From an optimization exercise on the open Yosys and OpenROAD flow, aimed at small area, a short achievable clock period and few clock cycles per item; shortcuts taken in it are not production practice.
RTL that was checked went through simulation tests only; none was proved equivalent to the original.
Not every run is shown, and edits may drop behaviour that the tests do not exercise.
Only the layout flow was run in runs 5 and 9 to 12; the RTL was not checked for function there.

==> design.v <==
module SNN(
	input            clk,
	input            rst_n,
	input            in_valid,
	input [7:0]      img,
	input [7:0]      ker,
	input [7:0]      weight,
	output reg       out_valid,
	output reg [9:0] out_data
);
integer k;
reg  [2:0] col_i, row_i;
reg        im_i;
reg        v0;
reg  [2:0] col, row;
reg        im;
reg  [7:0] win [0:12];           
always @(posedge clk or negedge rst_n) begin
	if (!rst_n) begin
		col_i <= 3'd0; row_i <= 3'd0; im_i <= 1'b0;
	end else if (in_valid) begin
		if (col_i == 3'd5) begin
			col_i <= 3'd0;
			if (row_i == 3'd5) begin
				row_i <= 3'd0;
				im_i  <= ~im_i;
			end else begin
				row_i <= row_i + 3'd1;
			end
		end else begin
			col_i <= col_i + 3'd1;
		end
	end
end
always @(posedge clk or negedge rst_n) begin
	if (!rst_n) v0 <= 1'b0;
	else        v0 <= in_valid;
end
always @(posedge clk) begin
	col <= col_i; row <= row_i; im <= im_i;
	win[0] <= img;
	for (k = 1; k < 13; k = k + 1) win[k] <= win[k-1];
end
reg  [7:0] kr [0:8];
reg  [7:0] wr [0:3];
wire       ld_ok  = !im_i && (row_i[2:1] == 2'b00);
wire [3:0] ld_idx = row_i[0] ? {1'b0, col_i} + 4'd6 : {1'b0, col_i};
always @(posedge clk) begin
	for (k = 0; k < 9; k = k + 1)
		if (in_valid && ld_ok && ld_idx == k) kr[k] <= ker;
	for (k = 0; k < 4; k = k + 1)
		if (in_valid && ld_ok && ld_idx == k) wr[k] <= weight;
end
wire [17:0] a_s, a_c;
wire [18:0] b_s, b_c;
wire [19:0] c_s, c_c;
reg  [17:0] ra_s, ra_c;
reg  [18:0] rb_s, rb_c;
reg  [19:0] rc_s, rc_c;
csa_conv_a u_a(.k0(kr[0]), .x0(win[12]), .k1(kr[1]), .x1(win[11]), .k2(kr[2]), .x2(win[10]),
               .s(a_s), .c(a_c));
csa_conv_b u_b(.k0(kr[3]), .x0(win[7]), .k1(kr[4]), .x1(win[6]), .k2(kr[5]), .x2(win[5]),
               .r0(ra_s), .r1(ra_c), .s(b_s), .c(b_c));
csa_conv_c u_c(.k0(kr[6]), .x0(win[2]), .k1(kr[7]), .x1(win[1]), .k2(kr[8]), .x2(win[0]),
               .r0(rb_s), .r1(rb_c), .s(c_s), .c(c_c));
always @(posedge clk) begin
	ra_s <= a_s; ra_c <= a_c;
	rb_s <= b_s; rb_c <= b_c;
	rc_s <= c_s; rc_c <= c_c;
end
reg       d_v;
reg [1:0] d_i, d_j;
reg       d_im;
always @(posedge clk or negedge rst_n) begin
	if (!rst_n) d_v <= 1'b0;
	else        d_v <= v0 && (row >= 3'd2) && (col >= 3'd2);
end
always @(posedge clk) begin
	d_i  <= row[1:0] - 2'd2;
	d_j  <= col[1:0] - 2'd2;
	d_im <= im;
end
wire [19:0] conv_sum = rc_s + rc_c;
reg  [19:0] pm [0:1];
wire        d_b     = d_j[1];
wire        d_first = !d_i[0] && !d_j[0];
wire        d_last  =  d_i[0] &&  d_j[0];
wire [19:0] pm_cur  = pm[d_b];
always @(posedge clk) begin
	if (d_v && (d_first || conv_sum > pm_cur)) pm[d_b] <= conv_sum;
end
reg       e_v, e_b, e_a, e_im;
always @(posedge clk or negedge rst_n) begin
	if (!rst_n) e_v <= 1'b0;
	else        e_v <= d_v && d_last;
end
always @(posedge clk) begin
	e_b <= d_b; e_a <= d_i[1]; e_im <= d_im;
end
wire [35:0] e_s, e_c;
csa_div255 u_e(.r0(pm[e_b]), .s(e_s), .c(e_c));
wire [35:0] e_sum = e_s + e_c;
reg  [11:0] q1;
reg         f_v, f_b, f_a, f_im;
always @(posedge clk or negedge rst_n) begin
	if (!rst_n) f_v <= 1'b0;
	else        f_v <= e_v;
end
always @(posedge clk) begin
	q1 <= e_sum[35:24];
	f_b <= e_b; f_a <= e_a; f_im <= e_im;
end
wire [21:0] f_s, f_c;
csa_div9 u_f(.r0(q1), .s(f_s), .c(f_c));
wire [21:0] f_sum = f_s + f_c;
reg  [7:0]  pq, mw;
reg  [16:0] madd;
reg  [16:0] acc_e, acc_o;
reg         m0_v, m1_v, m_b, m_a, m_im;
always @(posedge clk or negedge rst_n) begin
	if (!rst_n) begin
		m0_v <= 1'b0; m1_v <= 1'b0;
	end else begin
		m0_v <= f_v;
		m1_v <= m0_v;
	end
end
always @(posedge clk) begin
	if (f_v) begin
		pq   <= f_sum[21:14];
		m_b  <= f_b; m_a <= f_a; m_im <= f_im;
		mw   <= f_b ? wr[2] : wr[0];
		madd <= f_b ? acc_e : 17'd0;
	end else if (m0_v) begin
		mw   <= m_b ? wr[3] : wr[1];
		madd <= m_b ? acc_o : 17'd0;
	end
end
wire [16:0] m_s, m_c;
csa_mac u_m(.k0(mw), .x0(pq), .r0(madd), .s(m_s), .c(m_c));
wire [16:0] mac_res = m_s + m_c;
always @(posedge clk) begin
	if (m0_v) acc_e <= mac_res;
	if (m1_v) acc_o <= mac_res;
end
reg        h_v, h_s;
always @(posedge clk or negedge rst_n) begin
	if (!rst_n) h_v <= 1'b0;
	else        h_v <= (m0_v || m1_v) && m_b;
end
always @(posedge clk) begin
	h_s <= m1_v;
end
wire [16:0] h_n   = h_s ? acc_o : acc_e;
wire [15:0] h_y   = h_n[16:1];
wire [16:0] h_t   = h_y + {8'd0, h_y[15:8]} + 17'd1;
reg  [7:0]  eqv, eref;
reg  [7:0]  e0 [0:3];
reg         i_v, i_s;
wire [1:0]  h_idx = {m_a, h_s};
always @(posedge clk or negedge rst_n) begin
	if (!rst_n) i_v <= 1'b0;
	else        i_v <= h_v;
end
always @(posedge clk) begin
	eqv  <= h_t[15:8];
	eref <= e0[h_idx];
	i_s  <= h_s;
end
wire [1:0] i_idx = {m_a, i_s};
always @(posedge clk) begin
	if (i_v && !m_im) e0[i_idx] <= eqv;
end
reg  [9:0] dacc;
wire [9:0] dbase = (i_idx == 2'd0) ? 10'd0 : dacc;
wire [9:0] dnew  = (eref > eqv) ? dbase + {2'd0, eref} - {2'd0, eqv}
                                : dbase + {2'd0, eqv} - {2'd0, eref};
always @(posedge clk) begin
	if (i_v && m_im) dacc <= dnew;
end
always @(posedge clk or negedge rst_n) begin
	if (!rst_n) begin
		out_valid <= 1'b0;
		out_data  <= 10'd0;
	end else begin
		out_valid <= i_v && m_im && (i_idx == 2'd3);
		out_data  <= (i_v && m_im && (i_idx == 2'd3) && dnew[9:4] != 6'd0) ? dnew : 10'd0;
	end
end
endmodule
module csa_conv_a(
  input [7:0] k0,
  input [7:0] x0,
  input [7:0] k1,
  input [7:0] x1,
  input [7:0] k2,
  input [7:0] x2,
  output [17:0] s,
  output [17:0] c
);
wire p0 = k0[0] & x0[0];
wire p1 = k0[0] & x0[1];
wire p2 = k0[0] & x0[2];
wire p3 = k0[0] & x0[3];
wire p4 = k0[0] & x0[4];
wire p5 = k0[0] & x0[5];
wire p6 = k0[0] & x0[6];
wire p7 = k0[0] & x0[7];
wire p8 = k0[1] & x0[0];
wire p9 = k0[1] & x0[1];
wire p10 = k0[1] & x0[2];
wire p11 = k0[1] & x0[3];
wire p12 = k0[1] & x0[4];
wire p13 = k0[1] & x0[5];
wire p14 = k0[1] & x0[6];
wire p15 = k0[1] & x0[7];
wire p16 = k0[2] & x0[0];
wire p17 = k0[2] & x0[1];
wire p18 = k0[2] & x0[2];
wire p19 = k0[2] & x0[3];
wire p20 = k0[2] & x0[4];
wire p21 = k0[2] & x0[5];
wire p22 = k0[2] & x0[6];
wire p23 = k0[2] & x0[7];
wire p24 = k0[3] & x0[0];
wire p25 = k0[3] & x0[1];
wire p26 = k0[3] & x0[2];
wire p27 = k0[3] & x0[3];
wire p28 = k0[3] & x0[4];
wire p29 = k0[3] & x0[5];
wire p30 = k0[3] & x0[6];
wire p31 = k0[3] & x0[7];
wire p32 = k0[4] & x0[0];
wire p33 = k0[4] & x0[1];
wire p34 = k0[4] & x0[2];
wire p35 = k0[4] & x0[3];
wire p36 = k0[4] & x0[4];
wire p37 = k0[4] & x0[5];
wire p38 = k0[4] & x0[6];
wire p39 = k0[4] & x0[7];
wire p40 = k0[5] & x0[0];
wire p41 = k0[5] & x0[1];
wire p42 = k0[5] & x0[2];
wire p43 = k0[5] & x0[3];
wire p44 = k0[5] & x0[4];
wire p45 = k0[5] & x0[5];
wire p46 = k0[5] & x0[6];
wire p47 = k0[5] & x0[7];
wire p48 = k0[6] & x0[0];
wire p49 = k0[6] & x0[1];
wire p50 = k0[6] & x0[2];
wire p51 = k0[6] & x0[3];
wire p52 = k0[6] & x0[4];
wire p53 = k0[6] & x0[5];
wire p54 = k0[6] & x0[6];
wire p55 = k0[6] & x0[7];
wire p56 = k0[7] & x0[0];
wire p57 = k0[7] & x0[1];
wire p58 = k0[7] & x0[2];
wire p59 = k0[7] & x0[3];
wire p60 = k0[7] & x0[4];
wire p61 = k0[7] & x0[5];
wire p62 = k0[7] & x0[6];
wire p63 = k0[7] & x0[7];
wire p64 = k1[0] & x1[0];
wire p65 = k1[0] & x1[1];
wire p66 = k1[0] & x1[2];
wire p67 = k1[0] & x1[3];
wire p68 = k1[0] & x1[4];
wire p69 = k1[0] & x1[5];
wire p70 = k1[0] & x1[6];
wire p71 = k1[0] & x1[7];
wire p72 = k1[1] & x1[0];
wire p73 = k1[1] & x1[1];
wire p74 = k1[1] & x1[2];
wire p75 = k1[1] & x1[3];
wire p76 = k1[1] & x1[4];
wire p77 = k1[1] & x1[5];
wire p78 = k1[1] & x1[6];
wire p79 = k1[1] & x1[7];
wire p80 = k1[2] & x1[0];
wire p81 = k1[2] & x1[1];
wire p82 = k1[2] & x1[2];
wire p83 = k1[2] & x1[3];
wire p84 = k1[2] & x1[4];
wire p85 = k1[2] & x1[5];
wire p86 = k1[2] & x1[6];
wire p87 = k1[2] & x1[7];
wire p88 = k1[3] & x1[0];
wire p89 = k1[3] & x1[1];
wire p90 = k1[3] & x1[2];
wire p91 = k1[3] & x1[3];
wire p92 = k1[3] & x1[4];
wire p93 = k1[3] & x1[5];
wire p94 = k1[3] & x1[6];
wire p95 = k1[3] & x1[7];
wire p96 = k1[4] & x1[0];
wire p97 = k1[4] & x1[1];
wire p98 = k1[4] & x1[2];
wire p99 = k1[4] & x1[3];
wire p100 = k1[4] & x1[4];
wire p101 = k1[4] & x1[5];
wire p102 = k1[4] & x1[6];
wire p103 = k1[4] & x1[7];
wire p104 = k1[5] & x1[0];
wire p105 = k1[5] & x1[1];
wire p106 = k1[5] & x1[2];
wire p107 = k1[5] & x1[3];
wire p108 = k1[5] & x1[4];
wire p109 = k1[5] & x1[5];
wire p110 = k1[5] & x1[6];
wire p111 = k1[5] & x1[7];
wire p112 = k1[6] & x1[0];
wire p113 = k1[6] & x1[1];
wire p114 = k1[6] & x1[2];
wire p115 = k1[6] & x1[3];
wire p116 = k1[6] & x1[4];
wire p117 = k1[6] & x1[5];
wire p118 = k1[6] & x1[6];
wire p119 = k1[6] & x1[7];
wire p120 = k1[7] & x1[0];
wire p121 = k1[7] & x1[1];
wire p122 = k1[7] & x1[2];
wire p123 = k1[7] & x1[3];
wire p124 = k1[7] & x1[4];
wire p125 = k1[7] & x1[5];
wire p126 = k1[7] & x1[6];
wire p127 = k1[7] & x1[7];
wire p128 = k2[0] & x2[0];
wire p129 = k2[0] & x2[1];
wire p130 = k2[0] & x2[2];
wire p131 = k2[0] & x2[3];
wire p132 = k2[0] & x2[4];
wire p133 = k2[0] & x2[5];
wire p134 = k2[0] & x2[6];
wire p135 = k2[0] & x2[7];
wire p136 = k2[1] & x2[0];
wire p137 = k2[1] & x2[1];
wire p138 = k2[1] & x2[2];
wire p139 = k2[1] & x2[3];
wire p140 = k2[1] & x2[4];
wire p141 = k2[1] & x2[5];
wire p142 = k2[1] & x2[6];
wire p143 = k2[1] & x2[7];
wire p144 = k2[2] & x2[0];
wire p145 = k2[2] & x2[1];
wire p146 = k2[2] & x2[2];
wire p147 = k2[2] & x2[3];
wire p148 = k2[2] & x2[4];
wire p149 = k2[2] & x2[5];
wire p150 = k2[2] & x2[6];
wire p151 = k2[2] & x2[7];
wire p152 = k2[3] & x2[0];
wire p153 = k2[3] & x2[1];
wire p154 = k2[3] & x2[2];
wire p155 = k2[3] & x2[3];
wire p156 = k2[3] & x2[4];
wire p157 = k2[3] & x2[5];
wire p158 = k2[3] & x2[6];
wire p159 = k2[3] & x2[7];
wire p160 = k2[4] & x2[0];
wire p161 = k2[4] & x2[1];
wire p162 = k2[4] & x2[2];
wire p163 = k2[4] & x2[3];
wire p164 = k2[4] & x2[4];
wire p165 = k2[4] & x2[5];
wire p166 = k2[4] & x2[6];
wire p167 = k2[4] & x2[7];
wire p168 = k2[5] & x2[0];
wire p169 = k2[5] & x2[1];
wire p170 = k2[5] & x2[2];
wire p171 = k2[5] & x2[3];
wire p172 = k2[5] & x2[4];
wire p173 = k2[5] & x2[5];
wire p174 = k2[5] & x2[6];
wire p175 = k2[5] & x2[7];
wire p176 = k2[6] & x2[0];
wire p177 = k2[6] & x2[1];
wire p178 = k2[6] & x2[2];
wire p179 = k2[6] & x2[3];
wire p180 = k2[6] & x2[4];
wire p181 = k2[6] & x2[5];
wire p182 = k2[6] & x2[6];
wire p183 = k2[6] & x2[7];
wire p184 = k2[7] & x2[0];
wire p185 = k2[7] & x2[1];
wire p186 = k2[7] & x2[2];
wire p187 = k2[7] & x2[3];
wire p188 = k2[7] & x2[4];
wire p189 = k2[7] & x2[5];
wire p190 = k2[7] & x2[6];
wire p191 = k2[7] & x2[7];
wire n192, n193;
snn_fa un192(.a(p6), .b(p13), .c(p20), .s(n192), .co(n193));
wire n194, n195;
snn_fa un194(.a(p7), .b(p14), .c(p21), .s(n194), .co(n195));
wire n196, n197;
snn_fa un196(.a(p28), .b(p35), .c(p42), .s(n196), .co(n197));
wire n198, n199;
snn_fa un198(.a(p49), .b(p56), .c(p71), .s(n198), .co(n199));
wire n200, n201;
snn_fa un200(.a(p15), .b(p22), .c(p29), .s(n200), .co(n201));
wire n202, n203;
snn_fa un202(.a(p36), .b(p43), .c(p50), .s(n202), .co(n203));
wire n204, n205;
snn_fa un204(.a(p57), .b(p79), .c(p86), .s(n204), .co(n205));
wire n206, n207;
snn_fa un206(.a(p23), .b(p30), .c(p37), .s(n206), .co(n207));
wire n208, n209;
snn_fa un208(.a(p4), .b(p11), .c(p18), .s(n208), .co(n209));
wire n210, n211;
snn_fa un210(.a(p5), .b(p12), .c(p19), .s(n210), .co(n211));
wire n212, n213;
snn_fa un212(.a(p26), .b(p33), .c(p40), .s(n212), .co(n213));
wire n214, n215;
snn_fa un214(.a(p69), .b(p76), .c(p83), .s(n214), .co(n215));
wire n216, n217;
snn_fa un216(.a(n192), .b(p27), .c(p34), .s(n216), .co(n217));
wire n218, n219;
snn_fa un218(.a(p41), .b(p48), .c(p70), .s(n218), .co(n219));
wire n220, n221;
snn_fa un220(.a(p77), .b(p84), .c(p91), .s(n220), .co(n221));
wire n222, n223;
snn_fa un222(.a(p98), .b(p105), .c(p112), .s(n222), .co(n223));
wire n224, n225;
snn_fa un224(.a(p134), .b(p141), .c(p148), .s(n224), .co(n225));
wire n226, n227;
snn_fa un226(.a(n194), .b(n196), .c(n198), .s(n226), .co(n227));
wire n228, n229;
snn_fa un228(.a(p78), .b(p85), .c(p92), .s(n228), .co(n229));
wire n230, n231;
snn_fa un230(.a(p99), .b(p106), .c(p113), .s(n230), .co(n231));
wire n232, n233;
snn_fa un232(.a(p120), .b(p135), .c(p142), .s(n232), .co(n233));
wire n234, n235;
snn_fa un234(.a(p149), .b(p156), .c(p163), .s(n234), .co(n235));
wire n236, n237;
snn_fa un236(.a(p170), .b(p177), .c(p184), .s(n236), .co(n237));
wire n238, n239;
snn_fa un238(.a(n200), .b(n202), .c(n204), .s(n238), .co(n239));
wire n240, n241;
snn_fa un240(.a(p93), .b(p100), .c(p107), .s(n240), .co(n241));
wire n242, n243;
snn_fa un242(.a(p114), .b(p121), .c(p143), .s(n242), .co(n243));
wire n244, n245;
snn_fa un244(.a(p150), .b(p157), .c(p164), .s(n244), .co(n245));
wire n246, n247;
snn_fa un246(.a(p171), .b(p178), .c(p185), .s(n246), .co(n247));
wire n248, n249;
snn_fa un248(.a(n195), .b(n197), .c(n199), .s(n248), .co(n249));
wire n250, n251;
snn_fa un250(.a(n206), .b(p44), .c(p51), .s(n250), .co(n251));
wire n252, n253;
snn_fa un252(.a(p58), .b(p87), .c(p94), .s(n252), .co(n253));
wire n254, n255;
snn_fa un254(.a(p101), .b(p108), .c(p115), .s(n254), .co(n255));
wire n256, n257;
snn_fa un256(.a(p122), .b(p151), .c(p158), .s(n256), .co(n257));
wire n258, n259;
snn_fa un258(.a(p165), .b(p172), .c(p179), .s(n258), .co(n259));
wire n260, n261;
snn_fa un260(.a(p186), .b(n201), .c(n203), .s(n260), .co(n261));
wire n262, n263;
snn_fa un262(.a(p31), .b(p38), .c(p45), .s(n262), .co(n263));
wire n264, n265;
snn_fa un264(.a(p52), .b(p59), .c(p95), .s(n264), .co(n265));
wire n266, n267;
snn_fa un266(.a(p102), .b(p109), .c(p116), .s(n266), .co(n267));
wire n268, n269;
snn_fa un268(.a(p123), .b(p159), .c(p166), .s(n268), .co(n269));
wire n270, n271;
snn_fa un270(.a(p173), .b(p180), .c(p187), .s(n270), .co(n271));
wire n272, n273;
snn_fa un272(.a(p39), .b(p46), .c(p53), .s(n272), .co(n273));
wire n274, n275;
snn_fa un274(.a(p60), .b(p103), .c(p110), .s(n274), .co(n275));
wire n276, n277;
snn_fa un276(.a(p3), .b(p10), .c(p17), .s(n276), .co(n277));
wire n278, n279;
snn_fa un278(.a(p24), .b(p67), .c(p74), .s(n278), .co(n279));
wire n280, n281;
snn_fa un280(.a(n208), .b(p25), .c(p32), .s(n280), .co(n281));
wire n282, n283;
snn_fa un282(.a(p68), .b(p75), .c(p82), .s(n282), .co(n283));
wire n284, n285;
snn_fa un284(.a(p89), .b(p96), .c(p132), .s(n284), .co(n285));
wire n286, n287;
snn_fa un286(.a(n210), .b(n212), .c(n214), .s(n286), .co(n287));
wire n288, n289;
snn_fa un288(.a(p90), .b(p97), .c(p104), .s(n288), .co(n289));
wire n290, n291;
snn_fa un290(.a(p133), .b(p140), .c(p147), .s(n290), .co(n291));
wire n292, n293;
snn_fa un292(.a(p154), .b(p161), .c(p168), .s(n292), .co(n293));
wire n294, n295;
snn_fa un294(.a(n216), .b(n218), .c(n220), .s(n294), .co(n295));
wire n296, n297;
snn_fa un296(.a(n222), .b(n224), .c(p155), .s(n296), .co(n297));
wire n298, n299;
snn_fa un298(.a(p162), .b(p169), .c(p176), .s(n298), .co(n299));
wire n300, n301;
snn_fa un300(.a(n211), .b(n213), .c(n215), .s(n300), .co(n301));
wire n302, n303;
snn_fa un302(.a(n226), .b(n228), .c(n230), .s(n302), .co(n303));
wire n304, n305;
snn_fa un304(.a(n232), .b(n234), .c(n236), .s(n304), .co(n305));
wire n306, n307;
snn_fa un306(.a(n193), .b(n217), .c(n219), .s(n306), .co(n307));
wire n308, n309;
snn_fa un308(.a(n221), .b(n223), .c(n225), .s(n308), .co(n309));
wire n310, n311;
snn_fa un310(.a(n238), .b(n240), .c(n242), .s(n310), .co(n311));
wire n312, n313;
snn_fa un312(.a(n244), .b(n246), .c(n248), .s(n312), .co(n313));
wire n314, n315;
snn_fa un314(.a(n227), .b(n229), .c(n231), .s(n314), .co(n315));
wire n316, n317;
snn_fa un316(.a(n233), .b(n235), .c(n237), .s(n316), .co(n317));
wire n318, n319;
snn_fa un318(.a(n250), .b(n252), .c(n254), .s(n318), .co(n319));
wire n320, n321;
snn_fa un320(.a(n256), .b(n258), .c(n260), .s(n320), .co(n321));
wire n322, n323;
snn_fa un322(.a(n205), .b(n239), .c(n241), .s(n322), .co(n323));
wire n324, n325;
snn_fa un324(.a(n243), .b(n245), .c(n247), .s(n324), .co(n325));
wire n326, n327;
snn_fa un326(.a(n262), .b(n264), .c(n266), .s(n326), .co(n327));
wire n328, n329;
snn_fa un328(.a(n268), .b(n270), .c(n207), .s(n328), .co(n329));
wire n330, n331;
snn_fa un330(.a(n251), .b(n253), .c(n255), .s(n330), .co(n331));
wire n332, n333;
snn_fa un332(.a(n257), .b(n259), .c(n261), .s(n332), .co(n333));
wire n334, n335;
snn_fa un334(.a(n272), .b(n274), .c(p117), .s(n334), .co(n335));
wire n336, n337;
snn_fa un336(.a(p124), .b(p167), .c(p174), .s(n336), .co(n337));
wire n338, n339;
snn_fa un338(.a(p181), .b(p188), .c(n263), .s(n338), .co(n339));
wire n340, n341;
snn_fa un340(.a(n265), .b(n267), .c(n269), .s(n340), .co(n341));
wire n342, n343;
snn_fa un342(.a(p47), .b(p54), .c(p61), .s(n342), .co(n343));
wire n344, n345;
snn_fa un344(.a(p111), .b(p118), .c(p125), .s(n344), .co(n345));
wire n346, n347;
snn_fa un346(.a(p175), .b(p182), .c(p189), .s(n346), .co(n347));
wire n348, n349;
snn_fa un348(.a(p2), .b(p9), .c(p16), .s(n348), .co(n349));
wire n350, n351;
snn_fa un350(.a(p66), .b(p73), .c(p80), .s(n350), .co(n351));
wire n352, n353;
snn_fa un352(.a(n276), .b(n278), .c(p81), .s(n352), .co(n353));
wire n354, n355;
snn_fa un354(.a(p88), .b(p131), .c(p138), .s(n354), .co(n355));
wire n356, n357;
snn_fa un356(.a(n280), .b(n282), .c(n284), .s(n356), .co(n357));
wire n358, n359;
snn_fa un358(.a(p139), .b(p146), .c(p153), .s(n358), .co(n359));
wire n360, n361;
snn_fa un360(.a(p160), .b(n277), .c(n279), .s(n360), .co(n361));
wire n362, n363;
snn_fa un362(.a(n286), .b(n288), .c(n290), .s(n362), .co(n363));
wire n364, n365;
snn_fa un364(.a(n292), .b(n209), .c(n281), .s(n364), .co(n365));
wire n366, n367;
snn_ha un366(.a(n283), .b(n285), .s(n366), .co(n367));
wire n368, n369;
snn_fa un368(.a(n294), .b(n296), .c(n298), .s(n368), .co(n369));
wire n370, n371;
snn_fa un370(.a(n300), .b(n287), .c(n289), .s(n370), .co(n371));
wire n372, n373;
snn_ha un372(.a(n291), .b(n293), .s(n372), .co(n373));
wire n374, n375;
snn_fa un374(.a(n302), .b(n304), .c(n306), .s(n374), .co(n375));
wire n376, n377;
snn_fa un376(.a(n308), .b(n295), .c(n297), .s(n376), .co(n377));
wire n378, n379;
snn_ha un378(.a(n299), .b(n301), .s(n378), .co(n379));
wire n380, n381;
snn_fa un380(.a(n310), .b(n312), .c(n314), .s(n380), .co(n381));
wire n382, n383;
snn_fa un382(.a(n316), .b(n303), .c(n305), .s(n382), .co(n383));
wire n384, n385;
snn_ha un384(.a(n307), .b(n309), .s(n384), .co(n385));
wire n386, n387;
snn_fa un386(.a(n318), .b(n320), .c(n322), .s(n386), .co(n387));
wire n388, n389;
snn_fa un388(.a(n324), .b(n249), .c(n311), .s(n388), .co(n389));
wire n390, n391;
snn_fa un390(.a(n313), .b(n315), .c(n317), .s(n390), .co(n391));
wire n392, n393;
snn_fa un392(.a(n326), .b(n328), .c(n330), .s(n392), .co(n393));
wire n394, n395;
snn_fa un394(.a(n332), .b(n319), .c(n321), .s(n394), .co(n395));
wire n396, n397;
snn_ha un396(.a(n323), .b(n325), .s(n396), .co(n397));
wire n398, n399;
snn_fa un398(.a(n334), .b(n336), .c(n338), .s(n398), .co(n399));
wire n400, n401;
snn_fa un400(.a(n340), .b(n271), .c(n327), .s(n400), .co(n401));
wire n402, n403;
snn_fa un402(.a(n329), .b(n331), .c(n333), .s(n402), .co(n403));
wire n404, n405;
snn_fa un404(.a(n342), .b(n344), .c(n346), .s(n404), .co(n405));
wire n406, n407;
snn_fa un406(.a(n273), .b(n275), .c(n335), .s(n406), .co(n407));
wire n408, n409;
snn_fa un408(.a(n337), .b(n339), .c(n341), .s(n408), .co(n409));
wire n410, n411;
snn_fa un410(.a(p55), .b(p62), .c(p119), .s(n410), .co(n411));
wire n412, n413;
snn_fa un412(.a(p126), .b(p183), .c(p190), .s(n412), .co(n413));
wire n414, n415;
snn_fa un414(.a(n343), .b(n345), .c(n347), .s(n414), .co(n415));
wire n416, n417;
snn_fa un416(.a(p1), .b(p8), .c(p65), .s(n416), .co(n417));
wire n418, n419;
snn_fa un418(.a(n348), .b(n350), .c(p130), .s(n418), .co(n419));
wire n420, n421;
snn_fa un420(.a(n352), .b(n354), .c(p145), .s(n420), .co(n421));
wire n422, n423;
snn_fa un422(.a(p152), .b(n349), .c(n351), .s(n422), .co(n423));
wire n424, n425;
snn_fa un424(.a(n356), .b(n358), .c(n360), .s(n424), .co(n425));
wire n426, n427;
snn_ha un426(.a(n353), .b(n355), .s(n426), .co(n427));
wire n428, n429;
snn_fa un428(.a(n362), .b(n364), .c(n366), .s(n428), .co(n429));
wire n430, n431;
snn_fa un430(.a(n357), .b(n359), .c(n361), .s(n430), .co(n431));
wire n432, n433;
snn_fa un432(.a(n368), .b(n370), .c(n372), .s(n432), .co(n433));
wire n434, n435;
snn_fa un434(.a(n363), .b(n365), .c(n367), .s(n434), .co(n435));
wire n436, n437;
snn_fa un436(.a(n374), .b(n376), .c(n378), .s(n436), .co(n437));
wire n438, n439;
snn_fa un438(.a(n369), .b(n371), .c(n373), .s(n438), .co(n439));
wire n440, n441;
snn_fa un440(.a(n380), .b(n382), .c(n384), .s(n440), .co(n441));
wire n442, n443;
snn_fa un442(.a(n375), .b(n377), .c(n379), .s(n442), .co(n443));
wire n444, n445;
snn_fa un444(.a(n386), .b(n388), .c(n390), .s(n444), .co(n445));
wire n446, n447;
snn_fa un446(.a(n381), .b(n383), .c(n385), .s(n446), .co(n447));
wire n448, n449;
snn_fa un448(.a(n392), .b(n394), .c(n396), .s(n448), .co(n449));
wire n450, n451;
snn_fa un450(.a(n387), .b(n389), .c(n391), .s(n450), .co(n451));
wire n452, n453;
snn_fa un452(.a(n398), .b(n400), .c(n402), .s(n452), .co(n453));
wire n454, n455;
snn_fa un454(.a(n393), .b(n395), .c(n397), .s(n454), .co(n455));
wire n456, n457;
snn_fa un456(.a(n404), .b(n406), .c(n408), .s(n456), .co(n457));
wire n458, n459;
snn_fa un458(.a(n399), .b(n401), .c(n403), .s(n458), .co(n459));
wire n460, n461;
snn_fa un460(.a(n410), .b(n412), .c(n414), .s(n460), .co(n461));
wire n462, n463;
snn_fa un462(.a(n405), .b(n407), .c(n409), .s(n462), .co(n463));
wire n464, n465;
snn_fa un464(.a(p63), .b(p127), .c(p191), .s(n464), .co(n465));
wire n466, n467;
snn_fa un466(.a(n411), .b(n413), .c(n415), .s(n466), .co(n467));
wire n468, n469;
snn_fa un468(.a(n416), .b(p72), .c(p129), .s(n468), .co(n469));
wire n470, n471;
snn_fa un470(.a(n418), .b(p137), .c(p144), .s(n470), .co(n471));
wire n472, n473;
snn_fa un472(.a(n420), .b(n422), .c(n419), .s(n472), .co(n473));
wire n474, n475;
snn_fa un474(.a(n424), .b(n426), .c(n421), .s(n474), .co(n475));
wire n476, n477;
snn_fa un476(.a(n428), .b(n430), .c(n425), .s(n476), .co(n477));
wire n478, n479;
snn_fa un478(.a(n432), .b(n434), .c(n429), .s(n478), .co(n479));
wire n480, n481;
snn_fa un480(.a(n436), .b(n438), .c(n433), .s(n480), .co(n481));
wire n482, n483;
snn_fa un482(.a(n440), .b(n442), .c(n437), .s(n482), .co(n483));
wire n484, n485;
snn_fa un484(.a(n444), .b(n446), .c(n441), .s(n484), .co(n485));
wire n486, n487;
snn_fa un486(.a(n448), .b(n450), .c(n445), .s(n486), .co(n487));
wire n488, n489;
snn_fa un488(.a(n452), .b(n454), .c(n449), .s(n488), .co(n489));
wire n490, n491;
snn_fa un490(.a(n456), .b(n458), .c(n453), .s(n490), .co(n491));
wire n492, n493;
snn_fa un492(.a(n460), .b(n462), .c(n457), .s(n492), .co(n493));
wire n494, n495;
snn_fa un494(.a(n464), .b(n466), .c(n461), .s(n494), .co(n495));
wire n496, n497;
snn_fa un496(.a(p0), .b(p64), .c(p128), .s(n496), .co(n497));
wire n498, n499;
snn_ha un498(.a(n468), .b(p136), .s(n498), .co(n499));
wire n500, n501;
snn_fa un500(.a(n470), .b(n417), .c(n469), .s(n500), .co(n501));
wire n502, n503;
snn_ha un502(.a(n472), .b(n471), .s(n502), .co(n503));
wire n504, n505;
snn_fa un504(.a(n474), .b(n423), .c(n473), .s(n504), .co(n505));
wire n506, n507;
snn_fa un506(.a(n476), .b(n427), .c(n475), .s(n506), .co(n507));
wire n508, n509;
snn_fa un508(.a(n478), .b(n431), .c(n477), .s(n508), .co(n509));
wire n510, n511;
snn_fa un510(.a(n480), .b(n435), .c(n479), .s(n510), .co(n511));
wire n512, n513;
snn_fa un512(.a(n482), .b(n439), .c(n481), .s(n512), .co(n513));
wire n514, n515;
snn_fa un514(.a(n484), .b(n443), .c(n483), .s(n514), .co(n515));
wire n516, n517;
snn_fa un516(.a(n486), .b(n447), .c(n485), .s(n516), .co(n517));
wire n518, n519;
snn_fa un518(.a(n488), .b(n451), .c(n487), .s(n518), .co(n519));
wire n520, n521;
snn_fa un520(.a(n490), .b(n455), .c(n489), .s(n520), .co(n521));
wire n522, n523;
snn_fa un522(.a(n492), .b(n459), .c(n491), .s(n522), .co(n523));
wire n524, n525;
snn_fa un524(.a(n494), .b(n463), .c(n493), .s(n524), .co(n525));
wire n526, n527;
snn_fa un526(.a(n465), .b(n467), .c(n495), .s(n526), .co(n527));
assign s = {1'b0, n527, n526, n524, n522, n520, n518, n516, n514, n512, n510, n508, n506, n504, n502, n500, n498, n496};
assign c = {1'b0, 1'b0, n525, n523, n521, n519, n517, n515, n513, n511, n509, n507, n505, n503, n501, n499, n497, 1'b0};
endmodule
module csa_conv_b(
  input [7:0] k0,
  input [7:0] x0,
  input [7:0] k1,
  input [7:0] x1,
  input [7:0] k2,
  input [7:0] x2,
  input [17:0] r0,
  input [17:0] r1,
  output [18:0] s,
  output [18:0] c
);
wire p0 = k0[0] & x0[0];
wire p1 = k0[0] & x0[1];
wire p2 = k0[0] & x0[2];
wire p3 = k0[0] & x0[3];
wire p4 = k0[0] & x0[4];
wire p5 = k0[0] & x0[5];
wire p6 = k0[0] & x0[6];
wire p7 = k0[0] & x0[7];
wire p8 = k0[1] & x0[0];
wire p9 = k0[1] & x0[1];
wire p10 = k0[1] & x0[2];
wire p11 = k0[1] & x0[3];
wire p12 = k0[1] & x0[4];
wire p13 = k0[1] & x0[5];
wire p14 = k0[1] & x0[6];
wire p15 = k0[1] & x0[7];
wire p16 = k0[2] & x0[0];
wire p17 = k0[2] & x0[1];
wire p18 = k0[2] & x0[2];
wire p19 = k0[2] & x0[3];
wire p20 = k0[2] & x0[4];
wire p21 = k0[2] & x0[5];
wire p22 = k0[2] & x0[6];
wire p23 = k0[2] & x0[7];
wire p24 = k0[3] & x0[0];
wire p25 = k0[3] & x0[1];
wire p26 = k0[3] & x0[2];
wire p27 = k0[3] & x0[3];
wire p28 = k0[3] & x0[4];
wire p29 = k0[3] & x0[5];
wire p30 = k0[3] & x0[6];
wire p31 = k0[3] & x0[7];
wire p32 = k0[4] & x0[0];
wire p33 = k0[4] & x0[1];
wire p34 = k0[4] & x0[2];
wire p35 = k0[4] & x0[3];
wire p36 = k0[4] & x0[4];
wire p37 = k0[4] & x0[5];
wire p38 = k0[4] & x0[6];
wire p39 = k0[4] & x0[7];
wire p40 = k0[5] & x0[0];
wire p41 = k0[5] & x0[1];
wire p42 = k0[5] & x0[2];
wire p43 = k0[5] & x0[3];
wire p44 = k0[5] & x0[4];
wire p45 = k0[5] & x0[5];
wire p46 = k0[5] & x0[6];
wire p47 = k0[5] & x0[7];
wire p48 = k0[6] & x0[0];
wire p49 = k0[6] & x0[1];
wire p50 = k0[6] & x0[2];
wire p51 = k0[6] & x0[3];
wire p52 = k0[6] & x0[4];
wire p53 = k0[6] & x0[5];
wire p54 = k0[6] & x0[6];
wire p55 = k0[6] & x0[7];
wire p56 = k0[7] & x0[0];
wire p57 = k0[7] & x0[1];
wire p58 = k0[7] & x0[2];
wire p59 = k0[7] & x0[3];
wire p60 = k0[7] & x0[4];
wire p61 = k0[7] & x0[5];
wire p62 = k0[7] & x0[6];
wire p63 = k0[7] & x0[7];
wire p64 = k1[0] & x1[0];
wire p65 = k1[0] & x1[1];
wire p66 = k1[0] & x1[2];
wire p67 = k1[0] & x1[3];
wire p68 = k1[0] & x1[4];
wire p69 = k1[0] & x1[5];
wire p70 = k1[0] & x1[6];
wire p71 = k1[0] & x1[7];
wire p72 = k1[1] & x1[0];
wire p73 = k1[1] & x1[1];
wire p74 = k1[1] & x1[2];
wire p75 = k1[1] & x1[3];
wire p76 = k1[1] & x1[4];
wire p77 = k1[1] & x1[5];
wire p78 = k1[1] & x1[6];
wire p79 = k1[1] & x1[7];
wire p80 = k1[2] & x1[0];
wire p81 = k1[2] & x1[1];
wire p82 = k1[2] & x1[2];
wire p83 = k1[2] & x1[3];
wire p84 = k1[2] & x1[4];
wire p85 = k1[2] & x1[5];
wire p86 = k1[2] & x1[6];
wire p87 = k1[2] & x1[7];
wire p88 = k1[3] & x1[0];
wire p89 = k1[3] & x1[1];
wire p90 = k1[3] & x1[2];
wire p91 = k1[3] & x1[3];
wire p92 = k1[3] & x1[4];
wire p93 = k1[3] & x1[5];
wire p94 = k1[3] & x1[6];
wire p95 = k1[3] & x1[7];
wire p96 = k1[4] & x1[0];
wire p97 = k1[4] & x1[1];
wire p98 = k1[4] & x1[2];
wire p99 = k1[4] & x1[3];
wire p100 = k1[4] & x1[4];
wire p101 = k1[4] & x1[5];
wire p102 = k1[4] & x1[6];
wire p103 = k1[4] & x1[7];
wire p104 = k1[5] & x1[0];
wire p105 = k1[5] & x1[1];
wire p106 = k1[5] & x1[2];
wire p107 = k1[5] & x1[3];
wire p108 = k1[5] & x1[4];
wire p109 = k1[5] & x1[5];
wire p110 = k1[5] & x1[6];
wire p111 = k1[5] & x1[7];
wire p112 = k1[6] & x1[0];
wire p113 = k1[6] & x1[1];
wire p114 = k1[6] & x1[2];
wire p115 = k1[6] & x1[3];
wire p116 = k1[6] & x1[4];
wire p117 = k1[6] & x1[5];
wire p118 = k1[6] & x1[6];
wire p119 = k1[6] & x1[7];
wire p120 = k1[7] & x1[0];
wire p121 = k1[7] & x1[1];
wire p122 = k1[7] & x1[2];
wire p123 = k1[7] & x1[3];
wire p124 = k1[7] & x1[4];
wire p125 = k1[7] & x1[5];
wire p126 = k1[7] & x1[6];
wire p127 = k1[7] & x1[7];
wire p128 = k2[0] & x2[0];
wire p129 = k2[0] & x2[1];
wire p130 = k2[0] & x2[2];
wire p131 = k2[0] & x2[3];
wire p132 = k2[0] & x2[4];
wire p133 = k2[0] & x2[5];
wire p134 = k2[0] & x2[6];
wire p135 = k2[0] & x2[7];
wire p136 = k2[1] & x2[0];
wire p137 = k2[1] & x2[1];
wire p138 = k2[1] & x2[2];
wire p139 = k2[1] & x2[3];
wire p140 = k2[1] & x2[4];
wire p141 = k2[1] & x2[5];
wire p142 = k2[1] & x2[6];
wire p143 = k2[1] & x2[7];
wire p144 = k2[2] & x2[0];
wire p145 = k2[2] & x2[1];
wire p146 = k2[2] & x2[2];
wire p147 = k2[2] & x2[3];
wire p148 = k2[2] & x2[4];
wire p149 = k2[2] & x2[5];
wire p150 = k2[2] & x2[6];
wire p151 = k2[2] & x2[7];
wire p152 = k2[3] & x2[0];
wire p153 = k2[3] & x2[1];
wire p154 = k2[3] & x2[2];
wire p155 = k2[3] & x2[3];
wire p156 = k2[3] & x2[4];
wire p157 = k2[3] & x2[5];
wire p158 = k2[3] & x2[6];
wire p159 = k2[3] & x2[7];
wire p160 = k2[4] & x2[0];
wire p161 = k2[4] & x2[1];
wire p162 = k2[4] & x2[2];
wire p163 = k2[4] & x2[3];
wire p164 = k2[4] & x2[4];
wire p165 = k2[4] & x2[5];
wire p166 = k2[4] & x2[6];
wire p167 = k2[4] & x2[7];
wire p168 = k2[5] & x2[0];
wire p169 = k2[5] & x2[1];
wire p170 = k2[5] & x2[2];
wire p171 = k2[5] & x2[3];
wire p172 = k2[5] & x2[4];
wire p173 = k2[5] & x2[5];
wire p174 = k2[5] & x2[6];
wire p175 = k2[5] & x2[7];
wire p176 = k2[6] & x2[0];
wire p177 = k2[6] & x2[1];
wire p178 = k2[6] & x2[2];
wire p179 = k2[6] & x2[3];
wire p180 = k2[6] & x2[4];
wire p181 = k2[6] & x2[5];
wire p182 = k2[6] & x2[6];
wire p183 = k2[6] & x2[7];
wire p184 = k2[7] & x2[0];
wire p185 = k2[7] & x2[1];
wire p186 = k2[7] & x2[2];
wire p187 = k2[7] & x2[3];
wire p188 = k2[7] & x2[4];
wire p189 = k2[7] & x2[5];
wire p190 = k2[7] & x2[6];
wire p191 = k2[7] & x2[7];
wire n192, n193;
snn_fa un192(.a(p5), .b(p12), .c(p19), .s(n192), .co(n193));
wire n194, n195;
snn_fa un194(.a(p6), .b(p13), .c(p20), .s(n194), .co(n195));
wire n196, n197;
snn_fa un196(.a(p27), .b(p34), .c(p41), .s(n196), .co(n197));
wire n198, n199;
snn_fa un198(.a(p48), .b(p70), .c(p77), .s(n198), .co(n199));
wire n200, n201;
snn_fa un200(.a(p7), .b(p14), .c(p21), .s(n200), .co(n201));
wire n202, n203;
snn_fa un202(.a(p28), .b(p35), .c(p42), .s(n202), .co(n203));
wire n204, n205;
snn_fa un204(.a(p49), .b(p56), .c(p71), .s(n204), .co(n205));
wire n206, n207;
snn_fa un206(.a(p78), .b(p85), .c(p92), .s(n206), .co(n207));
wire n208, n209;
snn_fa un208(.a(p99), .b(p106), .c(p113), .s(n208), .co(n209));
wire n210, n211;
snn_fa un210(.a(p15), .b(p22), .c(p29), .s(n210), .co(n211));
wire n212, n213;
snn_fa un212(.a(p36), .b(p43), .c(p50), .s(n212), .co(n213));
wire n214, n215;
snn_fa un214(.a(p57), .b(p79), .c(p86), .s(n214), .co(n215));
wire n216, n217;
snn_fa un216(.a(p93), .b(p100), .c(p107), .s(n216), .co(n217));
wire n218, n219;
snn_fa un218(.a(p114), .b(p121), .c(p143), .s(n218), .co(n219));
wire n220, n221;
snn_fa un220(.a(p23), .b(p30), .c(p37), .s(n220), .co(n221));
wire n222, n223;
snn_fa un222(.a(p44), .b(p51), .c(p58), .s(n222), .co(n223));
wire n224, n225;
snn_fa un224(.a(p87), .b(p94), .c(p101), .s(n224), .co(n225));
wire n226, n227;
snn_fa un226(.a(p31), .b(p38), .c(p45), .s(n226), .co(n227));
wire n228, n229;
snn_fa un228(.a(p3), .b(p10), .c(p17), .s(n228), .co(n229));
wire n230, n231;
snn_fa un230(.a(p4), .b(p11), .c(p18), .s(n230), .co(n231));
wire n232, n233;
snn_fa un232(.a(p25), .b(p32), .c(p68), .s(n232), .co(n233));
wire n234, n235;
snn_fa un234(.a(p75), .b(p82), .c(p89), .s(n234), .co(n235));
wire n236, n237;
snn_fa un236(.a(n192), .b(p26), .c(p33), .s(n236), .co(n237));
wire n238, n239;
snn_fa un238(.a(p40), .b(p69), .c(p76), .s(n238), .co(n239));
wire n240, n241;
snn_fa un240(.a(p83), .b(p90), .c(p97), .s(n240), .co(n241));
wire n242, n243;
snn_fa un242(.a(p104), .b(p133), .c(p140), .s(n242), .co(n243));
wire n244, n245;
snn_fa un244(.a(n194), .b(n196), .c(n198), .s(n244), .co(n245));
wire n246, n247;
snn_fa un246(.a(p84), .b(p91), .c(p98), .s(n246), .co(n247));
wire n248, n249;
snn_fa un248(.a(p105), .b(p112), .c(p134), .s(n248), .co(n249));
wire n250, n251;
snn_fa un250(.a(p141), .b(p148), .c(p155), .s(n250), .co(n251));
wire n252, n253;
snn_fa un252(.a(p162), .b(p169), .c(p176), .s(n252), .co(n253));
wire n254, n255;
snn_fa un254(.a(n200), .b(n202), .c(n204), .s(n254), .co(n255));
wire n256, n257;
snn_fa un256(.a(n206), .b(n208), .c(p120), .s(n256), .co(n257));
wire n258, n259;
snn_fa un258(.a(p135), .b(p142), .c(p149), .s(n258), .co(n259));
wire n260, n261;
snn_fa un260(.a(p156), .b(p163), .c(p170), .s(n260), .co(n261));
wire n262, n263;
snn_fa un262(.a(p177), .b(p184), .c(r0[7]), .s(n262), .co(n263));
wire n264, n265;
snn_fa un264(.a(r1[7]), .b(n195), .c(n197), .s(n264), .co(n265));
wire n266, n267;
snn_fa un266(.a(n210), .b(n212), .c(n214), .s(n266), .co(n267));
wire n268, n269;
snn_fa un268(.a(n216), .b(n218), .c(p150), .s(n268), .co(n269));
wire n270, n271;
snn_fa un270(.a(p157), .b(p164), .c(p171), .s(n270), .co(n271));
wire n272, n273;
snn_fa un272(.a(p178), .b(p185), .c(r0[8]), .s(n272), .co(n273));
wire n274, n275;
snn_fa un274(.a(r1[8]), .b(n201), .c(n203), .s(n274), .co(n275));
wire n276, n277;
snn_fa un276(.a(n205), .b(n207), .c(n209), .s(n276), .co(n277));
wire n278, n279;
snn_fa un278(.a(n220), .b(n222), .c(n224), .s(n278), .co(n279));
wire n280, n281;
snn_fa un280(.a(p108), .b(p115), .c(p122), .s(n280), .co(n281));
wire n282, n283;
snn_fa un282(.a(p151), .b(p158), .c(p165), .s(n282), .co(n283));
wire n284, n285;
snn_fa un284(.a(p172), .b(p179), .c(p186), .s(n284), .co(n285));
wire n286, n287;
snn_fa un286(.a(r0[9]), .b(r1[9]), .c(n211), .s(n286), .co(n287));
wire n288, n289;
snn_fa un288(.a(n213), .b(n215), .c(n217), .s(n288), .co(n289));
wire n290, n291;
snn_fa un290(.a(n226), .b(p52), .c(p59), .s(n290), .co(n291));
wire n292, n293;
snn_fa un292(.a(p95), .b(p102), .c(p109), .s(n292), .co(n293));
wire n294, n295;
snn_fa un294(.a(p116), .b(p123), .c(p159), .s(n294), .co(n295));
wire n296, n297;
snn_fa un296(.a(p166), .b(p173), .c(p180), .s(n296), .co(n297));
wire n298, n299;
snn_fa un298(.a(p187), .b(r0[10]), .c(r1[10]), .s(n298), .co(n299));
wire n300, n301;
snn_fa un300(.a(n221), .b(n223), .c(n225), .s(n300), .co(n301));
wire n302, n303;
snn_fa un302(.a(p39), .b(p46), .c(p53), .s(n302), .co(n303));
wire n304, n305;
snn_fa un304(.a(p60), .b(p103), .c(p110), .s(n304), .co(n305));
wire n306, n307;
snn_fa un306(.a(p117), .b(p124), .c(p167), .s(n306), .co(n307));
wire n308, n309;
snn_fa un308(.a(p174), .b(p181), .c(p188), .s(n308), .co(n309));
wire n310, n311;
snn_fa un310(.a(p47), .b(p54), .c(p61), .s(n310), .co(n311));
wire n312, n313;
snn_fa un312(.a(p2), .b(p9), .c(p16), .s(n312), .co(n313));
wire n314, n315;
snn_fa un314(.a(n228), .b(p24), .c(p67), .s(n314), .co(n315));
wire n316, n317;
snn_fa un316(.a(p74), .b(p81), .c(p88), .s(n316), .co(n317));
wire n318, n319;
snn_fa un318(.a(n230), .b(n232), .c(n234), .s(n318), .co(n319));
wire n320, n321;
snn_fa un320(.a(p96), .b(p132), .c(p139), .s(n320), .co(n321));
wire n322, n323;
snn_fa un322(.a(p146), .b(p153), .c(p160), .s(n322), .co(n323));
wire n324, n325;
snn_fa un324(.a(n236), .b(n238), .c(n240), .s(n324), .co(n325));
wire n326, n327;
snn_fa un326(.a(n242), .b(p147), .c(p154), .s(n326), .co(n327));
wire n328, n329;
snn_fa un328(.a(p161), .b(p168), .c(r0[5]), .s(n328), .co(n329));
wire n330, n331;
snn_fa un330(.a(r1[5]), .b(n231), .c(n233), .s(n330), .co(n331));
wire n332, n333;
snn_fa un332(.a(n244), .b(n246), .c(n248), .s(n332), .co(n333));
wire n334, n335;
snn_fa un334(.a(n250), .b(n252), .c(r0[6]), .s(n334), .co(n335));
wire n336, n337;
snn_fa un336(.a(r1[6]), .b(n193), .c(n237), .s(n336), .co(n337));
wire n338, n339;
snn_fa un338(.a(n239), .b(n241), .c(n243), .s(n338), .co(n339));
wire n340, n341;
snn_fa un340(.a(n254), .b(n256), .c(n258), .s(n340), .co(n341));
wire n342, n343;
snn_fa un342(.a(n260), .b(n262), .c(n264), .s(n342), .co(n343));
wire n344, n345;
snn_fa un344(.a(n199), .b(n245), .c(n247), .s(n344), .co(n345));
wire n346, n347;
snn_fa un346(.a(n249), .b(n251), .c(n253), .s(n346), .co(n347));
wire n348, n349;
snn_fa un348(.a(n266), .b(n268), .c(n270), .s(n348), .co(n349));
wire n350, n351;
snn_fa un350(.a(n272), .b(n274), .c(n276), .s(n350), .co(n351));
wire n352, n353;
snn_fa un352(.a(n255), .b(n257), .c(n259), .s(n352), .co(n353));
wire n354, n355;
snn_fa un354(.a(n261), .b(n263), .c(n265), .s(n354), .co(n355));
wire n356, n357;
snn_fa un356(.a(n278), .b(n280), .c(n282), .s(n356), .co(n357));
wire n358, n359;
snn_fa un358(.a(n284), .b(n286), .c(n288), .s(n358), .co(n359));
wire n360, n361;
snn_fa un360(.a(n219), .b(n267), .c(n269), .s(n360), .co(n361));
wire n362, n363;
snn_fa un362(.a(n271), .b(n273), .c(n275), .s(n362), .co(n363));
wire n364, n365;
snn_fa un364(.a(n290), .b(n292), .c(n294), .s(n364), .co(n365));
wire n366, n367;
snn_fa un366(.a(n296), .b(n298), .c(n300), .s(n366), .co(n367));
wire n368, n369;
snn_fa un368(.a(n279), .b(n281), .c(n283), .s(n368), .co(n369));
wire n370, n371;
snn_fa un370(.a(n285), .b(n287), .c(n289), .s(n370), .co(n371));
wire n372, n373;
snn_fa un372(.a(n302), .b(n304), .c(n306), .s(n372), .co(n373));
wire n374, n375;
snn_fa un374(.a(n308), .b(r0[11]), .c(r1[11]), .s(n374), .co(n375));
wire n376, n377;
snn_fa un376(.a(n227), .b(n291), .c(n293), .s(n376), .co(n377));
wire n378, n379;
snn_fa un378(.a(n295), .b(n297), .c(n299), .s(n378), .co(n379));
wire n380, n381;
snn_fa un380(.a(n310), .b(p111), .c(p118), .s(n380), .co(n381));
wire n382, n383;
snn_fa un382(.a(p125), .b(p175), .c(p182), .s(n382), .co(n383));
wire n384, n385;
snn_fa un384(.a(p189), .b(r0[12]), .c(r1[12]), .s(n384), .co(n385));
wire n386, n387;
snn_fa un386(.a(n303), .b(n305), .c(n307), .s(n386), .co(n387));
wire n388, n389;
snn_fa un388(.a(p55), .b(p62), .c(p119), .s(n388), .co(n389));
wire n390, n391;
snn_fa un390(.a(p126), .b(p183), .c(p190), .s(n390), .co(n391));
wire n392, n393;
snn_fa un392(.a(p1), .b(p8), .c(p65), .s(n392), .co(n393));
wire n394, n395;
snn_fa un394(.a(n312), .b(p66), .c(p73), .s(n394), .co(n395));
wire n396, n397;
snn_fa un396(.a(p80), .b(p130), .c(p137), .s(n396), .co(n397));
wire n398, n399;
snn_fa un398(.a(n314), .b(n316), .c(p131), .s(n398), .co(n399));
wire n400, n401;
snn_fa un400(.a(p138), .b(p145), .c(p152), .s(n400), .co(n401));
wire n402, n403;
snn_fa un402(.a(r0[3]), .b(r1[3]), .c(n313), .s(n402), .co(n403));
wire n404, n405;
snn_fa un404(.a(n318), .b(n320), .c(n322), .s(n404), .co(n405));
wire n406, n407;
snn_fa un406(.a(r0[4]), .b(r1[4]), .c(n229), .s(n406), .co(n407));
wire n408, n409;
snn_ha un408(.a(n315), .b(n317), .s(n408), .co(n409));
wire n410, n411;
snn_fa un410(.a(n324), .b(n326), .c(n328), .s(n410), .co(n411));
wire n412, n413;
snn_fa un412(.a(n330), .b(n235), .c(n319), .s(n412), .co(n413));
wire n414, n415;
snn_ha un414(.a(n321), .b(n323), .s(n414), .co(n415));
wire n416, n417;
snn_fa un416(.a(n332), .b(n334), .c(n336), .s(n416), .co(n417));
wire n418, n419;
snn_fa un418(.a(n338), .b(n325), .c(n327), .s(n418), .co(n419));
wire n420, n421;
snn_ha un420(.a(n329), .b(n331), .s(n420), .co(n421));
wire n422, n423;
snn_fa un422(.a(n340), .b(n342), .c(n344), .s(n422), .co(n423));
wire n424, n425;
snn_fa un424(.a(n346), .b(n333), .c(n335), .s(n424), .co(n425));
wire n426, n427;
snn_ha un426(.a(n337), .b(n339), .s(n426), .co(n427));
wire n428, n429;
snn_fa un428(.a(n348), .b(n350), .c(n352), .s(n428), .co(n429));
wire n430, n431;
snn_fa un430(.a(n354), .b(n341), .c(n343), .s(n430), .co(n431));
wire n432, n433;
snn_ha un432(.a(n345), .b(n347), .s(n432), .co(n433));
wire n434, n435;
snn_fa un434(.a(n356), .b(n358), .c(n360), .s(n434), .co(n435));
wire n436, n437;
snn_fa un436(.a(n362), .b(n277), .c(n349), .s(n436), .co(n437));
wire n438, n439;
snn_fa un438(.a(n351), .b(n353), .c(n355), .s(n438), .co(n439));
wire n440, n441;
snn_fa un440(.a(n364), .b(n366), .c(n368), .s(n440), .co(n441));
wire n442, n443;
snn_fa un442(.a(n370), .b(n357), .c(n359), .s(n442), .co(n443));
wire n444, n445;
snn_ha un444(.a(n361), .b(n363), .s(n444), .co(n445));
wire n446, n447;
snn_fa un446(.a(n372), .b(n374), .c(n376), .s(n446), .co(n447));
wire n448, n449;
snn_fa un448(.a(n378), .b(n301), .c(n365), .s(n448), .co(n449));
wire n450, n451;
snn_fa un450(.a(n367), .b(n369), .c(n371), .s(n450), .co(n451));
wire n452, n453;
snn_fa un452(.a(n380), .b(n382), .c(n384), .s(n452), .co(n453));
wire n454, n455;
snn_fa un454(.a(n386), .b(n309), .c(n373), .s(n454), .co(n455));
wire n456, n457;
snn_fa un456(.a(n375), .b(n377), .c(n379), .s(n456), .co(n457));
wire n458, n459;
snn_fa un458(.a(n388), .b(n390), .c(r0[13]), .s(n458), .co(n459));
wire n460, n461;
snn_fa un460(.a(r1[13]), .b(n311), .c(n381), .s(n460), .co(n461));
wire n462, n463;
snn_fa un462(.a(n383), .b(n385), .c(n387), .s(n462), .co(n463));
wire n464, n465;
snn_fa un464(.a(p63), .b(p127), .c(p191), .s(n464), .co(n465));
wire n466, n467;
snn_fa un466(.a(r0[14]), .b(r1[14]), .c(n389), .s(n466), .co(n467));
wire n468, n469;
snn_fa un468(.a(p0), .b(p64), .c(p128), .s(n468), .co(n469));
wire n470, n471;
snn_fa un470(.a(n392), .b(p72), .c(p129), .s(n470), .co(n471));
wire n472, n473;
snn_fa un472(.a(p136), .b(r0[1]), .c(r1[1]), .s(n472), .co(n473));
wire n474, n475;
snn_fa un474(.a(n394), .b(n396), .c(p144), .s(n474), .co(n475));
wire n476, n477;
snn_fa un476(.a(r0[2]), .b(r1[2]), .c(n393), .s(n476), .co(n477));
wire n478, n479;
snn_fa un478(.a(n398), .b(n400), .c(n402), .s(n478), .co(n479));
wire n480, n481;
snn_ha un480(.a(n395), .b(n397), .s(n480), .co(n481));
wire n482, n483;
snn_fa un482(.a(n404), .b(n406), .c(n408), .s(n482), .co(n483));
wire n484, n485;
snn_fa un484(.a(n399), .b(n401), .c(n403), .s(n484), .co(n485));
wire n486, n487;
snn_fa un486(.a(n410), .b(n412), .c(n414), .s(n486), .co(n487));
wire n488, n489;
snn_fa un488(.a(n405), .b(n407), .c(n409), .s(n488), .co(n489));
wire n490, n491;
snn_fa un490(.a(n416), .b(n418), .c(n420), .s(n490), .co(n491));
wire n492, n493;
snn_fa un492(.a(n411), .b(n413), .c(n415), .s(n492), .co(n493));
wire n494, n495;
snn_fa un494(.a(n422), .b(n424), .c(n426), .s(n494), .co(n495));
wire n496, n497;
snn_fa un496(.a(n417), .b(n419), .c(n421), .s(n496), .co(n497));
wire n498, n499;
snn_fa un498(.a(n428), .b(n430), .c(n432), .s(n498), .co(n499));
wire n500, n501;
snn_fa un500(.a(n423), .b(n425), .c(n427), .s(n500), .co(n501));
wire n502, n503;
snn_fa un502(.a(n434), .b(n436), .c(n438), .s(n502), .co(n503));
wire n504, n505;
snn_fa un504(.a(n429), .b(n431), .c(n433), .s(n504), .co(n505));
wire n506, n507;
snn_fa un506(.a(n440), .b(n442), .c(n444), .s(n506), .co(n507));
wire n508, n509;
snn_fa un508(.a(n435), .b(n437), .c(n439), .s(n508), .co(n509));
wire n510, n511;
snn_fa un510(.a(n446), .b(n448), .c(n450), .s(n510), .co(n511));
wire n512, n513;
snn_fa un512(.a(n441), .b(n443), .c(n445), .s(n512), .co(n513));
wire n514, n515;
snn_fa un514(.a(n452), .b(n454), .c(n456), .s(n514), .co(n515));
wire n516, n517;
snn_fa un516(.a(n447), .b(n449), .c(n451), .s(n516), .co(n517));
wire n518, n519;
snn_fa un518(.a(n458), .b(n460), .c(n462), .s(n518), .co(n519));
wire n520, n521;
snn_fa un520(.a(n453), .b(n455), .c(n457), .s(n520), .co(n521));
wire n522, n523;
snn_fa un522(.a(n464), .b(n466), .c(n391), .s(n522), .co(n523));
wire n524, n525;
snn_fa un524(.a(n459), .b(n461), .c(n463), .s(n524), .co(n525));
wire n526, n527;
snn_fa un526(.a(r0[15]), .b(r1[15]), .c(n465), .s(n526), .co(n527));
wire n528, n529;
snn_fa un528(.a(n474), .b(n476), .c(n471), .s(n528), .co(n529));
wire n530, n531;
snn_fa un530(.a(n478), .b(n480), .c(n475), .s(n530), .co(n531));
wire n532, n533;
snn_fa un532(.a(n482), .b(n484), .c(n479), .s(n532), .co(n533));
wire n534, n535;
snn_fa un534(.a(n486), .b(n488), .c(n483), .s(n534), .co(n535));
wire n536, n537;
snn_fa un536(.a(n490), .b(n492), .c(n487), .s(n536), .co(n537));
wire n538, n539;
snn_fa un538(.a(n494), .b(n496), .c(n491), .s(n538), .co(n539));
wire n540, n541;
snn_fa un540(.a(n498), .b(n500), .c(n495), .s(n540), .co(n541));
wire n542, n543;
snn_fa un542(.a(n502), .b(n504), .c(n499), .s(n542), .co(n543));
wire n544, n545;
snn_fa un544(.a(n506), .b(n508), .c(n503), .s(n544), .co(n545));
wire n546, n547;
snn_fa un546(.a(n510), .b(n512), .c(n507), .s(n546), .co(n547));
wire n548, n549;
snn_fa un548(.a(n514), .b(n516), .c(n511), .s(n548), .co(n549));
wire n550, n551;
snn_fa un550(.a(n518), .b(n520), .c(n515), .s(n550), .co(n551));
wire n552, n553;
snn_fa un552(.a(n522), .b(n524), .c(n519), .s(n552), .co(n553));
wire n554, n555;
snn_fa un554(.a(n526), .b(n467), .c(n523), .s(n554), .co(n555));
wire n556, n557;
snn_fa un556(.a(r0[16]), .b(r1[16]), .c(n527), .s(n556), .co(n557));
wire n558, n559;
snn_fa un558(.a(n468), .b(r0[0]), .c(r1[0]), .s(n558), .co(n559));
wire n560, n561;
snn_fa un560(.a(n470), .b(n472), .c(n469), .s(n560), .co(n561));
wire n562, n563;
snn_ha un562(.a(n528), .b(n473), .s(n562), .co(n563));
wire n564, n565;
snn_fa un564(.a(n530), .b(n477), .c(n529), .s(n564), .co(n565));
wire n566, n567;
snn_fa un566(.a(n532), .b(n481), .c(n531), .s(n566), .co(n567));
wire n568, n569;
snn_fa un568(.a(n534), .b(n485), .c(n533), .s(n568), .co(n569));
wire n570, n571;
snn_fa un570(.a(n536), .b(n489), .c(n535), .s(n570), .co(n571));
wire n572, n573;
snn_fa un572(.a(n538), .b(n493), .c(n537), .s(n572), .co(n573));
wire n574, n575;
snn_fa un574(.a(n540), .b(n497), .c(n539), .s(n574), .co(n575));
wire n576, n577;
snn_fa un576(.a(n542), .b(n501), .c(n541), .s(n576), .co(n577));
wire n578, n579;
snn_fa un578(.a(n544), .b(n505), .c(n543), .s(n578), .co(n579));
wire n580, n581;
snn_fa un580(.a(n546), .b(n509), .c(n545), .s(n580), .co(n581));
wire n582, n583;
snn_fa un582(.a(n548), .b(n513), .c(n547), .s(n582), .co(n583));
wire n584, n585;
snn_fa un584(.a(n550), .b(n517), .c(n549), .s(n584), .co(n585));
wire n586, n587;
snn_fa un586(.a(n552), .b(n521), .c(n551), .s(n586), .co(n587));
wire n588, n589;
snn_fa un588(.a(n554), .b(n525), .c(n553), .s(n588), .co(n589));
wire n590, n591;
snn_ha un590(.a(n556), .b(n555), .s(n590), .co(n591));
wire n592, n593;
snn_fa un592(.a(r0[17]), .b(r1[17]), .c(n557), .s(n592), .co(n593));
assign s = {n593, n592, n590, n588, n586, n584, n582, n580, n578, n576, n574, n572, n570, n568, n566, n564, n562, n560, n558};
assign c = {1'b0, n591, n589, n587, n585, n583, n581, n579, n577, n575, n573, n571, n569, n567, n565, n563, n561, n559, 1'b0};
endmodule
module csa_conv_c(
  input [7:0] k0,
  input [7:0] x0,
  input [7:0] k1,
  input [7:0] x1,
  input [7:0] k2,
  input [7:0] x2,
  input [18:0] r0,
  input [18:0] r1,
  output [19:0] s,
  output [19:0] c
);
wire p0 = k0[0] & x0[0];
wire p1 = k0[0] & x0[1];
wire p2 = k0[0] & x0[2];
wire p3 = k0[0] & x0[3];
wire p4 = k0[0] & x0[4];
wire p5 = k0[0] & x0[5];
wire p6 = k0[0] & x0[6];
wire p7 = k0[0] & x0[7];
wire p8 = k0[1] & x0[0];
wire p9 = k0[1] & x0[1];
wire p10 = k0[1] & x0[2];
wire p11 = k0[1] & x0[3];
wire p12 = k0[1] & x0[4];
wire p13 = k0[1] & x0[5];
wire p14 = k0[1] & x0[6];
wire p15 = k0[1] & x0[7];
wire p16 = k0[2] & x0[0];
wire p17 = k0[2] & x0[1];
wire p18 = k0[2] & x0[2];
wire p19 = k0[2] & x0[3];
wire p20 = k0[2] & x0[4];
wire p21 = k0[2] & x0[5];
wire p22 = k0[2] & x0[6];
wire p23 = k0[2] & x0[7];
wire p24 = k0[3] & x0[0];
wire p25 = k0[3] & x0[1];
wire p26 = k0[3] & x0[2];
wire p27 = k0[3] & x0[3];
wire p28 = k0[3] & x0[4];
wire p29 = k0[3] & x0[5];
wire p30 = k0[3] & x0[6];
wire p31 = k0[3] & x0[7];
wire p32 = k0[4] & x0[0];
wire p33 = k0[4] & x0[1];
wire p34 = k0[4] & x0[2];
wire p35 = k0[4] & x0[3];
wire p36 = k0[4] & x0[4];
wire p37 = k0[4] & x0[5];
wire p38 = k0[4] & x0[6];
wire p39 = k0[4] & x0[7];
wire p40 = k0[5] & x0[0];
wire p41 = k0[5] & x0[1];
wire p42 = k0[5] & x0[2];
wire p43 = k0[5] & x0[3];
wire p44 = k0[5] & x0[4];
wire p45 = k0[5] & x0[5];
wire p46 = k0[5] & x0[6];
wire p47 = k0[5] & x0[7];
wire p48 = k0[6] & x0[0];
wire p49 = k0[6] & x0[1];
wire p50 = k0[6] & x0[2];
wire p51 = k0[6] & x0[3];
wire p52 = k0[6] & x0[4];
wire p53 = k0[6] & x0[5];
wire p54 = k0[6] & x0[6];
wire p55 = k0[6] & x0[7];
wire p56 = k0[7] & x0[0];
wire p57 = k0[7] & x0[1];
wire p58 = k0[7] & x0[2];
wire p59 = k0[7] & x0[3];
wire p60 = k0[7] & x0[4];
wire p61 = k0[7] & x0[5];
wire p62 = k0[7] & x0[6];
wire p63 = k0[7] & x0[7];
wire p64 = k1[0] & x1[0];
wire p65 = k1[0] & x1[1];
wire p66 = k1[0] & x1[2];
wire p67 = k1[0] & x1[3];
wire p68 = k1[0] & x1[4];
wire p69 = k1[0] & x1[5];
wire p70 = k1[0] & x1[6];
wire p71 = k1[0] & x1[7];
wire p72 = k1[1] & x1[0];
wire p73 = k1[1] & x1[1];
wire p74 = k1[1] & x1[2];
wire p75 = k1[1] & x1[3];
wire p76 = k1[1] & x1[4];
wire p77 = k1[1] & x1[5];
wire p78 = k1[1] & x1[6];
wire p79 = k1[1] & x1[7];
wire p80 = k1[2] & x1[0];
wire p81 = k1[2] & x1[1];
wire p82 = k1[2] & x1[2];
wire p83 = k1[2] & x1[3];
wire p84 = k1[2] & x1[4];
wire p85 = k1[2] & x1[5];
wire p86 = k1[2] & x1[6];
wire p87 = k1[2] & x1[7];
wire p88 = k1[3] & x1[0];
wire p89 = k1[3] & x1[1];
wire p90 = k1[3] & x1[2];
wire p91 = k1[3] & x1[3];
wire p92 = k1[3] & x1[4];
wire p93 = k1[3] & x1[5];
wire p94 = k1[3] & x1[6];
wire p95 = k1[3] & x1[7];
wire p96 = k1[4] & x1[0];
wire p97 = k1[4] & x1[1];
wire p98 = k1[4] & x1[2];
wire p99 = k1[4] & x1[3];
wire p100 = k1[4] & x1[4];
wire p101 = k1[4] & x1[5];
wire p102 = k1[4] & x1[6];
wire p103 = k1[4] & x1[7];
wire p104 = k1[5] & x1[0];
wire p105 = k1[5] & x1[1];
wire p106 = k1[5] & x1[2];
wire p107 = k1[5] & x1[3];
wire p108 = k1[5] & x1[4];
wire p109 = k1[5] & x1[5];
wire p110 = k1[5] & x1[6];
wire p111 = k1[5] & x1[7];
wire p112 = k1[6] & x1[0];
wire p113 = k1[6] & x1[1];
wire p114 = k1[6] & x1[2];
wire p115 = k1[6] & x1[3];
wire p116 = k1[6] & x1[4];
wire p117 = k1[6] & x1[5];
wire p118 = k1[6] & x1[6];
wire p119 = k1[6] & x1[7];
wire p120 = k1[7] & x1[0];
wire p121 = k1[7] & x1[1];
wire p122 = k1[7] & x1[2];
wire p123 = k1[7] & x1[3];
wire p124 = k1[7] & x1[4];
wire p125 = k1[7] & x1[5];
wire p126 = k1[7] & x1[6];
wire p127 = k1[7] & x1[7];
wire p128 = k2[0] & x2[0];
wire p129 = k2[0] & x2[1];
wire p130 = k2[0] & x2[2];
wire p131 = k2[0] & x2[3];
wire p132 = k2[0] & x2[4];
wire p133 = k2[0] & x2[5];
wire p134 = k2[0] & x2[6];
wire p135 = k2[0] & x2[7];
wire p136 = k2[1] & x2[0];
wire p137 = k2[1] & x2[1];
wire p138 = k2[1] & x2[2];
wire p139 = k2[1] & x2[3];
wire p140 = k2[1] & x2[4];
wire p141 = k2[1] & x2[5];
wire p142 = k2[1] & x2[6];
wire p143 = k2[1] & x2[7];
wire p144 = k2[2] & x2[0];
wire p145 = k2[2] & x2[1];
wire p146 = k2[2] & x2[2];
wire p147 = k2[2] & x2[3];
wire p148 = k2[2] & x2[4];
wire p149 = k2[2] & x2[5];
wire p150 = k2[2] & x2[6];
wire p151 = k2[2] & x2[7];
wire p152 = k2[3] & x2[0];
wire p153 = k2[3] & x2[1];
wire p154 = k2[3] & x2[2];
wire p155 = k2[3] & x2[3];
wire p156 = k2[3] & x2[4];
wire p157 = k2[3] & x2[5];
wire p158 = k2[3] & x2[6];
wire p159 = k2[3] & x2[7];
wire p160 = k2[4] & x2[0];
wire p161 = k2[4] & x2[1];
wire p162 = k2[4] & x2[2];
wire p163 = k2[4] & x2[3];
wire p164 = k2[4] & x2[4];
wire p165 = k2[4] & x2[5];
wire p166 = k2[4] & x2[6];
wire p167 = k2[4] & x2[7];
wire p168 = k2[5] & x2[0];
wire p169 = k2[5] & x2[1];
wire p170 = k2[5] & x2[2];
wire p171 = k2[5] & x2[3];
wire p172 = k2[5] & x2[4];
wire p173 = k2[5] & x2[5];
wire p174 = k2[5] & x2[6];
wire p175 = k2[5] & x2[7];
wire p176 = k2[6] & x2[0];
wire p177 = k2[6] & x2[1];
wire p178 = k2[6] & x2[2];
wire p179 = k2[6] & x2[3];
wire p180 = k2[6] & x2[4];
wire p181 = k2[6] & x2[5];
wire p182 = k2[6] & x2[6];
wire p183 = k2[6] & x2[7];
wire p184 = k2[7] & x2[0];
wire p185 = k2[7] & x2[1];
wire p186 = k2[7] & x2[2];
wire p187 = k2[7] & x2[3];
wire p188 = k2[7] & x2[4];
wire p189 = k2[7] & x2[5];
wire p190 = k2[7] & x2[6];
wire p191 = k2[7] & x2[7];
wire n192, n193;
snn_fa un192(.a(p5), .b(p12), .c(p19), .s(n192), .co(n193));
wire n194, n195;
snn_fa un194(.a(p6), .b(p13), .c(p20), .s(n194), .co(n195));
wire n196, n197;
snn_fa un196(.a(p27), .b(p34), .c(p41), .s(n196), .co(n197));
wire n198, n199;
snn_fa un198(.a(p48), .b(p70), .c(p77), .s(n198), .co(n199));
wire n200, n201;
snn_fa un200(.a(p7), .b(p14), .c(p21), .s(n200), .co(n201));
wire n202, n203;
snn_fa un202(.a(p28), .b(p35), .c(p42), .s(n202), .co(n203));
wire n204, n205;
snn_fa un204(.a(p49), .b(p56), .c(p71), .s(n204), .co(n205));
wire n206, n207;
snn_fa un206(.a(p78), .b(p85), .c(p92), .s(n206), .co(n207));
wire n208, n209;
snn_fa un208(.a(p99), .b(p106), .c(p113), .s(n208), .co(n209));
wire n210, n211;
snn_fa un210(.a(p15), .b(p22), .c(p29), .s(n210), .co(n211));
wire n212, n213;
snn_fa un212(.a(p36), .b(p43), .c(p50), .s(n212), .co(n213));
wire n214, n215;
snn_fa un214(.a(p57), .b(p79), .c(p86), .s(n214), .co(n215));
wire n216, n217;
snn_fa un216(.a(p93), .b(p100), .c(p107), .s(n216), .co(n217));
wire n218, n219;
snn_fa un218(.a(p114), .b(p121), .c(p143), .s(n218), .co(n219));
wire n220, n221;
snn_fa un220(.a(p23), .b(p30), .c(p37), .s(n220), .co(n221));
wire n222, n223;
snn_fa un222(.a(p44), .b(p51), .c(p58), .s(n222), .co(n223));
wire n224, n225;
snn_fa un224(.a(p87), .b(p94), .c(p101), .s(n224), .co(n225));
wire n226, n227;
snn_fa un226(.a(p31), .b(p38), .c(p45), .s(n226), .co(n227));
wire n228, n229;
snn_fa un228(.a(p3), .b(p10), .c(p17), .s(n228), .co(n229));
wire n230, n231;
snn_fa un230(.a(p4), .b(p11), .c(p18), .s(n230), .co(n231));
wire n232, n233;
snn_fa un232(.a(p25), .b(p32), .c(p68), .s(n232), .co(n233));
wire n234, n235;
snn_fa un234(.a(p75), .b(p82), .c(p89), .s(n234), .co(n235));
wire n236, n237;
snn_fa un236(.a(n192), .b(p26), .c(p33), .s(n236), .co(n237));
wire n238, n239;
snn_fa un238(.a(p40), .b(p69), .c(p76), .s(n238), .co(n239));
wire n240, n241;
snn_fa un240(.a(p83), .b(p90), .c(p97), .s(n240), .co(n241));
wire n242, n243;
snn_fa un242(.a(p104), .b(p133), .c(p140), .s(n242), .co(n243));
wire n244, n245;
snn_fa un244(.a(n194), .b(n196), .c(n198), .s(n244), .co(n245));
wire n246, n247;
snn_fa un246(.a(p84), .b(p91), .c(p98), .s(n246), .co(n247));
wire n248, n249;
snn_fa un248(.a(p105), .b(p112), .c(p134), .s(n248), .co(n249));
wire n250, n251;
snn_fa un250(.a(p141), .b(p148), .c(p155), .s(n250), .co(n251));
wire n252, n253;
snn_fa un252(.a(p162), .b(p169), .c(p176), .s(n252), .co(n253));
wire n254, n255;
snn_fa un254(.a(n200), .b(n202), .c(n204), .s(n254), .co(n255));
wire n256, n257;
snn_fa un256(.a(n206), .b(n208), .c(p120), .s(n256), .co(n257));
wire n258, n259;
snn_fa un258(.a(p135), .b(p142), .c(p149), .s(n258), .co(n259));
wire n260, n261;
snn_fa un260(.a(p156), .b(p163), .c(p170), .s(n260), .co(n261));
wire n262, n263;
snn_fa un262(.a(p177), .b(p184), .c(r0[7]), .s(n262), .co(n263));
wire n264, n265;
snn_fa un264(.a(r1[7]), .b(n195), .c(n197), .s(n264), .co(n265));
wire n266, n267;
snn_fa un266(.a(n210), .b(n212), .c(n214), .s(n266), .co(n267));
wire n268, n269;
snn_fa un268(.a(n216), .b(n218), .c(p150), .s(n268), .co(n269));
wire n270, n271;
snn_fa un270(.a(p157), .b(p164), .c(p171), .s(n270), .co(n271));
wire n272, n273;
snn_fa un272(.a(p178), .b(p185), .c(r0[8]), .s(n272), .co(n273));
wire n274, n275;
snn_fa un274(.a(r1[8]), .b(n201), .c(n203), .s(n274), .co(n275));
wire n276, n277;
snn_fa un276(.a(n205), .b(n207), .c(n209), .s(n276), .co(n277));
wire n278, n279;
snn_fa un278(.a(n220), .b(n222), .c(n224), .s(n278), .co(n279));
wire n280, n281;
snn_fa un280(.a(p108), .b(p115), .c(p122), .s(n280), .co(n281));
wire n282, n283;
snn_fa un282(.a(p151), .b(p158), .c(p165), .s(n282), .co(n283));
wire n284, n285;
snn_fa un284(.a(p172), .b(p179), .c(p186), .s(n284), .co(n285));
wire n286, n287;
snn_fa un286(.a(r0[9]), .b(r1[9]), .c(n211), .s(n286), .co(n287));
wire n288, n289;
snn_fa un288(.a(n213), .b(n215), .c(n217), .s(n288), .co(n289));
wire n290, n291;
snn_fa un290(.a(n226), .b(p52), .c(p59), .s(n290), .co(n291));
wire n292, n293;
snn_fa un292(.a(p95), .b(p102), .c(p109), .s(n292), .co(n293));
wire n294, n295;
snn_fa un294(.a(p116), .b(p123), .c(p159), .s(n294), .co(n295));
wire n296, n297;
snn_fa un296(.a(p166), .b(p173), .c(p180), .s(n296), .co(n297));
wire n298, n299;
snn_fa un298(.a(p187), .b(r0[10]), .c(r1[10]), .s(n298), .co(n299));
wire n300, n301;
snn_fa un300(.a(n221), .b(n223), .c(n225), .s(n300), .co(n301));
wire n302, n303;
snn_fa un302(.a(p39), .b(p46), .c(p53), .s(n302), .co(n303));
wire n304, n305;
snn_fa un304(.a(p60), .b(p103), .c(p110), .s(n304), .co(n305));
wire n306, n307;
snn_fa un306(.a(p117), .b(p124), .c(p167), .s(n306), .co(n307));
wire n308, n309;
snn_fa un308(.a(p174), .b(p181), .c(p188), .s(n308), .co(n309));
wire n310, n311;
snn_fa un310(.a(p47), .b(p54), .c(p61), .s(n310), .co(n311));
wire n312, n313;
snn_fa un312(.a(p2), .b(p9), .c(p16), .s(n312), .co(n313));
wire n314, n315;
snn_fa un314(.a(n228), .b(p24), .c(p67), .s(n314), .co(n315));
wire n316, n317;
snn_fa un316(.a(p74), .b(p81), .c(p88), .s(n316), .co(n317));
wire n318, n319;
snn_fa un318(.a(n230), .b(n232), .c(n234), .s(n318), .co(n319));
wire n320, n321;
snn_fa un320(.a(p96), .b(p132), .c(p139), .s(n320), .co(n321));
wire n322, n323;
snn_fa un322(.a(p146), .b(p153), .c(p160), .s(n322), .co(n323));
wire n324, n325;
snn_fa un324(.a(n236), .b(n238), .c(n240), .s(n324), .co(n325));
wire n326, n327;
snn_fa un326(.a(n242), .b(p147), .c(p154), .s(n326), .co(n327));
wire n328, n329;
snn_fa un328(.a(p161), .b(p168), .c(r0[5]), .s(n328), .co(n329));
wire n330, n331;
snn_fa un330(.a(r1[5]), .b(n231), .c(n233), .s(n330), .co(n331));
wire n332, n333;
snn_fa un332(.a(n244), .b(n246), .c(n248), .s(n332), .co(n333));
wire n334, n335;
snn_fa un334(.a(n250), .b(n252), .c(r0[6]), .s(n334), .co(n335));
wire n336, n337;
snn_fa un336(.a(r1[6]), .b(n193), .c(n237), .s(n336), .co(n337));
wire n338, n339;
snn_fa un338(.a(n239), .b(n241), .c(n243), .s(n338), .co(n339));
wire n340, n341;
snn_fa un340(.a(n254), .b(n256), .c(n258), .s(n340), .co(n341));
wire n342, n343;
snn_fa un342(.a(n260), .b(n262), .c(n264), .s(n342), .co(n343));
wire n344, n345;
snn_fa un344(.a(n199), .b(n245), .c(n247), .s(n344), .co(n345));
wire n346, n347;
snn_fa un346(.a(n249), .b(n251), .c(n253), .s(n346), .co(n347));
wire n348, n349;
snn_fa un348(.a(n266), .b(n268), .c(n270), .s(n348), .co(n349));
wire n350, n351;
snn_fa un350(.a(n272), .b(n274), .c(n276), .s(n350), .co(n351));
wire n352, n353;
snn_fa un352(.a(n255), .b(n257), .c(n259), .s(n352), .co(n353));
wire n354, n355;
snn_fa un354(.a(n261), .b(n263), .c(n265), .s(n354), .co(n355));
wire n356, n357;
snn_fa un356(.a(n278), .b(n280), .c(n282), .s(n356), .co(n357));
wire n358, n359;
snn_fa un358(.a(n284), .b(n286), .c(n288), .s(n358), .co(n359));
wire n360, n361;
snn_fa un360(.a(n219), .b(n267), .c(n269), .s(n360), .co(n361));
wire n362, n363;
snn_fa un362(.a(n271), .b(n273), .c(n275), .s(n362), .co(n363));
wire n364, n365;
snn_fa un364(.a(n290), .b(n292), .c(n294), .s(n364), .co(n365));
wire n366, n367;
snn_fa un366(.a(n296), .b(n298), .c(n300), .s(n366), .co(n367));
wire n368, n369;
snn_fa un368(.a(n279), .b(n281), .c(n283), .s(n368), .co(n369));
wire n370, n371;
snn_fa un370(.a(n285), .b(n287), .c(n289), .s(n370), .co(n371));
wire n372, n373;
snn_fa un372(.a(n302), .b(n304), .c(n306), .s(n372), .co(n373));
wire n374, n375;
snn_fa un374(.a(n308), .b(r0[11]), .c(r1[11]), .s(n374), .co(n375));
wire n376, n377;
snn_fa un376(.a(n227), .b(n291), .c(n293), .s(n376), .co(n377));
wire n378, n379;
snn_fa un378(.a(n295), .b(n297), .c(n299), .s(n378), .co(n379));
wire n380, n381;
snn_fa un380(.a(n310), .b(p111), .c(p118), .s(n380), .co(n381));
wire n382, n383;
snn_fa un382(.a(p125), .b(p175), .c(p182), .s(n382), .co(n383));
wire n384, n385;
snn_fa un384(.a(p189), .b(r0[12]), .c(r1[12]), .s(n384), .co(n385));
wire n386, n387;
snn_fa un386(.a(n303), .b(n305), .c(n307), .s(n386), .co(n387));
wire n388, n389;
snn_fa un388(.a(p55), .b(p62), .c(p119), .s(n388), .co(n389));
wire n390, n391;
snn_fa un390(.a(p126), .b(p183), .c(p190), .s(n390), .co(n391));
wire n392, n393;
snn_fa un392(.a(p1), .b(p8), .c(p65), .s(n392), .co(n393));
wire n394, n395;
snn_fa un394(.a(n312), .b(p66), .c(p73), .s(n394), .co(n395));
wire n396, n397;
snn_fa un396(.a(p80), .b(p130), .c(p137), .s(n396), .co(n397));
wire n398, n399;
snn_fa un398(.a(n314), .b(n316), .c(p131), .s(n398), .co(n399));
wire n400, n401;
snn_fa un400(.a(p138), .b(p145), .c(p152), .s(n400), .co(n401));
wire n402, n403;
snn_fa un402(.a(r0[3]), .b(r1[3]), .c(n313), .s(n402), .co(n403));
wire n404, n405;
snn_fa un404(.a(n318), .b(n320), .c(n322), .s(n404), .co(n405));
wire n406, n407;
snn_fa un406(.a(r0[4]), .b(r1[4]), .c(n229), .s(n406), .co(n407));
wire n408, n409;
snn_ha un408(.a(n315), .b(n317), .s(n408), .co(n409));
wire n410, n411;
snn_fa un410(.a(n324), .b(n326), .c(n328), .s(n410), .co(n411));
wire n412, n413;
snn_fa un412(.a(n330), .b(n235), .c(n319), .s(n412), .co(n413));
wire n414, n415;
snn_ha un414(.a(n321), .b(n323), .s(n414), .co(n415));
wire n416, n417;
snn_fa un416(.a(n332), .b(n334), .c(n336), .s(n416), .co(n417));
wire n418, n419;
snn_fa un418(.a(n338), .b(n325), .c(n327), .s(n418), .co(n419));
wire n420, n421;
snn_ha un420(.a(n329), .b(n331), .s(n420), .co(n421));
wire n422, n423;
snn_fa un422(.a(n340), .b(n342), .c(n344), .s(n422), .co(n423));
wire n424, n425;
snn_fa un424(.a(n346), .b(n333), .c(n335), .s(n424), .co(n425));
wire n426, n427;
snn_ha un426(.a(n337), .b(n339), .s(n426), .co(n427));
wire n428, n429;
snn_fa un428(.a(n348), .b(n350), .c(n352), .s(n428), .co(n429));
wire n430, n431;
snn_fa un430(.a(n354), .b(n341), .c(n343), .s(n430), .co(n431));
wire n432, n433;
snn_ha un432(.a(n345), .b(n347), .s(n432), .co(n433));
wire n434, n435;
snn_fa un434(.a(n356), .b(n358), .c(n360), .s(n434), .co(n435));
wire n436, n437;
snn_fa un436(.a(n362), .b(n277), .c(n349), .s(n436), .co(n437));
wire n438, n439;
snn_fa un438(.a(n351), .b(n353), .c(n355), .s(n438), .co(n439));
wire n440, n441;
snn_fa un440(.a(n364), .b(n366), .c(n368), .s(n440), .co(n441));
wire n442, n443;
snn_fa un442(.a(n370), .b(n357), .c(n359), .s(n442), .co(n443));
wire n444, n445;
snn_ha un444(.a(n361), .b(n363), .s(n444), .co(n445));
wire n446, n447;
snn_fa un446(.a(n372), .b(n374), .c(n376), .s(n446), .co(n447));
wire n448, n449;
snn_fa un448(.a(n378), .b(n301), .c(n365), .s(n448), .co(n449));
wire n450, n451;
snn_fa un450(.a(n367), .b(n369), .c(n371), .s(n450), .co(n451));
wire n452, n453;
snn_fa un452(.a(n380), .b(n382), .c(n384), .s(n452), .co(n453));
wire n454, n455;
snn_fa un454(.a(n386), .b(n309), .c(n373), .s(n454), .co(n455));
wire n456, n457;
snn_fa un456(.a(n375), .b(n377), .c(n379), .s(n456), .co(n457));
wire n458, n459;
snn_fa un458(.a(n388), .b(n390), .c(r0[13]), .s(n458), .co(n459));
wire n460, n461;
snn_fa un460(.a(r1[13]), .b(n311), .c(n381), .s(n460), .co(n461));
wire n462, n463;
snn_fa un462(.a(n383), .b(n385), .c(n387), .s(n462), .co(n463));
wire n464, n465;
snn_fa un464(.a(p63), .b(p127), .c(p191), .s(n464), .co(n465));
wire n466, n467;
snn_fa un466(.a(r0[14]), .b(r1[14]), .c(n389), .s(n466), .co(n467));
wire n468, n469;
snn_fa un468(.a(p0), .b(p64), .c(p128), .s(n468), .co(n469));
wire n470, n471;
snn_fa un470(.a(n392), .b(p72), .c(p129), .s(n470), .co(n471));
wire n472, n473;
snn_fa un472(.a(p136), .b(r0[1]), .c(r1[1]), .s(n472), .co(n473));
wire n474, n475;
snn_fa un474(.a(n394), .b(n396), .c(p144), .s(n474), .co(n475));
wire n476, n477;
snn_fa un476(.a(r0[2]), .b(r1[2]), .c(n393), .s(n476), .co(n477));
wire n478, n479;
snn_fa un478(.a(n398), .b(n400), .c(n402), .s(n478), .co(n479));
wire n480, n481;
snn_ha un480(.a(n395), .b(n397), .s(n480), .co(n481));
wire n482, n483;
snn_fa un482(.a(n404), .b(n406), .c(n408), .s(n482), .co(n483));
wire n484, n485;
snn_fa un484(.a(n399), .b(n401), .c(n403), .s(n484), .co(n485));
wire n486, n487;
snn_fa un486(.a(n410), .b(n412), .c(n414), .s(n486), .co(n487));
wire n488, n489;
snn_fa un488(.a(n405), .b(n407), .c(n409), .s(n488), .co(n489));
wire n490, n491;
snn_fa un490(.a(n416), .b(n418), .c(n420), .s(n490), .co(n491));
wire n492, n493;
snn_fa un492(.a(n411), .b(n413), .c(n415), .s(n492), .co(n493));
wire n494, n495;
snn_fa un494(.a(n422), .b(n424), .c(n426), .s(n494), .co(n495));
wire n496, n497;
snn_fa un496(.a(n417), .b(n419), .c(n421), .s(n496), .co(n497));
wire n498, n499;
snn_fa un498(.a(n428), .b(n430), .c(n432), .s(n498), .co(n499));
wire n500, n501;
snn_fa un500(.a(n423), .b(n425), .c(n427), .s(n500), .co(n501));
wire n502, n503;
snn_fa un502(.a(n434), .b(n436), .c(n438), .s(n502), .co(n503));
wire n504, n505;
snn_fa un504(.a(n429), .b(n431), .c(n433), .s(n504), .co(n505));
wire n506, n507;
snn_fa un506(.a(n440), .b(n442), .c(n444), .s(n506), .co(n507));
wire n508, n509;
snn_fa un508(.a(n435), .b(n437), .c(n439), .s(n508), .co(n509));
wire n510, n511;
snn_fa un510(.a(n446), .b(n448), .c(n450), .s(n510), .co(n511));
wire n512, n513;
snn_fa un512(.a(n441), .b(n443), .c(n445), .s(n512), .co(n513));
wire n514, n515;
snn_fa un514(.a(n452), .b(n454), .c(n456), .s(n514), .co(n515));
wire n516, n517;
snn_fa un516(.a(n447), .b(n449), .c(n451), .s(n516), .co(n517));
wire n518, n519;
snn_fa un518(.a(n458), .b(n460), .c(n462), .s(n518), .co(n519));
wire n520, n521;
snn_fa un520(.a(n453), .b(n455), .c(n457), .s(n520), .co(n521));
wire n522, n523;
snn_fa un522(.a(n464), .b(n466), .c(n391), .s(n522), .co(n523));
wire n524, n525;
snn_fa un524(.a(n459), .b(n461), .c(n463), .s(n524), .co(n525));
wire n526, n527;
snn_fa un526(.a(r0[15]), .b(r1[15]), .c(n465), .s(n526), .co(n527));
wire n528, n529;
snn_fa un528(.a(n474), .b(n476), .c(n471), .s(n528), .co(n529));
wire n530, n531;
snn_fa un530(.a(n478), .b(n480), .c(n475), .s(n530), .co(n531));
wire n532, n533;
snn_fa un532(.a(n482), .b(n484), .c(n479), .s(n532), .co(n533));
wire n534, n535;
snn_fa un534(.a(n486), .b(n488), .c(n483), .s(n534), .co(n535));
wire n536, n537;
snn_fa un536(.a(n490), .b(n492), .c(n487), .s(n536), .co(n537));
wire n538, n539;
snn_fa un538(.a(n494), .b(n496), .c(n491), .s(n538), .co(n539));
wire n540, n541;
snn_fa un540(.a(n498), .b(n500), .c(n495), .s(n540), .co(n541));
wire n542, n543;
snn_fa un542(.a(n502), .b(n504), .c(n499), .s(n542), .co(n543));
wire n544, n545;
snn_fa un544(.a(n506), .b(n508), .c(n503), .s(n544), .co(n545));
wire n546, n547;
snn_fa un546(.a(n510), .b(n512), .c(n507), .s(n546), .co(n547));
wire n548, n549;
snn_fa un548(.a(n514), .b(n516), .c(n511), .s(n548), .co(n549));
wire n550, n551;
snn_fa un550(.a(n518), .b(n520), .c(n515), .s(n550), .co(n551));
wire n552, n553;
snn_fa un552(.a(n522), .b(n524), .c(n519), .s(n552), .co(n553));
wire n554, n555;
snn_fa un554(.a(n526), .b(n467), .c(n523), .s(n554), .co(n555));
wire n556, n557;
snn_fa un556(.a(r0[16]), .b(r1[16]), .c(n527), .s(n556), .co(n557));
wire n558, n559;
snn_fa un558(.a(n468), .b(r0[0]), .c(r1[0]), .s(n558), .co(n559));
wire n560, n561;
snn_fa un560(.a(n470), .b(n472), .c(n469), .s(n560), .co(n561));
wire n562, n563;
snn_ha un562(.a(n528), .b(n473), .s(n562), .co(n563));
wire n564, n565;
snn_fa un564(.a(n530), .b(n477), .c(n529), .s(n564), .co(n565));
wire n566, n567;
snn_fa un566(.a(n532), .b(n481), .c(n531), .s(n566), .co(n567));
wire n568, n569;
snn_fa un568(.a(n534), .b(n485), .c(n533), .s(n568), .co(n569));
wire n570, n571;
snn_fa un570(.a(n536), .b(n489), .c(n535), .s(n570), .co(n571));
wire n572, n573;
snn_fa un572(.a(n538), .b(n493), .c(n537), .s(n572), .co(n573));
wire n574, n575;
snn_fa un574(.a(n540), .b(n497), .c(n539), .s(n574), .co(n575));
wire n576, n577;
snn_fa un576(.a(n542), .b(n501), .c(n541), .s(n576), .co(n577));
wire n578, n579;
snn_fa un578(.a(n544), .b(n505), .c(n543), .s(n578), .co(n579));
wire n580, n581;
snn_fa un580(.a(n546), .b(n509), .c(n545), .s(n580), .co(n581));
wire n582, n583;
snn_fa un582(.a(n548), .b(n513), .c(n547), .s(n582), .co(n583));
wire n584, n585;
snn_fa un584(.a(n550), .b(n517), .c(n549), .s(n584), .co(n585));
wire n586, n587;
snn_fa un586(.a(n552), .b(n521), .c(n551), .s(n586), .co(n587));
wire n588, n589;
snn_fa un588(.a(n554), .b(n525), .c(n553), .s(n588), .co(n589));
wire n590, n591;
snn_ha un590(.a(n556), .b(n555), .s(n590), .co(n591));
wire n592, n593;
snn_fa un592(.a(r0[17]), .b(r1[17]), .c(n557), .s(n592), .co(n593));
wire n594, n595;
snn_ha un594(.a(r0[18]), .b(r1[18]), .s(n594), .co(n595));
assign s = {n595, n594, n592, n590, n588, n586, n584, n582, n580, n578, n576, n574, n572, n570, n568, n566, n564, n562, n560, n558};
assign c = {1'b0, n593, n591, n589, n587, n585, n583, n581, n579, n577, n575, n573, n571, n569, n567, n565, n563, n561, n559, 1'b0};
endmodule
module csa_div255(
  input [19:0] r0,
  output [35:0] s,
  output [35:0] c
);
wire n0, n1;
snn_fa un0(.a(r0[16]), .b(r0[8]), .c(r0[0]), .s(n0), .co(n1));
wire n2, n3;
snn_fa un2(.a(r0[17]), .b(r0[9]), .c(r0[1]), .s(n2), .co(n3));
wire n4, n5;
snn_fa un4(.a(r0[18]), .b(r0[10]), .c(r0[2]), .s(n4), .co(n5));
wire n6, n7;
snn_fa un6(.a(r0[19]), .b(r0[11]), .c(r0[3]), .s(n6), .co(n7));
wire n8, n9;
snn_fa un8(.a(r0[8]), .b(r0[0]), .c(1'b1), .s(n8), .co(n9));
wire n10, n11;
snn_ha un10(.a(r0[9]), .b(r0[1]), .s(n10), .co(n11));
wire n12, n13;
snn_ha un12(.a(r0[10]), .b(r0[2]), .s(n12), .co(n13));
wire n14, n15;
snn_ha un14(.a(r0[11]), .b(r0[3]), .s(n14), .co(n15));
wire n16, n17;
snn_ha un16(.a(r0[12]), .b(r0[4]), .s(n16), .co(n17));
wire n18, n19;
snn_ha un18(.a(r0[13]), .b(r0[5]), .s(n18), .co(n19));
wire n20, n21;
snn_ha un20(.a(r0[14]), .b(r0[6]), .s(n20), .co(n21));
wire n22, n23;
snn_ha un22(.a(r0[15]), .b(r0[7]), .s(n22), .co(n23));
wire n24, n25;
snn_ha un24(.a(n0), .b(1'b1), .s(n24), .co(n25));
wire n26, n27;
snn_ha un26(.a(n2), .b(n1), .s(n26), .co(n27));
wire n28, n29;
snn_ha un28(.a(n4), .b(n3), .s(n28), .co(n29));
wire n30, n31;
snn_ha un30(.a(n6), .b(n5), .s(n30), .co(n31));
wire n32, n33;
snn_fa un32(.a(r0[12]), .b(r0[4]), .c(n7), .s(n32), .co(n33));
wire n34, n35;
snn_ha un34(.a(r0[13]), .b(r0[5]), .s(n34), .co(n35));
wire n36, n37;
snn_ha un36(.a(r0[14]), .b(r0[6]), .s(n36), .co(n37));
wire n38, n39;
snn_ha un38(.a(r0[15]), .b(r0[7]), .s(n38), .co(n39));
wire n40, n41;
snn_ha un40(.a(r0[16]), .b(r0[8]), .s(n40), .co(n41));
wire n42, n43;
snn_ha un42(.a(r0[17]), .b(r0[9]), .s(n42), .co(n43));
wire n44, n45;
snn_ha un44(.a(r0[18]), .b(r0[10]), .s(n44), .co(n45));
wire n46, n47;
snn_ha un46(.a(r0[19]), .b(r0[11]), .s(n46), .co(n47));
assign s = {r0[19], r0[18], r0[17], r0[16], r0[15], r0[14], r0[13], r0[12], n46, n44, n42, n40, n38, n36, n34, n32, n30, n28, n26, n24, n22, n20, n18, n16, n14, n12, n10, n8, r0[7], r0[6], r0[5], r0[4], r0[3], r0[2], r0[1], r0[0]};
assign c = {1'b0, 1'b0, 1'b0, 1'b0, 1'b0, 1'b0, 1'b0, n47, n45, n43, n41, n39, n37, n35, n33, n31, n29, n27, n25, n23, n21, n19, n17, n15, n13, n11, n9, 1'b0, 1'b0, 1'b0, 1'b0, 1'b0, 1'b0, 1'b0, 1'b0, 1'b1};
endmodule
module csa_div9(
  input [11:0] r0,
  output [21:0] s,
  output [21:0] c
);
wire n0, n1;
snn_fa un0(.a(r0[10]), .b(r0[8]), .c(r0[7]), .s(n0), .co(n1));
wire n2, n3;
snn_fa un2(.a(r0[11]), .b(r0[9]), .c(r0[8]), .s(n2), .co(n3));
wire n4, n5;
snn_fa un4(.a(r0[10]), .b(r0[9]), .c(r0[8]), .s(n4), .co(n5));
wire n6, n7;
snn_fa un6(.a(r0[11]), .b(r0[10]), .c(r0[9]), .s(n6), .co(n7));
wire n8, n9;
snn_fa un8(.a(r0[8]), .b(r0[6]), .c(r0[5]), .s(n8), .co(n9));
wire n10, n11;
snn_fa un10(.a(r0[9]), .b(r0[7]), .c(r0[6]), .s(n10), .co(n11));
wire n12, n13;
snn_fa un12(.a(r0[5]), .b(r0[1]), .c(r0[0]), .s(n12), .co(n13));
wire n14, n15;
snn_fa un14(.a(n0), .b(r0[6]), .c(r0[2]), .s(n14), .co(n15));
wire n16, n17;
snn_ha un16(.a(r0[1]), .b(r0[0]), .s(n16), .co(n17));
wire n18, n19;
snn_fa un18(.a(n2), .b(r0[7]), .c(r0[3]), .s(n18), .co(n19));
wire n20, n21;
snn_fa un20(.a(r0[2]), .b(r0[1]), .c(n1), .s(n20), .co(n21));
wire n22, n23;
snn_fa un22(.a(n4), .b(r0[4]), .c(r0[3]), .s(n22), .co(n23));
wire n24, n25;
snn_ha un24(.a(r0[2]), .b(n3), .s(n24), .co(n25));
wire n26, n27;
snn_fa un26(.a(n6), .b(r0[5]), .c(r0[4]), .s(n26), .co(n27));
wire n28, n29;
snn_ha un28(.a(r0[3]), .b(n5), .s(n28), .co(n29));
wire n30, n31;
snn_fa un30(.a(r0[11]), .b(r0[10]), .c(r0[6]), .s(n30), .co(n31));
wire n32, n33;
snn_fa un32(.a(r0[5]), .b(r0[4]), .c(n7), .s(n32), .co(n33));
wire n34, n35;
snn_fa un34(.a(r0[11]), .b(r0[7]), .c(r0[6]), .s(n34), .co(n35));
wire n36, n37;
snn_fa un36(.a(r0[4]), .b(r0[2]), .c(r0[1]), .s(n36), .co(n37));
wire n38, n39;
snn_fa un38(.a(r0[5]), .b(r0[3]), .c(r0[2]), .s(n38), .co(n39));
wire n40, n41;
snn_fa un40(.a(r0[6]), .b(r0[4]), .c(r0[3]), .s(n40), .co(n41));
wire n42, n43;
snn_fa un42(.a(r0[7]), .b(r0[5]), .c(r0[4]), .s(n42), .co(n43));
wire n44, n45;
snn_fa un44(.a(n8), .b(r0[4]), .c(r0[0]), .s(n44), .co(n45));
wire n46, n47;
snn_fa un46(.a(n10), .b(n12), .c(n9), .s(n46), .co(n47));
wire n48, n49;
snn_fa un48(.a(n14), .b(n16), .c(n11), .s(n48), .co(n49));
wire n50, n51;
snn_fa un50(.a(n18), .b(n20), .c(n15), .s(n50), .co(n51));
wire n52, n53;
snn_fa un52(.a(n22), .b(n24), .c(n19), .s(n52), .co(n53));
wire n54, n55;
snn_fa un54(.a(n26), .b(n28), .c(n23), .s(n54), .co(n55));
wire n56, n57;
snn_fa un56(.a(n30), .b(n32), .c(n27), .s(n56), .co(n57));
wire n58, n59;
snn_fa un58(.a(n34), .b(r0[5]), .c(n31), .s(n58), .co(n59));
wire n60, n61;
snn_fa un60(.a(r0[8]), .b(r0[7]), .c(r0[6]), .s(n60), .co(n61));
wire n62, n63;
snn_fa un62(.a(r0[9]), .b(r0[8]), .c(r0[7]), .s(n62), .co(n63));
wire n64, n65;
snn_fa un64(.a(r0[10]), .b(r0[9]), .c(r0[8]), .s(n64), .co(n65));
wire n66, n67;
snn_fa un66(.a(r0[11]), .b(r0[10]), .c(r0[9]), .s(n66), .co(n67));
wire n68, n69;
snn_fa un68(.a(r0[3]), .b(r0[1]), .c(r0[0]), .s(n68), .co(n69));
wire n70, n71;
snn_ha un70(.a(n36), .b(r0[0]), .s(n70), .co(n71));
wire n72, n73;
snn_fa un72(.a(n38), .b(r0[1]), .c(n37), .s(n72), .co(n73));
wire n74, n75;
snn_fa un74(.a(n40), .b(r0[2]), .c(n39), .s(n74), .co(n75));
wire n76, n77;
snn_fa un76(.a(n42), .b(r0[3]), .c(n41), .s(n76), .co(n77));
wire n78, n79;
snn_ha un78(.a(n44), .b(n43), .s(n78), .co(n79));
wire n80, n81;
snn_ha un80(.a(n46), .b(n45), .s(n80), .co(n81));
wire n82, n83;
snn_fa un82(.a(n48), .b(n13), .c(n47), .s(n82), .co(n83));
wire n84, n85;
snn_fa un84(.a(n50), .b(n17), .c(n49), .s(n84), .co(n85));
wire n86, n87;
snn_fa un86(.a(n52), .b(n21), .c(n51), .s(n86), .co(n87));
wire n88, n89;
snn_fa un88(.a(n54), .b(n25), .c(n53), .s(n88), .co(n89));
wire n90, n91;
snn_fa un90(.a(n56), .b(n29), .c(n55), .s(n90), .co(n91));
wire n92, n93;
snn_fa un92(.a(n58), .b(n33), .c(n57), .s(n92), .co(n93));
wire n94, n95;
snn_fa un94(.a(n60), .b(n35), .c(n59), .s(n94), .co(n95));
wire n96, n97;
snn_ha un96(.a(n62), .b(n61), .s(n96), .co(n97));
wire n98, n99;
snn_ha un98(.a(n64), .b(n63), .s(n98), .co(n99));
wire n100, n101;
snn_ha un100(.a(n66), .b(n65), .s(n100), .co(n101));
wire n102, n103;
snn_fa un102(.a(r0[11]), .b(r0[10]), .c(n67), .s(n102), .co(n103));
assign s = {r0[11], n102, n100, n98, n96, n94, n92, n90, n88, n86, n84, n82, n80, n78, n76, n74, n72, n70, n68, r0[2], r0[1], r0[0]};
assign c = {n103, n101, n99, n97, n95, n93, n91, n89, n87, n85, n83, n81, n79, n77, n75, n73, n71, n69, 1'b0, r0[0], 1'b0, 1'b0};
endmodule
module csa_mac(
  input [7:0] k0,
  input [7:0] x0,
  input [16:0] r0,
  output [16:0] s,
  output [16:0] c
);
wire p0 = k0[0] & x0[0];
wire p1 = k0[0] & x0[1];
wire p2 = k0[0] & x0[2];
wire p3 = k0[0] & x0[3];
wire p4 = k0[0] & x0[4];
wire p5 = k0[0] & x0[5];
wire p6 = k0[0] & x0[6];
wire p7 = k0[0] & x0[7];
wire p8 = k0[1] & x0[0];
wire p9 = k0[1] & x0[1];
wire p10 = k0[1] & x0[2];
wire p11 = k0[1] & x0[3];
wire p12 = k0[1] & x0[4];
wire p13 = k0[1] & x0[5];
wire p14 = k0[1] & x0[6];
wire p15 = k0[1] & x0[7];
wire p16 = k0[2] & x0[0];
wire p17 = k0[2] & x0[1];
wire p18 = k0[2] & x0[2];
wire p19 = k0[2] & x0[3];
wire p20 = k0[2] & x0[4];
wire p21 = k0[2] & x0[5];
wire p22 = k0[2] & x0[6];
wire p23 = k0[2] & x0[7];
wire p24 = k0[3] & x0[0];
wire p25 = k0[3] & x0[1];
wire p26 = k0[3] & x0[2];
wire p27 = k0[3] & x0[3];
wire p28 = k0[3] & x0[4];
wire p29 = k0[3] & x0[5];
wire p30 = k0[3] & x0[6];
wire p31 = k0[3] & x0[7];
wire p32 = k0[4] & x0[0];
wire p33 = k0[4] & x0[1];
wire p34 = k0[4] & x0[2];
wire p35 = k0[4] & x0[3];
wire p36 = k0[4] & x0[4];
wire p37 = k0[4] & x0[5];
wire p38 = k0[4] & x0[6];
wire p39 = k0[4] & x0[7];
wire p40 = k0[5] & x0[0];
wire p41 = k0[5] & x0[1];
wire p42 = k0[5] & x0[2];
wire p43 = k0[5] & x0[3];
wire p44 = k0[5] & x0[4];
wire p45 = k0[5] & x0[5];
wire p46 = k0[5] & x0[6];
wire p47 = k0[5] & x0[7];
wire p48 = k0[6] & x0[0];
wire p49 = k0[6] & x0[1];
wire p50 = k0[6] & x0[2];
wire p51 = k0[6] & x0[3];
wire p52 = k0[6] & x0[4];
wire p53 = k0[6] & x0[5];
wire p54 = k0[6] & x0[6];
wire p55 = k0[6] & x0[7];
wire p56 = k0[7] & x0[0];
wire p57 = k0[7] & x0[1];
wire p58 = k0[7] & x0[2];
wire p59 = k0[7] & x0[3];
wire p60 = k0[7] & x0[4];
wire p61 = k0[7] & x0[5];
wire p62 = k0[7] & x0[6];
wire p63 = k0[7] & x0[7];
wire n64, n65;
snn_fa un64(.a(p5), .b(p12), .c(p19), .s(n64), .co(n65));
wire n66, n67;
snn_fa un66(.a(p6), .b(p13), .c(p20), .s(n66), .co(n67));
wire n68, n69;
snn_fa un68(.a(p27), .b(p34), .c(p41), .s(n68), .co(n69));
wire n70, n71;
snn_fa un70(.a(p7), .b(p14), .c(p21), .s(n70), .co(n71));
wire n72, n73;
snn_fa un72(.a(p28), .b(p35), .c(p42), .s(n72), .co(n73));
wire n74, n75;
snn_fa un74(.a(p49), .b(p56), .c(r0[7]), .s(n74), .co(n75));
wire n76, n77;
snn_fa un76(.a(p15), .b(p22), .c(p29), .s(n76), .co(n77));
wire n78, n79;
snn_fa un78(.a(p36), .b(p43), .c(p50), .s(n78), .co(n79));
wire n80, n81;
snn_ha un80(.a(p57), .b(r0[8]), .s(n80), .co(n81));
wire n82, n83;
snn_fa un82(.a(p23), .b(p30), .c(p37), .s(n82), .co(n83));
wire n84, n85;
snn_fa un84(.a(p44), .b(p51), .c(p58), .s(n84), .co(n85));
wire n86, n87;
snn_fa un86(.a(p31), .b(p38), .c(p45), .s(n86), .co(n87));
wire n88, n89;
snn_fa un88(.a(p3), .b(p10), .c(p17), .s(n88), .co(n89));
wire n90, n91;
snn_fa un90(.a(p4), .b(p11), .c(p18), .s(n90), .co(n91));
wire n92, n93;
snn_fa un92(.a(p25), .b(p32), .c(r0[4]), .s(n92), .co(n93));
wire n94, n95;
snn_fa un94(.a(n64), .b(p26), .c(p33), .s(n94), .co(n95));
wire n96, n97;
snn_ha un96(.a(p40), .b(r0[5]), .s(n96), .co(n97));
wire n98, n99;
snn_fa un98(.a(n66), .b(n68), .c(p48), .s(n98), .co(n99));
wire n100, n101;
snn_ha un100(.a(r0[6]), .b(n65), .s(n100), .co(n101));
wire n102, n103;
snn_fa un102(.a(n70), .b(n72), .c(n74), .s(n102), .co(n103));
wire n104, n105;
snn_ha un104(.a(n67), .b(n69), .s(n104), .co(n105));
wire n106, n107;
snn_fa un106(.a(n76), .b(n78), .c(n80), .s(n106), .co(n107));
wire n108, n109;
snn_fa un108(.a(n71), .b(n73), .c(n75), .s(n108), .co(n109));
wire n110, n111;
snn_fa un110(.a(n82), .b(n84), .c(r0[9]), .s(n110), .co(n111));
wire n112, n113;
snn_fa un112(.a(n77), .b(n79), .c(n81), .s(n112), .co(n113));
wire n114, n115;
snn_fa un114(.a(n86), .b(p52), .c(p59), .s(n114), .co(n115));
wire n116, n117;
snn_fa un116(.a(r0[10]), .b(n83), .c(n85), .s(n116), .co(n117));
wire n118, n119;
snn_fa un118(.a(p39), .b(p46), .c(p53), .s(n118), .co(n119));
wire n120, n121;
snn_fa un120(.a(p60), .b(r0[11]), .c(n87), .s(n120), .co(n121));
wire n122, n123;
snn_fa un122(.a(p47), .b(p54), .c(p61), .s(n122), .co(n123));
wire n124, n125;
snn_fa un124(.a(p2), .b(p9), .c(p16), .s(n124), .co(n125));
wire n126, n127;
snn_fa un126(.a(n88), .b(p24), .c(r0[3]), .s(n126), .co(n127));
wire n128, n129;
snn_fa un128(.a(n90), .b(n92), .c(n89), .s(n128), .co(n129));
wire n130, n131;
snn_fa un130(.a(n94), .b(n96), .c(n91), .s(n130), .co(n131));
wire n132, n133;
snn_fa un132(.a(n98), .b(n100), .c(n95), .s(n132), .co(n133));
wire n134, n135;
snn_fa un134(.a(n102), .b(n104), .c(n99), .s(n134), .co(n135));
wire n136, n137;
snn_fa un136(.a(n106), .b(n108), .c(n103), .s(n136), .co(n137));
wire n138, n139;
snn_fa un138(.a(n110), .b(n112), .c(n107), .s(n138), .co(n139));
wire n140, n141;
snn_fa un140(.a(n114), .b(n116), .c(n111), .s(n140), .co(n141));
wire n142, n143;
snn_fa un142(.a(n118), .b(n120), .c(n115), .s(n142), .co(n143));
wire n144, n145;
snn_fa un144(.a(n122), .b(r0[12]), .c(n119), .s(n144), .co(n145));
wire n146, n147;
snn_fa un146(.a(p55), .b(p62), .c(r0[13]), .s(n146), .co(n147));
wire n148, n149;
snn_fa un148(.a(p1), .b(p8), .c(r0[1]), .s(n148), .co(n149));
wire n150, n151;
snn_ha un150(.a(n124), .b(r0[2]), .s(n150), .co(n151));
wire n152, n153;
snn_ha un152(.a(n126), .b(n125), .s(n152), .co(n153));
wire n154, n155;
snn_ha un154(.a(n128), .b(n127), .s(n154), .co(n155));
wire n156, n157;
snn_fa un156(.a(n130), .b(n93), .c(n129), .s(n156), .co(n157));
wire n158, n159;
snn_fa un158(.a(n132), .b(n97), .c(n131), .s(n158), .co(n159));
wire n160, n161;
snn_fa un160(.a(n134), .b(n101), .c(n133), .s(n160), .co(n161));
wire n162, n163;
snn_fa un162(.a(n136), .b(n105), .c(n135), .s(n162), .co(n163));
wire n164, n165;
snn_fa un164(.a(n138), .b(n109), .c(n137), .s(n164), .co(n165));
wire n166, n167;
snn_fa un166(.a(n140), .b(n113), .c(n139), .s(n166), .co(n167));
wire n168, n169;
snn_fa un168(.a(n142), .b(n117), .c(n141), .s(n168), .co(n169));
wire n170, n171;
snn_fa un170(.a(n144), .b(n121), .c(n143), .s(n170), .co(n171));
wire n172, n173;
snn_fa un172(.a(n146), .b(n123), .c(n145), .s(n172), .co(n173));
wire n174, n175;
snn_fa un174(.a(p63), .b(r0[14]), .c(n147), .s(n174), .co(n175));
assign s = {r0[16], r0[15], n174, n172, n170, n168, n166, n164, n162, n160, n158, n156, n154, n152, n150, n148, p0};
assign c = {1'b0, n175, n173, n171, n169, n167, n165, n163, n161, n159, n157, n155, n153, n151, n149, 1'b0, r0[0]};
endmodule
module snn_fa(input a, input b, input c, output s, output co);
assign s = a ^ b ^ c;
assign co = (a & b) | (a & c) | (b & c);
endmodule
module snn_ha(input a, input b, output s, output co);
assign s = a ^ b;
assign co = a & b;
endmodule
==> run.sh <==
#!/bin/bash
# synth_recipe.tcl (not shown) runs the flow's synth.tcl, then flattens the netlist and writes it again
# the make line also repeats each setting of config.mk as NAME=value (left out here)
make -C /OpenROAD-flow-scripts/flow DESIGN_CONFIG=/design/flow/config.mk WORK_HOME=/design/flow/orfs CLKGATE_MAP_FILE= SYNTH_SCRIPT=/design/flow/synth_recipe.tcl finish
==> config.mk <==
export PLATFORM = sky130hd
export DESIGN_NAME = SNN
export DESIGN_NICKNAME = SNN
export VERILOG_FILES = /design/flow/design.v
export SDC_FILE = /design/flow/constraint.sdc
export NUM_CORES = 4
export LEC_CHECK = 0
export ABC_CLOCK_PERIOD_IN_PS = 4000
export CAP_MARGIN = 20
export CORE_MARGIN = 2
export CORE_UTILIZATION = 40
export SLEW_MARGIN = 20
export SYNTH_HIERARCHICAL = 1
export SYNTH_MINIMUM_KEEP_SIZE = 0
==> constraint.sdc <==
create_clock -name core_clock -period 16.0 [get_ports {clk}]
set_input_delay 3.2000 -clock core_clock [delete_from_list [all_inputs] [get_ports {clk}]]
set_output_delay 3.2000 -clock core_clock [all_outputs]
set_load 0.01 [all_outputs]
Fig. 1: run 1, placement density heat map
Drawn at 1 px/um. The die is cut into 32 by 32 equal tiles; dark blue is low, red is high, 0 to 100% covered.
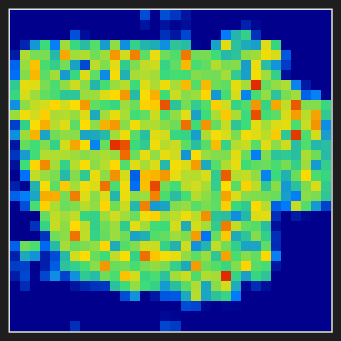
The densest ninth of the die: centre. The emptiest ninth of the die: lower right. The fullest tile reaches 96%.

Fig. 2: run 1, the metal 3 layer
Drawn at 1.5 px/um.
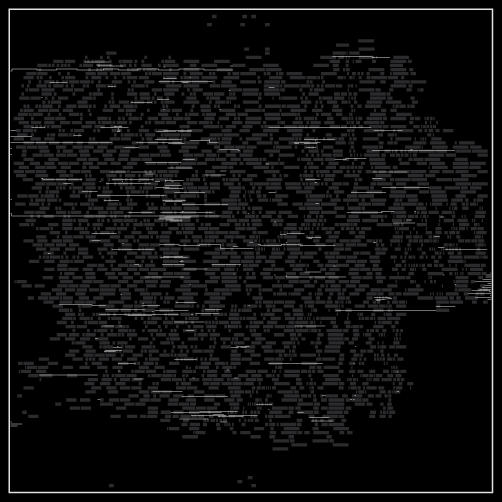
141 nets have wire on it. The longest straight run is 139 um. The layer carries 2890 um of wire. The layer holds 3.6% of the routed length. The wires run mostly horizontal.
total wire length after detailed routing: 81.2 mm
routed via count: 21012

Fig. 3: run 1, congestion heat map
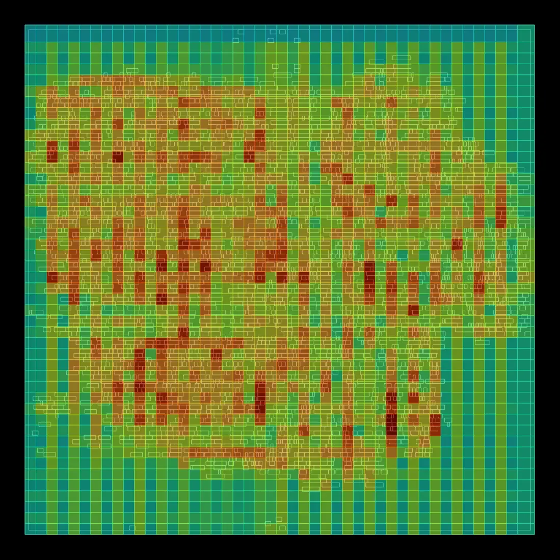
met2 Resource Use GR: 27.5%
Core Util, Final: 42.4%
GRT met3 Usage: 2.10%
met1 usage in global routing: 22.8%

==> results.json, run 1 <==
{
  "netlist_instances": 3060,
  "cts_resized": 0,
  "top_layer_used": "met5",
  "worst-r2r-cell-count": 19,
  "synth_mux_area_share_pct": 2.35,
  "insertion_delay_ns": 0.62,
  "place_area_um2": 40400,
  "yosysMostFrequentCell": "sky130_fd_sc_hd__fa_1",
  "gp_routability_congestion": 0.827,
  "cp.buffers_inverters": 1,
  "regArea_um2": 13700,
  "die_width_um": 321,
  "timing.critical_path.from": "rc_s[8]$_DFF_P_",
  "worst_hold_slack_ns": 0.319,
  "critical_path.max_stage_delay_ns": 0.39,
  "layout_buffering_overhead_excluding_clock_cells_pct": 1.16,
  "synth-simple-area-share_pct": 12.8,
  "worst_hold_path_endpoint": "d_im$_DFF_P_",
  "yosys.area_share.xor_xnor_pct": 1.63,
  "cp_cell_sequence": "ha_1 > a21o_1 > a21oi_1 > o211ai_1 > nand3_1 > nand3_1 > o31a_1 > a311o_1 > a21oi_1 > xnor2_1 > ha_1 > nand4_1 > nor4_1 > o21ai_0 > o211ai_1 > a2bb2oi_1 > o21ai_0 > nor2_1 > buf_4",
  "worstSetupPathType": "reg2reg",
  "synth_top_cell_by_area": "sky130_fd_sc_hd__fa_1",
  "synth_largest_type_area_fraction_pct": 32.8,
  "met2_length_mm": 40.2,
  "clock_area_share_pct": 4.61,
  "worst_path_max_delay_cell": "sky130_fd_sc_hd__nor4_1",
  "synth_compound_area_share_pct": 4.08,
  "fp-row-count": 116,
  "timing.fmax_mhz": 206,
  "via_count_of_the_first_global_routing_pass": 23560,
  "met3_wirelength_mm": 2.89,
  "crit_required_ns": 16.28,
  "regToRegSetupSlack_ns": 11.14,
  "synthAdderAreaFrac_pct": 39.2,
  "cp_data_arrival_time_ns": 5.14,
  "routed_via_density": 4.94,
  "num_tap_cells": 1298,
  "wirelength_per_cell_um": 19.1,
  "num-clock-buffers": 83,
  "holdPathStages": 0,
  "critical_path_maximum_fanout": 20,
  "async_flop_share_pct": 4.74,
  "share_of_the_final_layout_cell_area_in_sequential_cells_pct": 32.3,
  "clkSlewWorstSetupHoldPaths_ns": 0.06,
  "synth.yosys.warnings": 13,
  "clk_path_buf_depth": 3,
  "clock_skew_ns": 0.0233,
  "drt-met1-wl_mm": 36.4,
  "layout_common_cells": "sky130_fd_sc_hd__fa_1, sky130_fd_sc_hd__and2_1, sky130_fd_sc_hd__dfxtp_1",
  "port-buffer-count": 37,
  "fin_ws_ns": 11.14,
  "multi_input_area_share_pct": 57.4,
  "grt_max_degree": 32,
  "drtPass1Iterations": 5,
  "hpwlAfterDp_mm": 65.8,
  "antenna_found_initial": 6,
  "final_layout_size_suffix_gt1_share_pct": 5.98,
  "final_number_of_max_transition_violations": 0,
  "worst_setup_path_end_kind": "flip-flop",
  "dpl_worst_slack_ns": 10.32,
  "cts_hold_repair.buffers": 0,
  "timing_hold_violations_final": 0,
  "layout_commonest_cell": "sky130_fd_sc_hd__fa_1",
  "setup.worst_path.end": "pm[0][19]$_DFFE_PP_",
  "critical_path_depth": 19,
  "floorplan.die.height_um": 321,
  "post_synth.cell_area_avg_um2": 13.2,
  "placeable_area_um2": 99900,
  "postLayoutCellArea_um2": 42400,
  "crit_path_start_kind": "flip-flop",
  "overflow": 0,
  "dp.cells": 4148,
  "cp_top_family": "compound AO/OA/AOI/OAI gates",
  "post_layout_nonfiller_instances": 4256,
  "synth_top_flop_cell": "sky130_fd_sc_hd__dfxtp_1",
  "reg2reg_from": "rc_s[8]$_DFF_P_",
  "synth-seq-cells": 548,
  "synth.top_cells.by_area": "sky130_fd_sc_hd__fa_1, sky130_fd_sc_hd__edfxtp_1, sky130_fd_sc_hd__dfxtp_1, sky130_fd_sc_hd__and2_1, sky130_fd_sc_hd__ha_1",
  "netlist-cell-type-count": 64,
  "worst_hold_path_type": "reg2reg",
  "total_routing_usage_gr_pct": 16.5,
  "holdCritStartpoint": "im$_DFF_P_",
  "post-route-drc-count": 0,
  "grt-busiest-layer": "met2",
  "cts_num_sinks": 548,
  "initial_core_util_pct": 40.3,
  "global_route_wire_length_before_repair_mm": 132,
  "post_synth_most_frequent_cells": "sky130_fd_sc_hd__fa_1, sky130_fd_sc_hd__and2_1, sky130_fd_sc_hd__dfxtp_1",
  "final_tns_setup_ns": 0,
  "post_cts.repair.setup_buffers": 0,
  "largest_family_of_logic_cells_by_synthesized_area": "adder cells",
  "outcome": "no timing/DRC/antenna violations",
  "detail_route.iter0.violations": 1063,
  "setup-violations-final": 0,
  "nNonClkInverters": 83,
  "relSlewSlack_pct": 41.9,
  "floorplan.die_area_um2": 103000,
  "grt_setup_unrepaired": "false",
  "tritoncts": "yes",
  "timing.final.crit_share_pct": 30.4,
  "synth_enable_flop_cells": 256,
  "worst_margin_slew_ns": 0.870,
  "root_buffer_master": "sky130_fd_sc_hd__clkbuf_16",
  "reg2reg_to": "pm[0][19]$_DFFE_PP_",
  "top_area_cell_class": "multi-input gates",
  "multiInputCombCellCount": 2166,
  "multi_input_comb_area_um2": 24300,
  "antenna_left": 0,
  "netlist_area_um2": 40200,
  "layout.sequential_cells": 548,
  "areaGrowthSynthToFinish_pct": 5.23,
  "boundaryPins": 38,
  "cts-htree-levels": 2,
  "finalNetCount": 3803,
  "antennaDiodeCount": 0,
  "final.signal_buffer_count": 53,
  "finalCriticalPeriod_ns": 4.86,
  "synth-seq-area-share_pct": 33.9,
  "cts-buffers-inserted": 58,
  "flip_flop_count_of_the_largest_register_after_layout": 104,
  "filler_cell_count": 9133,
  "drv_cap": 0
}
Testbench counts for the RTL of run 1, summed over its fixed seeds: cycles 25,920, items 320.
==> run 2, diff against run 1 <==
==> flow/run.sh (new file) <==
#!/bin/bash
# Standard ORFS layout (standard.sh), with repair_timing asked for
# extra setup margin and the port buffers given a regular buffer cell.
set -euo pipefail
bash standard.sh SETUP_SLACK_MARGIN=11.8 "BUFFER_PORTS_ARGS=-buffer_cell sky130_fd_sc_hd__buf_2" finish > standard_flow.log 2>&1
==> standard.sh (new file) <==
#!/bin/bash
# synth_recipe.tcl (not shown) runs the flow's synth.tcl, then flattens the netlist and writes it again
# the make line also repeats each setting of config.mk as NAME=value (left out here)
make -C /OpenROAD-flow-scripts/flow DESIGN_CONFIG=/design/flow/config.mk WORK_HOME=/design/flow/orfs CLKGATE_MAP_FILE= SYNTH_SCRIPT=/design/flow/synth_recipe.tcl "${@:-finish}"
removed: run.sh
Fig. 4: run 2, cells by drive strength
Drawn at 2 px/um.
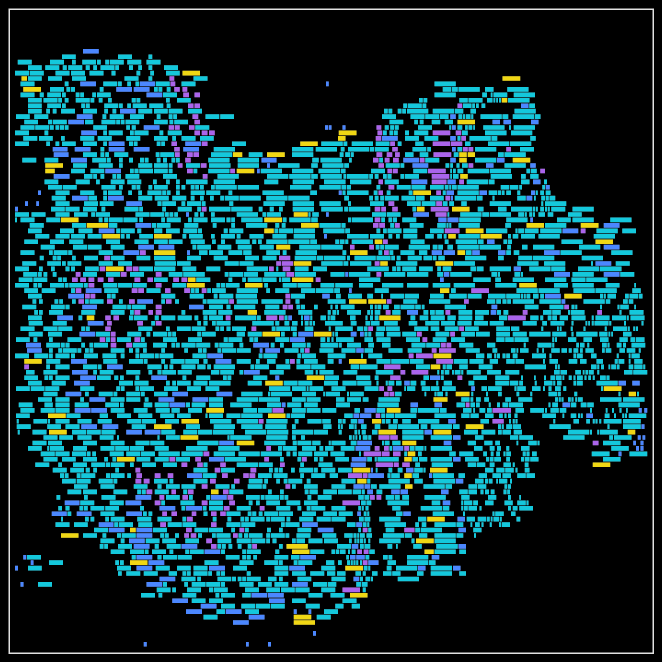
Key: yellow = _6 and larger [cells 106, share 3.4%]; cyan = _0 and _1 cells [cells 2454, share 80%]; blue = _2 cells [cells 251, share 8.2%]; purple = _3 and _4 cells [cells 262, share 8.5%]
design area: 44300 um^2
area overhead of the layout relative to synthesis: 10.1%

Fig. 5: run 2, placement density heat map
Drawn at 1 px/um. The die is cut into 32 by 32 equal tiles; dark blue is low, red is high, 0 to 100% covered.
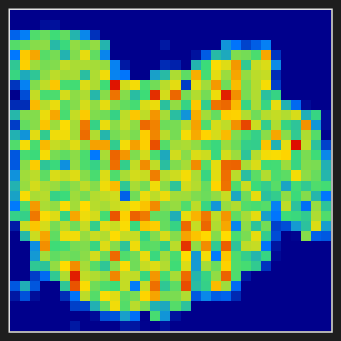
27% of the tiles are nearly empty. 10% of the tiles are over 75% full. The fullest tile reaches 98%. The densest ninth of the die: centre.
Placeable Area: 99900 um^2
starting density of the core: 40.3%

==> results.json, run 2 <==
{
  "detail_route.iter0.violations": 1174,
  "final_layout_size_suffix_gt1_share_pct": 20.1,
  "fin_ws_ns": 11.59,
  "worstSetupPathType": "reg2reg",
  "global_route_wire_length_before_repair_mm": 138,
  "filler_cell_count": 8968,
  "top_layer_used": "met5",
  "critical_path_depth": 8,
  "multiInputCombCellCount": 2168,
  "worst_hold_slack_ns": 0.319,
  "worst_path_max_delay_cell": "sky130_fd_sc_hd__fa_1",
  "regToRegSetupSlack_ns": 11.59,
  "post-route-drc-count": 0,
  "num-clock-buffers": 80,
  "cp_data_arrival_time_ns": 4.99,
  "final_number_of_max_transition_violations": 0,
  "post_synth_most_frequent_cells": "sky130_fd_sc_hd__fa_1, sky130_fd_sc_hd__and2_1, sky130_fd_sc_hd__dfxtp_1",
  "synth_top_flop_cell": "sky130_fd_sc_hd__dfxtp_1",
  "synth_compound_area_share_pct": 4.08,
  "floorplan.die.height_um": 321,
  "dpl_worst_slack_ns": 11.06,
  "layout_buffering_overhead_excluding_clock_cells_pct": 2.87,
  "timing.fmax_mhz": 227,
  "post_cts.repair.setup_buffers": 85,
  "largest_family_of_logic_cells_by_synthesized_area": "adder cells",
  "final_tns_setup_ns": 0,
  "cts_resized": 108,
  "cts_num_sinks": 548,
  "final.signal_buffer_count": 162,
  "multi_input_area_share_pct": 57.1,
  "boundaryPins": 38,
  "layout_common_cells": "sky130_fd_sc_hd__fa_1, sky130_fd_sc_hd__and2_1, sky130_fd_sc_hd__edfxtp_1",
  "flip_flop_count_of_the_largest_register_after_layout": 104,
  "cts_hold_repair.buffers": 0,
  "synthAdderAreaFrac_pct": 39.2,
  "worst_hold_path_endpoint": "win[5][5]$_DFF_P_",
  "hpwlAfterDp_mm": 67.7,
  "via_count_of_the_first_global_routing_pass": 23991,
  "port-buffer-count": 37,
  "synth.top_cells.by_area": "sky130_fd_sc_hd__fa_1, sky130_fd_sc_hd__edfxtp_1, sky130_fd_sc_hd__dfxtp_1, sky130_fd_sc_hd__and2_1, sky130_fd_sc_hd__ha_1",
  "clkSlewWorstSetupHoldPaths_ns": 0.06,
  "crit_required_ns": 16.58,
  "floorplan.die_area_um2": 103000,
  "antenna_left": 0,
  "cts-buffers-inserted": 59,
  "synth_mux_area_share_pct": 2.35,
  "cts-htree-levels": 2,
  "drtPass1Iterations": 7,
  "gp_routability_congestion": 0.810,
  "drv_cap": 0,
  "overflow": 0,
  "setup-violations-final": 0,
  "drt-met1-wl_mm": 38.0,
  "synth_largest_type_area_fraction_pct": 32.8,
  "worst_setup_path_end_kind": "flip-flop",
  "synth-simple-area-share_pct": 12.8,
  "synth-seq-area-share_pct": 33.9,
  "holdPathStages": 0,
  "clock_area_share_pct": 4.70,
  "insertion_delay_ns": 0.65,
  "wirelength_per_cell_um": 20.0,
  "nNonClkInverters": 83,
  "critical_path.max_stage_delay_ns": 0.59,
  "grt_setup_unrepaired": "true",
  "antenna_found_initial": 10,
  "netlist-cell-type-count": 64,
  "reg2reg_to": "ra_s[8]$_DFF_P_",
  "worst_margin_slew_ns": 0.887,
  "netlist_area_um2": 40200,
  "worst_hold_path_type": "reg2reg",
  "timing.final.crit_share_pct": 27.5,
  "root_buffer_master": "sky130_fd_sc_hd__clkbuf_16",
  "timing.critical_path.from": "kr[1][2]$_DFFE_PP_",
  "met2_length_mm": 43.3,
  "async_flop_share_pct": 4.74,
  "setup.worst_path.end": "ra_s[8]$_DFF_P_",
  "multi_input_comb_area_um2": 25300,
  "layout_commonest_cell": "sky130_fd_sc_hd__fa_1",
  "post_synth.cell_area_avg_um2": 13.2,
  "fp-row-count": 116,
  "top_area_cell_class": "multi-input gates",
  "total_routing_usage_gr_pct": 17.6,
  "vias": 21667,
  "clk_path_buf_depth": 3,
  "wirelength_mm": 87.4,
  "crit_path_start_kind": "flip-flop",
  "netlist_instances": 3060,
  "critical_path_maximum_fanout": 8,
  "cp_top_family": "adder cells",
  "finalCriticalPeriod_ns": 4.41,
  "routed_via_density": 4.95,
  "outcome": "no timing/DRC/antenna violations",
  "tritoncts": "yes",
  "synth.yosys.warnings": 13,
  "place_area_um2": 40600,
  "relSlewSlack_pct": 40.9,
  "layout.sequential_cells": 548,
  "cp.buffers_inverters": 0,
  "share_of_the_final_layout_cell_area_in_sequential_cells_pct": 30.9,
  "antennaDiodeCount": 2,
  "timing_hold_violations_final": 0,
  "cp_cell_sequence": "and2_4 > fa_1 > fa_1 > fa_1 > fa_2 > fa_1 > fa_1 > fa_2",
  "die_width_um": 321,
  "yosysMostFrequentCell": "sky130_fd_sc_hd__fa_1",
  "synth_top_cell_by_area": "sky130_fd_sc_hd__fa_1",
  "yosys.area_share.xor_xnor_pct": 1.63
}
Fig. 6: run 2, congestion heat map
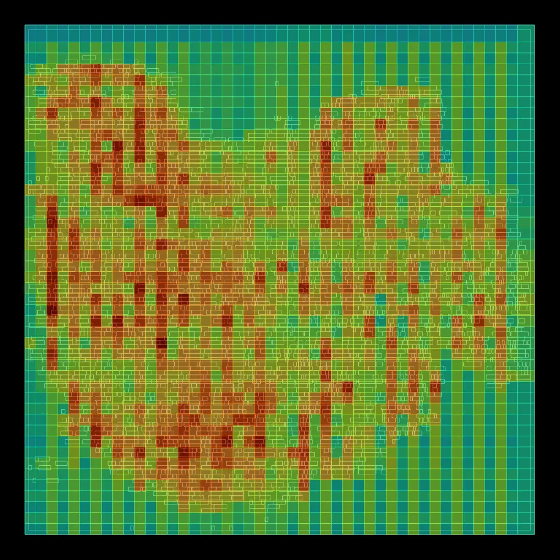
met2 Resource Use GR: 29.8%
GRT met3 Usage: 2.85%
met1 usage in global routing: 23.3%
busiest layer in global routing: met2

==> run 3, diff against run 2 <==
==> flow/run.sh (replaced) <==
#!/bin/bash
# Standard ORFS layout (standard.sh), with repair_timing asked for
# extra setup margin and the port buffers given a regular buffer cell.
set -euo pipefail
bash standard.sh SETUP_SLACK_MARGIN=11.4 "BUFFER_PORTS_ARGS=-buffer_cell sky130_fd_sc_hd__buf_2" finish > standard_flow.log 2>&1
Fig. 7: run 3, cells by drive strength
Drawn at 2 px/um.
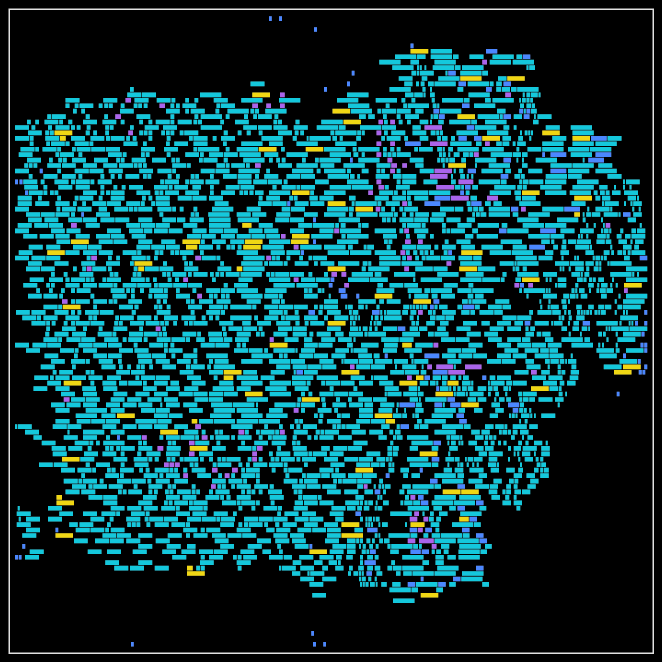
Key: blue = _2 cells [cells 138, share 4.6%]; purple = _3 and _4 cells [cells 104, share 3.5%]; yellow = _6 and larger [cells 80, share 2.7%]; cyan = _0 and _1 cells [cells 2681, share 89%]

Fig. 8: run 3, clock distribution
Drawn at 1.5 px/um.
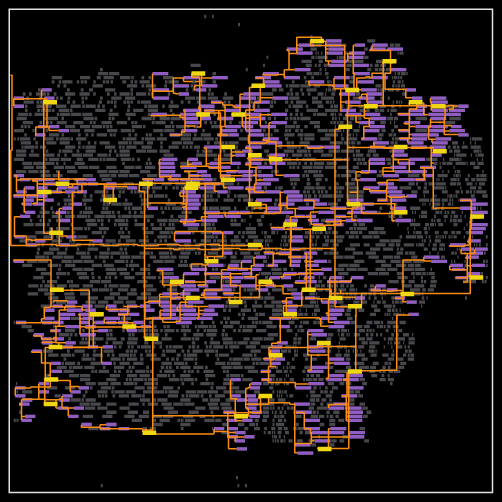
Key: orange = clock wires [length 7360 um]; yellow = clock drivers [count 57]; purple = flip-flops [count 548]
There are 58 routed clock nets.

==> results.json, run 3 <==
{
  "outcome": "no timing/DRC/antenna violations",
  "timing.critical_path.from": "kr[6][5]$_DFFE_PP_",
  "via_count_of_the_first_global_routing_pass": 23517,
  "flip_flop_count_of_the_largest_register_after_layout": 104,
  "largest_family_of_logic_cells_by_synthesized_area": "adder cells",
  "drv_cap": 0,
  "crit_required_ns": 16.50,
  "cp_top_family": "adder cells",
  "final_number_of_max_transition_violations": 0,
  "cts-buffers-inserted": 57,
  "synthAdderAreaFrac_pct": 39.2,
  "cts_hold_repair.buffers": 0,
  "cts-htree-levels": 2,
  "netlist_instances": 3060,
  "post_synth_most_frequent_cells": "sky130_fd_sc_hd__fa_1, sky130_fd_sc_hd__and2_1, sky130_fd_sc_hd__dfxtp_1",
  "filler_cell_count": 9199,
  "synth_mux_area_share_pct": 2.35,
  "drt-met1-wl_mm": 36.1,
  "yosysMostFrequentCell": "sky130_fd_sc_hd__fa_1",
  "antenna_found_initial": 10,
  "worst_hold_path_endpoint": "win[10][2]$_DFF_P_",
  "regArea_um2": 13700,
  "post-route-drc-count": 0,
  "dpl_worst_slack_ns": 10.71,
  "grt_use_met2_pct": 28.5,
  "initial_core_util_pct": 40.3,
  "floorplan.die.height_um": 321,
  "cp_cell_sequence": "and2_1 > fa_1 > fa_1 > fa_1 > fa_1 > fa_1 > fa_1 > fa_1",
  "clkSlewWorstSetupHoldPaths_ns": 0.06,
  "detail_route.iter0.violations": 972,
  "critical_path_depth": 8,
  "wirelength_per_cell_um": 19.3,
  "cp_data_arrival_time_ns": 5.05,
  "cts_num_sinks": 548,
  "areaGrowthSynthToFinish_pct": 6.44,
  "met3_wirelength_mm": 4.00,
  "top_area_cell_class": "multi-input gates",
  "worst_margin_slew_ns": 0.867,
  "synth_top_flop_cell": "sky130_fd_sc_hd__dfxtp_1",
  "post_synth.cell_area_avg_um2": 13.2,
  "cts_resized": 20,
  "cp.buffers_inverters": 0,
  "layout_commonest_cell": "sky130_fd_sc_hd__fa_1",
  "clock_skew_ns": 0.0199,
  "placeable_area_um2": 99900,
  "synth-simple-area-share_pct": 12.8,
  "antennaDiodeCount": 2,
  "die_width_um": 321,
  "timing_hold_violations_final": 0,
  "layout_common_cells": "sky130_fd_sc_hd__fa_1, sky130_fd_sc_hd__and2_1, sky130_fd_sc_hd__dfxtp_1",
  "timing.fmax_mhz": 220,
  "grt_met3_usage_pct": 3.11,
  "boundaryPins": 38,
  "synth_largest_type_area_fraction_pct": 32.8,
  "yosys.area_share.xor_xnor_pct": 1.63,
  "num_tap_cells": 1298,
  "postLayoutCellArea_um2": 42800,
  "layout_buffering_overhead_excluding_clock_cells_pct": 1.58,
  "multi_input_comb_area_um2": 24600,
  "vias": 21158,
  "grt_setup_unrepaired": "true",
  "drtPass1Iterations": 5,
  "critical_path_maximum_fanout": 7,
  "insertion_delay_ns": 0.64,
  "routed_via_density": 4.92,
  "synth_compound_area_share_pct": 4.08,
  "final_tns_setup_ns": 0,
  "total_routing_usage_gr_pct": 16.8,
  "finalNetCount": 3847,
  "floorplan.die_area_um2": 103000,
  "synth-seq-area-share_pct": 33.9,
  "met2_length_mm": 41.3,
  "nNonClkInverters": 83,
  "worstSetupPathType": "reg2reg",
  "layout.sequential_cells": 548,
  "worst_path_max_delay_cell": "sky130_fd_sc_hd__fa_1"
}
Fig. 9: run 3, placement density heat map
Drawn at 1 px/um. The die is cut into 32 by 32 equal tiles; dark blue is low, red is high, 0 to 100% covered.
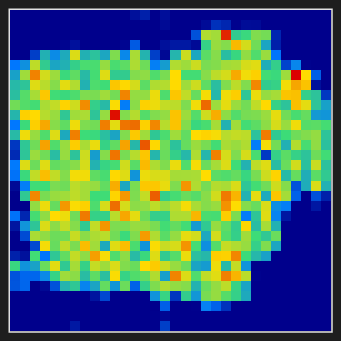
The densest ninth of the die: centre. 9.0% of the tiles are over 75% full. 27% of the tiles are nearly empty. The emptiest ninth of the die: lower right. The mean over all tiles is 40%.
Core Util, Final: 42.9%

## Run 4: large edit since run 3, in outline
design.v: 2313 -> 2308 lines; modules unchanged: 4
  SNN: edited, 190 -> 185 lines
  csa_conv_a: edited, 541 -> 541 lines
  csa_conv_b: edited, 609 -> 609 lines
  csa_conv_c: edited, 611 -> 611 lines
  csa_div9: edited, 112 -> 108 lines
  snn_hai: new, 4 lines
==> module snn_hai as of run 4 <==
module snn_hai(input a, input b, output s, output co);
assign s = ~(a ^ b);
assign co = a | b;
endmodule
==> module SNN as of run 4 <==
module SNN(
	input            clk,
	input            rst_n,
	input            in_valid,
	input [7:0]      img,
	input [7:0]      ker,
	input [7:0]      weight,
	output reg       out_valid,
	output reg [9:0] out_data
);
integer k;
reg        v0;
reg  [7:0] ker_r, wt_r;
reg  [2:0] col, row;
reg        im;
reg  [7:0] win [0:12];           
always @(posedge clk or negedge rst_n) begin
	if (!rst_n) v0 <= 1'b0;
	else        v0 <= in_valid;
end
always @(posedge clk) begin
	ker_r  <= ker;
	wt_r   <= weight;
	win[0] <= img;
	for (k = 1; k < 13; k = k + 1) win[k] <= win[k-1];
end
always @(posedge clk or negedge rst_n) begin
	if (!rst_n) begin
		col <= 3'd0; row <= 3'd0; im <= 1'b0;
	end else if (v0) begin
		if (col == 3'd5) begin
			col <= 3'd0;
			if (row == 3'd5) begin
				row <= 3'd0;
				im  <= ~im;
			end else begin
				row <= row + 3'd1;
			end
		end else begin
			col <= col + 3'd1;
		end
	end
end
reg  [7:0] kr [0:8];
reg  [7:0] wr [0:3];
wire       ld_ok  = v0 && !im && (row[2:1] == 2'b00);
wire [3:0] ld_idx = row[0] ? {1'b0, col} + 4'd6 : {1'b0, col};
always @(posedge clk) begin
	for (k = 0; k < 9; k = k + 1)
		if (ld_ok && ld_idx == k) kr[k] <= ker_r;
	for (k = 0; k < 4; k = k + 1)
		if (ld_ok && ld_idx == k) wr[k] <= wt_r;
end
wire [17:0] a_s, a_c;
wire [18:0] b_s, b_c;
wire [19:0] c_s, c_c;
reg  [17:0] ra_s, ra_c;
reg  [18:0] rb_s, rb_c;
reg  [19:0] rc_s, rc_c;
csa_conv_a u_a(.k0(kr[0]), .x0(win[12]), .k1(kr[1]), .x1(win[11]), .k2(kr[2]), .x2(win[10]),
               .s(a_s), .c(a_c));
csa_conv_b u_b(.k0(kr[3]), .x0(win[7]), .k1(kr[4]), .x1(win[6]), .k2(kr[5]), .x2(win[5]),
               .r0(ra_s), .r1(ra_c), .s(b_s), .c(b_c));
csa_conv_c u_c(.k0(kr[6]), .x0(win[2]), .k1(kr[7]), .x1(win[1]), .k2(kr[8]), .x2(win[0]),
               .r0(rb_s), .r1(rb_c), .s(c_s), .c(c_c));
always @(posedge clk) begin
	ra_s <= a_s; ra_c <= a_c;
	rb_s <= b_s; rb_c <= b_c;
	rc_s <= c_s; rc_c <= c_c;
end
reg       d_v;
reg [1:0] d_i, d_j;
reg       d_im;
always @(posedge clk or negedge rst_n) begin
	if (!rst_n) d_v <= 1'b0;
	else        d_v <= v0 && (row >= 3'd2) && (col >= 3'd2);
end
always @(posedge clk) begin
	d_i  <= row[1:0] - 2'd2;
	d_j  <= col[1:0] - 2'd2;
	d_im <= im;
end
wire [19:0] cs_s     = ~rc_s;
wire [19:0] cs_c     = ~rc_c;
wire [19:0] conv_sum = cs_s + cs_c;
reg  [19:0] pm [0:1];
wire        d_b     = d_j[1];
wire        d_first = !d_i[0] && !d_j[0];
wire        d_last  =  d_i[0] &&  d_j[0];
wire [19:0] pm_cur  = pm[d_b];
wire [20:0] d_cmp   = {1'b0, cs_s} + {1'b0, cs_c} + {1'b0, ~pm_cur};
always @(posedge clk) begin
	if (d_v && (d_first || d_cmp[20])) pm[d_b] <= conv_sum;
end
reg       e_v, e_b, e_a, e_im;
always @(posedge clk or negedge rst_n) begin
	if (!rst_n) e_v <= 1'b0;
	else        e_v <= d_v && d_last;
end
always @(posedge clk) begin
	e_b <= d_b; e_a <= d_i[1]; e_im <= d_im;
end
wire [35:0] e_s, e_c;
csa_div255 u_e(.r0(pm[e_b]), .s(e_s), .c(e_c));
wire [35:0] e_sum = e_s + e_c;
reg  [11:0] q1;
reg         f_v, f_b, f_a, f_im;
always @(posedge clk or negedge rst_n) begin
	if (!rst_n) f_v <= 1'b0;
	else        f_v <= e_v;
end
always @(posedge clk) begin
	q1 <= e_sum[35:24];
	f_b <= e_b; f_a <= e_a; f_im <= e_im;
end
wire [21:0] f_s, f_c;
csa_div9 u_f(.r0(q1), .s(f_s), .c(f_c));
wire [21:0] f_sum = f_s + f_c;
reg  [7:0]  pq, mw;
reg  [16:0] madd;
reg  [16:0] acc_e, acc_o;
reg         m0_v, m1_v, m_b, m_a, m_im;
always @(posedge clk or negedge rst_n) begin
	if (!rst_n) begin
		m0_v <= 1'b0; m1_v <= 1'b0;
	end else begin
		m0_v <= f_v;
		m1_v <= m0_v;
	end
end
always @(posedge clk) begin
	if (f_v) begin
		pq   <= f_sum[21:14];
		m_b  <= f_b; m_a <= f_a; m_im <= f_im;
		mw   <= f_b ? wr[2] : wr[0];
		madd <= f_b ? acc_e : 17'd0;
	end else if (m0_v) begin
		mw   <= m_b ? wr[3] : wr[1];
		madd <= m_b ? acc_o : 17'd0;
	end
end
wire [16:0] m_s, m_c;
csa_mac u_m(.k0(mw), .x0(pq), .r0(madd), .s(m_s), .c(m_c));
wire [16:0] mac_res = m_s + m_c;
reg  [16:0] mres;
always @(posedge clk) begin
	mres <= mac_res;
	if (m0_v) acc_e <= mac_res;
	if (m1_v) acc_o <= mac_res;
end
reg        h_v, h_s;
always @(posedge clk or negedge rst_n) begin
	if (!rst_n) h_v <= 1'b0;
	else        h_v <= (m0_v || m1_v) && m_b;
end
always @(posedge clk) begin
	h_s <= m1_v;
end
wire [15:0] h_y   = mres[16:1];
wire [16:0] h_t   = h_y + {8'd0, h_y[15:8]} + 17'd1;
wire [7:0]  h_e   = h_t[15:8];
reg  [7:0]  e0 [0:3];
wire [1:0]  h_idx = {m_a, h_s};
wire [7:0]  eref  = e0[h_idx];
always @(posedge clk) begin
	if (h_v && !m_im) e0[h_idx] <= h_e;
end
reg  [9:0] dacc;
wire [9:0] dbase = (h_idx == 2'd0) ? 10'd0 : dacc;
wire [9:0] dnew  = (eref > h_e) ? dbase + {2'd0, eref} - {2'd0, h_e}
                                : dbase + {2'd0, h_e} - {2'd0, eref};
wire       h_fin = h_v && m_im && (h_idx == 2'd3);
always @(posedge clk) begin
	if (h_v && m_im) dacc <= dnew;
end
always @(posedge clk or negedge rst_n) begin
	if (!rst_n) begin
		out_valid <= 1'b0;
		out_data  <= 10'd0;
	end else begin
		out_valid <= h_fin;
		out_data  <= (h_fin && dnew[9:4] != 6'd0) ? dnew : 10'd0;
	end
end
endmodule
==> module csa_div9 as of run 4 <==
module csa_div9(
  input [11:0] r0,
  output [21:0] s,
  output [21:0] c
);
wire p0 = ~r0[0];
wire p1 = ~r0[1];
wire p2 = ~r0[2];
wire p3 = ~r0[3];
wire p4 = ~r0[4];
wire p5 = ~r0[5];
wire p6 = ~r0[6];
wire p7 = ~r0[7];
wire p8 = ~r0[8];
wire p9 = ~r0[9];
wire p10 = ~r0[10];
wire p11 = ~r0[11];
wire p12 = ~r0[0];
wire p13 = ~r0[1];
wire p14 = ~r0[2];
wire p15 = ~r0[3];
wire p16 = ~r0[4];
wire p17 = ~r0[5];
wire p18 = ~r0[6];
wire p19 = ~r0[7];
wire p20 = ~r0[8];
wire p21 = ~r0[9];
wire p22 = ~r0[10];
wire p23 = ~r0[11];
wire n24, n25;
snn_fa un24(.a(p0), .b(r0[3]), .c(p18), .s(n24), .co(n25));
wire n26, n27;
snn_fa un26(.a(p1), .b(r0[4]), .c(p19), .s(n26), .co(n27));
wire n28, n29;
snn_fa un28(.a(p2), .b(r0[5]), .c(p20), .s(n28), .co(n29));
wire n30, n31;
snn_fa un30(.a(r0[0]), .b(p3), .c(r0[6]), .s(n30), .co(n31));
wire n32, n33;
snn_fa un32(.a(r0[1]), .b(p4), .c(r0[7]), .s(n32), .co(n33));
wire n34, n35;
snn_fa un34(.a(r0[2]), .b(p5), .c(r0[8]), .s(n34), .co(n35));
wire n36, n37;
snn_fa un36(.a(r0[3]), .b(p6), .c(r0[9]), .s(n36), .co(n37));
wire n38, n39;
snn_fa un38(.a(r0[4]), .b(p7), .c(r0[10]), .s(n38), .co(n39));
wire n40, n41;
snn_fa un40(.a(r0[5]), .b(p8), .c(r0[11]), .s(n40), .co(n41));
wire n42, n43;
snn_fa un42(.a(n30), .b(p21), .c(r0[11]), .s(n42), .co(n43));
wire n44, n45;
snn_fa un44(.a(n32), .b(p22), .c(n31), .s(n44), .co(n45));
wire n46, n47;
snn_fa un46(.a(n34), .b(p23), .c(n33), .s(n46), .co(n47));
wire n48, n49;
snn_fa un48(.a(n36), .b(1'b1), .c(n35), .s(n48), .co(n49));
wire n50, n51;
snn_fa un50(.a(n38), .b(1'b1), .c(n37), .s(n50), .co(n51));
wire n52, n53;
snn_fa un52(.a(n40), .b(1'b1), .c(n39), .s(n52), .co(n53));
wire n54, n55;
snn_fa un54(.a(r0[6]), .b(p9), .c(1'b1), .s(n54), .co(n55));
wire n56, n57;
snn_fa un56(.a(r0[7]), .b(p10), .c(1'b1), .s(n56), .co(n57));
wire n58, n59;
snn_fa un58(.a(r0[8]), .b(p11), .c(1'b1), .s(n58), .co(n59));
wire n60, n61;
snn_fa un60(.a(p12), .b(r0[2]), .c(1'b1), .s(n60), .co(n61));
wire n62, n63;
snn_ha un62(.a(p13), .b(r0[3]), .s(n62), .co(n63));
wire n64, n65;
snn_ha un64(.a(p14), .b(r0[4]), .s(n64), .co(n65));
wire n66, n67;
snn_fa un66(.a(r0[0]), .b(p15), .c(r0[5]), .s(n66), .co(n67));
wire n68, n69;
snn_fa un68(.a(r0[1]), .b(p16), .c(r0[6]), .s(n68), .co(n69));
wire n70, n71;
snn_fa un70(.a(r0[2]), .b(p17), .c(r0[7]), .s(n70), .co(n71));
wire n72, n73;
snn_fa un72(.a(n24), .b(r0[8]), .c(1'b1), .s(n72), .co(n73));
wire n74, n75;
snn_fa un74(.a(n26), .b(r0[9]), .c(n25), .s(n74), .co(n75));
wire n76, n77;
snn_fa un76(.a(n28), .b(r0[10]), .c(n27), .s(n76), .co(n77));
wire n78, n79;
snn_ha un78(.a(n42), .b(n29), .s(n78), .co(n79));
wire n80, n81;
snn_ha un80(.a(n44), .b(n43), .s(n80), .co(n81));
wire n82, n83;
snn_ha un82(.a(n46), .b(n45), .s(n82), .co(n83));
wire n84, n85;
snn_ha un84(.a(n48), .b(n47), .s(n84), .co(n85));
wire n86, n87;
snn_ha un86(.a(n50), .b(n49), .s(n86), .co(n87));
wire n88, n89;
snn_ha un88(.a(n52), .b(n51), .s(n88), .co(n89));
wire n90, n91;
snn_fa un90(.a(n54), .b(n41), .c(n53), .s(n90), .co(n91));
wire n92, n93;
snn_ha un92(.a(n56), .b(n55), .s(n92), .co(n93));
wire n94, n95;
snn_ha un94(.a(n58), .b(n57), .s(n94), .co(n95));
wire n96, n97;
snn_ha un96(.a(r0[9]), .b(n59), .s(n96), .co(n97));
wire n98, n99;
snn_ha un98(.a(r0[10]), .b(1'b1), .s(n98), .co(n99));
assign s = {n98, n96, n94, n92, n90, n88, n86, n84, n82, n80, n78, n76, n74, n72, n70, n68, n66, n64, n62, n60, r0[1], r0[0]};
assign c = {n97, n95, n93, n91, n89, n87, n85, n83, n81, n79, n77, n75, n73, n71, n69, n67, n65, n63, n61, 1'b0, 1'b0, 1'b0};
endmodule
==> flow/run.sh (replaced) <==
#!/bin/bash
# Standard ORFS layout (standard.sh, unchanged synthesis and
# clock tree), with repair_timing aiming for 11.7 ns of setup margin at
# the design's 16 ns clock, and the port buffers given buf_2 cells.
set -euo pipefail
bash standard.sh SETUP_SLACK_MARGIN=11.7 "BUFFER_PORTS_ARGS=-buffer_cell sky130_fd_sc_hd__buf_2" finish > standard_flow.log 2>&1
Fig. 10: run 4, clock distribution
Drawn at 1.5 px/um.
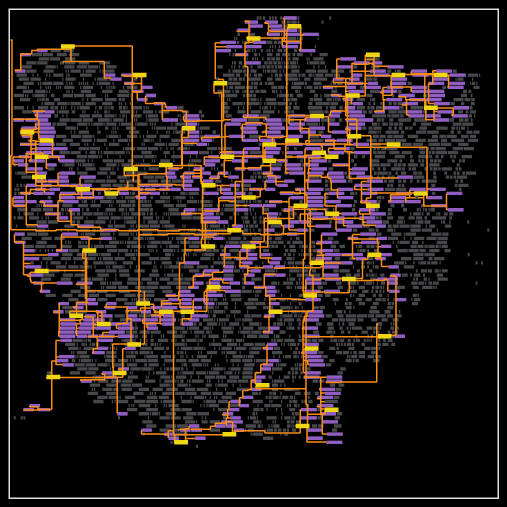
Key: orange = clock wires [length 7400 um]; purple = flip-flops [count 555]; yellow = clock drivers [count 61]
There are 62 routed clock nets.
clock latency reported for the late side of the worst-skew pair: 0.67 ns
final setup skew: 0.0422 ns

Fig. 11: run 4, congestion heat map
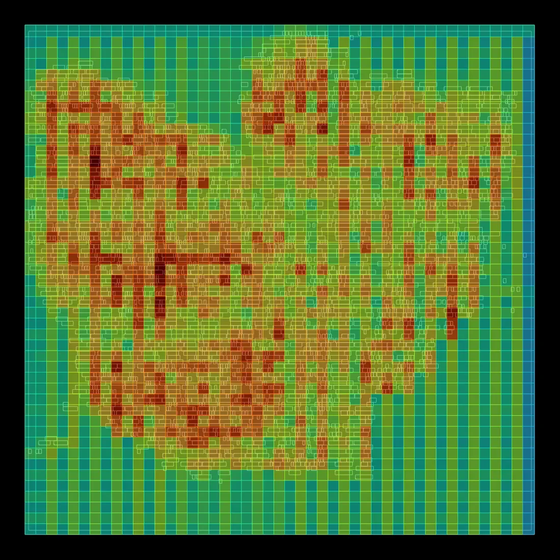
met1 usage in global routing: 21.9%
Total Routing Usage GR: 16.5%
GRT met3 Usage: 2.98%
met2 Resource Use GR: 27.5%

==> results.json, run 4 <==
{
  "top_layer_used": "met4",
  "gp_routability_congestion": 0.846,
  "timing.fmax_mhz": 224,
  "multi_input_area_share_pct": 54.2,
  "layout_commonest_cell": "sky130_fd_sc_hd__fa_1",
  "overflow": 0,
  "layout_common_cells": "sky130_fd_sc_hd__fa_1, sky130_fd_sc_hd__nand2_1, sky130_fd_sc_hd__edfxtp_1",
  "dpl_worst_slack_ns": 11.22,
  "worst_margin_slew_ns": 1.08,
  "clkSlewWorstSetupHoldPaths_ns": 0.06,
  "dp.cells": 4400,
  "num_tap_cells": 1368,
  "netlist_area_um2": 41200,
  "synthAdderAreaFrac_pct": 38.5,
  "timing_hold_violations_final": 0,
  "worst-r2r-cell-count": 15,
  "reg2reg_to": "acc_o[16]$_DFFE_PP_",
  "nNonClkInverters": 259,
  "met2_length_mm": 42.1,
  "holdPathStages": 0,
  "clk_path_buf_depth": 3,
  "drv_cap": 0,
  "cp_cell_sequence": "buf_6 > and2_4 > fa_1 > fa_1 > fa_1 > fa_1 > ha_4 > a21o_1 > a21o_1 > a21oi_4 > o21ai_4 > a2111oi_4 > o21bai_1 > a21oi_2 > xnor2_2",
  "grt_max_degree": 32,
  "areaGrowthSynthToFinish_pct": 6.30,
  "critical_path.max_stage_delay_ns": 0.55,
  "crit_required_ns": 16.41,
  "final_number_of_max_transition_violations": 0,
  "timing.final.crit_share_pct": 27.9,
  "fp-row-count": 117,
  "wirelength_mm": 85.4,
  "holdCritStartpoint": "win[8][0]$_DFF_P_",
  "global_route_wire_length_before_repair_mm": 136,
  "finalNetCount": 4125,
  "crit_path_start_kind": "flip-flop",
  "share_of_the_final_layout_cell_area_in_sequential_cells_pct": 31.7,
  "finish.utilization_pct": 42.9,
  "yosys.area_share.xor_xnor_pct": 1.59,
  "antenna_left": 0,
  "async_flop_share_pct": 4.50,
  "cts-htree-levels": 2,
  "synth.top_cells.by_area": "sky130_fd_sc_hd__fa_1, sky130_fd_sc_hd__edfxtp_1, sky130_fd_sc_hd__dfxtp_1, sky130_fd_sc_hd__ha_1, sky130_fd_sc_hd__nand2_1",
  "post_synth.cell_area_avg_um2": 12.2,
  "antennaDiodeCount": 0,
  "regToRegSetupSlack_ns": 11.53,
  "drt-met1-wl_mm": 36.3,
  "post_cts.repair.setup_buffers": 95,
  "critical_path_depth": 15,
  "place_area_um2": 39700,
  "wirelength_per_cell_um": 18.4,
  "grt_setup_unrepaired": "true",
  "detail_route.iter0.violations": 1271,
  "tritoncts": "yes",
  "clock_area_share_pct": 4.86,
  "boundaryPins": 38,
  "largest_family_of_logic_cells_by_synthesized_area": "adder cells",
  "yosysMostFrequentCell": "sky130_fd_sc_hd__fa_1",
  "post-route-drc-count": 0,
  "setup-violations-final": 0,
  "top_area_cell_class": "multi-input gates",
  "synth-seq-area-share_pct": 33.5,
  "outcome": "no timing/DRC/antenna violations",
  "fin_ws_ns": 11.53,
  "synth_enable_flop_cells": 256,
  "root_buffer_master": "sky130_fd_sc_hd__clkbuf_16",
  "setup.worst_path.end": "acc_o[16]$_DFFE_PP_",
  "layout.sequential_cells": 555,
  "cts_hold_repair.buffers": 0,
  "cp_data_arrival_time_ns": 4.88,
  "final.signal_buffer_count": 181,
  "placeable_area_um2": 102000,
  "die_width_um": 325,
  "filler_cell_count": 9401,
  "floorplan.die_area_um2": 106000
}
Testbench counts for the RTL of run 4, summed over its fixed seeds: cycles 25,600, items 320.
Fig. 12: run 4, the metal 3 layer
Drawn at 1.5 px/um.
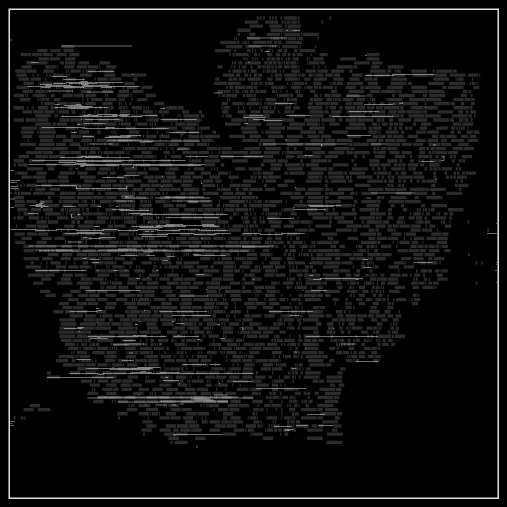
The layer holds 5.4% of the routed length. The longest straight run is 163 um. The wires run mostly horizontal. 190 nets have wire on it. The layer carries 4600 um of wire.

==> run 5: too many edits to list; what changed since run 4 <==
design.v: 2308 -> 2308 lines; modules unchanged: 4
  SNN: edited, 185 -> 207 lines
  csa_conv_a: edited, 541 -> 541 lines
  csa_conv_b: edited, 609 -> 609 lines
  csa_conv_c: edited, 611 -> 611 lines
  csa_mac: edited, 186 -> 168 lines
  removed: snn_hai
==> module csa_mac as of run 5 <==
module csa_mac(
  input [16:0] r0,
  input [7:0] x,
  input [4:0] one,
  input [3:0] two,
  input [3:0] neg,
  output [16:0] s,
  output [16:0] c
);
wire m0_0 = ((x[0] & one[0])) ^ neg[0];
wire m0_1 = ((x[1] & one[0]) | (x[0] & two[0])) ^ neg[0];
wire m0_2 = ((x[2] & one[0]) | (x[1] & two[0])) ^ neg[0];
wire m0_3 = ((x[3] & one[0]) | (x[2] & two[0])) ^ neg[0];
wire m0_4 = ((x[4] & one[0]) | (x[3] & two[0])) ^ neg[0];
wire m0_5 = ((x[5] & one[0]) | (x[4] & two[0])) ^ neg[0];
wire m0_6 = ((x[6] & one[0]) | (x[5] & two[0])) ^ neg[0];
wire m0_7 = ((x[7] & one[0]) | (x[6] & two[0])) ^ neg[0];
wire m0_8 = ((x[7] & two[0])) ^ neg[0];
wire m1_0 = ((x[0] & one[1])) ^ neg[1];
wire m1_1 = ((x[1] & one[1]) | (x[0] & two[1])) ^ neg[1];
wire m1_2 = ((x[2] & one[1]) | (x[1] & two[1])) ^ neg[1];
wire m1_3 = ((x[3] & one[1]) | (x[2] & two[1])) ^ neg[1];
wire m1_4 = ((x[4] & one[1]) | (x[3] & two[1])) ^ neg[1];
wire m1_5 = ((x[5] & one[1]) | (x[4] & two[1])) ^ neg[1];
wire m1_6 = ((x[6] & one[1]) | (x[5] & two[1])) ^ neg[1];
wire m1_7 = ((x[7] & one[1]) | (x[6] & two[1])) ^ neg[1];
wire m1_8 = ((x[7] & two[1])) ^ neg[1];
wire m2_0 = ((x[0] & one[2])) ^ neg[2];
wire m2_1 = ((x[1] & one[2]) | (x[0] & two[2])) ^ neg[2];
wire m2_2 = ((x[2] & one[2]) | (x[1] & two[2])) ^ neg[2];
wire m2_3 = ((x[3] & one[2]) | (x[2] & two[2])) ^ neg[2];
wire m2_4 = ((x[4] & one[2]) | (x[3] & two[2])) ^ neg[2];
wire m2_5 = ((x[5] & one[2]) | (x[4] & two[2])) ^ neg[2];
wire m2_6 = ((x[6] & one[2]) | (x[5] & two[2])) ^ neg[2];
wire m2_7 = ((x[7] & one[2]) | (x[6] & two[2])) ^ neg[2];
wire m2_8 = ((x[7] & two[2])) ^ neg[2];
wire m3_0 = ((x[0] & one[3])) ^ neg[3];
wire m3_1 = ((x[1] & one[3]) | (x[0] & two[3])) ^ neg[3];
wire m3_2 = ((x[2] & one[3]) | (x[1] & two[3])) ^ neg[3];
wire m3_3 = ((x[3] & one[3]) | (x[2] & two[3])) ^ neg[3];
wire m3_4 = ((x[4] & one[3]) | (x[3] & two[3])) ^ neg[3];
wire m3_5 = ((x[5] & one[3]) | (x[4] & two[3])) ^ neg[3];
wire m3_6 = ((x[6] & one[3]) | (x[5] & two[3])) ^ neg[3];
wire m3_7 = ((x[7] & one[3]) | (x[6] & two[3])) ^ neg[3];
wire m3_8 = ((x[7] & two[3])) ^ neg[3];
wire m4_0 = (x[0] & one[4]);
wire m4_1 = (x[1] & one[4]);
wire m4_2 = (x[2] & one[4]);
wire m4_3 = (x[3] & one[4]);
wire m4_4 = (x[4] & one[4]);
wire m4_5 = (x[5] & one[4]);
wire m4_6 = (x[6] & one[4]);
wire m4_7 = (x[7] & one[4]);
wire n0, n1;
snn_fa un0(.a(r0[4]), .b(m0_4), .c(m1_2), .s(n0), .co(n1));
wire n2, n3;
snn_fa un2(.a(r0[5]), .b(m0_5), .c(m1_3), .s(n2), .co(n3));
wire n4, n5;
snn_fa un4(.a(r0[6]), .b(m0_6), .c(m1_4), .s(n4), .co(n5));
wire n6, n7;
snn_fa un6(.a(m2_2), .b(m3_0), .c(neg[3]), .s(n6), .co(n7));
wire n8, n9;
snn_fa un8(.a(r0[7]), .b(m0_7), .c(m1_5), .s(n8), .co(n9));
wire n10, n11;
snn_ha un10(.a(m2_3), .b(m3_1), .s(n10), .co(n11));
wire n12, n13;
snn_fa un12(.a(r0[8]), .b(m0_8), .c(m1_6), .s(n12), .co(n13));
wire n14, n15;
snn_fa un14(.a(m2_4), .b(m3_2), .c(m4_0), .s(n14), .co(n15));
wire n16, n17;
snn_fa un16(.a(r0[9]), .b(neg[0]), .c(m1_7), .s(n16), .co(n17));
wire n18, n19;
snn_fa un18(.a(m2_5), .b(m3_3), .c(m4_1), .s(n18), .co(n19));
wire n20, n21;
snn_fa un20(.a(r0[10]), .b(neg[0]), .c(m1_8), .s(n20), .co(n21));
wire n22, n23;
snn_fa un22(.a(m2_6), .b(m3_4), .c(m4_2), .s(n22), .co(n23));
wire n24, n25;
snn_fa un24(.a(r0[11]), .b(neg[0]), .c(neg[1]), .s(n24), .co(n25));
wire n26, n27;
snn_fa un26(.a(m2_7), .b(m3_5), .c(m4_3), .s(n26), .co(n27));
wire n28, n29;
snn_fa un28(.a(r0[12]), .b(neg[0]), .c(neg[1]), .s(n28), .co(n29));
wire n30, n31;
snn_fa un30(.a(m2_8), .b(m3_6), .c(m4_4), .s(n30), .co(n31));
wire n32, n33;
snn_fa un32(.a(r0[13]), .b(neg[0]), .c(neg[1]), .s(n32), .co(n33));
wire n34, n35;
snn_fa un34(.a(neg[2]), .b(m3_7), .c(m4_5), .s(n34), .co(n35));
wire n36, n37;
snn_fa un36(.a(r0[14]), .b(neg[0]), .c(neg[1]), .s(n36), .co(n37));
wire n38, n39;
snn_fa un38(.a(neg[2]), .b(m3_8), .c(m4_6), .s(n38), .co(n39));
wire n40, n41;
snn_fa un40(.a(r0[15]), .b(neg[0]), .c(neg[1]), .s(n40), .co(n41));
wire n42, n43;
snn_fa un42(.a(neg[2]), .b(neg[3]), .c(m4_7), .s(n42), .co(n43));
wire n44, n45;
snn_fa un44(.a(r0[16]), .b(neg[0]), .c(neg[1]), .s(n44), .co(n45));
wire n46, n47;
snn_ha un46(.a(neg[2]), .b(neg[3]), .s(n46), .co(n47));
wire n48, n49;
snn_fa un48(.a(r0[2]), .b(m0_2), .c(m1_0), .s(n48), .co(n49));
wire n50, n51;
snn_fa un50(.a(r0[3]), .b(m0_3), .c(m1_1), .s(n50), .co(n51));
wire n52, n53;
snn_fa un52(.a(n0), .b(m2_0), .c(neg[2]), .s(n52), .co(n53));
wire n54, n55;
snn_fa un54(.a(n2), .b(m2_1), .c(n1), .s(n54), .co(n55));
wire n56, n57;
snn_fa un56(.a(n4), .b(n6), .c(n3), .s(n56), .co(n57));
wire n58, n59;
snn_fa un58(.a(n8), .b(n10), .c(n5), .s(n58), .co(n59));
wire n60, n61;
snn_fa un60(.a(n12), .b(n14), .c(n9), .s(n60), .co(n61));
wire n62, n63;
snn_fa un62(.a(n16), .b(n18), .c(n13), .s(n62), .co(n63));
wire n64, n65;
snn_fa un64(.a(n20), .b(n22), .c(n17), .s(n64), .co(n65));
wire n66, n67;
snn_fa un66(.a(n24), .b(n26), .c(n21), .s(n66), .co(n67));
wire n68, n69;
snn_fa un68(.a(n28), .b(n30), .c(n25), .s(n68), .co(n69));
wire n70, n71;
snn_fa un70(.a(n32), .b(n34), .c(n29), .s(n70), .co(n71));
wire n72, n73;
snn_fa un72(.a(n36), .b(n38), .c(n33), .s(n72), .co(n73));
wire n74, n75;
snn_fa un74(.a(n40), .b(n42), .c(n37), .s(n74), .co(n75));
wire n76, n77;
snn_fa un76(.a(n44), .b(n46), .c(n41), .s(n76), .co(n77));
wire n78, n79;
snn_fa un78(.a(r0[0]), .b(m0_0), .c(neg[0]), .s(n78), .co(n79));
wire n80, n81;
snn_ha un80(.a(r0[1]), .b(m0_1), .s(n80), .co(n81));
wire n82, n83;
snn_ha un82(.a(n48), .b(neg[1]), .s(n82), .co(n83));
wire n84, n85;
snn_ha un84(.a(n50), .b(n49), .s(n84), .co(n85));
wire n86, n87;
snn_ha un86(.a(n52), .b(n51), .s(n86), .co(n87));
wire n88, n89;
snn_ha un88(.a(n54), .b(n53), .s(n88), .co(n89));
wire n90, n91;
snn_ha un90(.a(n56), .b(n55), .s(n90), .co(n91));
wire n92, n93;
snn_fa un92(.a(n58), .b(n7), .c(n57), .s(n92), .co(n93));
wire n94, n95;
snn_fa un94(.a(n60), .b(n11), .c(n59), .s(n94), .co(n95));
wire n96, n97;
snn_fa un96(.a(n62), .b(n15), .c(n61), .s(n96), .co(n97));
wire n98, n99;
snn_fa un98(.a(n64), .b(n19), .c(n63), .s(n98), .co(n99));
wire n100, n101;
snn_fa un100(.a(n66), .b(n23), .c(n65), .s(n100), .co(n101));
wire n102, n103;
snn_fa un102(.a(n68), .b(n27), .c(n67), .s(n102), .co(n103));
wire n104, n105;
snn_fa un104(.a(n70), .b(n31), .c(n69), .s(n104), .co(n105));
wire n106, n107;
snn_fa un106(.a(n72), .b(n35), .c(n71), .s(n106), .co(n107));
wire n108, n109;
snn_fa un108(.a(n74), .b(n39), .c(n73), .s(n108), .co(n109));
wire n110, n111;
snn_fa un110(.a(n76), .b(n43), .c(n75), .s(n110), .co(n111));
assign s = {n110, n108, n106, n104, n102, n100, n98, n96, n94, n92, n90, n88, n86, n84, n82, n80, n78};
assign c = {n109, n107, n105, n103, n101, n99, n97, n95, n93, n91, n89, n87, n85, n83, n81, n79, 1'b0};
endmodule
==> module SNN as of run 5 <==
module SNN(
	input            clk,
	input            rst_n,
	input            in_valid,
	input [7:0]      img,
	input [7:0]      ker,
	input [7:0]      weight,
	output reg       out_valid,
	output reg [9:0] out_data
);
integer k;
reg        v0;
reg  [7:0] ker_r, wt_r;
reg  [2:0] col, row;
reg        im;
reg  [7:0] win [0:12];           
always @(posedge clk or negedge rst_n) begin
	if (!rst_n) v0 <= 1'b0;
	else        v0 <= in_valid;
end
always @(posedge clk) begin
	ker_r  <= ker;
	wt_r   <= weight;
	win[0] <= img;
	for (k = 1; k < 13; k = k + 1) win[k] <= win[k-1];
end
always @(posedge clk or negedge rst_n) begin
	if (!rst_n) begin
		col <= 3'd0; row <= 3'd0; im <= 1'b0;
	end else if (v0) begin
		if (col == 3'd5) begin
			col <= 3'd0;
			if (row == 3'd5) begin
				row <= 3'd0;
				im  <= ~im;
			end else begin
				row <= row + 3'd1;
			end
		end else begin
			col <= col + 3'd1;
		end
	end
end
reg  [7:0] kr [0:8];
reg  [7:0] wr [0:3];
wire       ld_ok  = v0 && !im && (row[2:1] == 2'b00);
wire [3:0] ld_idx = row[0] ? {1'b0, col} + 4'd6 : {1'b0, col};
always @(posedge clk) begin
	for (k = 0; k < 9; k = k + 1)
		if (ld_ok && ld_idx == k) kr[k] <= ker_r;
	for (k = 0; k < 4; k = k + 1)
		if (ld_ok && ld_idx == k) wr[k] <= wt_r;
end
wire [17:0] a_s, a_c;
wire [18:0] b_s, b_c;
wire [19:0] c_s, c_c;
reg  [17:0] ra_s, ra_c;
reg  [18:0] rb_s, rb_c;
reg  [19:0] rc_s, rc_c;
csa_conv_a u_a(.k0(kr[0]), .x0(win[12]), .k1(kr[1]), .x1(win[11]), .k2(kr[2]), .x2(win[10]),
               .s(a_s), .c(a_c));
csa_conv_b u_b(.k0(kr[3]), .x0(win[7]), .k1(kr[4]), .x1(win[6]), .k2(kr[5]), .x2(win[5]),
               .r0(ra_s), .r1(ra_c), .s(b_s), .c(b_c));
csa_conv_c u_c(.k0(kr[6]), .x0(win[2]), .k1(kr[7]), .x1(win[1]), .k2(kr[8]), .x2(win[0]),
               .r0(rb_s), .r1(rb_c), .s(c_s), .c(c_c));
always @(posedge clk) begin
	ra_s <= a_s; ra_c <= a_c;
	rb_s <= b_s; rb_c <= b_c;
	rc_s <= c_s; rc_c <= c_c;
end
reg       d_v;
reg [1:0] d_i, d_j;
reg       d_im;
always @(posedge clk or negedge rst_n) begin
	if (!rst_n) d_v <= 1'b0;
	else        d_v <= v0 && (row >= 3'd2) && (col >= 3'd2);
end
always @(posedge clk) begin
	d_i  <= row[1:0] - 2'd2;
	d_j  <= col[1:0] - 2'd2;
	d_im <= im;
end
wire [19:0] cs_s     = ~rc_s;
wire [19:0] cs_c     = ~rc_c;
wire [19:0] conv_sum = cs_s + cs_c;
reg  [19:0] pm [0:1];
wire        d_b     = d_j[1];
wire        d_first = !d_i[0] && !d_j[0];
wire        d_last  =  d_i[0] &&  d_j[0];
wire [19:0] pm_cur  = pm[d_b];
wire [20:0] d_cmp   = {1'b0, cs_s} + {1'b0, cs_c} + {1'b0, ~pm_cur};
always @(posedge clk) begin
	if (d_v && (d_first || d_cmp[20])) pm[d_b] <= conv_sum;
end
reg       e_v, e_b, e_a, e_im;
always @(posedge clk or negedge rst_n) begin
	if (!rst_n) e_v <= 1'b0;
	else        e_v <= d_v && d_last;
end
always @(posedge clk) begin
	e_b <= d_b; e_a <= d_i[1]; e_im <= d_im;
end
wire [35:0] e_s, e_c;
csa_div255 u_e(.r0(pm[e_b]), .s(e_s), .c(e_c));
wire [35:0] e_sum = e_s + e_c;
reg  [11:0] q1;
reg         f_v, f_b, f_a, f_im;
always @(posedge clk or negedge rst_n) begin
	if (!rst_n) f_v <= 1'b0;
	else        f_v <= e_v;
end
always @(posedge clk) begin
	q1 <= e_sum[35:24];
	f_b <= e_b; f_a <= e_a; f_im <= e_im;
end
wire [21:0] f_s, f_c;
csa_div9 u_f(.r0(q1), .s(f_s), .c(f_c));
wire [21:0] f_sum = f_s + f_c;
reg  [7:0]  pq;
reg  [4:0]  mo;                  
reg  [3:0]  mt, mn;              
function [12:0] booth;           
	input [7:0] y;
	integer i;
	reg [8:0] z;
	begin
		z = {y, 1'b0};
		for (i = 0; i < 4; i = i + 1) begin
			booth[i]     = z[2*i+1] ^ z[2*i];
			booth[5+i]   = (z[2*i+2] & ~z[2*i+1] & ~z[2*i]) | (~z[2*i+2] & z[2*i+1] & z[2*i]);
			booth[9+i]   = z[2*i+2] & ~(z[2*i+1] & z[2*i]);
		end
		booth[4] = y[7];
	end
endfunction
reg         m0_v, m1_v, m_b, m_a, m_im;
always @(posedge clk or negedge rst_n) begin
	if (!rst_n) begin
		m0_v <= 1'b0; m1_v <= 1'b0;
	end else begin
		m0_v <= f_v;
		m1_v <= m0_v;
	end
end
always @(posedge clk) begin
	if (f_v) begin
		pq  <= f_sum[21:14];
		m_b <= f_b; m_a <= f_a; m_im <= f_im;
		{mn, mt, mo} <= booth(f_b ? wr[2] : wr[0]);
	end else if (m0_v) begin
		{mn, mt, mo} <= booth(m_b ? wr[3] : wr[1]);
	end
end
reg  [16:0] mres, mres_d;
wire [16:0] madd = m_b ? mres_d : 17'd0;
wire [16:0] m_s, m_c;
csa_mac u_m(.x(pq), .one(mo), .two(mt), .neg(mn), .r0(madd), .s(m_s), .c(m_c));
wire [16:0] mac_res = m_s + m_c;
always @(posedge clk) begin
	mres   <= mac_res;
	mres_d <= mres;
end
reg        h_v, h_s;
always @(posedge clk or negedge rst_n) begin
	if (!rst_n) h_v <= 1'b0;
	else        h_v <= (m0_v || m1_v) && m_b;
end
always @(posedge clk) begin
	h_s <= m1_v;
end
wire [15:0] h_y   = mres[16:1];
wire [16:0] h_t   = h_y + {8'd0, h_y[15:8]} + 17'd1;
reg  [7:0]  eqv, eref;
reg  [7:0]  e0 [0:3];
reg         i_v, i_s;
wire [1:0]  h_idx = {m_a, h_s};
always @(posedge clk or negedge rst_n) begin
	if (!rst_n) i_v <= 1'b0;
	else        i_v <= h_v;
end
always @(posedge clk) begin
	eqv  <= h_t[15:8];
	eref <= e0[h_idx];
	i_s  <= h_s;
end
wire [1:0] i_idx = {m_a, i_s};
always @(posedge clk) begin
	if (i_v && !m_im) e0[i_idx] <= eqv;
end
reg  [9:0] dacc;
wire [9:0] dbase = (i_idx == 2'd0) ? 10'd0 : dacc;
wire [9:0] dnew  = (eref > eqv) ? dbase + {2'd0, eref} - {2'd0, eqv}
                                : dbase + {2'd0, eqv} - {2'd0, eref};
wire       i_fin = i_v && m_im && (i_idx == 2'd3);
always @(posedge clk) begin
	if (i_v && m_im) dacc <= dnew;
end
always @(posedge clk or negedge rst_n) begin
	if (!rst_n) begin
		out_valid <= 1'b0;
		out_data  <= 10'd0;
	end else begin
		out_valid <= i_fin;
		out_data  <= (i_fin && dnew[9:4] != 6'd0) ? dnew : 10'd0;
	end
end
endmodule
--- a/config.mk
+++ b/config.mk
@@ -10,4 +10,6 @@
 export CORE_MARGIN = 2
 export CORE_UTILIZATION = 40
+export CTS_CLUSTER_DIAMETER = 80
+export CTS_CLUSTER_SIZE = 25
 export SLEW_MARGIN = 20
 export SYNTH_HIERARCHICAL = 1
Fig. 13: run 5, cells by drive strength
Drawn at 2 px/um.
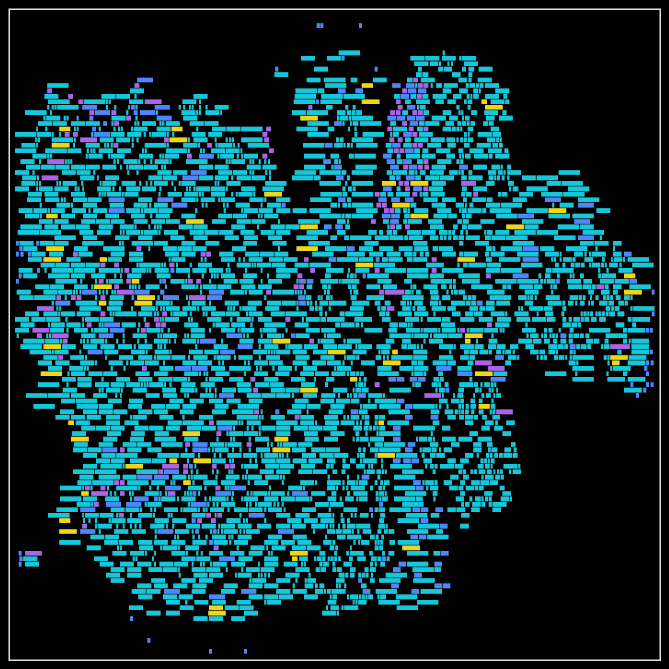
Key: purple = _3 and _4 cells [cells 156, share 4.9%]; blue = _2 cells [cells 218, share 6.8%]; cyan = _0 and _1 cells [cells 2750, share 86%]; yellow = _6 and larger [cells 65, share 2.0%]
area overhead of the layout relative to synthesis: 2.29%
design area: 42100 um^2
Non-clk bufs: 176
final critical-path setup slack: 11.72 ns

Fig. 14: run 5, placement density heat map
Drawn at 1 px/um. The die is cut into 32 by 32 equal tiles; dark blue is low, red is high, 0 to 100% covered.
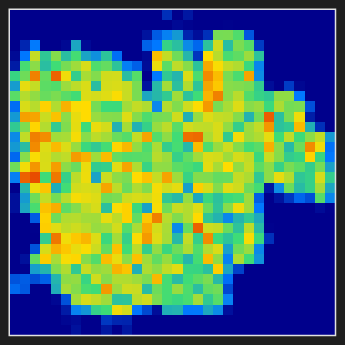
The emptiest ninth of the die: lower right. The fullest tile reaches 91%. The mean over all tiles is 38%. 7.9% of the tiles are over 75% full. 30% of the tiles are nearly empty.
Core Util, Final: 41.3%
Placeable Area: 102000 um^2
starting density of the core: 40.4%

==> results.json, run 5 <==
{
  "outcome": "no timing/DRC/antenna violations",
  "synthAdderAreaFrac_pct": 39.2,
  "cp.buffers_inverters": 1,
  "worst_margin_slew_ns": 1.11,
  "layout_buffering_overhead_excluding_clock_cells_pct": 2.97,
  "synth-seq-cells": 545,
  "multi_input_comb_area_um2": 24000,
  "reg2reg_to": "rc_s[7]$_DFF_P_",
  "grt_setup_unrepaired": "true",
  "cts_hold_repair.buffers": 0,
  "dpl_worst_slack_ns": 11.41,
  "finalNetCount": 4063,
  "share_of_the_final_layout_cell_area_in_sequential_cells_pct": 31.5,
  "synth_largest_type_area_fraction_pct": 33.5,
  "clk_path_buf_depth": 3,
  "regArea_um2": 13200,
  "final_tns_setup_ns": 0,
  "worst_path_max_delay_cell": "sky130_fd_sc_hd__dfrtp_1",
  "total_routing_usage_gr_pct": 16.5,
  "cts-htree-levels": 2,
  "drtPass1Iterations": 5,
  "multi_input_area_share_pct": 57.1,
  "drv_cap": 0,
  "async_flop_share_pct": 4.77,
  "synth_mux_area_share_pct": 2.24,
  "reg2reg_from": "kr[6][3]$_DFFE_PP_",
  "crit_path_start_kind": "flip-flop",
  "largest_family_of_logic_cells_by_synthesized_area": "adder cells",
  "regToRegSetupSlack_ns": 11.73,
  "insertion_delay_ns": 0.60,
  "root_buffer_master": "sky130_fd_sc_hd__clkbuf_16",
  "worst_hold_path_endpoint": "win[4][7]$_DFF_P_",
  "holdPathStages": 0,
  "clkSlewWorstSetupHoldPaths_ns": 0.09,
  "grt_max_degree": 37,
  "netlist_area_um2": 41100,
  "setup-violations-final": 0,
  "layout_common_cells": "sky130_fd_sc_hd__fa_1, sky130_fd_sc_hd__nand2_1, sky130_fd_sc_hd__dfxtp_1",
  "clock_area_share_pct": 3.14,
  "final_layout_size_suffix_gt1_share_pct": 13.8,
  "top_layer_used": "met4",
  "finalCriticalPeriod_ns": 4.28,
  "post_cts.repair.setup_buffers": 82,
  "top_area_cell_class": "multi-input gates",
  "boundaryPins": 38,
  "port-buffer-count": 37,
  "worst_hold_path_type": "reg2reg",
  "num-clock-buffers": 46,
  "yosysMostFrequentCell": "sky130_fd_sc_hd__fa_1",
  "post_synth.cell_area_avg_um2": 12.3,
  "die_width_um": 325,
  "worst_hold_slack_ns": 0.321,
  "hpwlAfterDp_mm": 67.6,
  "worstSetupPathType": "reg2out",
  "post_synth_most_frequent_cells": "sky130_fd_sc_hd__fa_1, sky130_fd_sc_hd__nand2_1, sky130_fd_sc_hd__dfxtp_1",
  "holdCritStartpoint": "win[3][7]$_DFF_P_",
  "cp_top_family": "flip-flops",
  "timing.critical_path.from": "out_data[5]$_DFF_PN0_",
  "synth_top_cell_by_area": "sky130_fd_sc_hd__fa_1",
  "cts_num_sinks": 545,
  "synth-simple-area-share_pct": 9.06,
  "filler_cell_count": 9599,
  "antenna_found_initial": 1,
  "netlist-cell-type-count": 71,
  "antenna_left": 0,
  "post_layout_nonfiller_instances": 4557,
  "critical_path_maximum_fanout": 1,
  "timing.final.crit_share_pct": 26.7,
  "grt-busiest-layer": "met2",
  "overflow": 0,
  "timing.fmax_mhz": 234,
  "nNonClkInverters": 138,
  "final_number_of_max_transition_violations": 0,
  "synth-seq-area-share_pct": 31.9,
  "worst-r2r-cell-count": 10,
  "critical_path_depth": 1,
  "fp-row-count": 117,
  "global_route_wire_length_before_repair_mm": 136
}
Fig. 15: run 5, congestion heat map
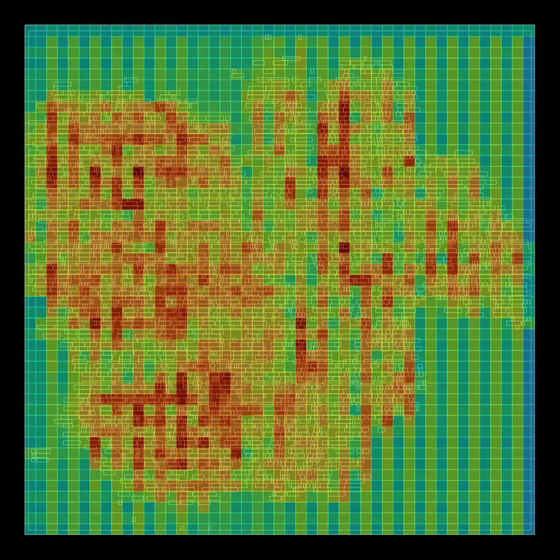
met1 usage in global routing: 21.5%
met2 Resource Use GR: 28.5%

==> run 6, diff against run 5 <==
--- a/design.v
+++ b/design.v
@@ -11,5 +11,4 @@
 integer k;
 reg        v0;
-reg  [7:0] ker_r, wt_r;
 reg  [2:0] col, row;
 reg        im;
@@ -20,6 +19,4 @@
 end
 always @(posedge clk) begin
-	ker_r  <= ker;
-	wt_r   <= weight;
 	win[0] <= img;
 	for (k = 1; k < 13; k = k + 1) win[k] <= win[k-1];
@@ -44,11 +41,16 @@
 reg  [7:0] kr [0:8];
 reg  [7:0] wr [0:3];
-wire       ld_ok  = v0 && !im && (row[2:1] == 2'b00);
-wire [3:0] ld_idx = row[0] ? {1'b0, col} + 4'd6 : {1'b0, col};
+wire [3:0] w0_idx = row[0] ? {1'b0, col} + 4'd6 : {1'b0, col};
+wire       w0_ok  = !im && (row[2:1] == 2'b00);
+reg  [8:0] ld_sel;
+always @(*) begin
+	for (k = 0; k < 9; k = k + 1)
+		ld_sel[k] = (k == 0) ? !v0 : (v0 && w0_ok && w0_idx == k - 1);
+end
 always @(posedge clk) begin
 	for (k = 0; k < 9; k = k + 1)
-		if (ld_ok && ld_idx == k) kr[k] <= ker_r;
+		if (in_valid && ld_sel[k]) kr[k] <= ker;
 	for (k = 0; k < 4; k = k + 1)
-		if (ld_ok && ld_idx == k) wr[k] <= wt_r;
+		if (in_valid && ld_sel[k]) wr[k] <= weight;
 end
 wire [17:0] a_s, a_c;
--- a/config.mk
+++ b/config.mk
@@ -9,7 +9,8 @@
 export CAP_MARGIN = 20
 export CORE_MARGIN = 2
-export CORE_UTILIZATION = 40
+export CORE_UTILIZATION = 55
 export CTS_CLUSTER_DIAMETER = 80
 export CTS_CLUSTER_SIZE = 25
+export PLACE_DENSITY = 0.65
 export SLEW_MARGIN = 20
 export SYNTH_HIERARCHICAL = 1
Fig. 16: run 6, cells by drive strength
Drawn at 2 px/um.
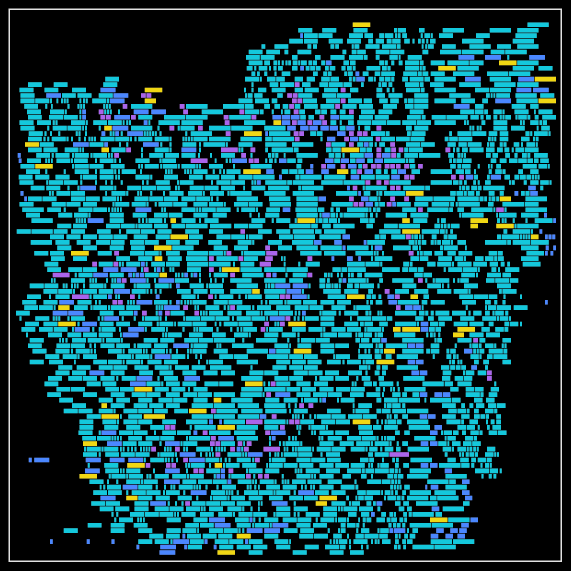
Key: blue = _2 cells [cells 252, share 8.0%]; purple = _3 and _4 cells [cells 168, share 5.4%]; cyan = _0 and _1 cells [cells 2651, share 85%]; yellow = _6 and larger [cells 64, share 2.0%]

Fig. 17: run 6, clock distribution
Drawn at 1.5 px/um.
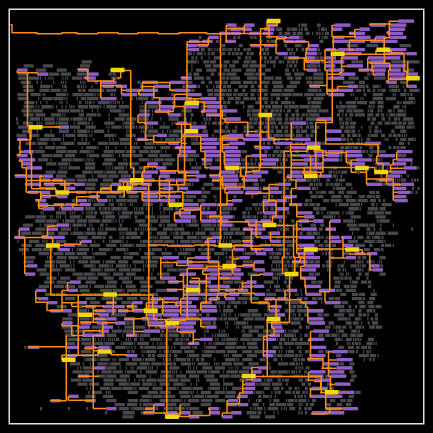
Key: orange = clock wires [length 6150 um]; purple = flip-flops [count 529]; yellow = clock drivers [count 36]
There are 37 routed clock nets. Position of the flops: widely spread.
final setup skew: 0.0423 ns
clock latency reported for the late side of the worst-skew pair: 0.59 ns

==> results.json, run 6 <==
{
  "drtPass1Iterations": 6,
  "final_layout_size_suffix_gt1_share_pct": 15.4,
  "share_of_the_final_layout_cell_area_in_sequential_cells_pct": 31.4,
  "post_synth.cell_area_avg_um2": 12.4,
  "multi_input_comb_area_um2": 23800,
  "areaGrowthSynthToFinish_pct": 1.47,
  "worstSetupPathType": "reg2reg",
  "cts_hold_repair.buffers": 0,
  "finalNetCount": 4011,
  "layout_commonest_cell": "sky130_fd_sc_hd__fa_1",
  "grt-busiest-layer": "met2",
  "synth-seq-area-share_pct": 31.7,
  "setup-violations-final": 0,
  "multiInputCombCellCount": 2210,
  "reg2reg_from": "kr[6][1]$_DFFE_PP_",
  "vias": 22344,
  "worst-r2r-cell-count": 9,
  "grt_met3_usage_pct": 3.49,
  "cts_num_sinks": 529,
  "layout_buffering_overhead_excluding_clock_cells_pct": 3.55,
  "outcome": "no timing/DRC/antenna violations",
  "worst_path_max_delay_cell": "sky130_fd_sc_hd__fa_2",
  "antenna_left": 0,
  "filler_cell_count": 5864,
  "holdCritStartpoint": "win[3][3]$_DFF_P_",
  "timing.fmax_mhz": 230,
  "overflow": 0,
  "fp-row-count": 99,
  "num_tap_cells": 959,
  "synth-seq-cells": 529,
  "timing.final.crit_share_pct": 27.2,
  "timing.critical_path.from": "kr[6][1]$_DFFE_PP_",
  "port-buffer-count": 37,
  "synth_largest_type_area_fraction_pct": 34.0,
  "netlist-cell-type-count": 63,
  "dp.cells": 3870,
  "clk_path_buf_depth": 3,
  "finalCriticalPeriod_ns": 4.36,
  "critical_path_depth": 9,
  "drt-met1-wl_mm": 33.3,
  "synth_top_cell_by_area": "sky130_fd_sc_hd__fa_1",
  "regArea_um2": 12900,
  "yosys.area_share.xor_xnor_pct": 2.44,
  "top_area_cell_class": "multi-input gates",
  "die_width_um": 275,
  "post_cts.repair.setup_buffers": 79,
  "post-route-drc-count": 0,
  "flip_flop_count_of_the_largest_register_after_layout": 104,
  "clock_area_share_pct": 3.05,
  "hpwlAfterDp_mm": 65.6,
  "grt_max_degree": 37,
  "reg2reg_to": "rc_s[8]$_DFF_P_",
  "postLayoutCellArea_um2": 41100,
  "groute.layer.met1.usage_pct": 30.2
}
Testbench counts for the RTL of run 6, summed over its fixed seeds: cycles 25,920, items 320.
Fig. 18: run 6, placement density heat map
Drawn at 1.5 px/um. The die is cut into 28 by 28 equal tiles; dark blue is low, red is high, 0 to 100% covered.
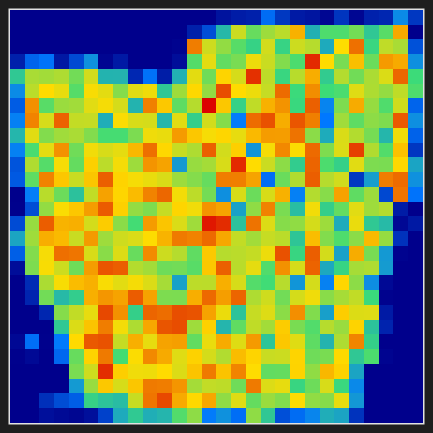
The fullest tile reaches 100%. The mean over all tiles is 53%. 24% of the tiles are over 75% full. 14% of the tiles are nearly empty.
Placeable Area: 73000 um^2
starting density of the core: 55.5%
Core Util, Final: 56.3%

==> run 7, diff against run 6 <==
--- a/config.mk
+++ b/config.mk
@@ -9,8 +9,7 @@
 export CAP_MARGIN = 20
 export CORE_MARGIN = 2
-export CORE_UTILIZATION = 55
+export CORE_UTILIZATION = 40
 export CTS_CLUSTER_DIAMETER = 80
 export CTS_CLUSTER_SIZE = 25
-export PLACE_DENSITY = 0.65
 export SLEW_MARGIN = 20
 export SYNTH_HIERARCHICAL = 1
Fig. 19: run 7, placement density heat map
Drawn at 1 px/um. The die is cut into 32 by 32 equal tiles; dark blue is low, red is high, 0 to 100% covered.
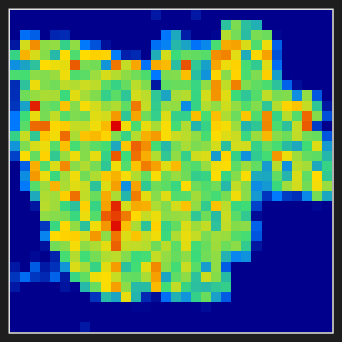
11% of the tiles are over 75% full. The emptiest ninth of the die: lower right. The fullest tile reaches 100%.

Fig. 20: run 7, the metal 3 layer
Drawn at 1.5 px/um.
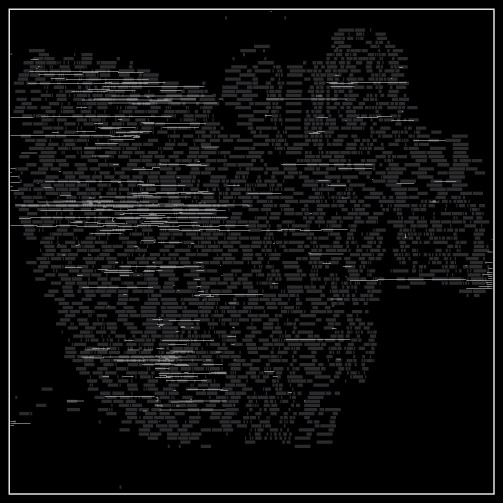
The longest straight run is 132 um. 197 nets have wire on it. The wires run mostly horizontal.
GRT met3 Usage: 3.15%
total wire length after detailed routing: 81.8 mm
routed via count: 21695

==> results.json, run 7 <==
{
  "worst-r2r-cell-count": 10,
  "outcome": "no timing/DRC/antenna violations",
  "netlist-cell-type-count": 63,
  "num_tap_cells": 1298,
  "drv_cap": 0,
  "post_synth_most_frequent_cells": "sky130_fd_sc_hd__fa_1, sky130_fd_sc_hd__nand2_1, sky130_fd_sc_hd__dfxtp_1",
  "post_cts.repair.setup_buffers": 79,
  "die_width_um": 322,
  "synth_top_flop_cell": "sky130_fd_sc_hd__dfxtp_1",
  "antenna_left": 0,
  "timing.final.crit_share_pct": 27.5,
  "synth_largest_type_area_fraction_pct": 34.0,
  "port-buffer-count": 37,
  "clk_path_buf_depth": 3,
  "antennaDiodeCount": 1,
  "setup.worst_path.end": "rc_s[9]$_DFF_P_",
  "drt-met1-wl_mm": 34.2,
  "regToRegSetupSlack_ns": 11.60,
  "cts-buffers-inserted": 36,
  "cts_num_sinks": 529,
  "clock_area_share_pct": 3.02,
  "netlist_area_um2": 40500,
  "final_number_of_max_transition_violations": 0,
  "synth_compound_area_share_pct": 4.16,
  "timing.critical_path.from": "kr[6][4]$_DFFE_PP_",
  "yosysMostFrequentCell": "sky130_fd_sc_hd__fa_1",
  "floorplan.die_area_um2": 104000,
  "synth-seq-area-share_pct": 31.7,
  "wirelength_per_cell_um": 18.5,
  "layout_common_cells": "sky130_fd_sc_hd__fa_1, sky130_fd_sc_hd__nand2_1, sky130_fd_sc_hd__dfxtp_1",
  "overflow": 0,
  "detail_route.iter0.violations": 1102,
  "clkSlewWorstSetupHoldPaths_ns": 0.09,
  "met3_wirelength_mm": 4.62,
  "place_area_um2": 38800,
  "top_area_cell_class": "multi-input gates",
  "worst_hold_path_endpoint": "win[4][5]$_DFF_P_",
  "share_of_the_final_layout_cell_area_in_sequential_cells_pct": 31.2,
  "final_tns_setup_ns": 0,
  "post_layout_nonfiller_instances": 4417,
  "placeable_area_um2": 100000,
  "clock_skew_ns": 0.0411,
  "postLayoutCellArea_um2": 41400,
  "final_layout_size_suffix_gt1_share_pct": 14.8,
  "layout.sequential_cells": 529,
  "cp.buffers_inverters": 2,
  "flip_flop_count_of_the_largest_register_after_layout": 104,
  "synthAdderAreaFrac_pct": 39.8,
  "reg2reg_from": "kr[6][4]$_DFFE_PP_",
  "reg2reg_to": "rc_s[9]$_DFF_P_",
  "insertion_delay_ns": 0.63,
  "post_synth.cell_area_avg_um2": 12.4,
  "grt_max_degree": 27,
  "worst_margin_slew_ns": 0.792,
  "setup-violations-final": 0,
  "cts-htree-levels": 2,
  "relSlewSlack_pct": 47.0,
  "critical_path_maximum_fanout": 3,
  "synth_top_cell_by_area": "sky130_fd_sc_hd__fa_1",
  "via_count_of_the_first_global_routing_pass": 23584,
  "cts_hold_repair.buffers": 0,
  "tritoncts": "yes",
  "async_flop_share_pct": 4.91,
  "layout_buffering_overhead_excluding_clock_cells_pct": 3.24,
  "dpl_worst_slack_ns": 10.92,
  "cp_cell_sequence": "buf_4 > buf_6 > nand2_1 > fa_1 > fa_2 > fa_2 > fa_2 > fa_2 > fa_1 > fa_2",
  "worst_hold_path_type": "reg2reg",
  "top_layer_used": "met5",
  "fin_ws_ns": 11.60,
  "multi_input_comb_area_um2": 23800,
  "cts_resized": 54,
  "worst_path_max_delay_cell": "sky130_fd_sc_hd__fa_2",
  "layout_commonest_cell": "sky130_fd_sc_hd__fa_1",
  "areaGrowthSynthToFinish_pct": 2.30,
  "floorplan.die.height_um": 322,
  "synth.top_cells.by_area": "sky130_fd_sc_hd__fa_1, sky130_fd_sc_hd__edfxtp_1, sky130_fd_sc_hd__dfxtp_1, sky130_fd_sc_hd__ha_1, sky130_fd_sc_hd__nand2_1",
  "synth_mux_area_share_pct": 2.31,
  "multi_input_area_share_pct": 57.5,
  "routed_via_density": 4.91,
  "netlist_instances": 3258,
  "multiInputCombCellCount": 2210,
  "cp_data_arrival_time_ns": 4.96,
  "critical_path_depth": 10,
  "dp.cells": 4213
}
Fig. 21: run 7, congestion heat map
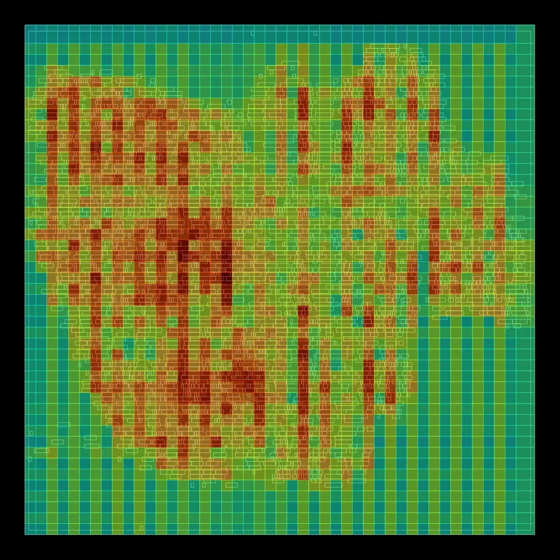
met1 usage in global routing: 21.1%
Total Routing Usage GR: 16.4%
met2 Resource Use GR: 27.6%
Core Util, Final: 41.4%

==> run 8, diff against run 7 <==
==> flow/run.sh (replaced) <==
#!/bin/bash
# Standard ORFS layout (standard.sh, unchanged synthesis and
# clock tree), with repair_timing aiming for 11.7 ns of setup margin at
# the design's 16 ns clock, and the port buffers given buf_2 cells.
set -euo pipefail
bash standard.sh SETUP_SLACK_MARGIN=11.8 "BUFFER_PORTS_ARGS=-buffer_cell sky130_fd_sc_hd__buf_2" finish > standard_flow.log 2>&1
Fig. 22: run 8, cells by drive strength
Drawn at 2 px/um.
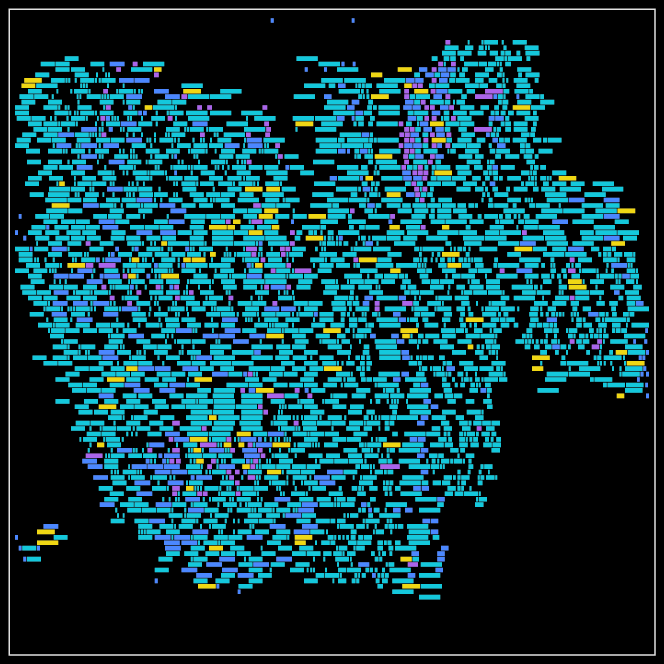
Key: cyan = _0 and _1 cells [cells 2588, share 83%]; yellow = _6 and larger [cells 90, share 2.9%]; purple = _3 and _4 cells [cells 155, share 4.9%]; blue = _2 cells [cells 302, share 9.6%]

Fig. 23: run 8, congestion heat map
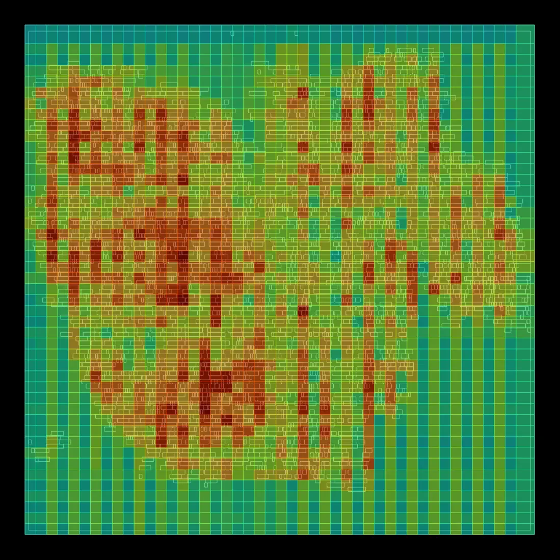
met2 Resource Use GR: 27.4%
GRT met3 Usage: 2.85%
Core Util, Final: 41.9%
Total Routing Usage GR: 16.3%

==> results.json, run 8 <==
{
  "nNonClkInverters": 129,
  "worst_hold_path_endpoint": "win[5][5]$_DFF_P_",
  "netlist-cell-type-count": 63,
  "cts-buffers-inserted": 37,
  "cts_resized": 88,
  "worst_margin_slew_ns": 0.774,
  "finalNetCount": 4010,
  "clock_skew_ns": 0.0235,
  "yosys.area_share.xor_xnor_pct": 2.44,
  "outcome": "no timing/DRC/antenna violations",
  "clkSlewWorstSetupHoldPaths_ns": 0.09,
  "setup.worst_path.end": "rc_s[9]$_DFF_P_",
  "final.signal_buffer_count": 200,
  "crit_path_start_kind": "flip-flop",
  "groute.layer.met1.usage_pct": 21.3,
  "timing.fmax_mhz": 231,
  "layout.sequential_cells": 529,
  "num_tap_cells": 1298,
  "async_flop_share_pct": 4.91,
  "filler_cell_count": 9220,
  "place_area_um2": 38800,
  "boundaryPins": 38,
  "synth_largest_type_area_fraction_pct": 34.0,
  "synthAdderAreaFrac_pct": 39.8,
  "drv_cap": 0,
  "synth_top_cell_by_area": "sky130_fd_sc_hd__fa_1",
  "insertion_delay_ns": 0.60,
  "post_synth_most_frequent_cells": "sky130_fd_sc_hd__fa_1, sky130_fd_sc_hd__nand2_1, sky130_fd_sc_hd__dfxtp_1",
  "cp_top_family": "adder cells",
  "tritoncts": "yes",
  "post_cts.repair.setup_buffers": 91,
  "synth_enable_flop_cells": 210,
  "postLayoutCellArea_um2": 42000,
  "synth-seq-area-share_pct": 31.7,
  "post_layout_nonfiller_instances": 4434,
  "worst-r2r-cell-count": 9,
  "gp_routability_congestion": 0.856,
  "timing.critical_path.from": "kr[6][2]$_DFFE_PP_",
  "worst_hold_path_type": "reg2reg",
  "synth_mux_area_share_pct": 2.31,
  "routed_via_density": 4.88,
  "finalCriticalPeriod_ns": 4.33,
  "worstSetupPathType": "reg2reg",
  "worst_hold_slack_ns": 0.319,
  "cts_hold_repair.buffers": 0,
  "netlist_area_um2": 40500,
  "dp.cells": 4212,
  "top_layer_used": "met5",
  "netlist_instances": 3258,
  "critical_path_maximum_fanout": 5,
  "antenna_left": 0,
  "multi_input_comb_area_um2": 24000,
  "antenna_found_initial": 6,
  "post_synth.cell_area_avg_um2": 12.4,
  "global_route_wire_length_before_repair_mm": 130,
  "dpl_worst_slack_ns": 10.98,
  "cts-htree-levels": 2,
  "drtPass1Iterations": 5,
  "via_count_of_the_first_global_routing_pass": 23322,
  "cts_num_sinks": 529,
  "multi_input_area_share_pct": 57.2
}
Fig. 24: run 8, the metal 3 layer
Drawn at 1.5 px/um.
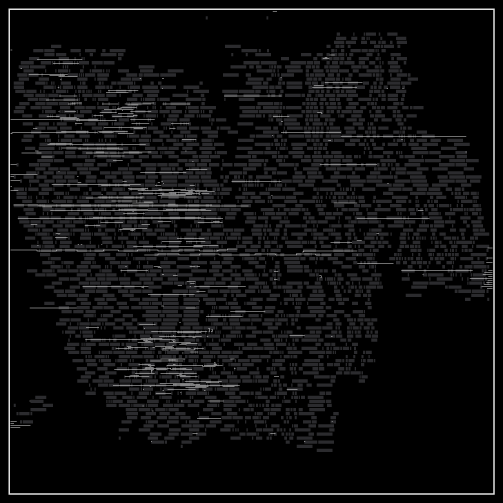
The longest straight run is 140 um. The layer carries 4290 um of wire. The layer holds 5.2% of the routed length. The wires run mostly horizontal.
routed via count: 21624
total wire length after detailed routing: 82.0 mm

==> run 9, diff against run 8 <==
--- a/design.v
+++ b/design.v
@@ -149,8 +149,6 @@
 		pq  <= f_sum[21:14];
 		m_b <= f_b; m_a <= f_a; m_im <= f_im;
-		{mn, mt, mo} <= booth(f_b ? wr[2] : wr[0]);
-	end else if (m0_v) begin
-		{mn, mt, mo} <= booth(m_b ? wr[3] : wr[1]);
 	end
+	{mn, mt, mo} <= booth(f_v ? (f_b ? wr[2] : wr[0]) : (m_b ? wr[3] : wr[1]));
 end
 reg  [16:0] mres, mres_d;
==> flow/run.sh (replaced) <==
#!/bin/bash
# Standard ORFS layout (standard.sh with its unchanged synthesis),
# with repair_timing aiming for 11.7 ns of setup margin at the design's
# 16 ns clock, port buffers of buf_2 cells, and clock tree synthesis with
# sink clusters of up to 25 flip-flops within 80 um and no dummy loads.
set -euo pipefail
bash standard.sh SETUP_SLACK_MARGIN=11.7 \
  "BUFFER_PORTS_ARGS=-buffer_cell sky130_fd_sc_hd__buf_2" \
  "CTS_ARGS=-sink_clustering_enable -repair_clock_nets -sink_clustering_size 25 -sink_clustering_max_diameter 80 -dont_use_dummy_load" \
  finish > standard_flow.log 2>&1
--- a/config.mk
+++ b/config.mk
@@ -10,6 +10,4 @@
 export CORE_MARGIN = 2
 export CORE_UTILIZATION = 40
-export CTS_CLUSTER_DIAMETER = 80
-export CTS_CLUSTER_SIZE = 25
 export SLEW_MARGIN = 20
 export SYNTH_HIERARCHICAL = 1
Fig. 25: run 9, congestion heat map
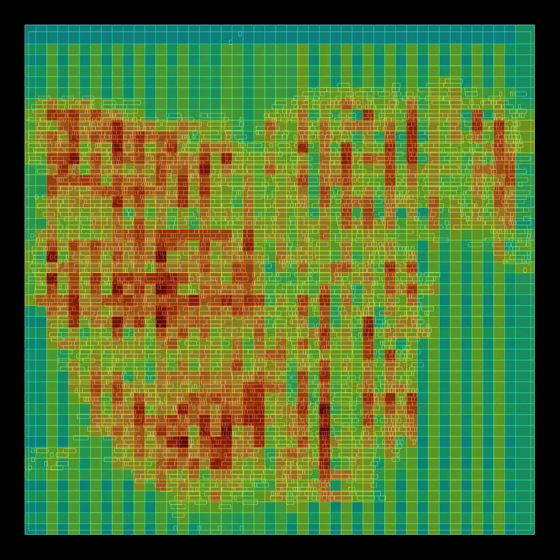
Core Util, Final: 41.0%
Wirelength per Cell: 18.6 um
Total Routing Usage GR: 16.6%
GRT met3 Usage: 3.23%
met1 usage in global routing: 21.3%

Fig. 26: run 9, placement density heat map
Drawn at 1 px/um. The die is cut into 32 by 32 equal tiles; dark blue is low, red is high, 0 to 100% covered.
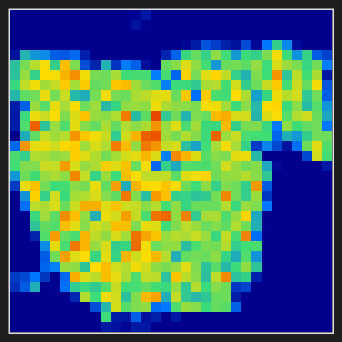
The densest ninth of the die: centre. 9.0% of the tiles are over 75% full. The fullest tile reaches 92%.
starting density of the core: 40.5%
Placeable Area: 100000 um^2

==> results.json, run 9 <==
{
  "netlist_instances": 3296,
  "synth_largest_type_area_fraction_pct": 33.9,
  "reg2reg_from": "kr[6][3]$_DFFE_PP_",
  "final_layout_size_suffix_gt1_share_pct": 13.7,
  "floorplan.die.height_um": 322,
  "dpl_worst_slack_ns": 10.76,
  "outcome": "no timing/DRC/antenna violations",
  "num-clock-buffers": 36,
  "synth-seq-area-share_pct": 31.3,
  "critical_path_depth": 9,
  "num_tap_cells": 1357,
  "async_flop_share_pct": 4.91,
  "timing.fmax_mhz": 228,
  "worstSetupPathType": "reg2reg",
  "cp_top_family": "adder cells",
  "finalNetCount": 4010,
  "timing.critical_path.from": "kr[6][3]$_DFFE_PP_",
  "cts-buffers-inserted": 36,
  "overflow": 0,
  "largest_family_of_logic_cells_by_synthesized_area": "adder cells",
  "global_route_wire_length_before_repair_mm": 132,
  "gp_routability_congestion": 0.844,
  "netlist-cell-type-count": 83,
  "regToRegSetupSlack_ns": 11.62,
  "worst_margin_slew_ns": 1.01,
  "areaGrowthSynthToFinish_pct": 1.36,
  "netlist_area_um2": 40600,
  "antennaDiodeCount": 2,
  "routed_via_density": 4.88,
  "top_layer_used": "met5",
  "tritoncts": "yes",
  "cp_cell_sequence": "buf_6 > nand2_4 > fa_1 > fa_1 > fa_1 > fa_2 > fa_1 > fa_1 > fa_1",
  "synth.yosys.warnings": 13,
  "cp.buffers_inverters": 1,
  "cts_hold_repair.buffers": 0,
  "grt_use_met2_pct": 28.0,
  "cts_resized": 50,
  "via_count_of_the_first_global_routing_pass": 23857,
  "antenna_found_initial": 10,
  "met2_length_mm": 40.7,
  "cp_data_arrival_time_ns": 4.84,
  "nNonClkInverters": 141,
  "holdPathStages": 0,
  "share_of_the_final_layout_cell_area_in_sequential_cells_pct": 31.0,
  "grt_setup_unrepaired": "true",
  "cts-htree-levels": 2,
  "setup-violations-final": 0,
  "post_synth_most_frequent_cells": "sky130_fd_sc_hd__fa_1, sky130_fd_sc_hd__nand2_1, sky130_fd_sc_hd__dfxtp_1",
  "detail_route.iter0.violations": 1259,
  "postLayoutCellArea_um2": 41100,
  "critical_path.max_stage_delay_ns": 0.60,
  "yosysMostFrequentCell": "sky130_fd_sc_hd__fa_1",
  "post_layout_nonfiller_instances": 4467,
  "timing.final.crit_share_pct": 27.4,
  "grt-busiest-layer": "met2",
  "hpwlAfterDp_mm": 66.0,
  "post_cts.repair.setup_buffers": 76,
  "drtPass1Iterations": 5,
  "layout.sequential_cells": 529,
  "setup.worst_path.end": "rc_s[8]$_DFF_P_",
  "final_tns_setup_ns": 0,
  "timing_hold_violations_final": 0,
  "holdCritStartpoint": "win[8][2]$_DFF_P_",
  "insertion_delay_ns": 0.59,
  "synth_top_flop_cell": "sky130_fd_sc_hd__dfxtp_1",
  "worst_setup_path_end_kind": "flip-flop",
  "reg2reg_to": "rc_s[8]$_DFF_P_",
  "finalCriticalPeriod_ns": 4.38,
  "synth-seq-cells": 529,
  "met3_wirelength_mm": 4.60,
  "boundaryPins": 38
}
Fig. 27: run 9, clock distribution
Drawn at 1.5 px/um.
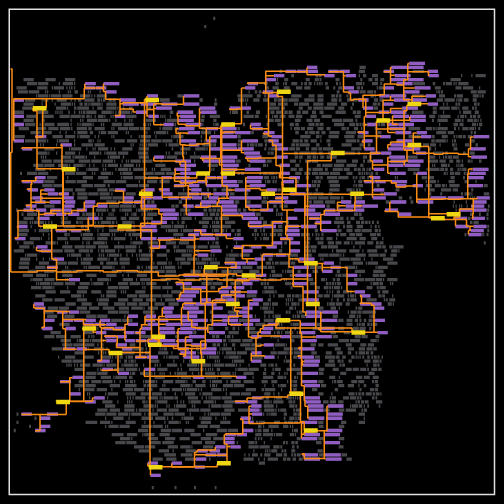
Key: orange = clock wires [length 6490 um]; purple = flip-flops [count 529]; yellow = clock drivers [count 36]
There are 37 routed clock nets.
final setup skew: 0.0690 ns

==> run 10, diff against run 9 <==
--- a/config.mk
+++ b/config.mk
@@ -9,5 +9,6 @@
 export CAP_MARGIN = 20
 export CORE_MARGIN = 2
-export CORE_UTILIZATION = 40
+export CORE_UTILIZATION = 60
+export PLACE_DENSITY = 0.75
 export SLEW_MARGIN = 20
 export SYNTH_HIERARCHICAL = 1
Fig. 28: run 10, cells by drive strength
Drawn at 2 px/um.
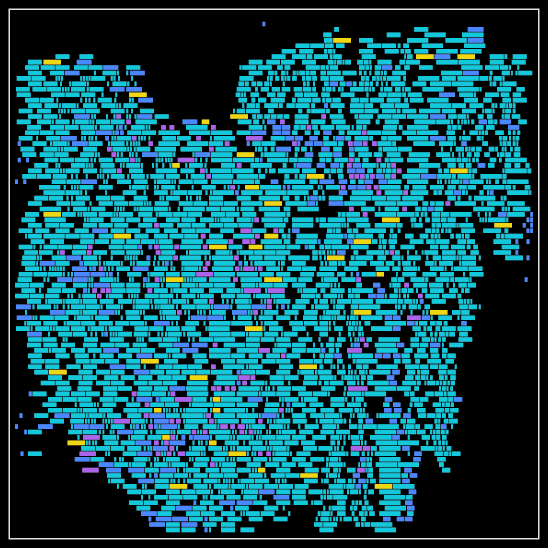
Key: yellow = _6 and larger [cells 43, share 1.4%]; blue = _2 cells [cells 251, share 8.1%]; cyan = _0 and _1 cells [cells 2673, share 86%]; purple = _3 and _4 cells [cells 142, share 4.6%]

Fig. 29: run 10, clock distribution
Drawn at 2 px/um.
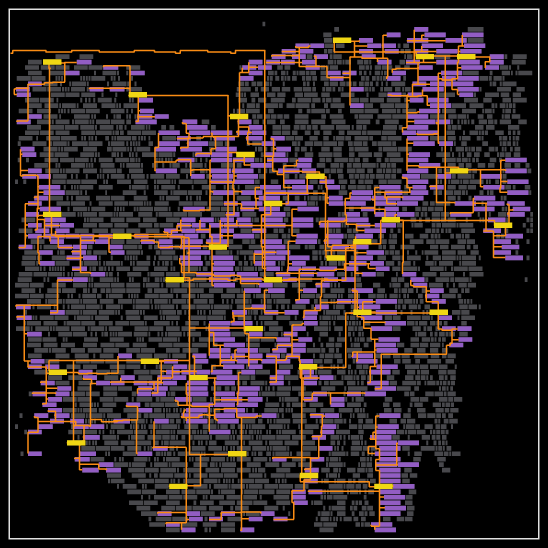
Key: purple = flip-flops [count 529]; yellow = clock drivers [count 31]; orange = clock wires [length 5670 um]
Position of the flops: widely spread.
final setup skew: 0.0497 ns
clock latency reported for the late side of the worst-skew pair: 0.63 ns

==> results.json, run 10 <==
{
  "grt_setup_unrepaired": "true",
  "synth.top_cells.by_area": "sky130_fd_sc_hd__fa_1, sky130_fd_sc_hd__dfxtp_1, sky130_fd_sc_hd__edfxtp_1, sky130_fd_sc_hd__nand2_1, sky130_fd_sc_hd__ha_1",
  "multiInputCombCellCount": 2241,
  "layout.sequential_cells": 529,
  "fin_ws_ns": 11.59,
  "relSlewSlack_pct": 34.2,
  "place_area_um2": 38300,
  "vias": 22902,
  "outcome": "no timing/DRC/antenna violations",
  "timing.final.crit_share_pct": 27.6,
  "worst_margin_slew_ns": 0.987,
  "netlist_area_um2": 40600,
  "via_count_of_the_first_global_routing_pass": 25107,
  "num-clock-buffers": 31,
  "synth_compound_area_share_pct": 4.94,
  "final_tns_setup_ns": 0,
  "synth_mux_area_share_pct": 2.05,
  "met3_wirelength_mm": 6.86,
  "final.signal_buffer_count": 167,
  "post_synth_most_frequent_cells": "sky130_fd_sc_hd__fa_1, sky130_fd_sc_hd__nand2_1, sky130_fd_sc_hd__dfxtp_1",
  "timing_hold_violations_final": 0,
  "netlist-cell-type-count": 83,
  "layout_commonest_cell": "sky130_fd_sc_hd__fa_1",
  "holdPathStages": 0,
  "layout_common_cells": "sky130_fd_sc_hd__fa_1, sky130_fd_sc_hd__nand2_1, sky130_fd_sc_hd__dfxtp_1",
  "post-route-drc-count": 0,
  "cts_hold_repair.buffers": 0,
  "crit_required_ns": 16.49,
  "worst_path_max_delay_cell": "sky130_fd_sc_hd__fa_2",
  "groute.layer.met1.usage_pct": 31.5,
  "post_cts.repair.setup_buffers": 74,
  "reg2reg_to": "rc_s[9]$_DFF_P_",
  "setup-violations-final": 0,
  "yosys.area_share.xor_xnor_pct": 2.42,
  "global_route_wire_length_before_repair_mm": 134,
  "critical_path_maximum_fanout": 3,
  "crit_path_start_kind": "flip-flop",
  "multi_input_area_share_pct": 59.4,
  "cp_top_family": "adder cells",
  "postLayoutCellArea_um2": 40400,
  "worst_hold_slack_ns": 0.319,
  "synth_largest_type_area_fraction_pct": 33.9,
  "dpl_worst_slack_ns": 10.87,
  "hpwlAfterDp_mm": 65.8,
  "worst_hold_path_endpoint": "win[10][1]$_DFF_P_",
  "cts-buffers-inserted": 31,
  "worst-r2r-cell-count": 9,
  "routed_via_density": 5.75,
  "fp-row-count": 95,
  "synth.yosys.warnings": 13,
  "cts-htree-levels": 1,
  "synth_top_cell_by_area": "sky130_fd_sc_hd__fa_1",
  "floorplan.die_area_um2": 69700,
  "tritoncts": "yes",
  "grt-busiest-layer": "met2",
  "final_layout_size_suffix_gt1_share_pct": 14.0,
  "boundaryPins": 38,
  "finalCriticalPeriod_ns": 4.41,
  "synthAdderAreaFrac_pct": 39.7,
  "critical_path.max_stage_delay_ns": 0.58,
  "floorplan.die.height_um": 264,
  "synth_enable_flop_cells": 197,
  "worst_hold_path_type": "reg2reg",
  "antenna_left": 0,
  "num_tap_cells": 873,
  "holdCritStartpoint": "win[9][1]$_DFF_P_",
  "finalNetCount": 4011,
  "grt_max_degree": 29,
  "root_buffer_master": "sky130_fd_sc_hd__clkbuf_16",
  "async_flop_share_pct": 4.91,
  "flip_flop_count_of_the_largest_register_after_layout": 104,
  "regToRegSetupSlack_ns": 11.59,
  "final_number_of_max_transition_violations": 0,
  "cp_data_arrival_time_ns": 4.90,
  "setup.worst_path.end": "rc_s[9]$_DFF_P_",
  "synth-seq-cells": 529
}
Fig. 30: run 10, placement density heat map
Drawn at 1.5 px/um. The die is cut into 26 by 26 equal tiles; dark blue is low, red is high, 0 to 100% covered.
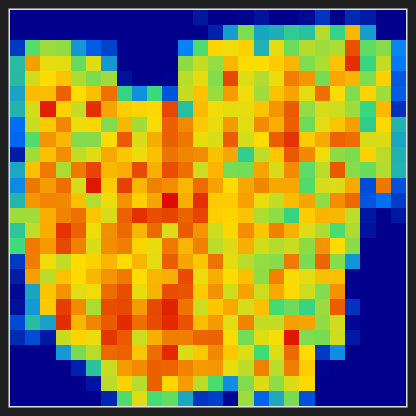
The fullest tile reaches 99%. The emptiest ninth of the die: lower right. The mean over all tiles is 56%. 40% of the tiles are over 75% full.
Placeable Area: 67000 um^2
Core Util, Final: 60.3%
starting density of the core: 60.5%

==> run 11, diff against run 10 <==
--- a/design.v
+++ b/design.v
@@ -149,6 +149,8 @@
 		pq  <= f_sum[21:14];
 		m_b <= f_b; m_a <= f_a; m_im <= f_im;
+		{mn, mt, mo} <= booth(f_b ? wr[2] : wr[0]);
+	end else if (m0_v) begin
+		{mn, mt, mo} <= booth(m_b ? wr[3] : wr[1]);
 	end
-	{mn, mt, mo} <= booth(f_v ? (f_b ? wr[2] : wr[0]) : (m_b ? wr[3] : wr[1]));
 end
 reg  [16:0] mres, mres_d;
@@ -171,28 +173,19 @@
 wire [15:0] h_y   = mres[16:1];
 wire [16:0] h_t   = h_y + {8'd0, h_y[15:8]} + 17'd1;
-reg  [7:0]  eqv, eref;
+wire [7:0]  h_e   = h_t[15:8];
 reg  [7:0]  e0 [0:3];
-reg         i_v, i_s;
 wire [1:0]  h_idx = {m_a, h_s};
-always @(posedge clk or negedge rst_n) begin
-	if (!rst_n) i_v <= 1'b0;
-	else        i_v <= h_v;
-end
-always @(posedge clk) begin
-	eqv  <= h_t[15:8];
-	eref <= e0[h_idx];
-	i_s  <= h_s;
-end
-wire [1:0] i_idx = {m_a, i_s};
+wire [7:0]  eref  = e0[h_idx];
 always @(posedge clk) begin
-	if (i_v && !m_im) e0[i_idx] <= eqv;
+	if (h_v && !m_im) e0[h_idx] <= h_e;
 end
 reg  [9:0] dacc;
-wire [9:0] dbase = (i_idx == 2'd0) ? 10'd0 : dacc;
-wire [9:0] dnew  = (eref > eqv) ? dbase + {2'd0, eref} - {2'd0, eqv}
-                                : dbase + {2'd0, eqv} - {2'd0, eref};
-wire       i_fin = i_v && m_im && (i_idx == 2'd3);
+wire [9:0] dbase = (h_idx == 2'd0) ? 10'd0 : dacc;
+wire [9:0] d_up  = dbase + {2'd0, h_e} - {2'd0, eref};
+wire [9:0] d_dn  = dbase + {2'd0, eref} - {2'd0, h_e};
+wire [9:0] dnew  = (eref > h_e) ? d_dn : d_up;
+wire       h_fin = h_v && m_im && (h_idx == 2'd3);
 always @(posedge clk) begin
-	if (i_v && m_im) dacc <= dnew;
+	if (h_v && m_im) dacc <= dnew;
 end
 always @(posedge clk or negedge rst_n) begin
@@ -201,6 +194,6 @@
 		out_data  <= 10'd0;
 	end else begin
-		out_valid <= i_fin;
-		out_data  <= (i_fin && dnew[9:4] != 6'd0) ? dnew : 10'd0;
+		out_valid <= h_fin;
+		out_data  <= (h_fin && dnew[9:4] != 6'd0) ? dnew : 10'd0;
 	end
 end
==> flow/run.sh (replaced) <==
#!/bin/bash
# Standard ORFS layout (standard.sh, unchanged synthesis and
# clock tree), with repair_timing aiming for 11.7 ns of setup margin at
# the design's 16 ns clock, and the port buffers given buf_2 cells.
set -euo pipefail
bash standard.sh SETUP_SLACK_MARGIN=11.7 "BUFFER_PORTS_ARGS=-buffer_cell sky130_fd_sc_hd__buf_2" finish > standard_flow.log 2>&1
--- a/config.mk
+++ b/config.mk
@@ -9,6 +9,7 @@
 export CAP_MARGIN = 20
 export CORE_MARGIN = 2
-export CORE_UTILIZATION = 60
-export PLACE_DENSITY = 0.75
+export CORE_UTILIZATION = 40
+export CTS_CLUSTER_DIAMETER = 80
+export CTS_CLUSTER_SIZE = 25
 export SLEW_MARGIN = 20
 export SYNTH_HIERARCHICAL = 1
Fig. 31: run 11, cells by drive strength
Drawn at 2 px/um.
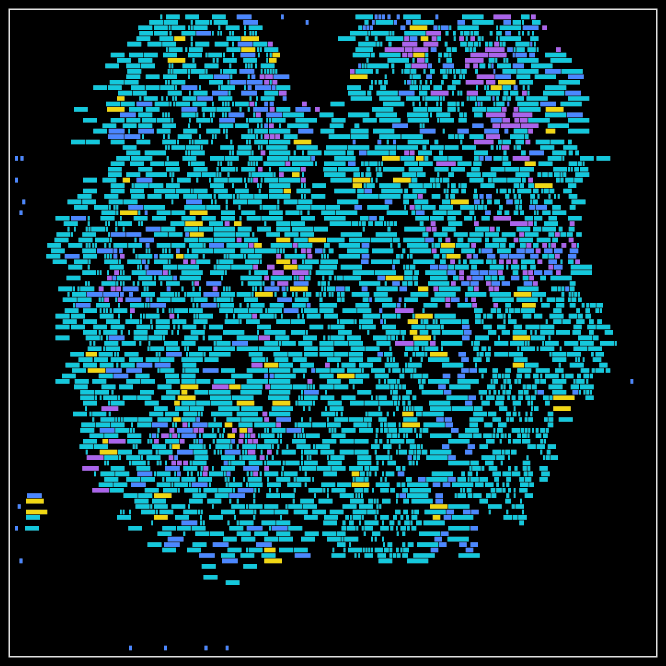
Key: purple = _3 and _4 cells [cells 202, share 6.2%]; cyan = _0 and _1 cells [cells 2641, share 82%]; blue = _2 cells [cells 308, share 9.5%]; yellow = _6 and larger [cells 86, share 2.7%]
Non-clk bufs: 208
final critical-path setup slack: 11.29 ns
design area: 42700 um^2
area overhead of the layout relative to synthesis: 4.89%

Fig. 32: run 11, congestion heat map
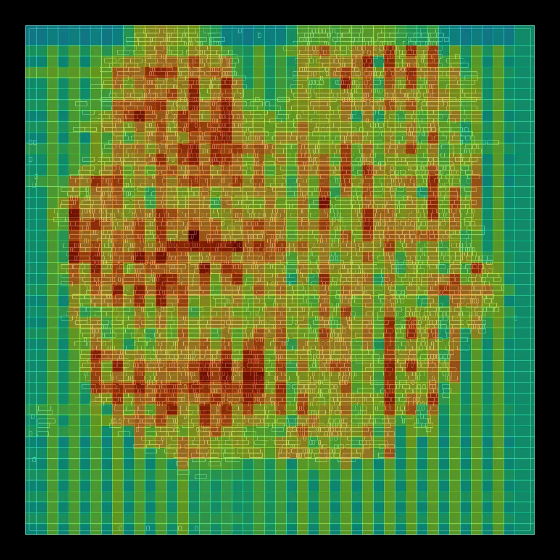
Total Routing Usage GR: 17.3%
met2 Resource Use GR: 28.8%
met1 usage in global routing: 23.1%

==> results.json, run 11 <==
{
  "outcome": "no timing/DRC/antenna violations",
  "cts-htree-levels": 2,
  "drtPass1Iterations": 7,
  "synth_enable_flop_cells": 210,
  "num-clock-buffers": 45,
  "multi_input_comb_area_um2": 24800,
  "multiInputCombCellCount": 2286,
  "die_width_um": 323,
  "place_area_um2": 39300,
  "clock_area_share_pct": 3.31,
  "gp_routability_congestion": 0.838,
  "worst_hold_slack_ns": 0.332,
  "worst_path_max_delay_cell": "sky130_fd_sc_hd__fa_1",
  "vias": 22688,
  "worst_hold_path_endpoint": "e_a$_DFF_P_",
  "flip_flop_count_of_the_largest_register_after_layout": 104,
  "worst_setup_path_end_kind": "flip-flop",
  "top_area_cell_class": "multi-input gates",
  "grt_met3_usage_pct": 3.37,
  "critical_path.max_stage_delay_ns": 0.58,
  "clk_path_buf_depth": 3,
  "cts_hold_repair.buffers": 0,
  "worst_hold_path_type": "reg2reg",
  "final_number_of_max_transition_violations": 0,
  "worst-r2r-cell-count": 19,
  "antennaDiodeCount": 1,
  "floorplan.die.height_um": 323,
  "post_layout_nonfiller_instances": 4606,
  "fp-row-count": 117,
  "multi_input_area_share_pct": 58.2,
  "crit_required_ns": 16.46,
  "async_flop_share_pct": 4.89,
  "synth.top_cells.by_area": "sky130_fd_sc_hd__fa_1, sky130_fd_sc_hd__edfxtp_1, sky130_fd_sc_hd__dfxtp_1, sky130_fd_sc_hd__nand2_1, sky130_fd_sc_hd__ha_1",
  "floorplan.die_area_um2": 104000,
  "cts-buffers-inserted": 38,
  "finalNetCount": 4110,
  "timing.final.crit_share_pct": 29.5,
  "cp_cell_sequence": "ha_4 > o21a_1 > o21a_1 > o2111ai_1 > and3_4 > a211oi_4 > nand2_2 > xor2_4 > fa_1 > inv_2 > ha_4 > a21oi_2 > o21ai_2 > o311a_1 > o311a_4 > nor4_4 > o31ai_4 > a2111oi_4 > a21oi_1",
  "regToRegSetupSlack_ns": 11.29,
  "timing.fmax_mhz": 212,
  "synth-simple-area-share_pct": 8.94,
  "yosysMostFrequentCell": "sky130_fd_sc_hd__fa_1",
  "synth_compound_area_share_pct": 5.28,
  "filler_cell_count": 9461,
  "nNonClkInverters": 162,
  "routed_via_density": 4.93,
  "tritoncts": "yes",
  "clkSlewWorstSetupHoldPaths_ns": 0.08,
  "overflow": 0,
  "cp.buffers_inverters": 1,
  "worst_margin_slew_ns": 0.985,
  "final_layout_size_suffix_gt1_share_pct": 18.4,
  "relSlewSlack_pct": 34.1,
  "cp_data_arrival_time_ns": 5.18,
  "holdPathStages": 0,
  "setup.worst_path.end": "out_data[1]$_DFF_PN0_"
}
Fig. 33: run 11, placement density heat map
Drawn at 1 px/um. The die is cut into 32 by 32 equal tiles; dark blue is low, red is high, 0 to 100% covered.
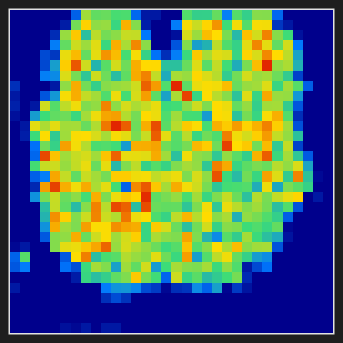
The fullest tile reaches 96%. The densest ninth of the die: centre. The mean over all tiles is 39%. 12% of the tiles are over 75% full. The emptiest ninth of the die: lower right.
starting density of the core: 40.2%
Core Util, Final: 42.2%
Placeable Area: 101000 um^2

==> run 12: a larger rewrite; changed files in full <==
removed: flow/run.sh
removed: standard.sh
==> design.v <==
module SNN(
	input            clk,
	input            rst_n,
	input            in_valid,
	input [7:0]      img,
	input [7:0]      ker,
	input [7:0]      weight,
	output reg       out_valid,
	output reg [9:0] out_data
);
integer i, j, k;
reg [2:0] input_img_row;
reg [2:0] input_img_col;
reg [7:0] input_img_reg  [0:2][0:5];
reg [7:0] ker_reg        [0:2][0:2];
reg [7:0] ker_reg_mux    [0:2][0:2];
reg [7:0] weight_reg     [0:1][0:1];
reg       doin_0_or_1;
reg [1:0] input_lut;
reg [7:0] input_conv_img [0:2][0:2];
wire [19:0] conv_out;
reg         conv_valid;
wire        conv_out_valid;
reg [19:0] conv_out_reg;
reg [19:0] conv_out_reg_mux;
reg        conv_out_valid_reg;
reg  [1:0] max_pool_cnt;
reg  [7:0] max_pool [0:1];
wire [7:0] quant_out; 
reg        max_pool_row;
reg        max_pool_valid;
reg [7:0] ker_mux;
reg [7:0] img_mux;
reg        encode_up_or_down;
reg [16:0] fc_res [0:1];
wire [7:0] encode_res_quant_0; 
wire [7:0] encode_res_quant_1; 
reg [7:0] encode_res_four [0:3];
reg [7:0] encode_res_four_mux [0:3];
wire [9:0] before_relu; 
reg encode_valid;
reg delay_in_val, delay_in_val1;
quant_2295 u_quant_2295(
	.conv_out(conv_out_reg),
	.quant_out(quant_out)
);
final_add_four u_final_add_four(
	.encode_res_four({encode_res_four[0], encode_res_four[1], encode_res_four[2], encode_res_four[3]}),
	.before_relu(before_relu)
);
always @(posedge clk or negedge rst_n) begin
	if (!rst_n) begin
		out_valid <= 0;
		delay_in_val <= 0;
		delay_in_val1 <= 0;
	end 
	else begin
		delay_in_val <= in_valid;
		delay_in_val1 <= delay_in_val;
		out_valid <= delay_in_val1 && !delay_in_val;
	end
end
always @(*) begin
	out_data = 0;
	if (out_valid) begin
		if (before_relu >= 16) begin
			out_data = before_relu;
		end
	end
end
always @(posedge clk, negedge rst_n) begin
	if (!rst_n) begin
		doin_0_or_1 <= 0;
	end
	else begin
		if (!doin_0_or_1 && input_img_col == 5 && input_img_row == 3) begin
			doin_0_or_1 <= 1;
		end
		else if (out_valid) begin
			doin_0_or_1 <= 0;
		end
	end
end
always @(*) begin
	if      (input_img_row == 6 || input_img_row == 1) begin
		input_lut = 0;
	end
	else if (input_img_row == 7 || input_img_row == 2) begin
		input_lut = 1;
	end
	else if (input_img_row == 0 || input_img_row == 3) begin
		input_lut = 2;
	end
	else begin
		input_lut = 3;
	end
end
always @(*) begin
	if (in_valid) ker_mux = ker;
	else ker_mux = 0;
end
wire img_clk [0:5];
wire img_cg_en [0:5]; 
assign img_cg_en[0] = !(input_img_col == 0);
assign img_cg_en[1] = !(input_img_col == 1);
assign img_cg_en[2] = !(input_img_col == 2);
assign img_cg_en[3] = !(input_img_col == 3);
assign img_cg_en[4] = !(input_img_col == 4);
assign img_cg_en[5] = !(input_img_col == 5);
always @(*) begin
	if (in_valid) img_mux = img;
	else img_mux = 0;
end
always @(posedge clk) begin
	if (input_img_col == 0) begin
		input_img_reg[input_lut][0] <= img;
	end
end
always @(posedge clk) begin
	if (input_img_col == 1) begin
		input_img_reg[input_lut][1] <= img;
	end
end
always @(posedge clk) begin
	if (input_img_col == 2) begin
		input_img_reg[input_lut][2] <= img;
	end
end
always @(posedge clk) begin
	if (input_img_col == 3) begin
		input_img_reg[input_lut][3] <= img;
	end
end
always @(posedge clk) begin
	if (input_img_col == 4) begin
		input_img_reg[input_lut][4] <= img;
	end
end
always @(posedge clk) begin
	if (input_img_col == 5) begin
		input_img_reg[input_lut][5] <= img;
	end
end
wire fuck_kernel_clk_6;
wire cond_kernel_clk_6 = !(!doin_0_or_1 && input_img_row == 6);
always @(posedge clk) begin
	if (!doin_0_or_1) begin
		if (input_img_row == 6 && input_img_col == 0) begin
			ker_reg[0][0] <= ker;
		end
		if (input_img_row == 6 && input_img_col == 1) begin
			ker_reg[0][1] <= ker;
		end
		if (input_img_row == 6 && input_img_col == 2) begin
			ker_reg[0][2] <= ker;
		end
		if (input_img_row == 6 && input_img_col == 3) begin
			ker_reg[1][0] <= ker;
		end
		if (input_img_row == 6 && input_img_col == 4) begin
			ker_reg[1][1] <= ker;
		end
		if (input_img_row == 6 && input_img_col == 5) begin
			ker_reg[1][2] <= ker;
		end
	end
end
always @(posedge clk) begin
	if (!doin_0_or_1) begin
		if (input_img_row == 7 && input_img_col == 0) begin
			ker_reg[2][0] <= ker;
		end
		if (input_img_row == 7 && input_img_col == 1) begin
			ker_reg[2][1] <= ker;
		end
		if (input_img_row == 7 && input_img_col == 2) begin
			ker_reg[2][2] <= ker;
		end
	end
end
always @(posedge clk) begin
	if (!doin_0_or_1 && input_img_row == 6) begin
		if (input_img_col == 0) begin
			weight_reg[0][0] <= weight;
		end
		if (input_img_col == 1) begin
			weight_reg[0][1] <= weight;
		end
	end
end
always @(posedge clk) begin
	if (!doin_0_or_1 && input_img_row == 6) begin
		if (input_img_col == 2) begin
			weight_reg[1][0] <= weight;
		end
		if (input_img_col == 3) begin
			weight_reg[1][1] <= weight;
		end
	end
end
always @(posedge clk, negedge rst_n) begin
	if (!rst_n) begin
		input_img_col <= 0;
	end
	else begin
		if (in_valid) begin
			if (input_img_col == 5) begin
				input_img_col <= 0;
			end
			else begin
				input_img_col <= input_img_col + 1;
			end
		end
	end
end
always @(posedge clk, negedge rst_n) begin
	if (!rst_n) begin
		input_img_row <= 6;
	end
	else begin
		if (input_img_col == 5) begin
			if (input_img_row == 3) begin
				input_img_row <= 6;
			end
			else begin
				input_img_row <= input_img_row + 1;
			end
		end
	end
end
always @(*) begin
	if (input_img_row[1:0] == 1) begin
		input_conv_img[0][0] = input_img_reg[1][input_img_col-2];
		input_conv_img[0][1] = input_img_reg[1][input_img_col-1];
		input_conv_img[0][2] = input_img_reg[1][input_img_col  ];
		input_conv_img[1][0] = input_img_reg[2][input_img_col-2];
		input_conv_img[1][1] = input_img_reg[2][input_img_col-1];
		input_conv_img[1][2] = input_img_reg[2][input_img_col  ];
		input_conv_img[2][0] = input_img_reg[0][input_img_col-2];
		input_conv_img[2][1] = input_img_reg[0][input_img_col-1];
		input_conv_img[2][2] = img;
	end
	else if (input_img_row[1:0] == 2) begin
		input_conv_img[0][0] = input_img_reg[2][input_img_col-2];
		input_conv_img[0][1] = input_img_reg[2][input_img_col-1];
		input_conv_img[0][2] = input_img_reg[2][input_img_col  ];
		input_conv_img[1][0] = input_img_reg[0][input_img_col-2];
		input_conv_img[1][1] = input_img_reg[0][input_img_col-1];
		input_conv_img[1][2] = input_img_reg[0][input_img_col  ];
		input_conv_img[2][0] = input_img_reg[1][input_img_col-2];
		input_conv_img[2][1] = input_img_reg[1][input_img_col-1];
		input_conv_img[2][2] = img;
	end
	else begin
		input_conv_img[0][0] = input_img_reg[0][input_img_col-2];
		input_conv_img[0][1] = input_img_reg[0][input_img_col-1];
		input_conv_img[0][2] = input_img_reg[0][input_img_col  ];
		input_conv_img[1][0] = input_img_reg[1][input_img_col-2];
		input_conv_img[1][1] = input_img_reg[1][input_img_col-1];
		input_conv_img[1][2] = input_img_reg[1][input_img_col  ];
		input_conv_img[2][0] = input_img_reg[2][input_img_col-2];
		input_conv_img[2][1] = input_img_reg[2][input_img_col-1];
		input_conv_img[2][2] = img;
	end
end
always @(*) begin
		ker_reg_mux[0][0] = ker_reg[0][0];
		ker_reg_mux[0][1] = ker_reg[0][1];
		ker_reg_mux[0][2] = ker_reg[0][2];
		ker_reg_mux[1][0] = ker_reg[1][0];
		ker_reg_mux[1][1] = ker_reg[1][1];
		ker_reg_mux[1][2] = ker_reg[1][2];
		ker_reg_mux[2][0] = ker_reg[2][0];
		ker_reg_mux[2][1] = ker_reg[2][1];
		ker_reg_mux[2][2] = ker_reg[2][2];
end
always @(*) begin
	conv_valid = 0;
	if (input_img_row == 0 || input_img_row == 1 || input_img_row == 2 || input_img_row == 3) begin
		if (input_img_col == 2 || input_img_col == 3 || input_img_col == 4 || input_img_col == 5) begin
			conv_valid = 1;
		end
	end
end
cool_conv u_cool_conv(
	.in_valid  (conv_valid),
	.ker       ({ker_reg_mux[0][0], ker_reg_mux[0][1], ker_reg_mux[0][2], ker_reg_mux[1][0], ker_reg_mux[1][1], ker_reg_mux[1][2], ker_reg_mux[2][0], ker_reg_mux[2][1], ker_reg_mux[2][2]}), 
	.img       ({input_conv_img[0][0], input_conv_img[0][1], input_conv_img[0][2], input_conv_img[1][0], input_conv_img[1][1], input_conv_img[1][2], input_conv_img[2][0], input_conv_img[2][1], input_conv_img[2][2]}), 
	.out_valid (conv_out_valid),
	.out_data  (conv_out)
);
always @(posedge clk) begin
	if (out_valid) begin
		conv_out_reg <= 0;
	end
	else begin
		conv_out_reg <= conv_out;
	end
end
always @(*) begin
	if (conv_out_valid_reg) begin
		conv_out_reg_mux = conv_out_reg;
	end
	else begin
		conv_out_reg_mux = 0;
	end
end
always @(posedge clk, negedge rst_n) begin
	if (!rst_n) begin
		max_pool_cnt <= 0;
	end
	else begin
		if (conv_out_valid_reg) begin
			max_pool_cnt <= max_pool_cnt + 1;
		end
	end
end
always @(posedge clk, negedge rst_n) begin
	if (!rst_n) begin
		conv_out_valid_reg <= 0;
	end
	else begin
		conv_out_valid_reg <= conv_out_valid;
	end
end
always @(posedge clk, negedge rst_n) begin
	if (!rst_n) begin
		max_pool_row <= 0;
	end
	else begin
		if (max_pool_cnt == 3) begin
			max_pool_row <= max_pool_row + 1;
		end
	end
end
always @(posedge clk, negedge rst_n) begin
	if (!rst_n) begin
		max_pool[0] <= 0;
		max_pool[1] <= 0;
	end
	else begin
		if (conv_out_valid_reg) begin
			if (!max_pool_cnt[1]) begin
				if (max_pool[0] < quant_out) begin
					max_pool[0] <= quant_out;
				end
			end
			else begin
				if (max_pool[1] < quant_out) begin
					max_pool[1] <= quant_out;
				end
			end
		end
		else if (max_pool_cnt == 0 && !max_pool_row) begin
			max_pool[0] <= 0;
			max_pool[1] <= 0;
		end
	end
end
always @(*) begin
	max_pool_valid = 0;
	if (max_pool_row && max_pool_cnt == 3) begin
		max_pool_valid = 1;
	end
end
reg [7:0] max_pool_mux [0:1];
reg [7:0] weight_reg_mux [0:1][0:1];
always @(*) begin
	if (encode_valid) begin
		max_pool_mux[0] = max_pool[0];
		max_pool_mux[1] = max_pool[1];
		weight_reg_mux[0][0] = weight_reg[0][0];
		weight_reg_mux[0][1] = weight_reg[0][1];
		weight_reg_mux[1][0] = weight_reg[1][0];
		weight_reg_mux[1][1] = weight_reg[1][1];
	end
	else begin
		max_pool_mux[0] = 0;
		max_pool_mux[1] = 0;
		weight_reg_mux[0][0] = 0;
		weight_reg_mux[0][1] = 0;
		weight_reg_mux[1][0] = 0;
		weight_reg_mux[1][1] = 0;
	end
end
wire [7:0] abb[0:1];
fc u_fc(
	.max_pool  ({max_pool_mux[0], max_pool_mux[1]}),
	.weight_reg({weight_reg_mux[0][0], weight_reg_mux[0][1], weight_reg_mux[1][0], weight_reg_mux[1][1]}),
	.fc_res_quant    ({abb[0], abb[1]})
);
assign encode_res_quant_0 = abb[0];
assign encode_res_quant_1 = abb[1];
always @(posedge clk, negedge rst_n) begin
	if (!rst_n) begin
		encode_up_or_down <= 0;
	end
	else begin
		if (max_pool_valid) begin
			encode_up_or_down <= encode_up_or_down + 1;
		end
	end
end
always @(posedge clk, negedge rst_n) begin
	if (!rst_n) begin
		encode_valid <= 0;
	end
	else begin
		encode_valid <= max_pool_valid;
	end
end
always @(posedge clk) begin
		if (encode_valid) begin
			if (encode_up_or_down == 1) begin
				encode_res_four[0] <= (encode_res_four[0] > encode_res_quant_0) ? encode_res_four[0] - encode_res_quant_0 : encode_res_quant_0 - encode_res_four[0];
				encode_res_four[1] <= (encode_res_four[1] > encode_res_quant_1) ? encode_res_four[1] - encode_res_quant_1 : encode_res_quant_1 - encode_res_four[1];
			end
			else if (encode_up_or_down == 0) begin
				encode_res_four[2] <= (encode_res_four[2] > encode_res_quant_0) ? encode_res_four[2] - encode_res_quant_0 : encode_res_quant_0 - encode_res_four[2];
				encode_res_four[3] <= (encode_res_four[3] > encode_res_quant_1) ? encode_res_four[3] - encode_res_quant_1 : encode_res_quant_1 - encode_res_four[3];
			end
		end
		else if (!delay_in_val1 && delay_in_val) begin
			encode_res_four[0] <= 0;
			encode_res_four[1] <= 0;
			encode_res_four[2] <= 0;
			encode_res_four[3] <= 0;
		end
end
endmodule
module quant_2295(
	input  [19:0] conv_out,
	output reg [7:0] quant_out
);
always @(*) begin
	quant_out = conv_out / 'd2295;
end
endmodule
module final_add_four(
    input  [31:0] encode_res_four,   
    output reg [9:0]  before_relu
);
wire [7:0] e[0:3];
genvar i;
generate
  for (i = 0; i < 4; i = i + 1) begin : UNPACK
    assign e[i] = encode_res_four[8*(3-i) +: 8];
  end
endgenerate
always @(*) begin
    before_relu = e[0] + e[1] + e[2] + e[3];
end
endmodule
module fc(
    input  [15:0] max_pool,     
    input  [31:0] weight_reg,   
    output reg [15:0] fc_res_quant  
);
wire [7:0] mp[0:1];
wire [7:0] w [0:1][0:1];
assign mp[0] = max_pool[15:8];
assign mp[1] = max_pool[ 7:0];
assign w[0][0] = weight_reg[31:24];
assign w[0][1] = weight_reg[23:16];
assign w[1][0] = weight_reg[15: 8];
assign w[1][1] = weight_reg[ 7: 0];
reg [16:0] fc_res[0:1];
always @(*) begin
    fc_res[0] = mp[0] * w[0][0] + mp[1] * w[1][0];
    fc_res[1] = mp[0] * w[0][1] + mp[1] * w[1][1];
    fc_res_quant[15:8] = (fc_res[0] / 'd510);
	fc_res_quant[7:0]  = (fc_res[1] / 'd510);
end
endmodule
module cool_conv(
    input            in_valid,
    input  [71:0]    ker,    
    input  [71:0]    img,    
    output           out_valid,
    output reg [19:0] out_data
);
wire [7:0] ker_[0:2][0:2];
wire [7:0] img_[0:2][0:2];
generate
  genvar r, c;
  for (r = 0; r < 3; r = r + 1) begin: UPK_ROW
    for (c = 0; c < 3; c = c + 1) begin: UPK_COL
      localparam idx = r*3 + c;
      assign ker_[r][c] = ker[(9-idx)*8-1 -: 8];
      assign img_[r][c] = img[(9-idx)*8-1 -: 8];
    end
  end
endgenerate
always @(*) begin
    out_data = 
        (ker_[0][0]*img_[0][0]) + (ker_[0][1]*img_[0][1]) + (ker_[0][2]*img_[0][2]) +
        (ker_[1][0]*img_[1][0]) + (ker_[1][1]*img_[1][1]) + (ker_[1][2]*img_[1][2]) +
        (ker_[2][0]*img_[2][0]) + (ker_[2][1]*img_[2][1]) + (ker_[2][2]*img_[2][2]);
end
assign out_valid = in_valid;
endmodule
==> run.sh <==
#!/bin/bash
# synth_recipe.tcl (not shown) runs the flow's synth.tcl, then flattens the netlist and writes it again
# the make line also repeats each setting of config.mk as NAME=value (left out here)
make -C /OpenROAD-flow-scripts/flow DESIGN_CONFIG=/design/flow/config.mk WORK_HOME=/design/flow/orfs CLKGATE_MAP_FILE= SYNTH_SCRIPT=/design/flow/synth_recipe.tcl finish
==> config.mk <==
export PLATFORM = sky130hd
export DESIGN_NAME = SNN
export DESIGN_NICKNAME = SNN
export VERILOG_FILES = /design/flow/design.v
export SDC_FILE = /design/flow/constraint.sdc
export NUM_CORES = 4
export LEC_CHECK = 0
export CAP_MARGIN = 20
export CORE_MARGIN = 2
export CORE_UTILIZATION = 40
export SLEW_MARGIN = 20
Fig. 34: run 12, clock distribution
Drawn at 1 px/um.
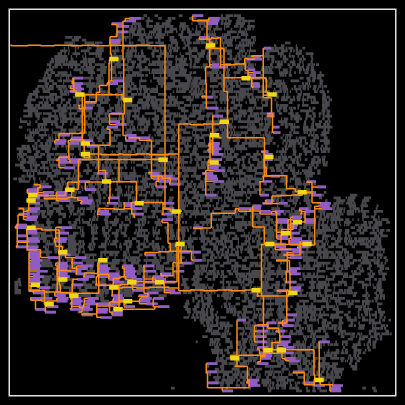
Key: orange = clock wires [length 6140 um]; yellow = clock drivers [count 43]; purple = flip-flops [count 332]
There are 44 routed clock nets.

Fig. 35: run 12, cells by drive strength
Drawn at 1.5 px/um.
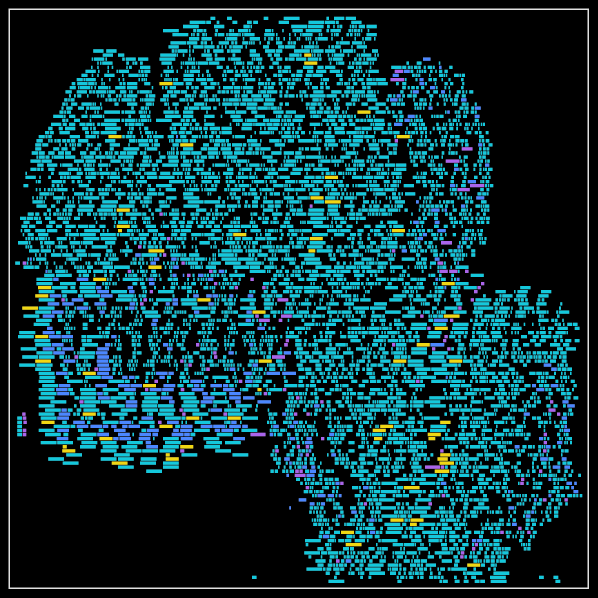
Key: yellow = _6 and larger [cells 66, share 1.0%]; cyan = _0 and _1 cells [cells 5914, share 93%]; purple = _3 and _4 cells [cells 118, share 1.9%]; blue = _2 cells [cells 269, share 4.2%]
area overhead of the layout relative to synthesis: 7.92%
final critical-path setup slack: 0.971 ns

==> results.json, run 12 <==
{
  "outcome": "no timing/DRC/antenna violations",
  "worstSetupPathType": "reg2reg",
  "relSlewSlack_pct": 16.5,
  "routed_via_density": 5.55,
  "synth.top_cells.by_area": "sky130_fd_sc_hd__fa_1, sky130_fd_sc_hd__edfxtp_1, sky130_fd_sc_hd__ha_1, sky130_fd_sc_hd__inv_1, sky130_fd_sc_hd__xnor2_1",
  "filler_cell_count": 13882,
  "synth-seq-area-share_pct": 16.6,
  "overflow": 0,
  "met2_length_mm": 76.8,
  "vias": 45871,
  "grt_max_degree": 167,
  "reg2reg_from": "encode_valid$_DFF_PN0_",
  "grt-busiest-layer": "met2",
  "final.signal_buffer_count": 132,
  "drv_cap": 0,
  "critical_path_maximum_fanout": 83,
  "layout_buffering_overhead_excluding_clock_cells_pct": 1.86,
  "grt_met3_usage_pct": 2.20,
  "dpl_worst_slack_ns": 0.206,
  "num-clock-buffers": 50,
  "flip_flop_count_of_the_largest_register_after_layout": 144,
  "synth-seq-cells": 332,
  "crit_path_start_kind": "flip-flop",
  "timing.final.crit_share_pct": 93.9,
  "clkSlewWorstSetupHoldPaths_ns": 0.06,
  "synth-simple-area-share_pct": 16.2,
  "worst_margin_slew_ns": 1.25,
  "cp_top_family": "compound AO/OA/AOI/OAI gates",
  "synth_largest_type_area_fraction_pct": 20.6,
  "wirelength_per_cell_um": 19.5,
  "timing.fmax_mhz": 66.5,
  "finalCriticalPeriod_ns": 15.03,
  "cts_resized": 0,
  "synth_top_flop_cell": "sky130_fd_sc_hd__edfxtp_1",
  "postLayoutCellArea_um2": 62700,
  "gp_routability_congestion": 0.923,
  "met3_wirelength_mm": 8.89,
  "root_buffer_master": "sky130_fd_sc_hd__clkbuf_16",
  "netlist_area_um2": 58100,
  "post_layout_nonfiller_instances": 8272,
  "cts_num_sinks": 332,
  "largest_family_of_logic_cells_by_synthesized_area": "adder cells",
  "initial_core_util_pct": 40.4,
  "layout_common_cells": "sky130_fd_sc_hd__inv_1, sky130_fd_sc_hd__ha_1, sky130_fd_sc_hd__fa_1",
  "via_count_of_the_first_global_routing_pass": 45516,
  "post_synth_most_frequent_cells": "sky130_fd_sc_hd__inv_1, sky130_fd_sc_hd__ha_1, sky130_fd_sc_hd__fa_1",
  "post_cts.repair.setup_buffers": 0,
  "critical_path_depth": 63,
  "wirelength_mm": 162,
  "cts-buffers-inserted": 43,
  "global_route_wire_length_before_repair_mm": 255,
  "boundaryPins": 38,
  "cts_hold_repair.buffers": 0,
  "insertion_delay_ns": 0.63,
  "multiInputCombCellCount": 4858,
  "clock_skew_ns": 0.0288,
  "yosysMostFrequentCell": "sky130_fd_sc_hd__inv_1",
  "worst_hold_path_type": "reg2reg",
  "worst_hold_slack_ns": 0.444,
  "floorplan.die.height_um": 385,
  "clock_area_share_pct": 2.46,
  "worst_path_max_delay_cell": "sky130_fd_sc_hd__fa_1",
  "timing_hold_violations_final": 0,
  "netlist-cell-type-count": 114,
  "reg2reg_to": "encode_res_four[2][5]$_SDFFCE_PN0P_",
  "synth_enable_flop_cells": 280,
  "worst_setup_path_end_kind": "flip-flop",
  "multi_input_comb_area_um2": 44300,
  "worst_hold_path_endpoint": "delay_in_val1$_DFF_PN0_",
  "holdPathStages": 0,
  "yosys.area_share.xor_xnor_pct": 4.48,
  "top_area_cell_class": "multi-input gates",
  "port-buffer-count": 37,
  "setup-violations-final": 0,
  "top_layer_used": "met5",
  "timing.critical_path.from": "encode_valid$_DFF_PN0_",
  "finish.utilization_pct": 43.6,
  "total_routing_usage_gr_pct": 21.7,
  "synth_compound_area_share_pct": 13.3,
  "cp_data_arrival_time_ns": 15.41,
  "die_width_um": 385
}
Fig. 36: run 12, placement density heat map
Drawn at 1 px/um. The die is cut into 39 by 39 equal tiles; dark blue is low, red is high, 0 to 100% covered.
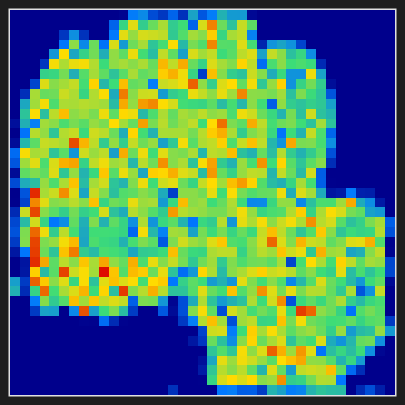
The fullest tile reaches 99%. The mean over all tiles is 41%. 25% of the tiles are nearly empty. The emptiest ninth of the die: upper right. 8.0% of the tiles are over 75% full.

## Run 13: large edit since run 12, in outline
design.v: 501 -> 2373 lines; modules unchanged: 0
  SNN: edited, 430 -> 194 lines
  csa_conv_1: new, 347 lines
  csa_conv_2: new, 413 lines
  csa_conv_3: new, 415 lines
  csa_conv_4: new, 417 lines
  csa_conv_5: new, 225 lines
  csa_div255: new, 56 lines
  csa_div9: new, 108 lines
  csa_mac: new, 186 lines
  snn_fa: new, 4 lines
  snn_ha: new, 4 lines
  snn_hai: new, 4 lines
  removed: quant_2295, final_add_four, fc, cool_conv
==> module snn_fa as of run 13 <==
module snn_fa(input a, input b, input c, output s, output co);
assign s = a ^ b ^ c;
assign co = (a & b) | (a & c) | (b & c);
endmodule
==> module snn_hai as of run 13 <==
module snn_hai(input a, input b, output s, output co);
assign s = ~(a ^ b);
assign co = a | b;
endmodule
==> module csa_div255 as of run 13 <==
module csa_div255(
  input [19:0] r0,
  output [35:0] s,
  output [35:0] c
);
wire n0, n1;
snn_fa un0(.a(r0[16]), .b(r0[8]), .c(r0[0]), .s(n0), .co(n1));
wire n2, n3;
snn_fa un2(.a(r0[17]), .b(r0[9]), .c(r0[1]), .s(n2), .co(n3));
wire n4, n5;
snn_fa un4(.a(r0[18]), .b(r0[10]), .c(r0[2]), .s(n4), .co(n5));
wire n6, n7;
snn_fa un6(.a(r0[19]), .b(r0[11]), .c(r0[3]), .s(n6), .co(n7));
wire n8, n9;
snn_fa un8(.a(r0[8]), .b(r0[0]), .c(1'b1), .s(n8), .co(n9));
wire n10, n11;
snn_ha un10(.a(r0[9]), .b(r0[1]), .s(n10), .co(n11));
wire n12, n13;
snn_ha un12(.a(r0[10]), .b(r0[2]), .s(n12), .co(n13));
wire n14, n15;
snn_ha un14(.a(r0[11]), .b(r0[3]), .s(n14), .co(n15));
wire n16, n17;
snn_ha un16(.a(r0[12]), .b(r0[4]), .s(n16), .co(n17));
wire n18, n19;
snn_ha un18(.a(r0[13]), .b(r0[5]), .s(n18), .co(n19));
wire n20, n21;
snn_ha un20(.a(r0[14]), .b(r0[6]), .s(n20), .co(n21));
wire n22, n23;
snn_ha un22(.a(r0[15]), .b(r0[7]), .s(n22), .co(n23));
wire n24, n25;
snn_ha un24(.a(n0), .b(1'b1), .s(n24), .co(n25));
wire n26, n27;
snn_ha un26(.a(n2), .b(n1), .s(n26), .co(n27));
wire n28, n29;
snn_ha un28(.a(n4), .b(n3), .s(n28), .co(n29));
wire n30, n31;
snn_ha un30(.a(n6), .b(n5), .s(n30), .co(n31));
wire n32, n33;
snn_fa un32(.a(r0[12]), .b(r0[4]), .c(n7), .s(n32), .co(n33));
wire n34, n35;
snn_ha un34(.a(r0[13]), .b(r0[5]), .s(n34), .co(n35));
wire n36, n37;
snn_ha un36(.a(r0[14]), .b(r0[6]), .s(n36), .co(n37));
wire n38, n39;
snn_ha un38(.a(r0[15]), .b(r0[7]), .s(n38), .co(n39));
wire n40, n41;
snn_ha un40(.a(r0[16]), .b(r0[8]), .s(n40), .co(n41));
wire n42, n43;
snn_ha un42(.a(r0[17]), .b(r0[9]), .s(n42), .co(n43));
wire n44, n45;
snn_ha un44(.a(r0[18]), .b(r0[10]), .s(n44), .co(n45));
wire n46, n47;
snn_ha un46(.a(r0[19]), .b(r0[11]), .s(n46), .co(n47));
assign s = {r0[19], r0[18], r0[17], r0[16], r0[15], r0[14], r0[13], r0[12], n46, n44, n42, n40, n38, n36, n34, n32, n30, n28, n26, n24, n22, n20, n18, n16, n14, n12, n10, n8, r0[7], r0[6], r0[5], r0[4], r0[3], r0[2], r0[1], r0[0]};
assign c = {1'b0, 1'b0, 1'b0, 1'b0, 1'b0, 1'b0, 1'b0, n47, n45, n43, n41, n39, n37, n35, n33, n31, n29, n27, n25, n23, n21, n19, n17, n15, n13, n11, n9, 1'b0, 1'b0, 1'b0, 1'b0, 1'b0, 1'b0, 1'b0, 1'b0, 1'b1};
endmodule
==> module snn_ha as of run 13 <==
module snn_ha(input a, input b, output s, output co);
assign s = a ^ b;
assign co = a & b;
endmodule
==> flow/run.sh (new file) <==
#!/bin/bash
# Standard ORFS layout (standard.sh, unchanged synthesis and
# clock tree), with repair_timing aiming for 11.7 ns of setup margin at
# the design's 16 ns clock, and the port buffers given buf_2 cells.
set -euo pipefail
bash standard.sh SETUP_SLACK_MARGIN=11.7 "BUFFER_PORTS_ARGS=-buffer_cell sky130_fd_sc_hd__buf_2" finish > standard_flow.log 2>&1
==> standard.sh (new file) <==
#!/bin/bash
# synth_recipe.tcl (not shown) runs the flow's synth.tcl, then flattens the netlist and writes it again
# the make line also repeats each setting of config.mk as NAME=value (left out here)
make -C /OpenROAD-flow-scripts/flow DESIGN_CONFIG=/design/flow/config.mk WORK_HOME=/design/flow/orfs CLKGATE_MAP_FILE= SYNTH_SCRIPT=/design/flow/synth_recipe.tcl "${@:-finish}"
--- a/config.mk
+++ b/config.mk
@@ -6,6 +6,9 @@
 export NUM_CORES = 4
 export LEC_CHECK = 0
+export ABC_CLOCK_PERIOD_IN_PS = 4000
 export CAP_MARGIN = 20
 export CORE_MARGIN = 2
 export CORE_UTILIZATION = 40
 export SLEW_MARGIN = 20
+export SYNTH_HIERARCHICAL = 1
+export SYNTH_MINIMUM_KEEP_SIZE = 0
removed: run.sh
Fig. 37: run 13, congestion heat map
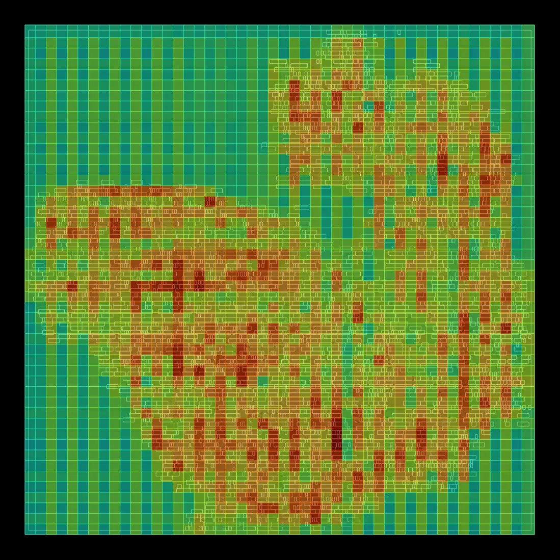
Wirelength per Cell: 17.7 um
GRT met3 Usage: 2.15%
Core Util, Final: 41.9%
met1 usage in global routing: 21.9%

Fig. 38: run 13, cells by drive strength
Drawn at 2 px/um.
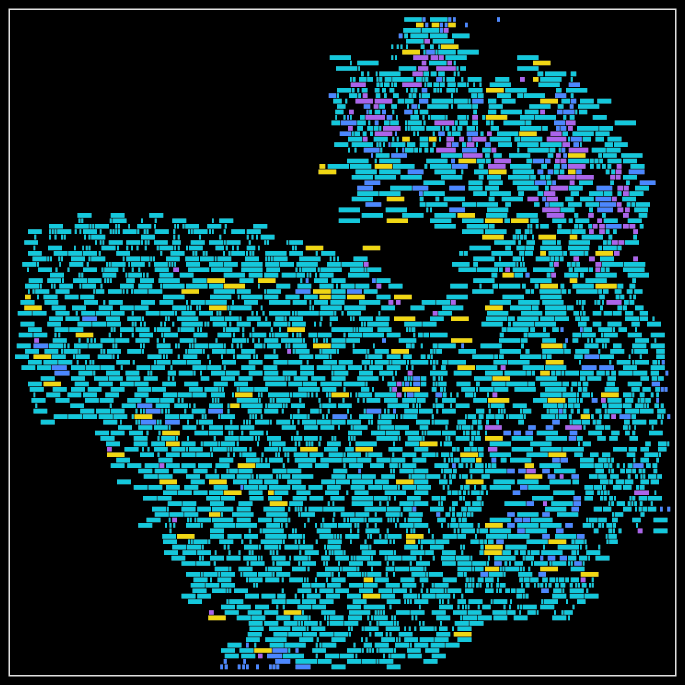
Key: purple = _3 and _4 cells [cells 120, share 3.6%]; cyan = _0 and _1 cells [cells 2928, share 88%]; blue = _2 cells [cells 184, share 5.5%]; yellow = _6 and larger [cells 108, share 3.2%]

==> results.json, run 13 <==
{
  "most_used_cell_along_the_critical_path": "sky130_fd_sc_hd__o21a_1",
  "share_of_the_final_layout_cell_area_in_sequential_cells_pct": 33.4,
  "root_buffer_master": "sky130_fd_sc_hd__clkbuf_16",
  "timing.final.crit_share_pct": 28.8,
  "nNonClkInverters": 326,
  "grt_max_degree": 32,
  "final_number_of_max_transition_violations": 0,
  "worst-r2r-cell-count": 20,
  "overflow": 0,
  "grt_setup_unrepaired": "true",
  "reg2reg_from": "mres[2]$_DFF_P_",
  "cp.buffers_inverters": 2,
  "post_layout_nonfiller_instances": 4744,
  "floorplan.die_area_um2": 111000,
  "dpl_worst_slack_ns": 11.07,
  "routed_via_density": 4.80,
  "die_width_um": 333,
  "cts-htree-levels": 3,
  "clock_area_share_pct": 5.63,
  "worstSetupPathType": "reg2reg",
  "relSlewSlack_pct": 29.8,
  "wirelength_mm": 84.2,
  "port-buffer-count": 37,
  "multi_input_area_share_pct": 53.0,
  "num-clock-buffers": 88,
  "clkSlewWorstSetupHoldPaths_ns": 0.06,
  "floorplan.die.height_um": 333,
  "grt_use_met2_pct": 25.9,
  "vias": 22748,
  "total_routing_usage_gr_pct": 15.7,
  "top_layer_used": "met4",
  "cp_top_family": "compound AO/OA/AOI/OAI gates",
  "worst_hold_path_type": "reg2reg",
  "reg2reg_to": "out_data[1]$_DFF_PN0_",
  "hpwlAfterDp_mm": 65.2,
  "multi_input_comb_area_um2": 23800,
  "drt-met1-wl_mm": 37.9,
  "setup.worst_path.end": "out_data[1]$_DFF_PN0_",
  "num_tap_cells": 1403,
  "synth.yosys.warnings": 13,
  "drv_cap": 0,
  "layout_common_cells": "sky130_fd_sc_hd__fa_1, sky130_fd_sc_hd__nand2_1, sky130_fd_sc_hd__inv_1",
  "fp-row-count": 120,
  "timing_hold_violations_final": 0,
  "critical_path.max_stage_delay_ns": 0.55,
  "filler_cell_count": 9882,
  "worst_setup_path_end_kind": "flip-flop",
  "timing.critical_path.from": "mres[2]$_DFF_P_",
  "final_tns_setup_ns": 0,
  "clock_skew_ns": 0.0328,
  "antenna_left": 0,
  "grt-busiest-layer": "met2",
  "netlist_instances": 3585,
  "holdCritStartpoint": "win[8][3]$_DFF_P_",
  "worst_hold_path_endpoint": "win[9][3]$_DFF_P_",
  "cts_resized": 79,
  "setup-violations-final": 0,
  "worst_hold_slack_ns": 0.307,
  "cp_data_arrival_time_ns": 5.11,
  "cts-buffers-inserted": 72,
  "boundaryPins": 38,
  "top_area_cell_class": "multi-input gates",
  "finalCriticalPeriod_ns": 4.61,
  "layout_buffering_overhead_excluding_clock_cells_pct": 1.38,
  "multiInputCombCellCount": 2181,
  "dp.cells": 4569,
  "final.signal_buffer_count": 89,
  "worst_margin_slew_ns": 1.05,
  "met3_wirelength_mm": 3.88,
  "fin_ws_ns": 11.39,
  "worst_path_max_delay_cell": "sky130_fd_sc_hd__fa_1",
  "cts_num_sinks": 611,
  "holdPathStages": 0,
  "antennaDiodeCount": 1,
  "insertion_delay_ns": 0.63,
  "crit_path_start_kind": "flip-flop",
  "gp_routability_congestion": 0.856,
  "post_synth.cell_area_avg_um2": 12.0,
  "areaGrowthSynthToFinish_pct": 3.87,
  "netlist_area_um2": 43200,
  "drtPass1Iterations": 5,
  "regToRegSetupSlack_ns": 11.39,
  "post-route-drc-count": 0,
  "clk_path_buf_depth": 3,
  "finalNetCount": 4197,
  "critical_path_maximum_fanout": 5,
  "cp_cell_sequence": "ha_4 > o21a_1 > o21a_1 > o21a_1 > o21a_1 > o21ai_2 > a211oi_4 > buf_4 > xnor2_4 > fa_1 > inv_2 > ha_1 > a21o_1 > a2111oi_4 > o31ai_2 > xor2_1 > mux2_4 > nor4_4 > and3_4 > nor3b_2",
  "outcome": "no timing/DRC/antenna violations",
  "layout_commonest_cell": "sky130_fd_sc_hd__fa_1",
  "tritoncts": "yes",
  "timing.fmax_mhz": 217,
  "detail_route.iter0.violations": 1346,
  "layout.sequential_cells": 611,
  "final_layout_size_suffix_gt1_share_pct": 12.3,
  "via_count_of_the_first_global_routing_pass": 24784,
  "flip_flop_count_of_the_largest_register_after_layout": 88,
  "met2_length_mm": 40.8,
  "place_area_um2": 41400,
  "post_cts.repair.setup_buffers": 25,
  "global_route_wire_length_before_repair_mm": 137,
  "crit_required_ns": 16.50,
  "regArea_um2": 15000,
  "cts_hold_repair.buffers": 0,
  "postLayoutCellArea_um2": 44800,
  "antenna_found_initial": 2,
  "critical_path_depth": 20
}
Testbench counts for the RTL of run 13, summed over its fixed seeds: cycles 25,600, items 320.
Fig. 39: run 13, placement density heat map
Drawn at 1 px/um. The die is cut into 33 by 33 equal tiles; dark blue is low, red is high, 0 to 100% covered.
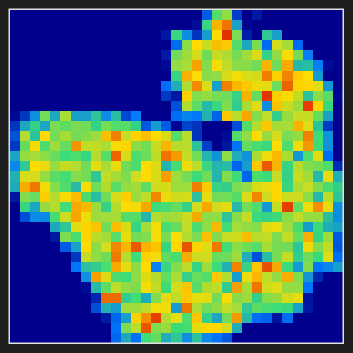
The densest ninth of the die: bottom centre. 11% of the tiles are over 75% full. The fullest tile reaches 95%.
starting density of the core: 40.3%
Placeable Area: 107000 um^2


==> screenshots <==
Clock distribution.
Drawn at 1.5 px/um.
shot_01.png
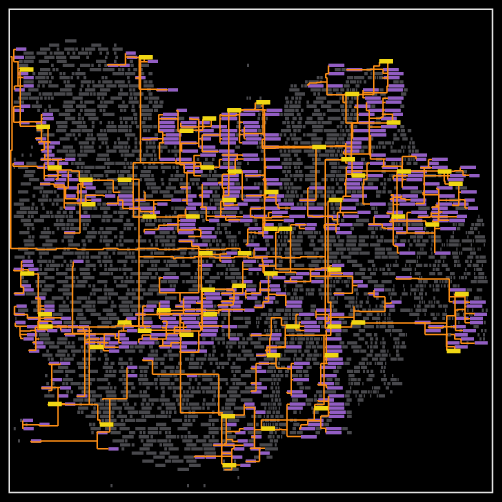
shot_02.png
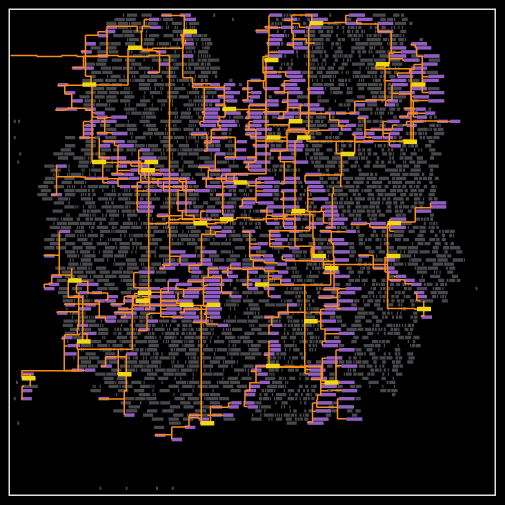
shot_03.png
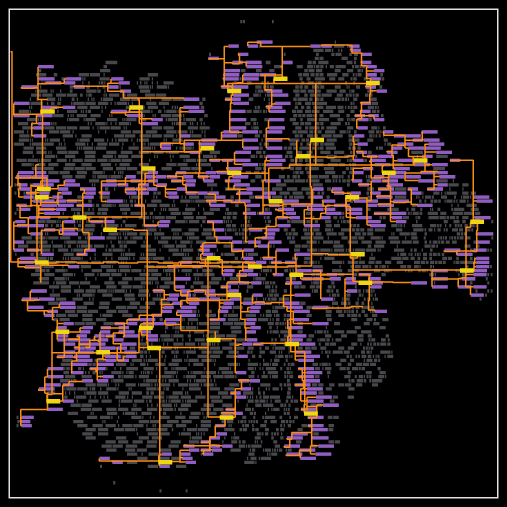
shot_04.png
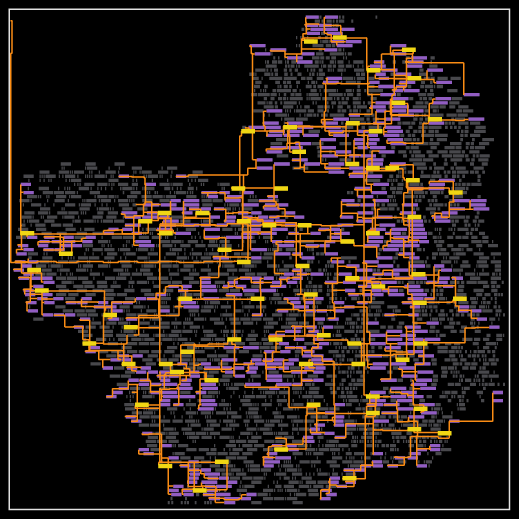
shot_05.png
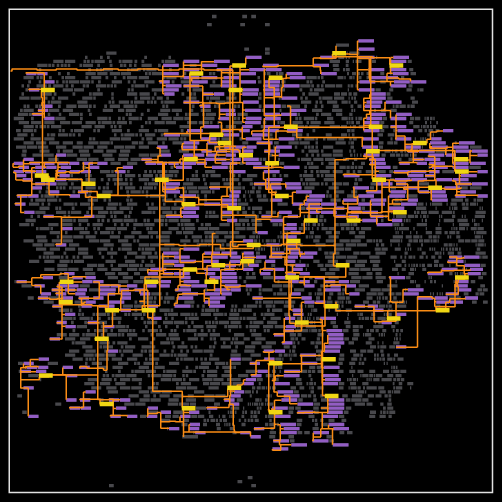
For run 1, see shot_05.png.
For run 5, see shot_03.png.
For run 11, see shot_02.png.
For run 13, see shot_04.png.
For run 2, see shot_01.png.

Key to shot_05.png:
Key: purple = flip-flops [count 548]; orange = clock wires [length 7270 um]; yellow = clock drivers [count 58]
There are 59 routed clock nets.


==> screenshots <==
The metal 3 layer.
panel A
Drawn at 2 px/um.
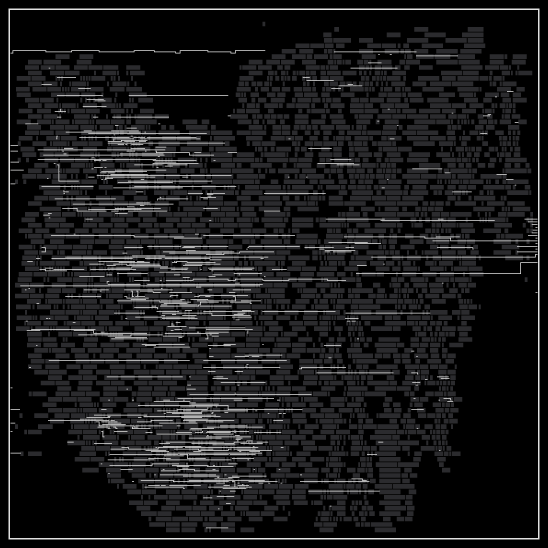
panel B
Drawn at 1.5 px/um.
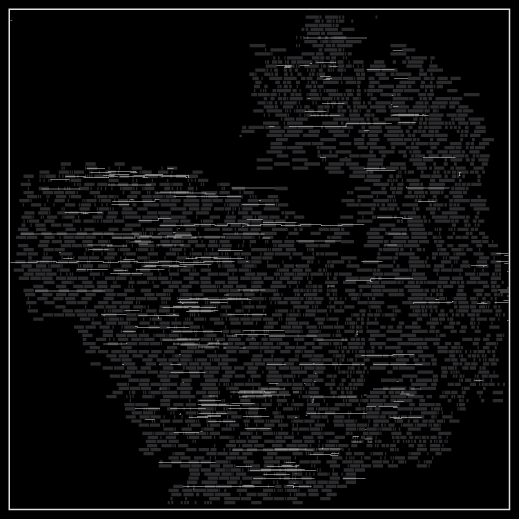
panel C
Drawn at 1 px/um.
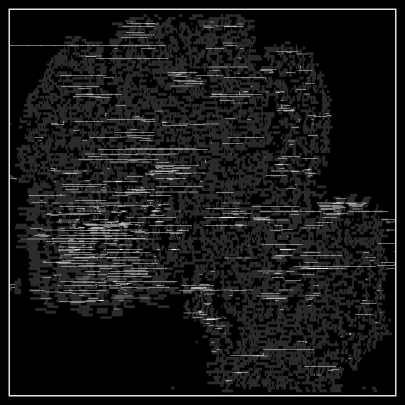
panel D
Drawn at 1.5 px/um.
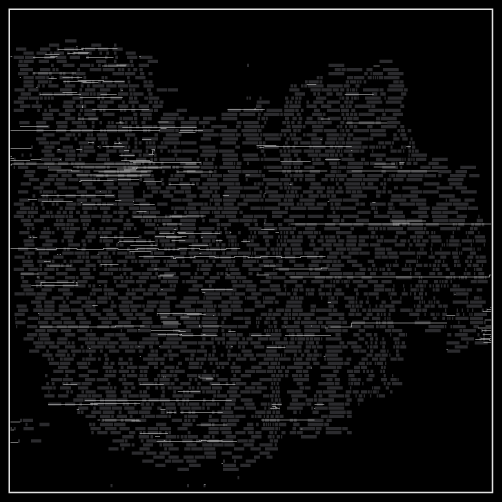
panel E
Drawn at 1.5 px/um.
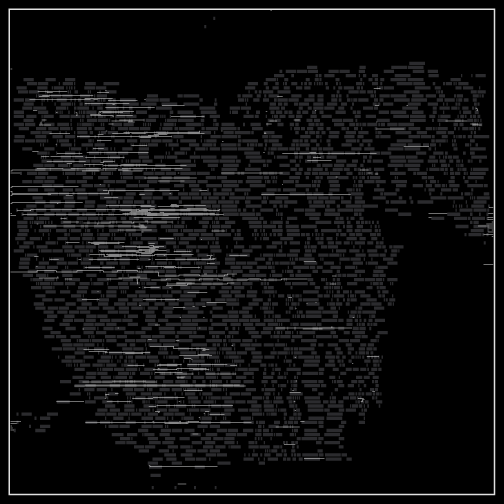
panel F
Drawn at 1.5 px/um.
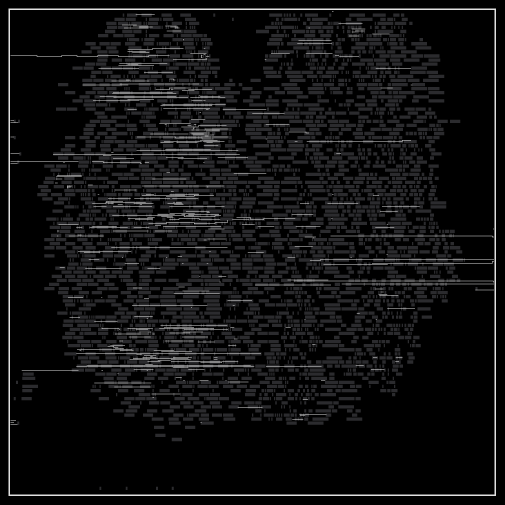
- smallest die: panel A
- largest die: panel C
Panel B is run 13.
Panel A is run 10.
Panel F is run 11.
Panel C is run 12.
Panel E is run 9.
Panel D is run 2.

Key to panel C:
438 nets have wire on it. The layer carries 8890 um of wire. The wires run mostly horizontal. The layer holds 5.5% of the routed length. The longest straight run is 110 um.

==> separate check: timing with driven ports <==
No port has a modelled driver above. Below, the same layouts with a new extraction and two added sets of constraints.
Step 1 (the two cells are an assumption about what drives the block):
set clk [get_ports {clk}]
set_driving_cell -lib_cell sky130_fd_sc_hd__clkbuf_16 $clk
set_driving_cell -lib_cell sky130_fd_sc_hd__buf_2 [delete_from_list [all_inputs] $clk]
Step 2 adds t to the input delays and takes it off the output delays; t is the mean of the earliest and latest rising clock arrival at the registers after step 1. Input paths then give back, and output paths get back, about the clock's delay inside the block.
a / b / c = no drivers / after step 1 / after step 2; a / b = the first two.
| run | t, ns | slack for setup (ns) | hold slack, ns | worst setup path after step 2 | cell pins on the clock port's net |
|---|---|---|---|---|---|
| run 1 | 0.673 | 11.143 / 11.143 / 10.526 | 0.319 / 0.319 / 0.319 | input to register | 1 |
| run 2 | 0.708 | 11.593 / 11.579 / 11.103 | 0.319 / 0.319 / 0.319 | input to register | 1 |
| run 3 | 0.695 | 11.450 / 11.450 / 10.995 | 0.323 / 0.323 / 0.323 | input to register | 1 |
| run 4 | 0.710 | 11.531 / 11.531 / 11.531 | 0.285 / 0.285 / 0.285 | register to register | 1 |
| run 5 | 0.651 | 11.724 / 11.657 / 11.729 | 0.321 / 0.321 / 0.321 | register to register | 1 |
| run 6 | 0.641 | 11.645 / 11.628 / 11.163 | 0.330 / 0.330 / 0.330 | input to register | 1 |
| run 7 | 0.668 | 11.599 / 11.599 / 11.140 | 0.322 / 0.322 / 0.322 | input to register | 1 |
| run 8 | 0.651 | 11.672 / 11.655 / 11.215 | 0.319 / 0.319 / 0.319 | input to register | 1 |
| run 9 | 0.626 | 11.619 / 11.619 / 11.126 | 0.313 / 0.313 / 0.313 | input to register | 1 |
| run 10 | 0.667 | 11.587 / 11.587 / 11.030 | 0.319 / 0.319 / 0.319 | input to register | 1 |
| run 11 | 0.651 | 11.285 / 11.285 / 11.073 | 0.332 / 0.332 / 0.332 | input to register | 1 |
| run 12 | 0.696 | 0.971 / 0.971 / 0.971 | 0.444 / 0.444 / 0.444 | register to register | 1 |
| run 13 | 0.677 | 11.388 / 11.388 / 11.388 | 0.307 / 0.307 / 0.307 | register to register | 1 |
After both steps every run listed still meets setup and hold. For run 1, which loses most, drivers alone change the setup slack by 0.000 ns; drivers and shift together by -0.617 ns.
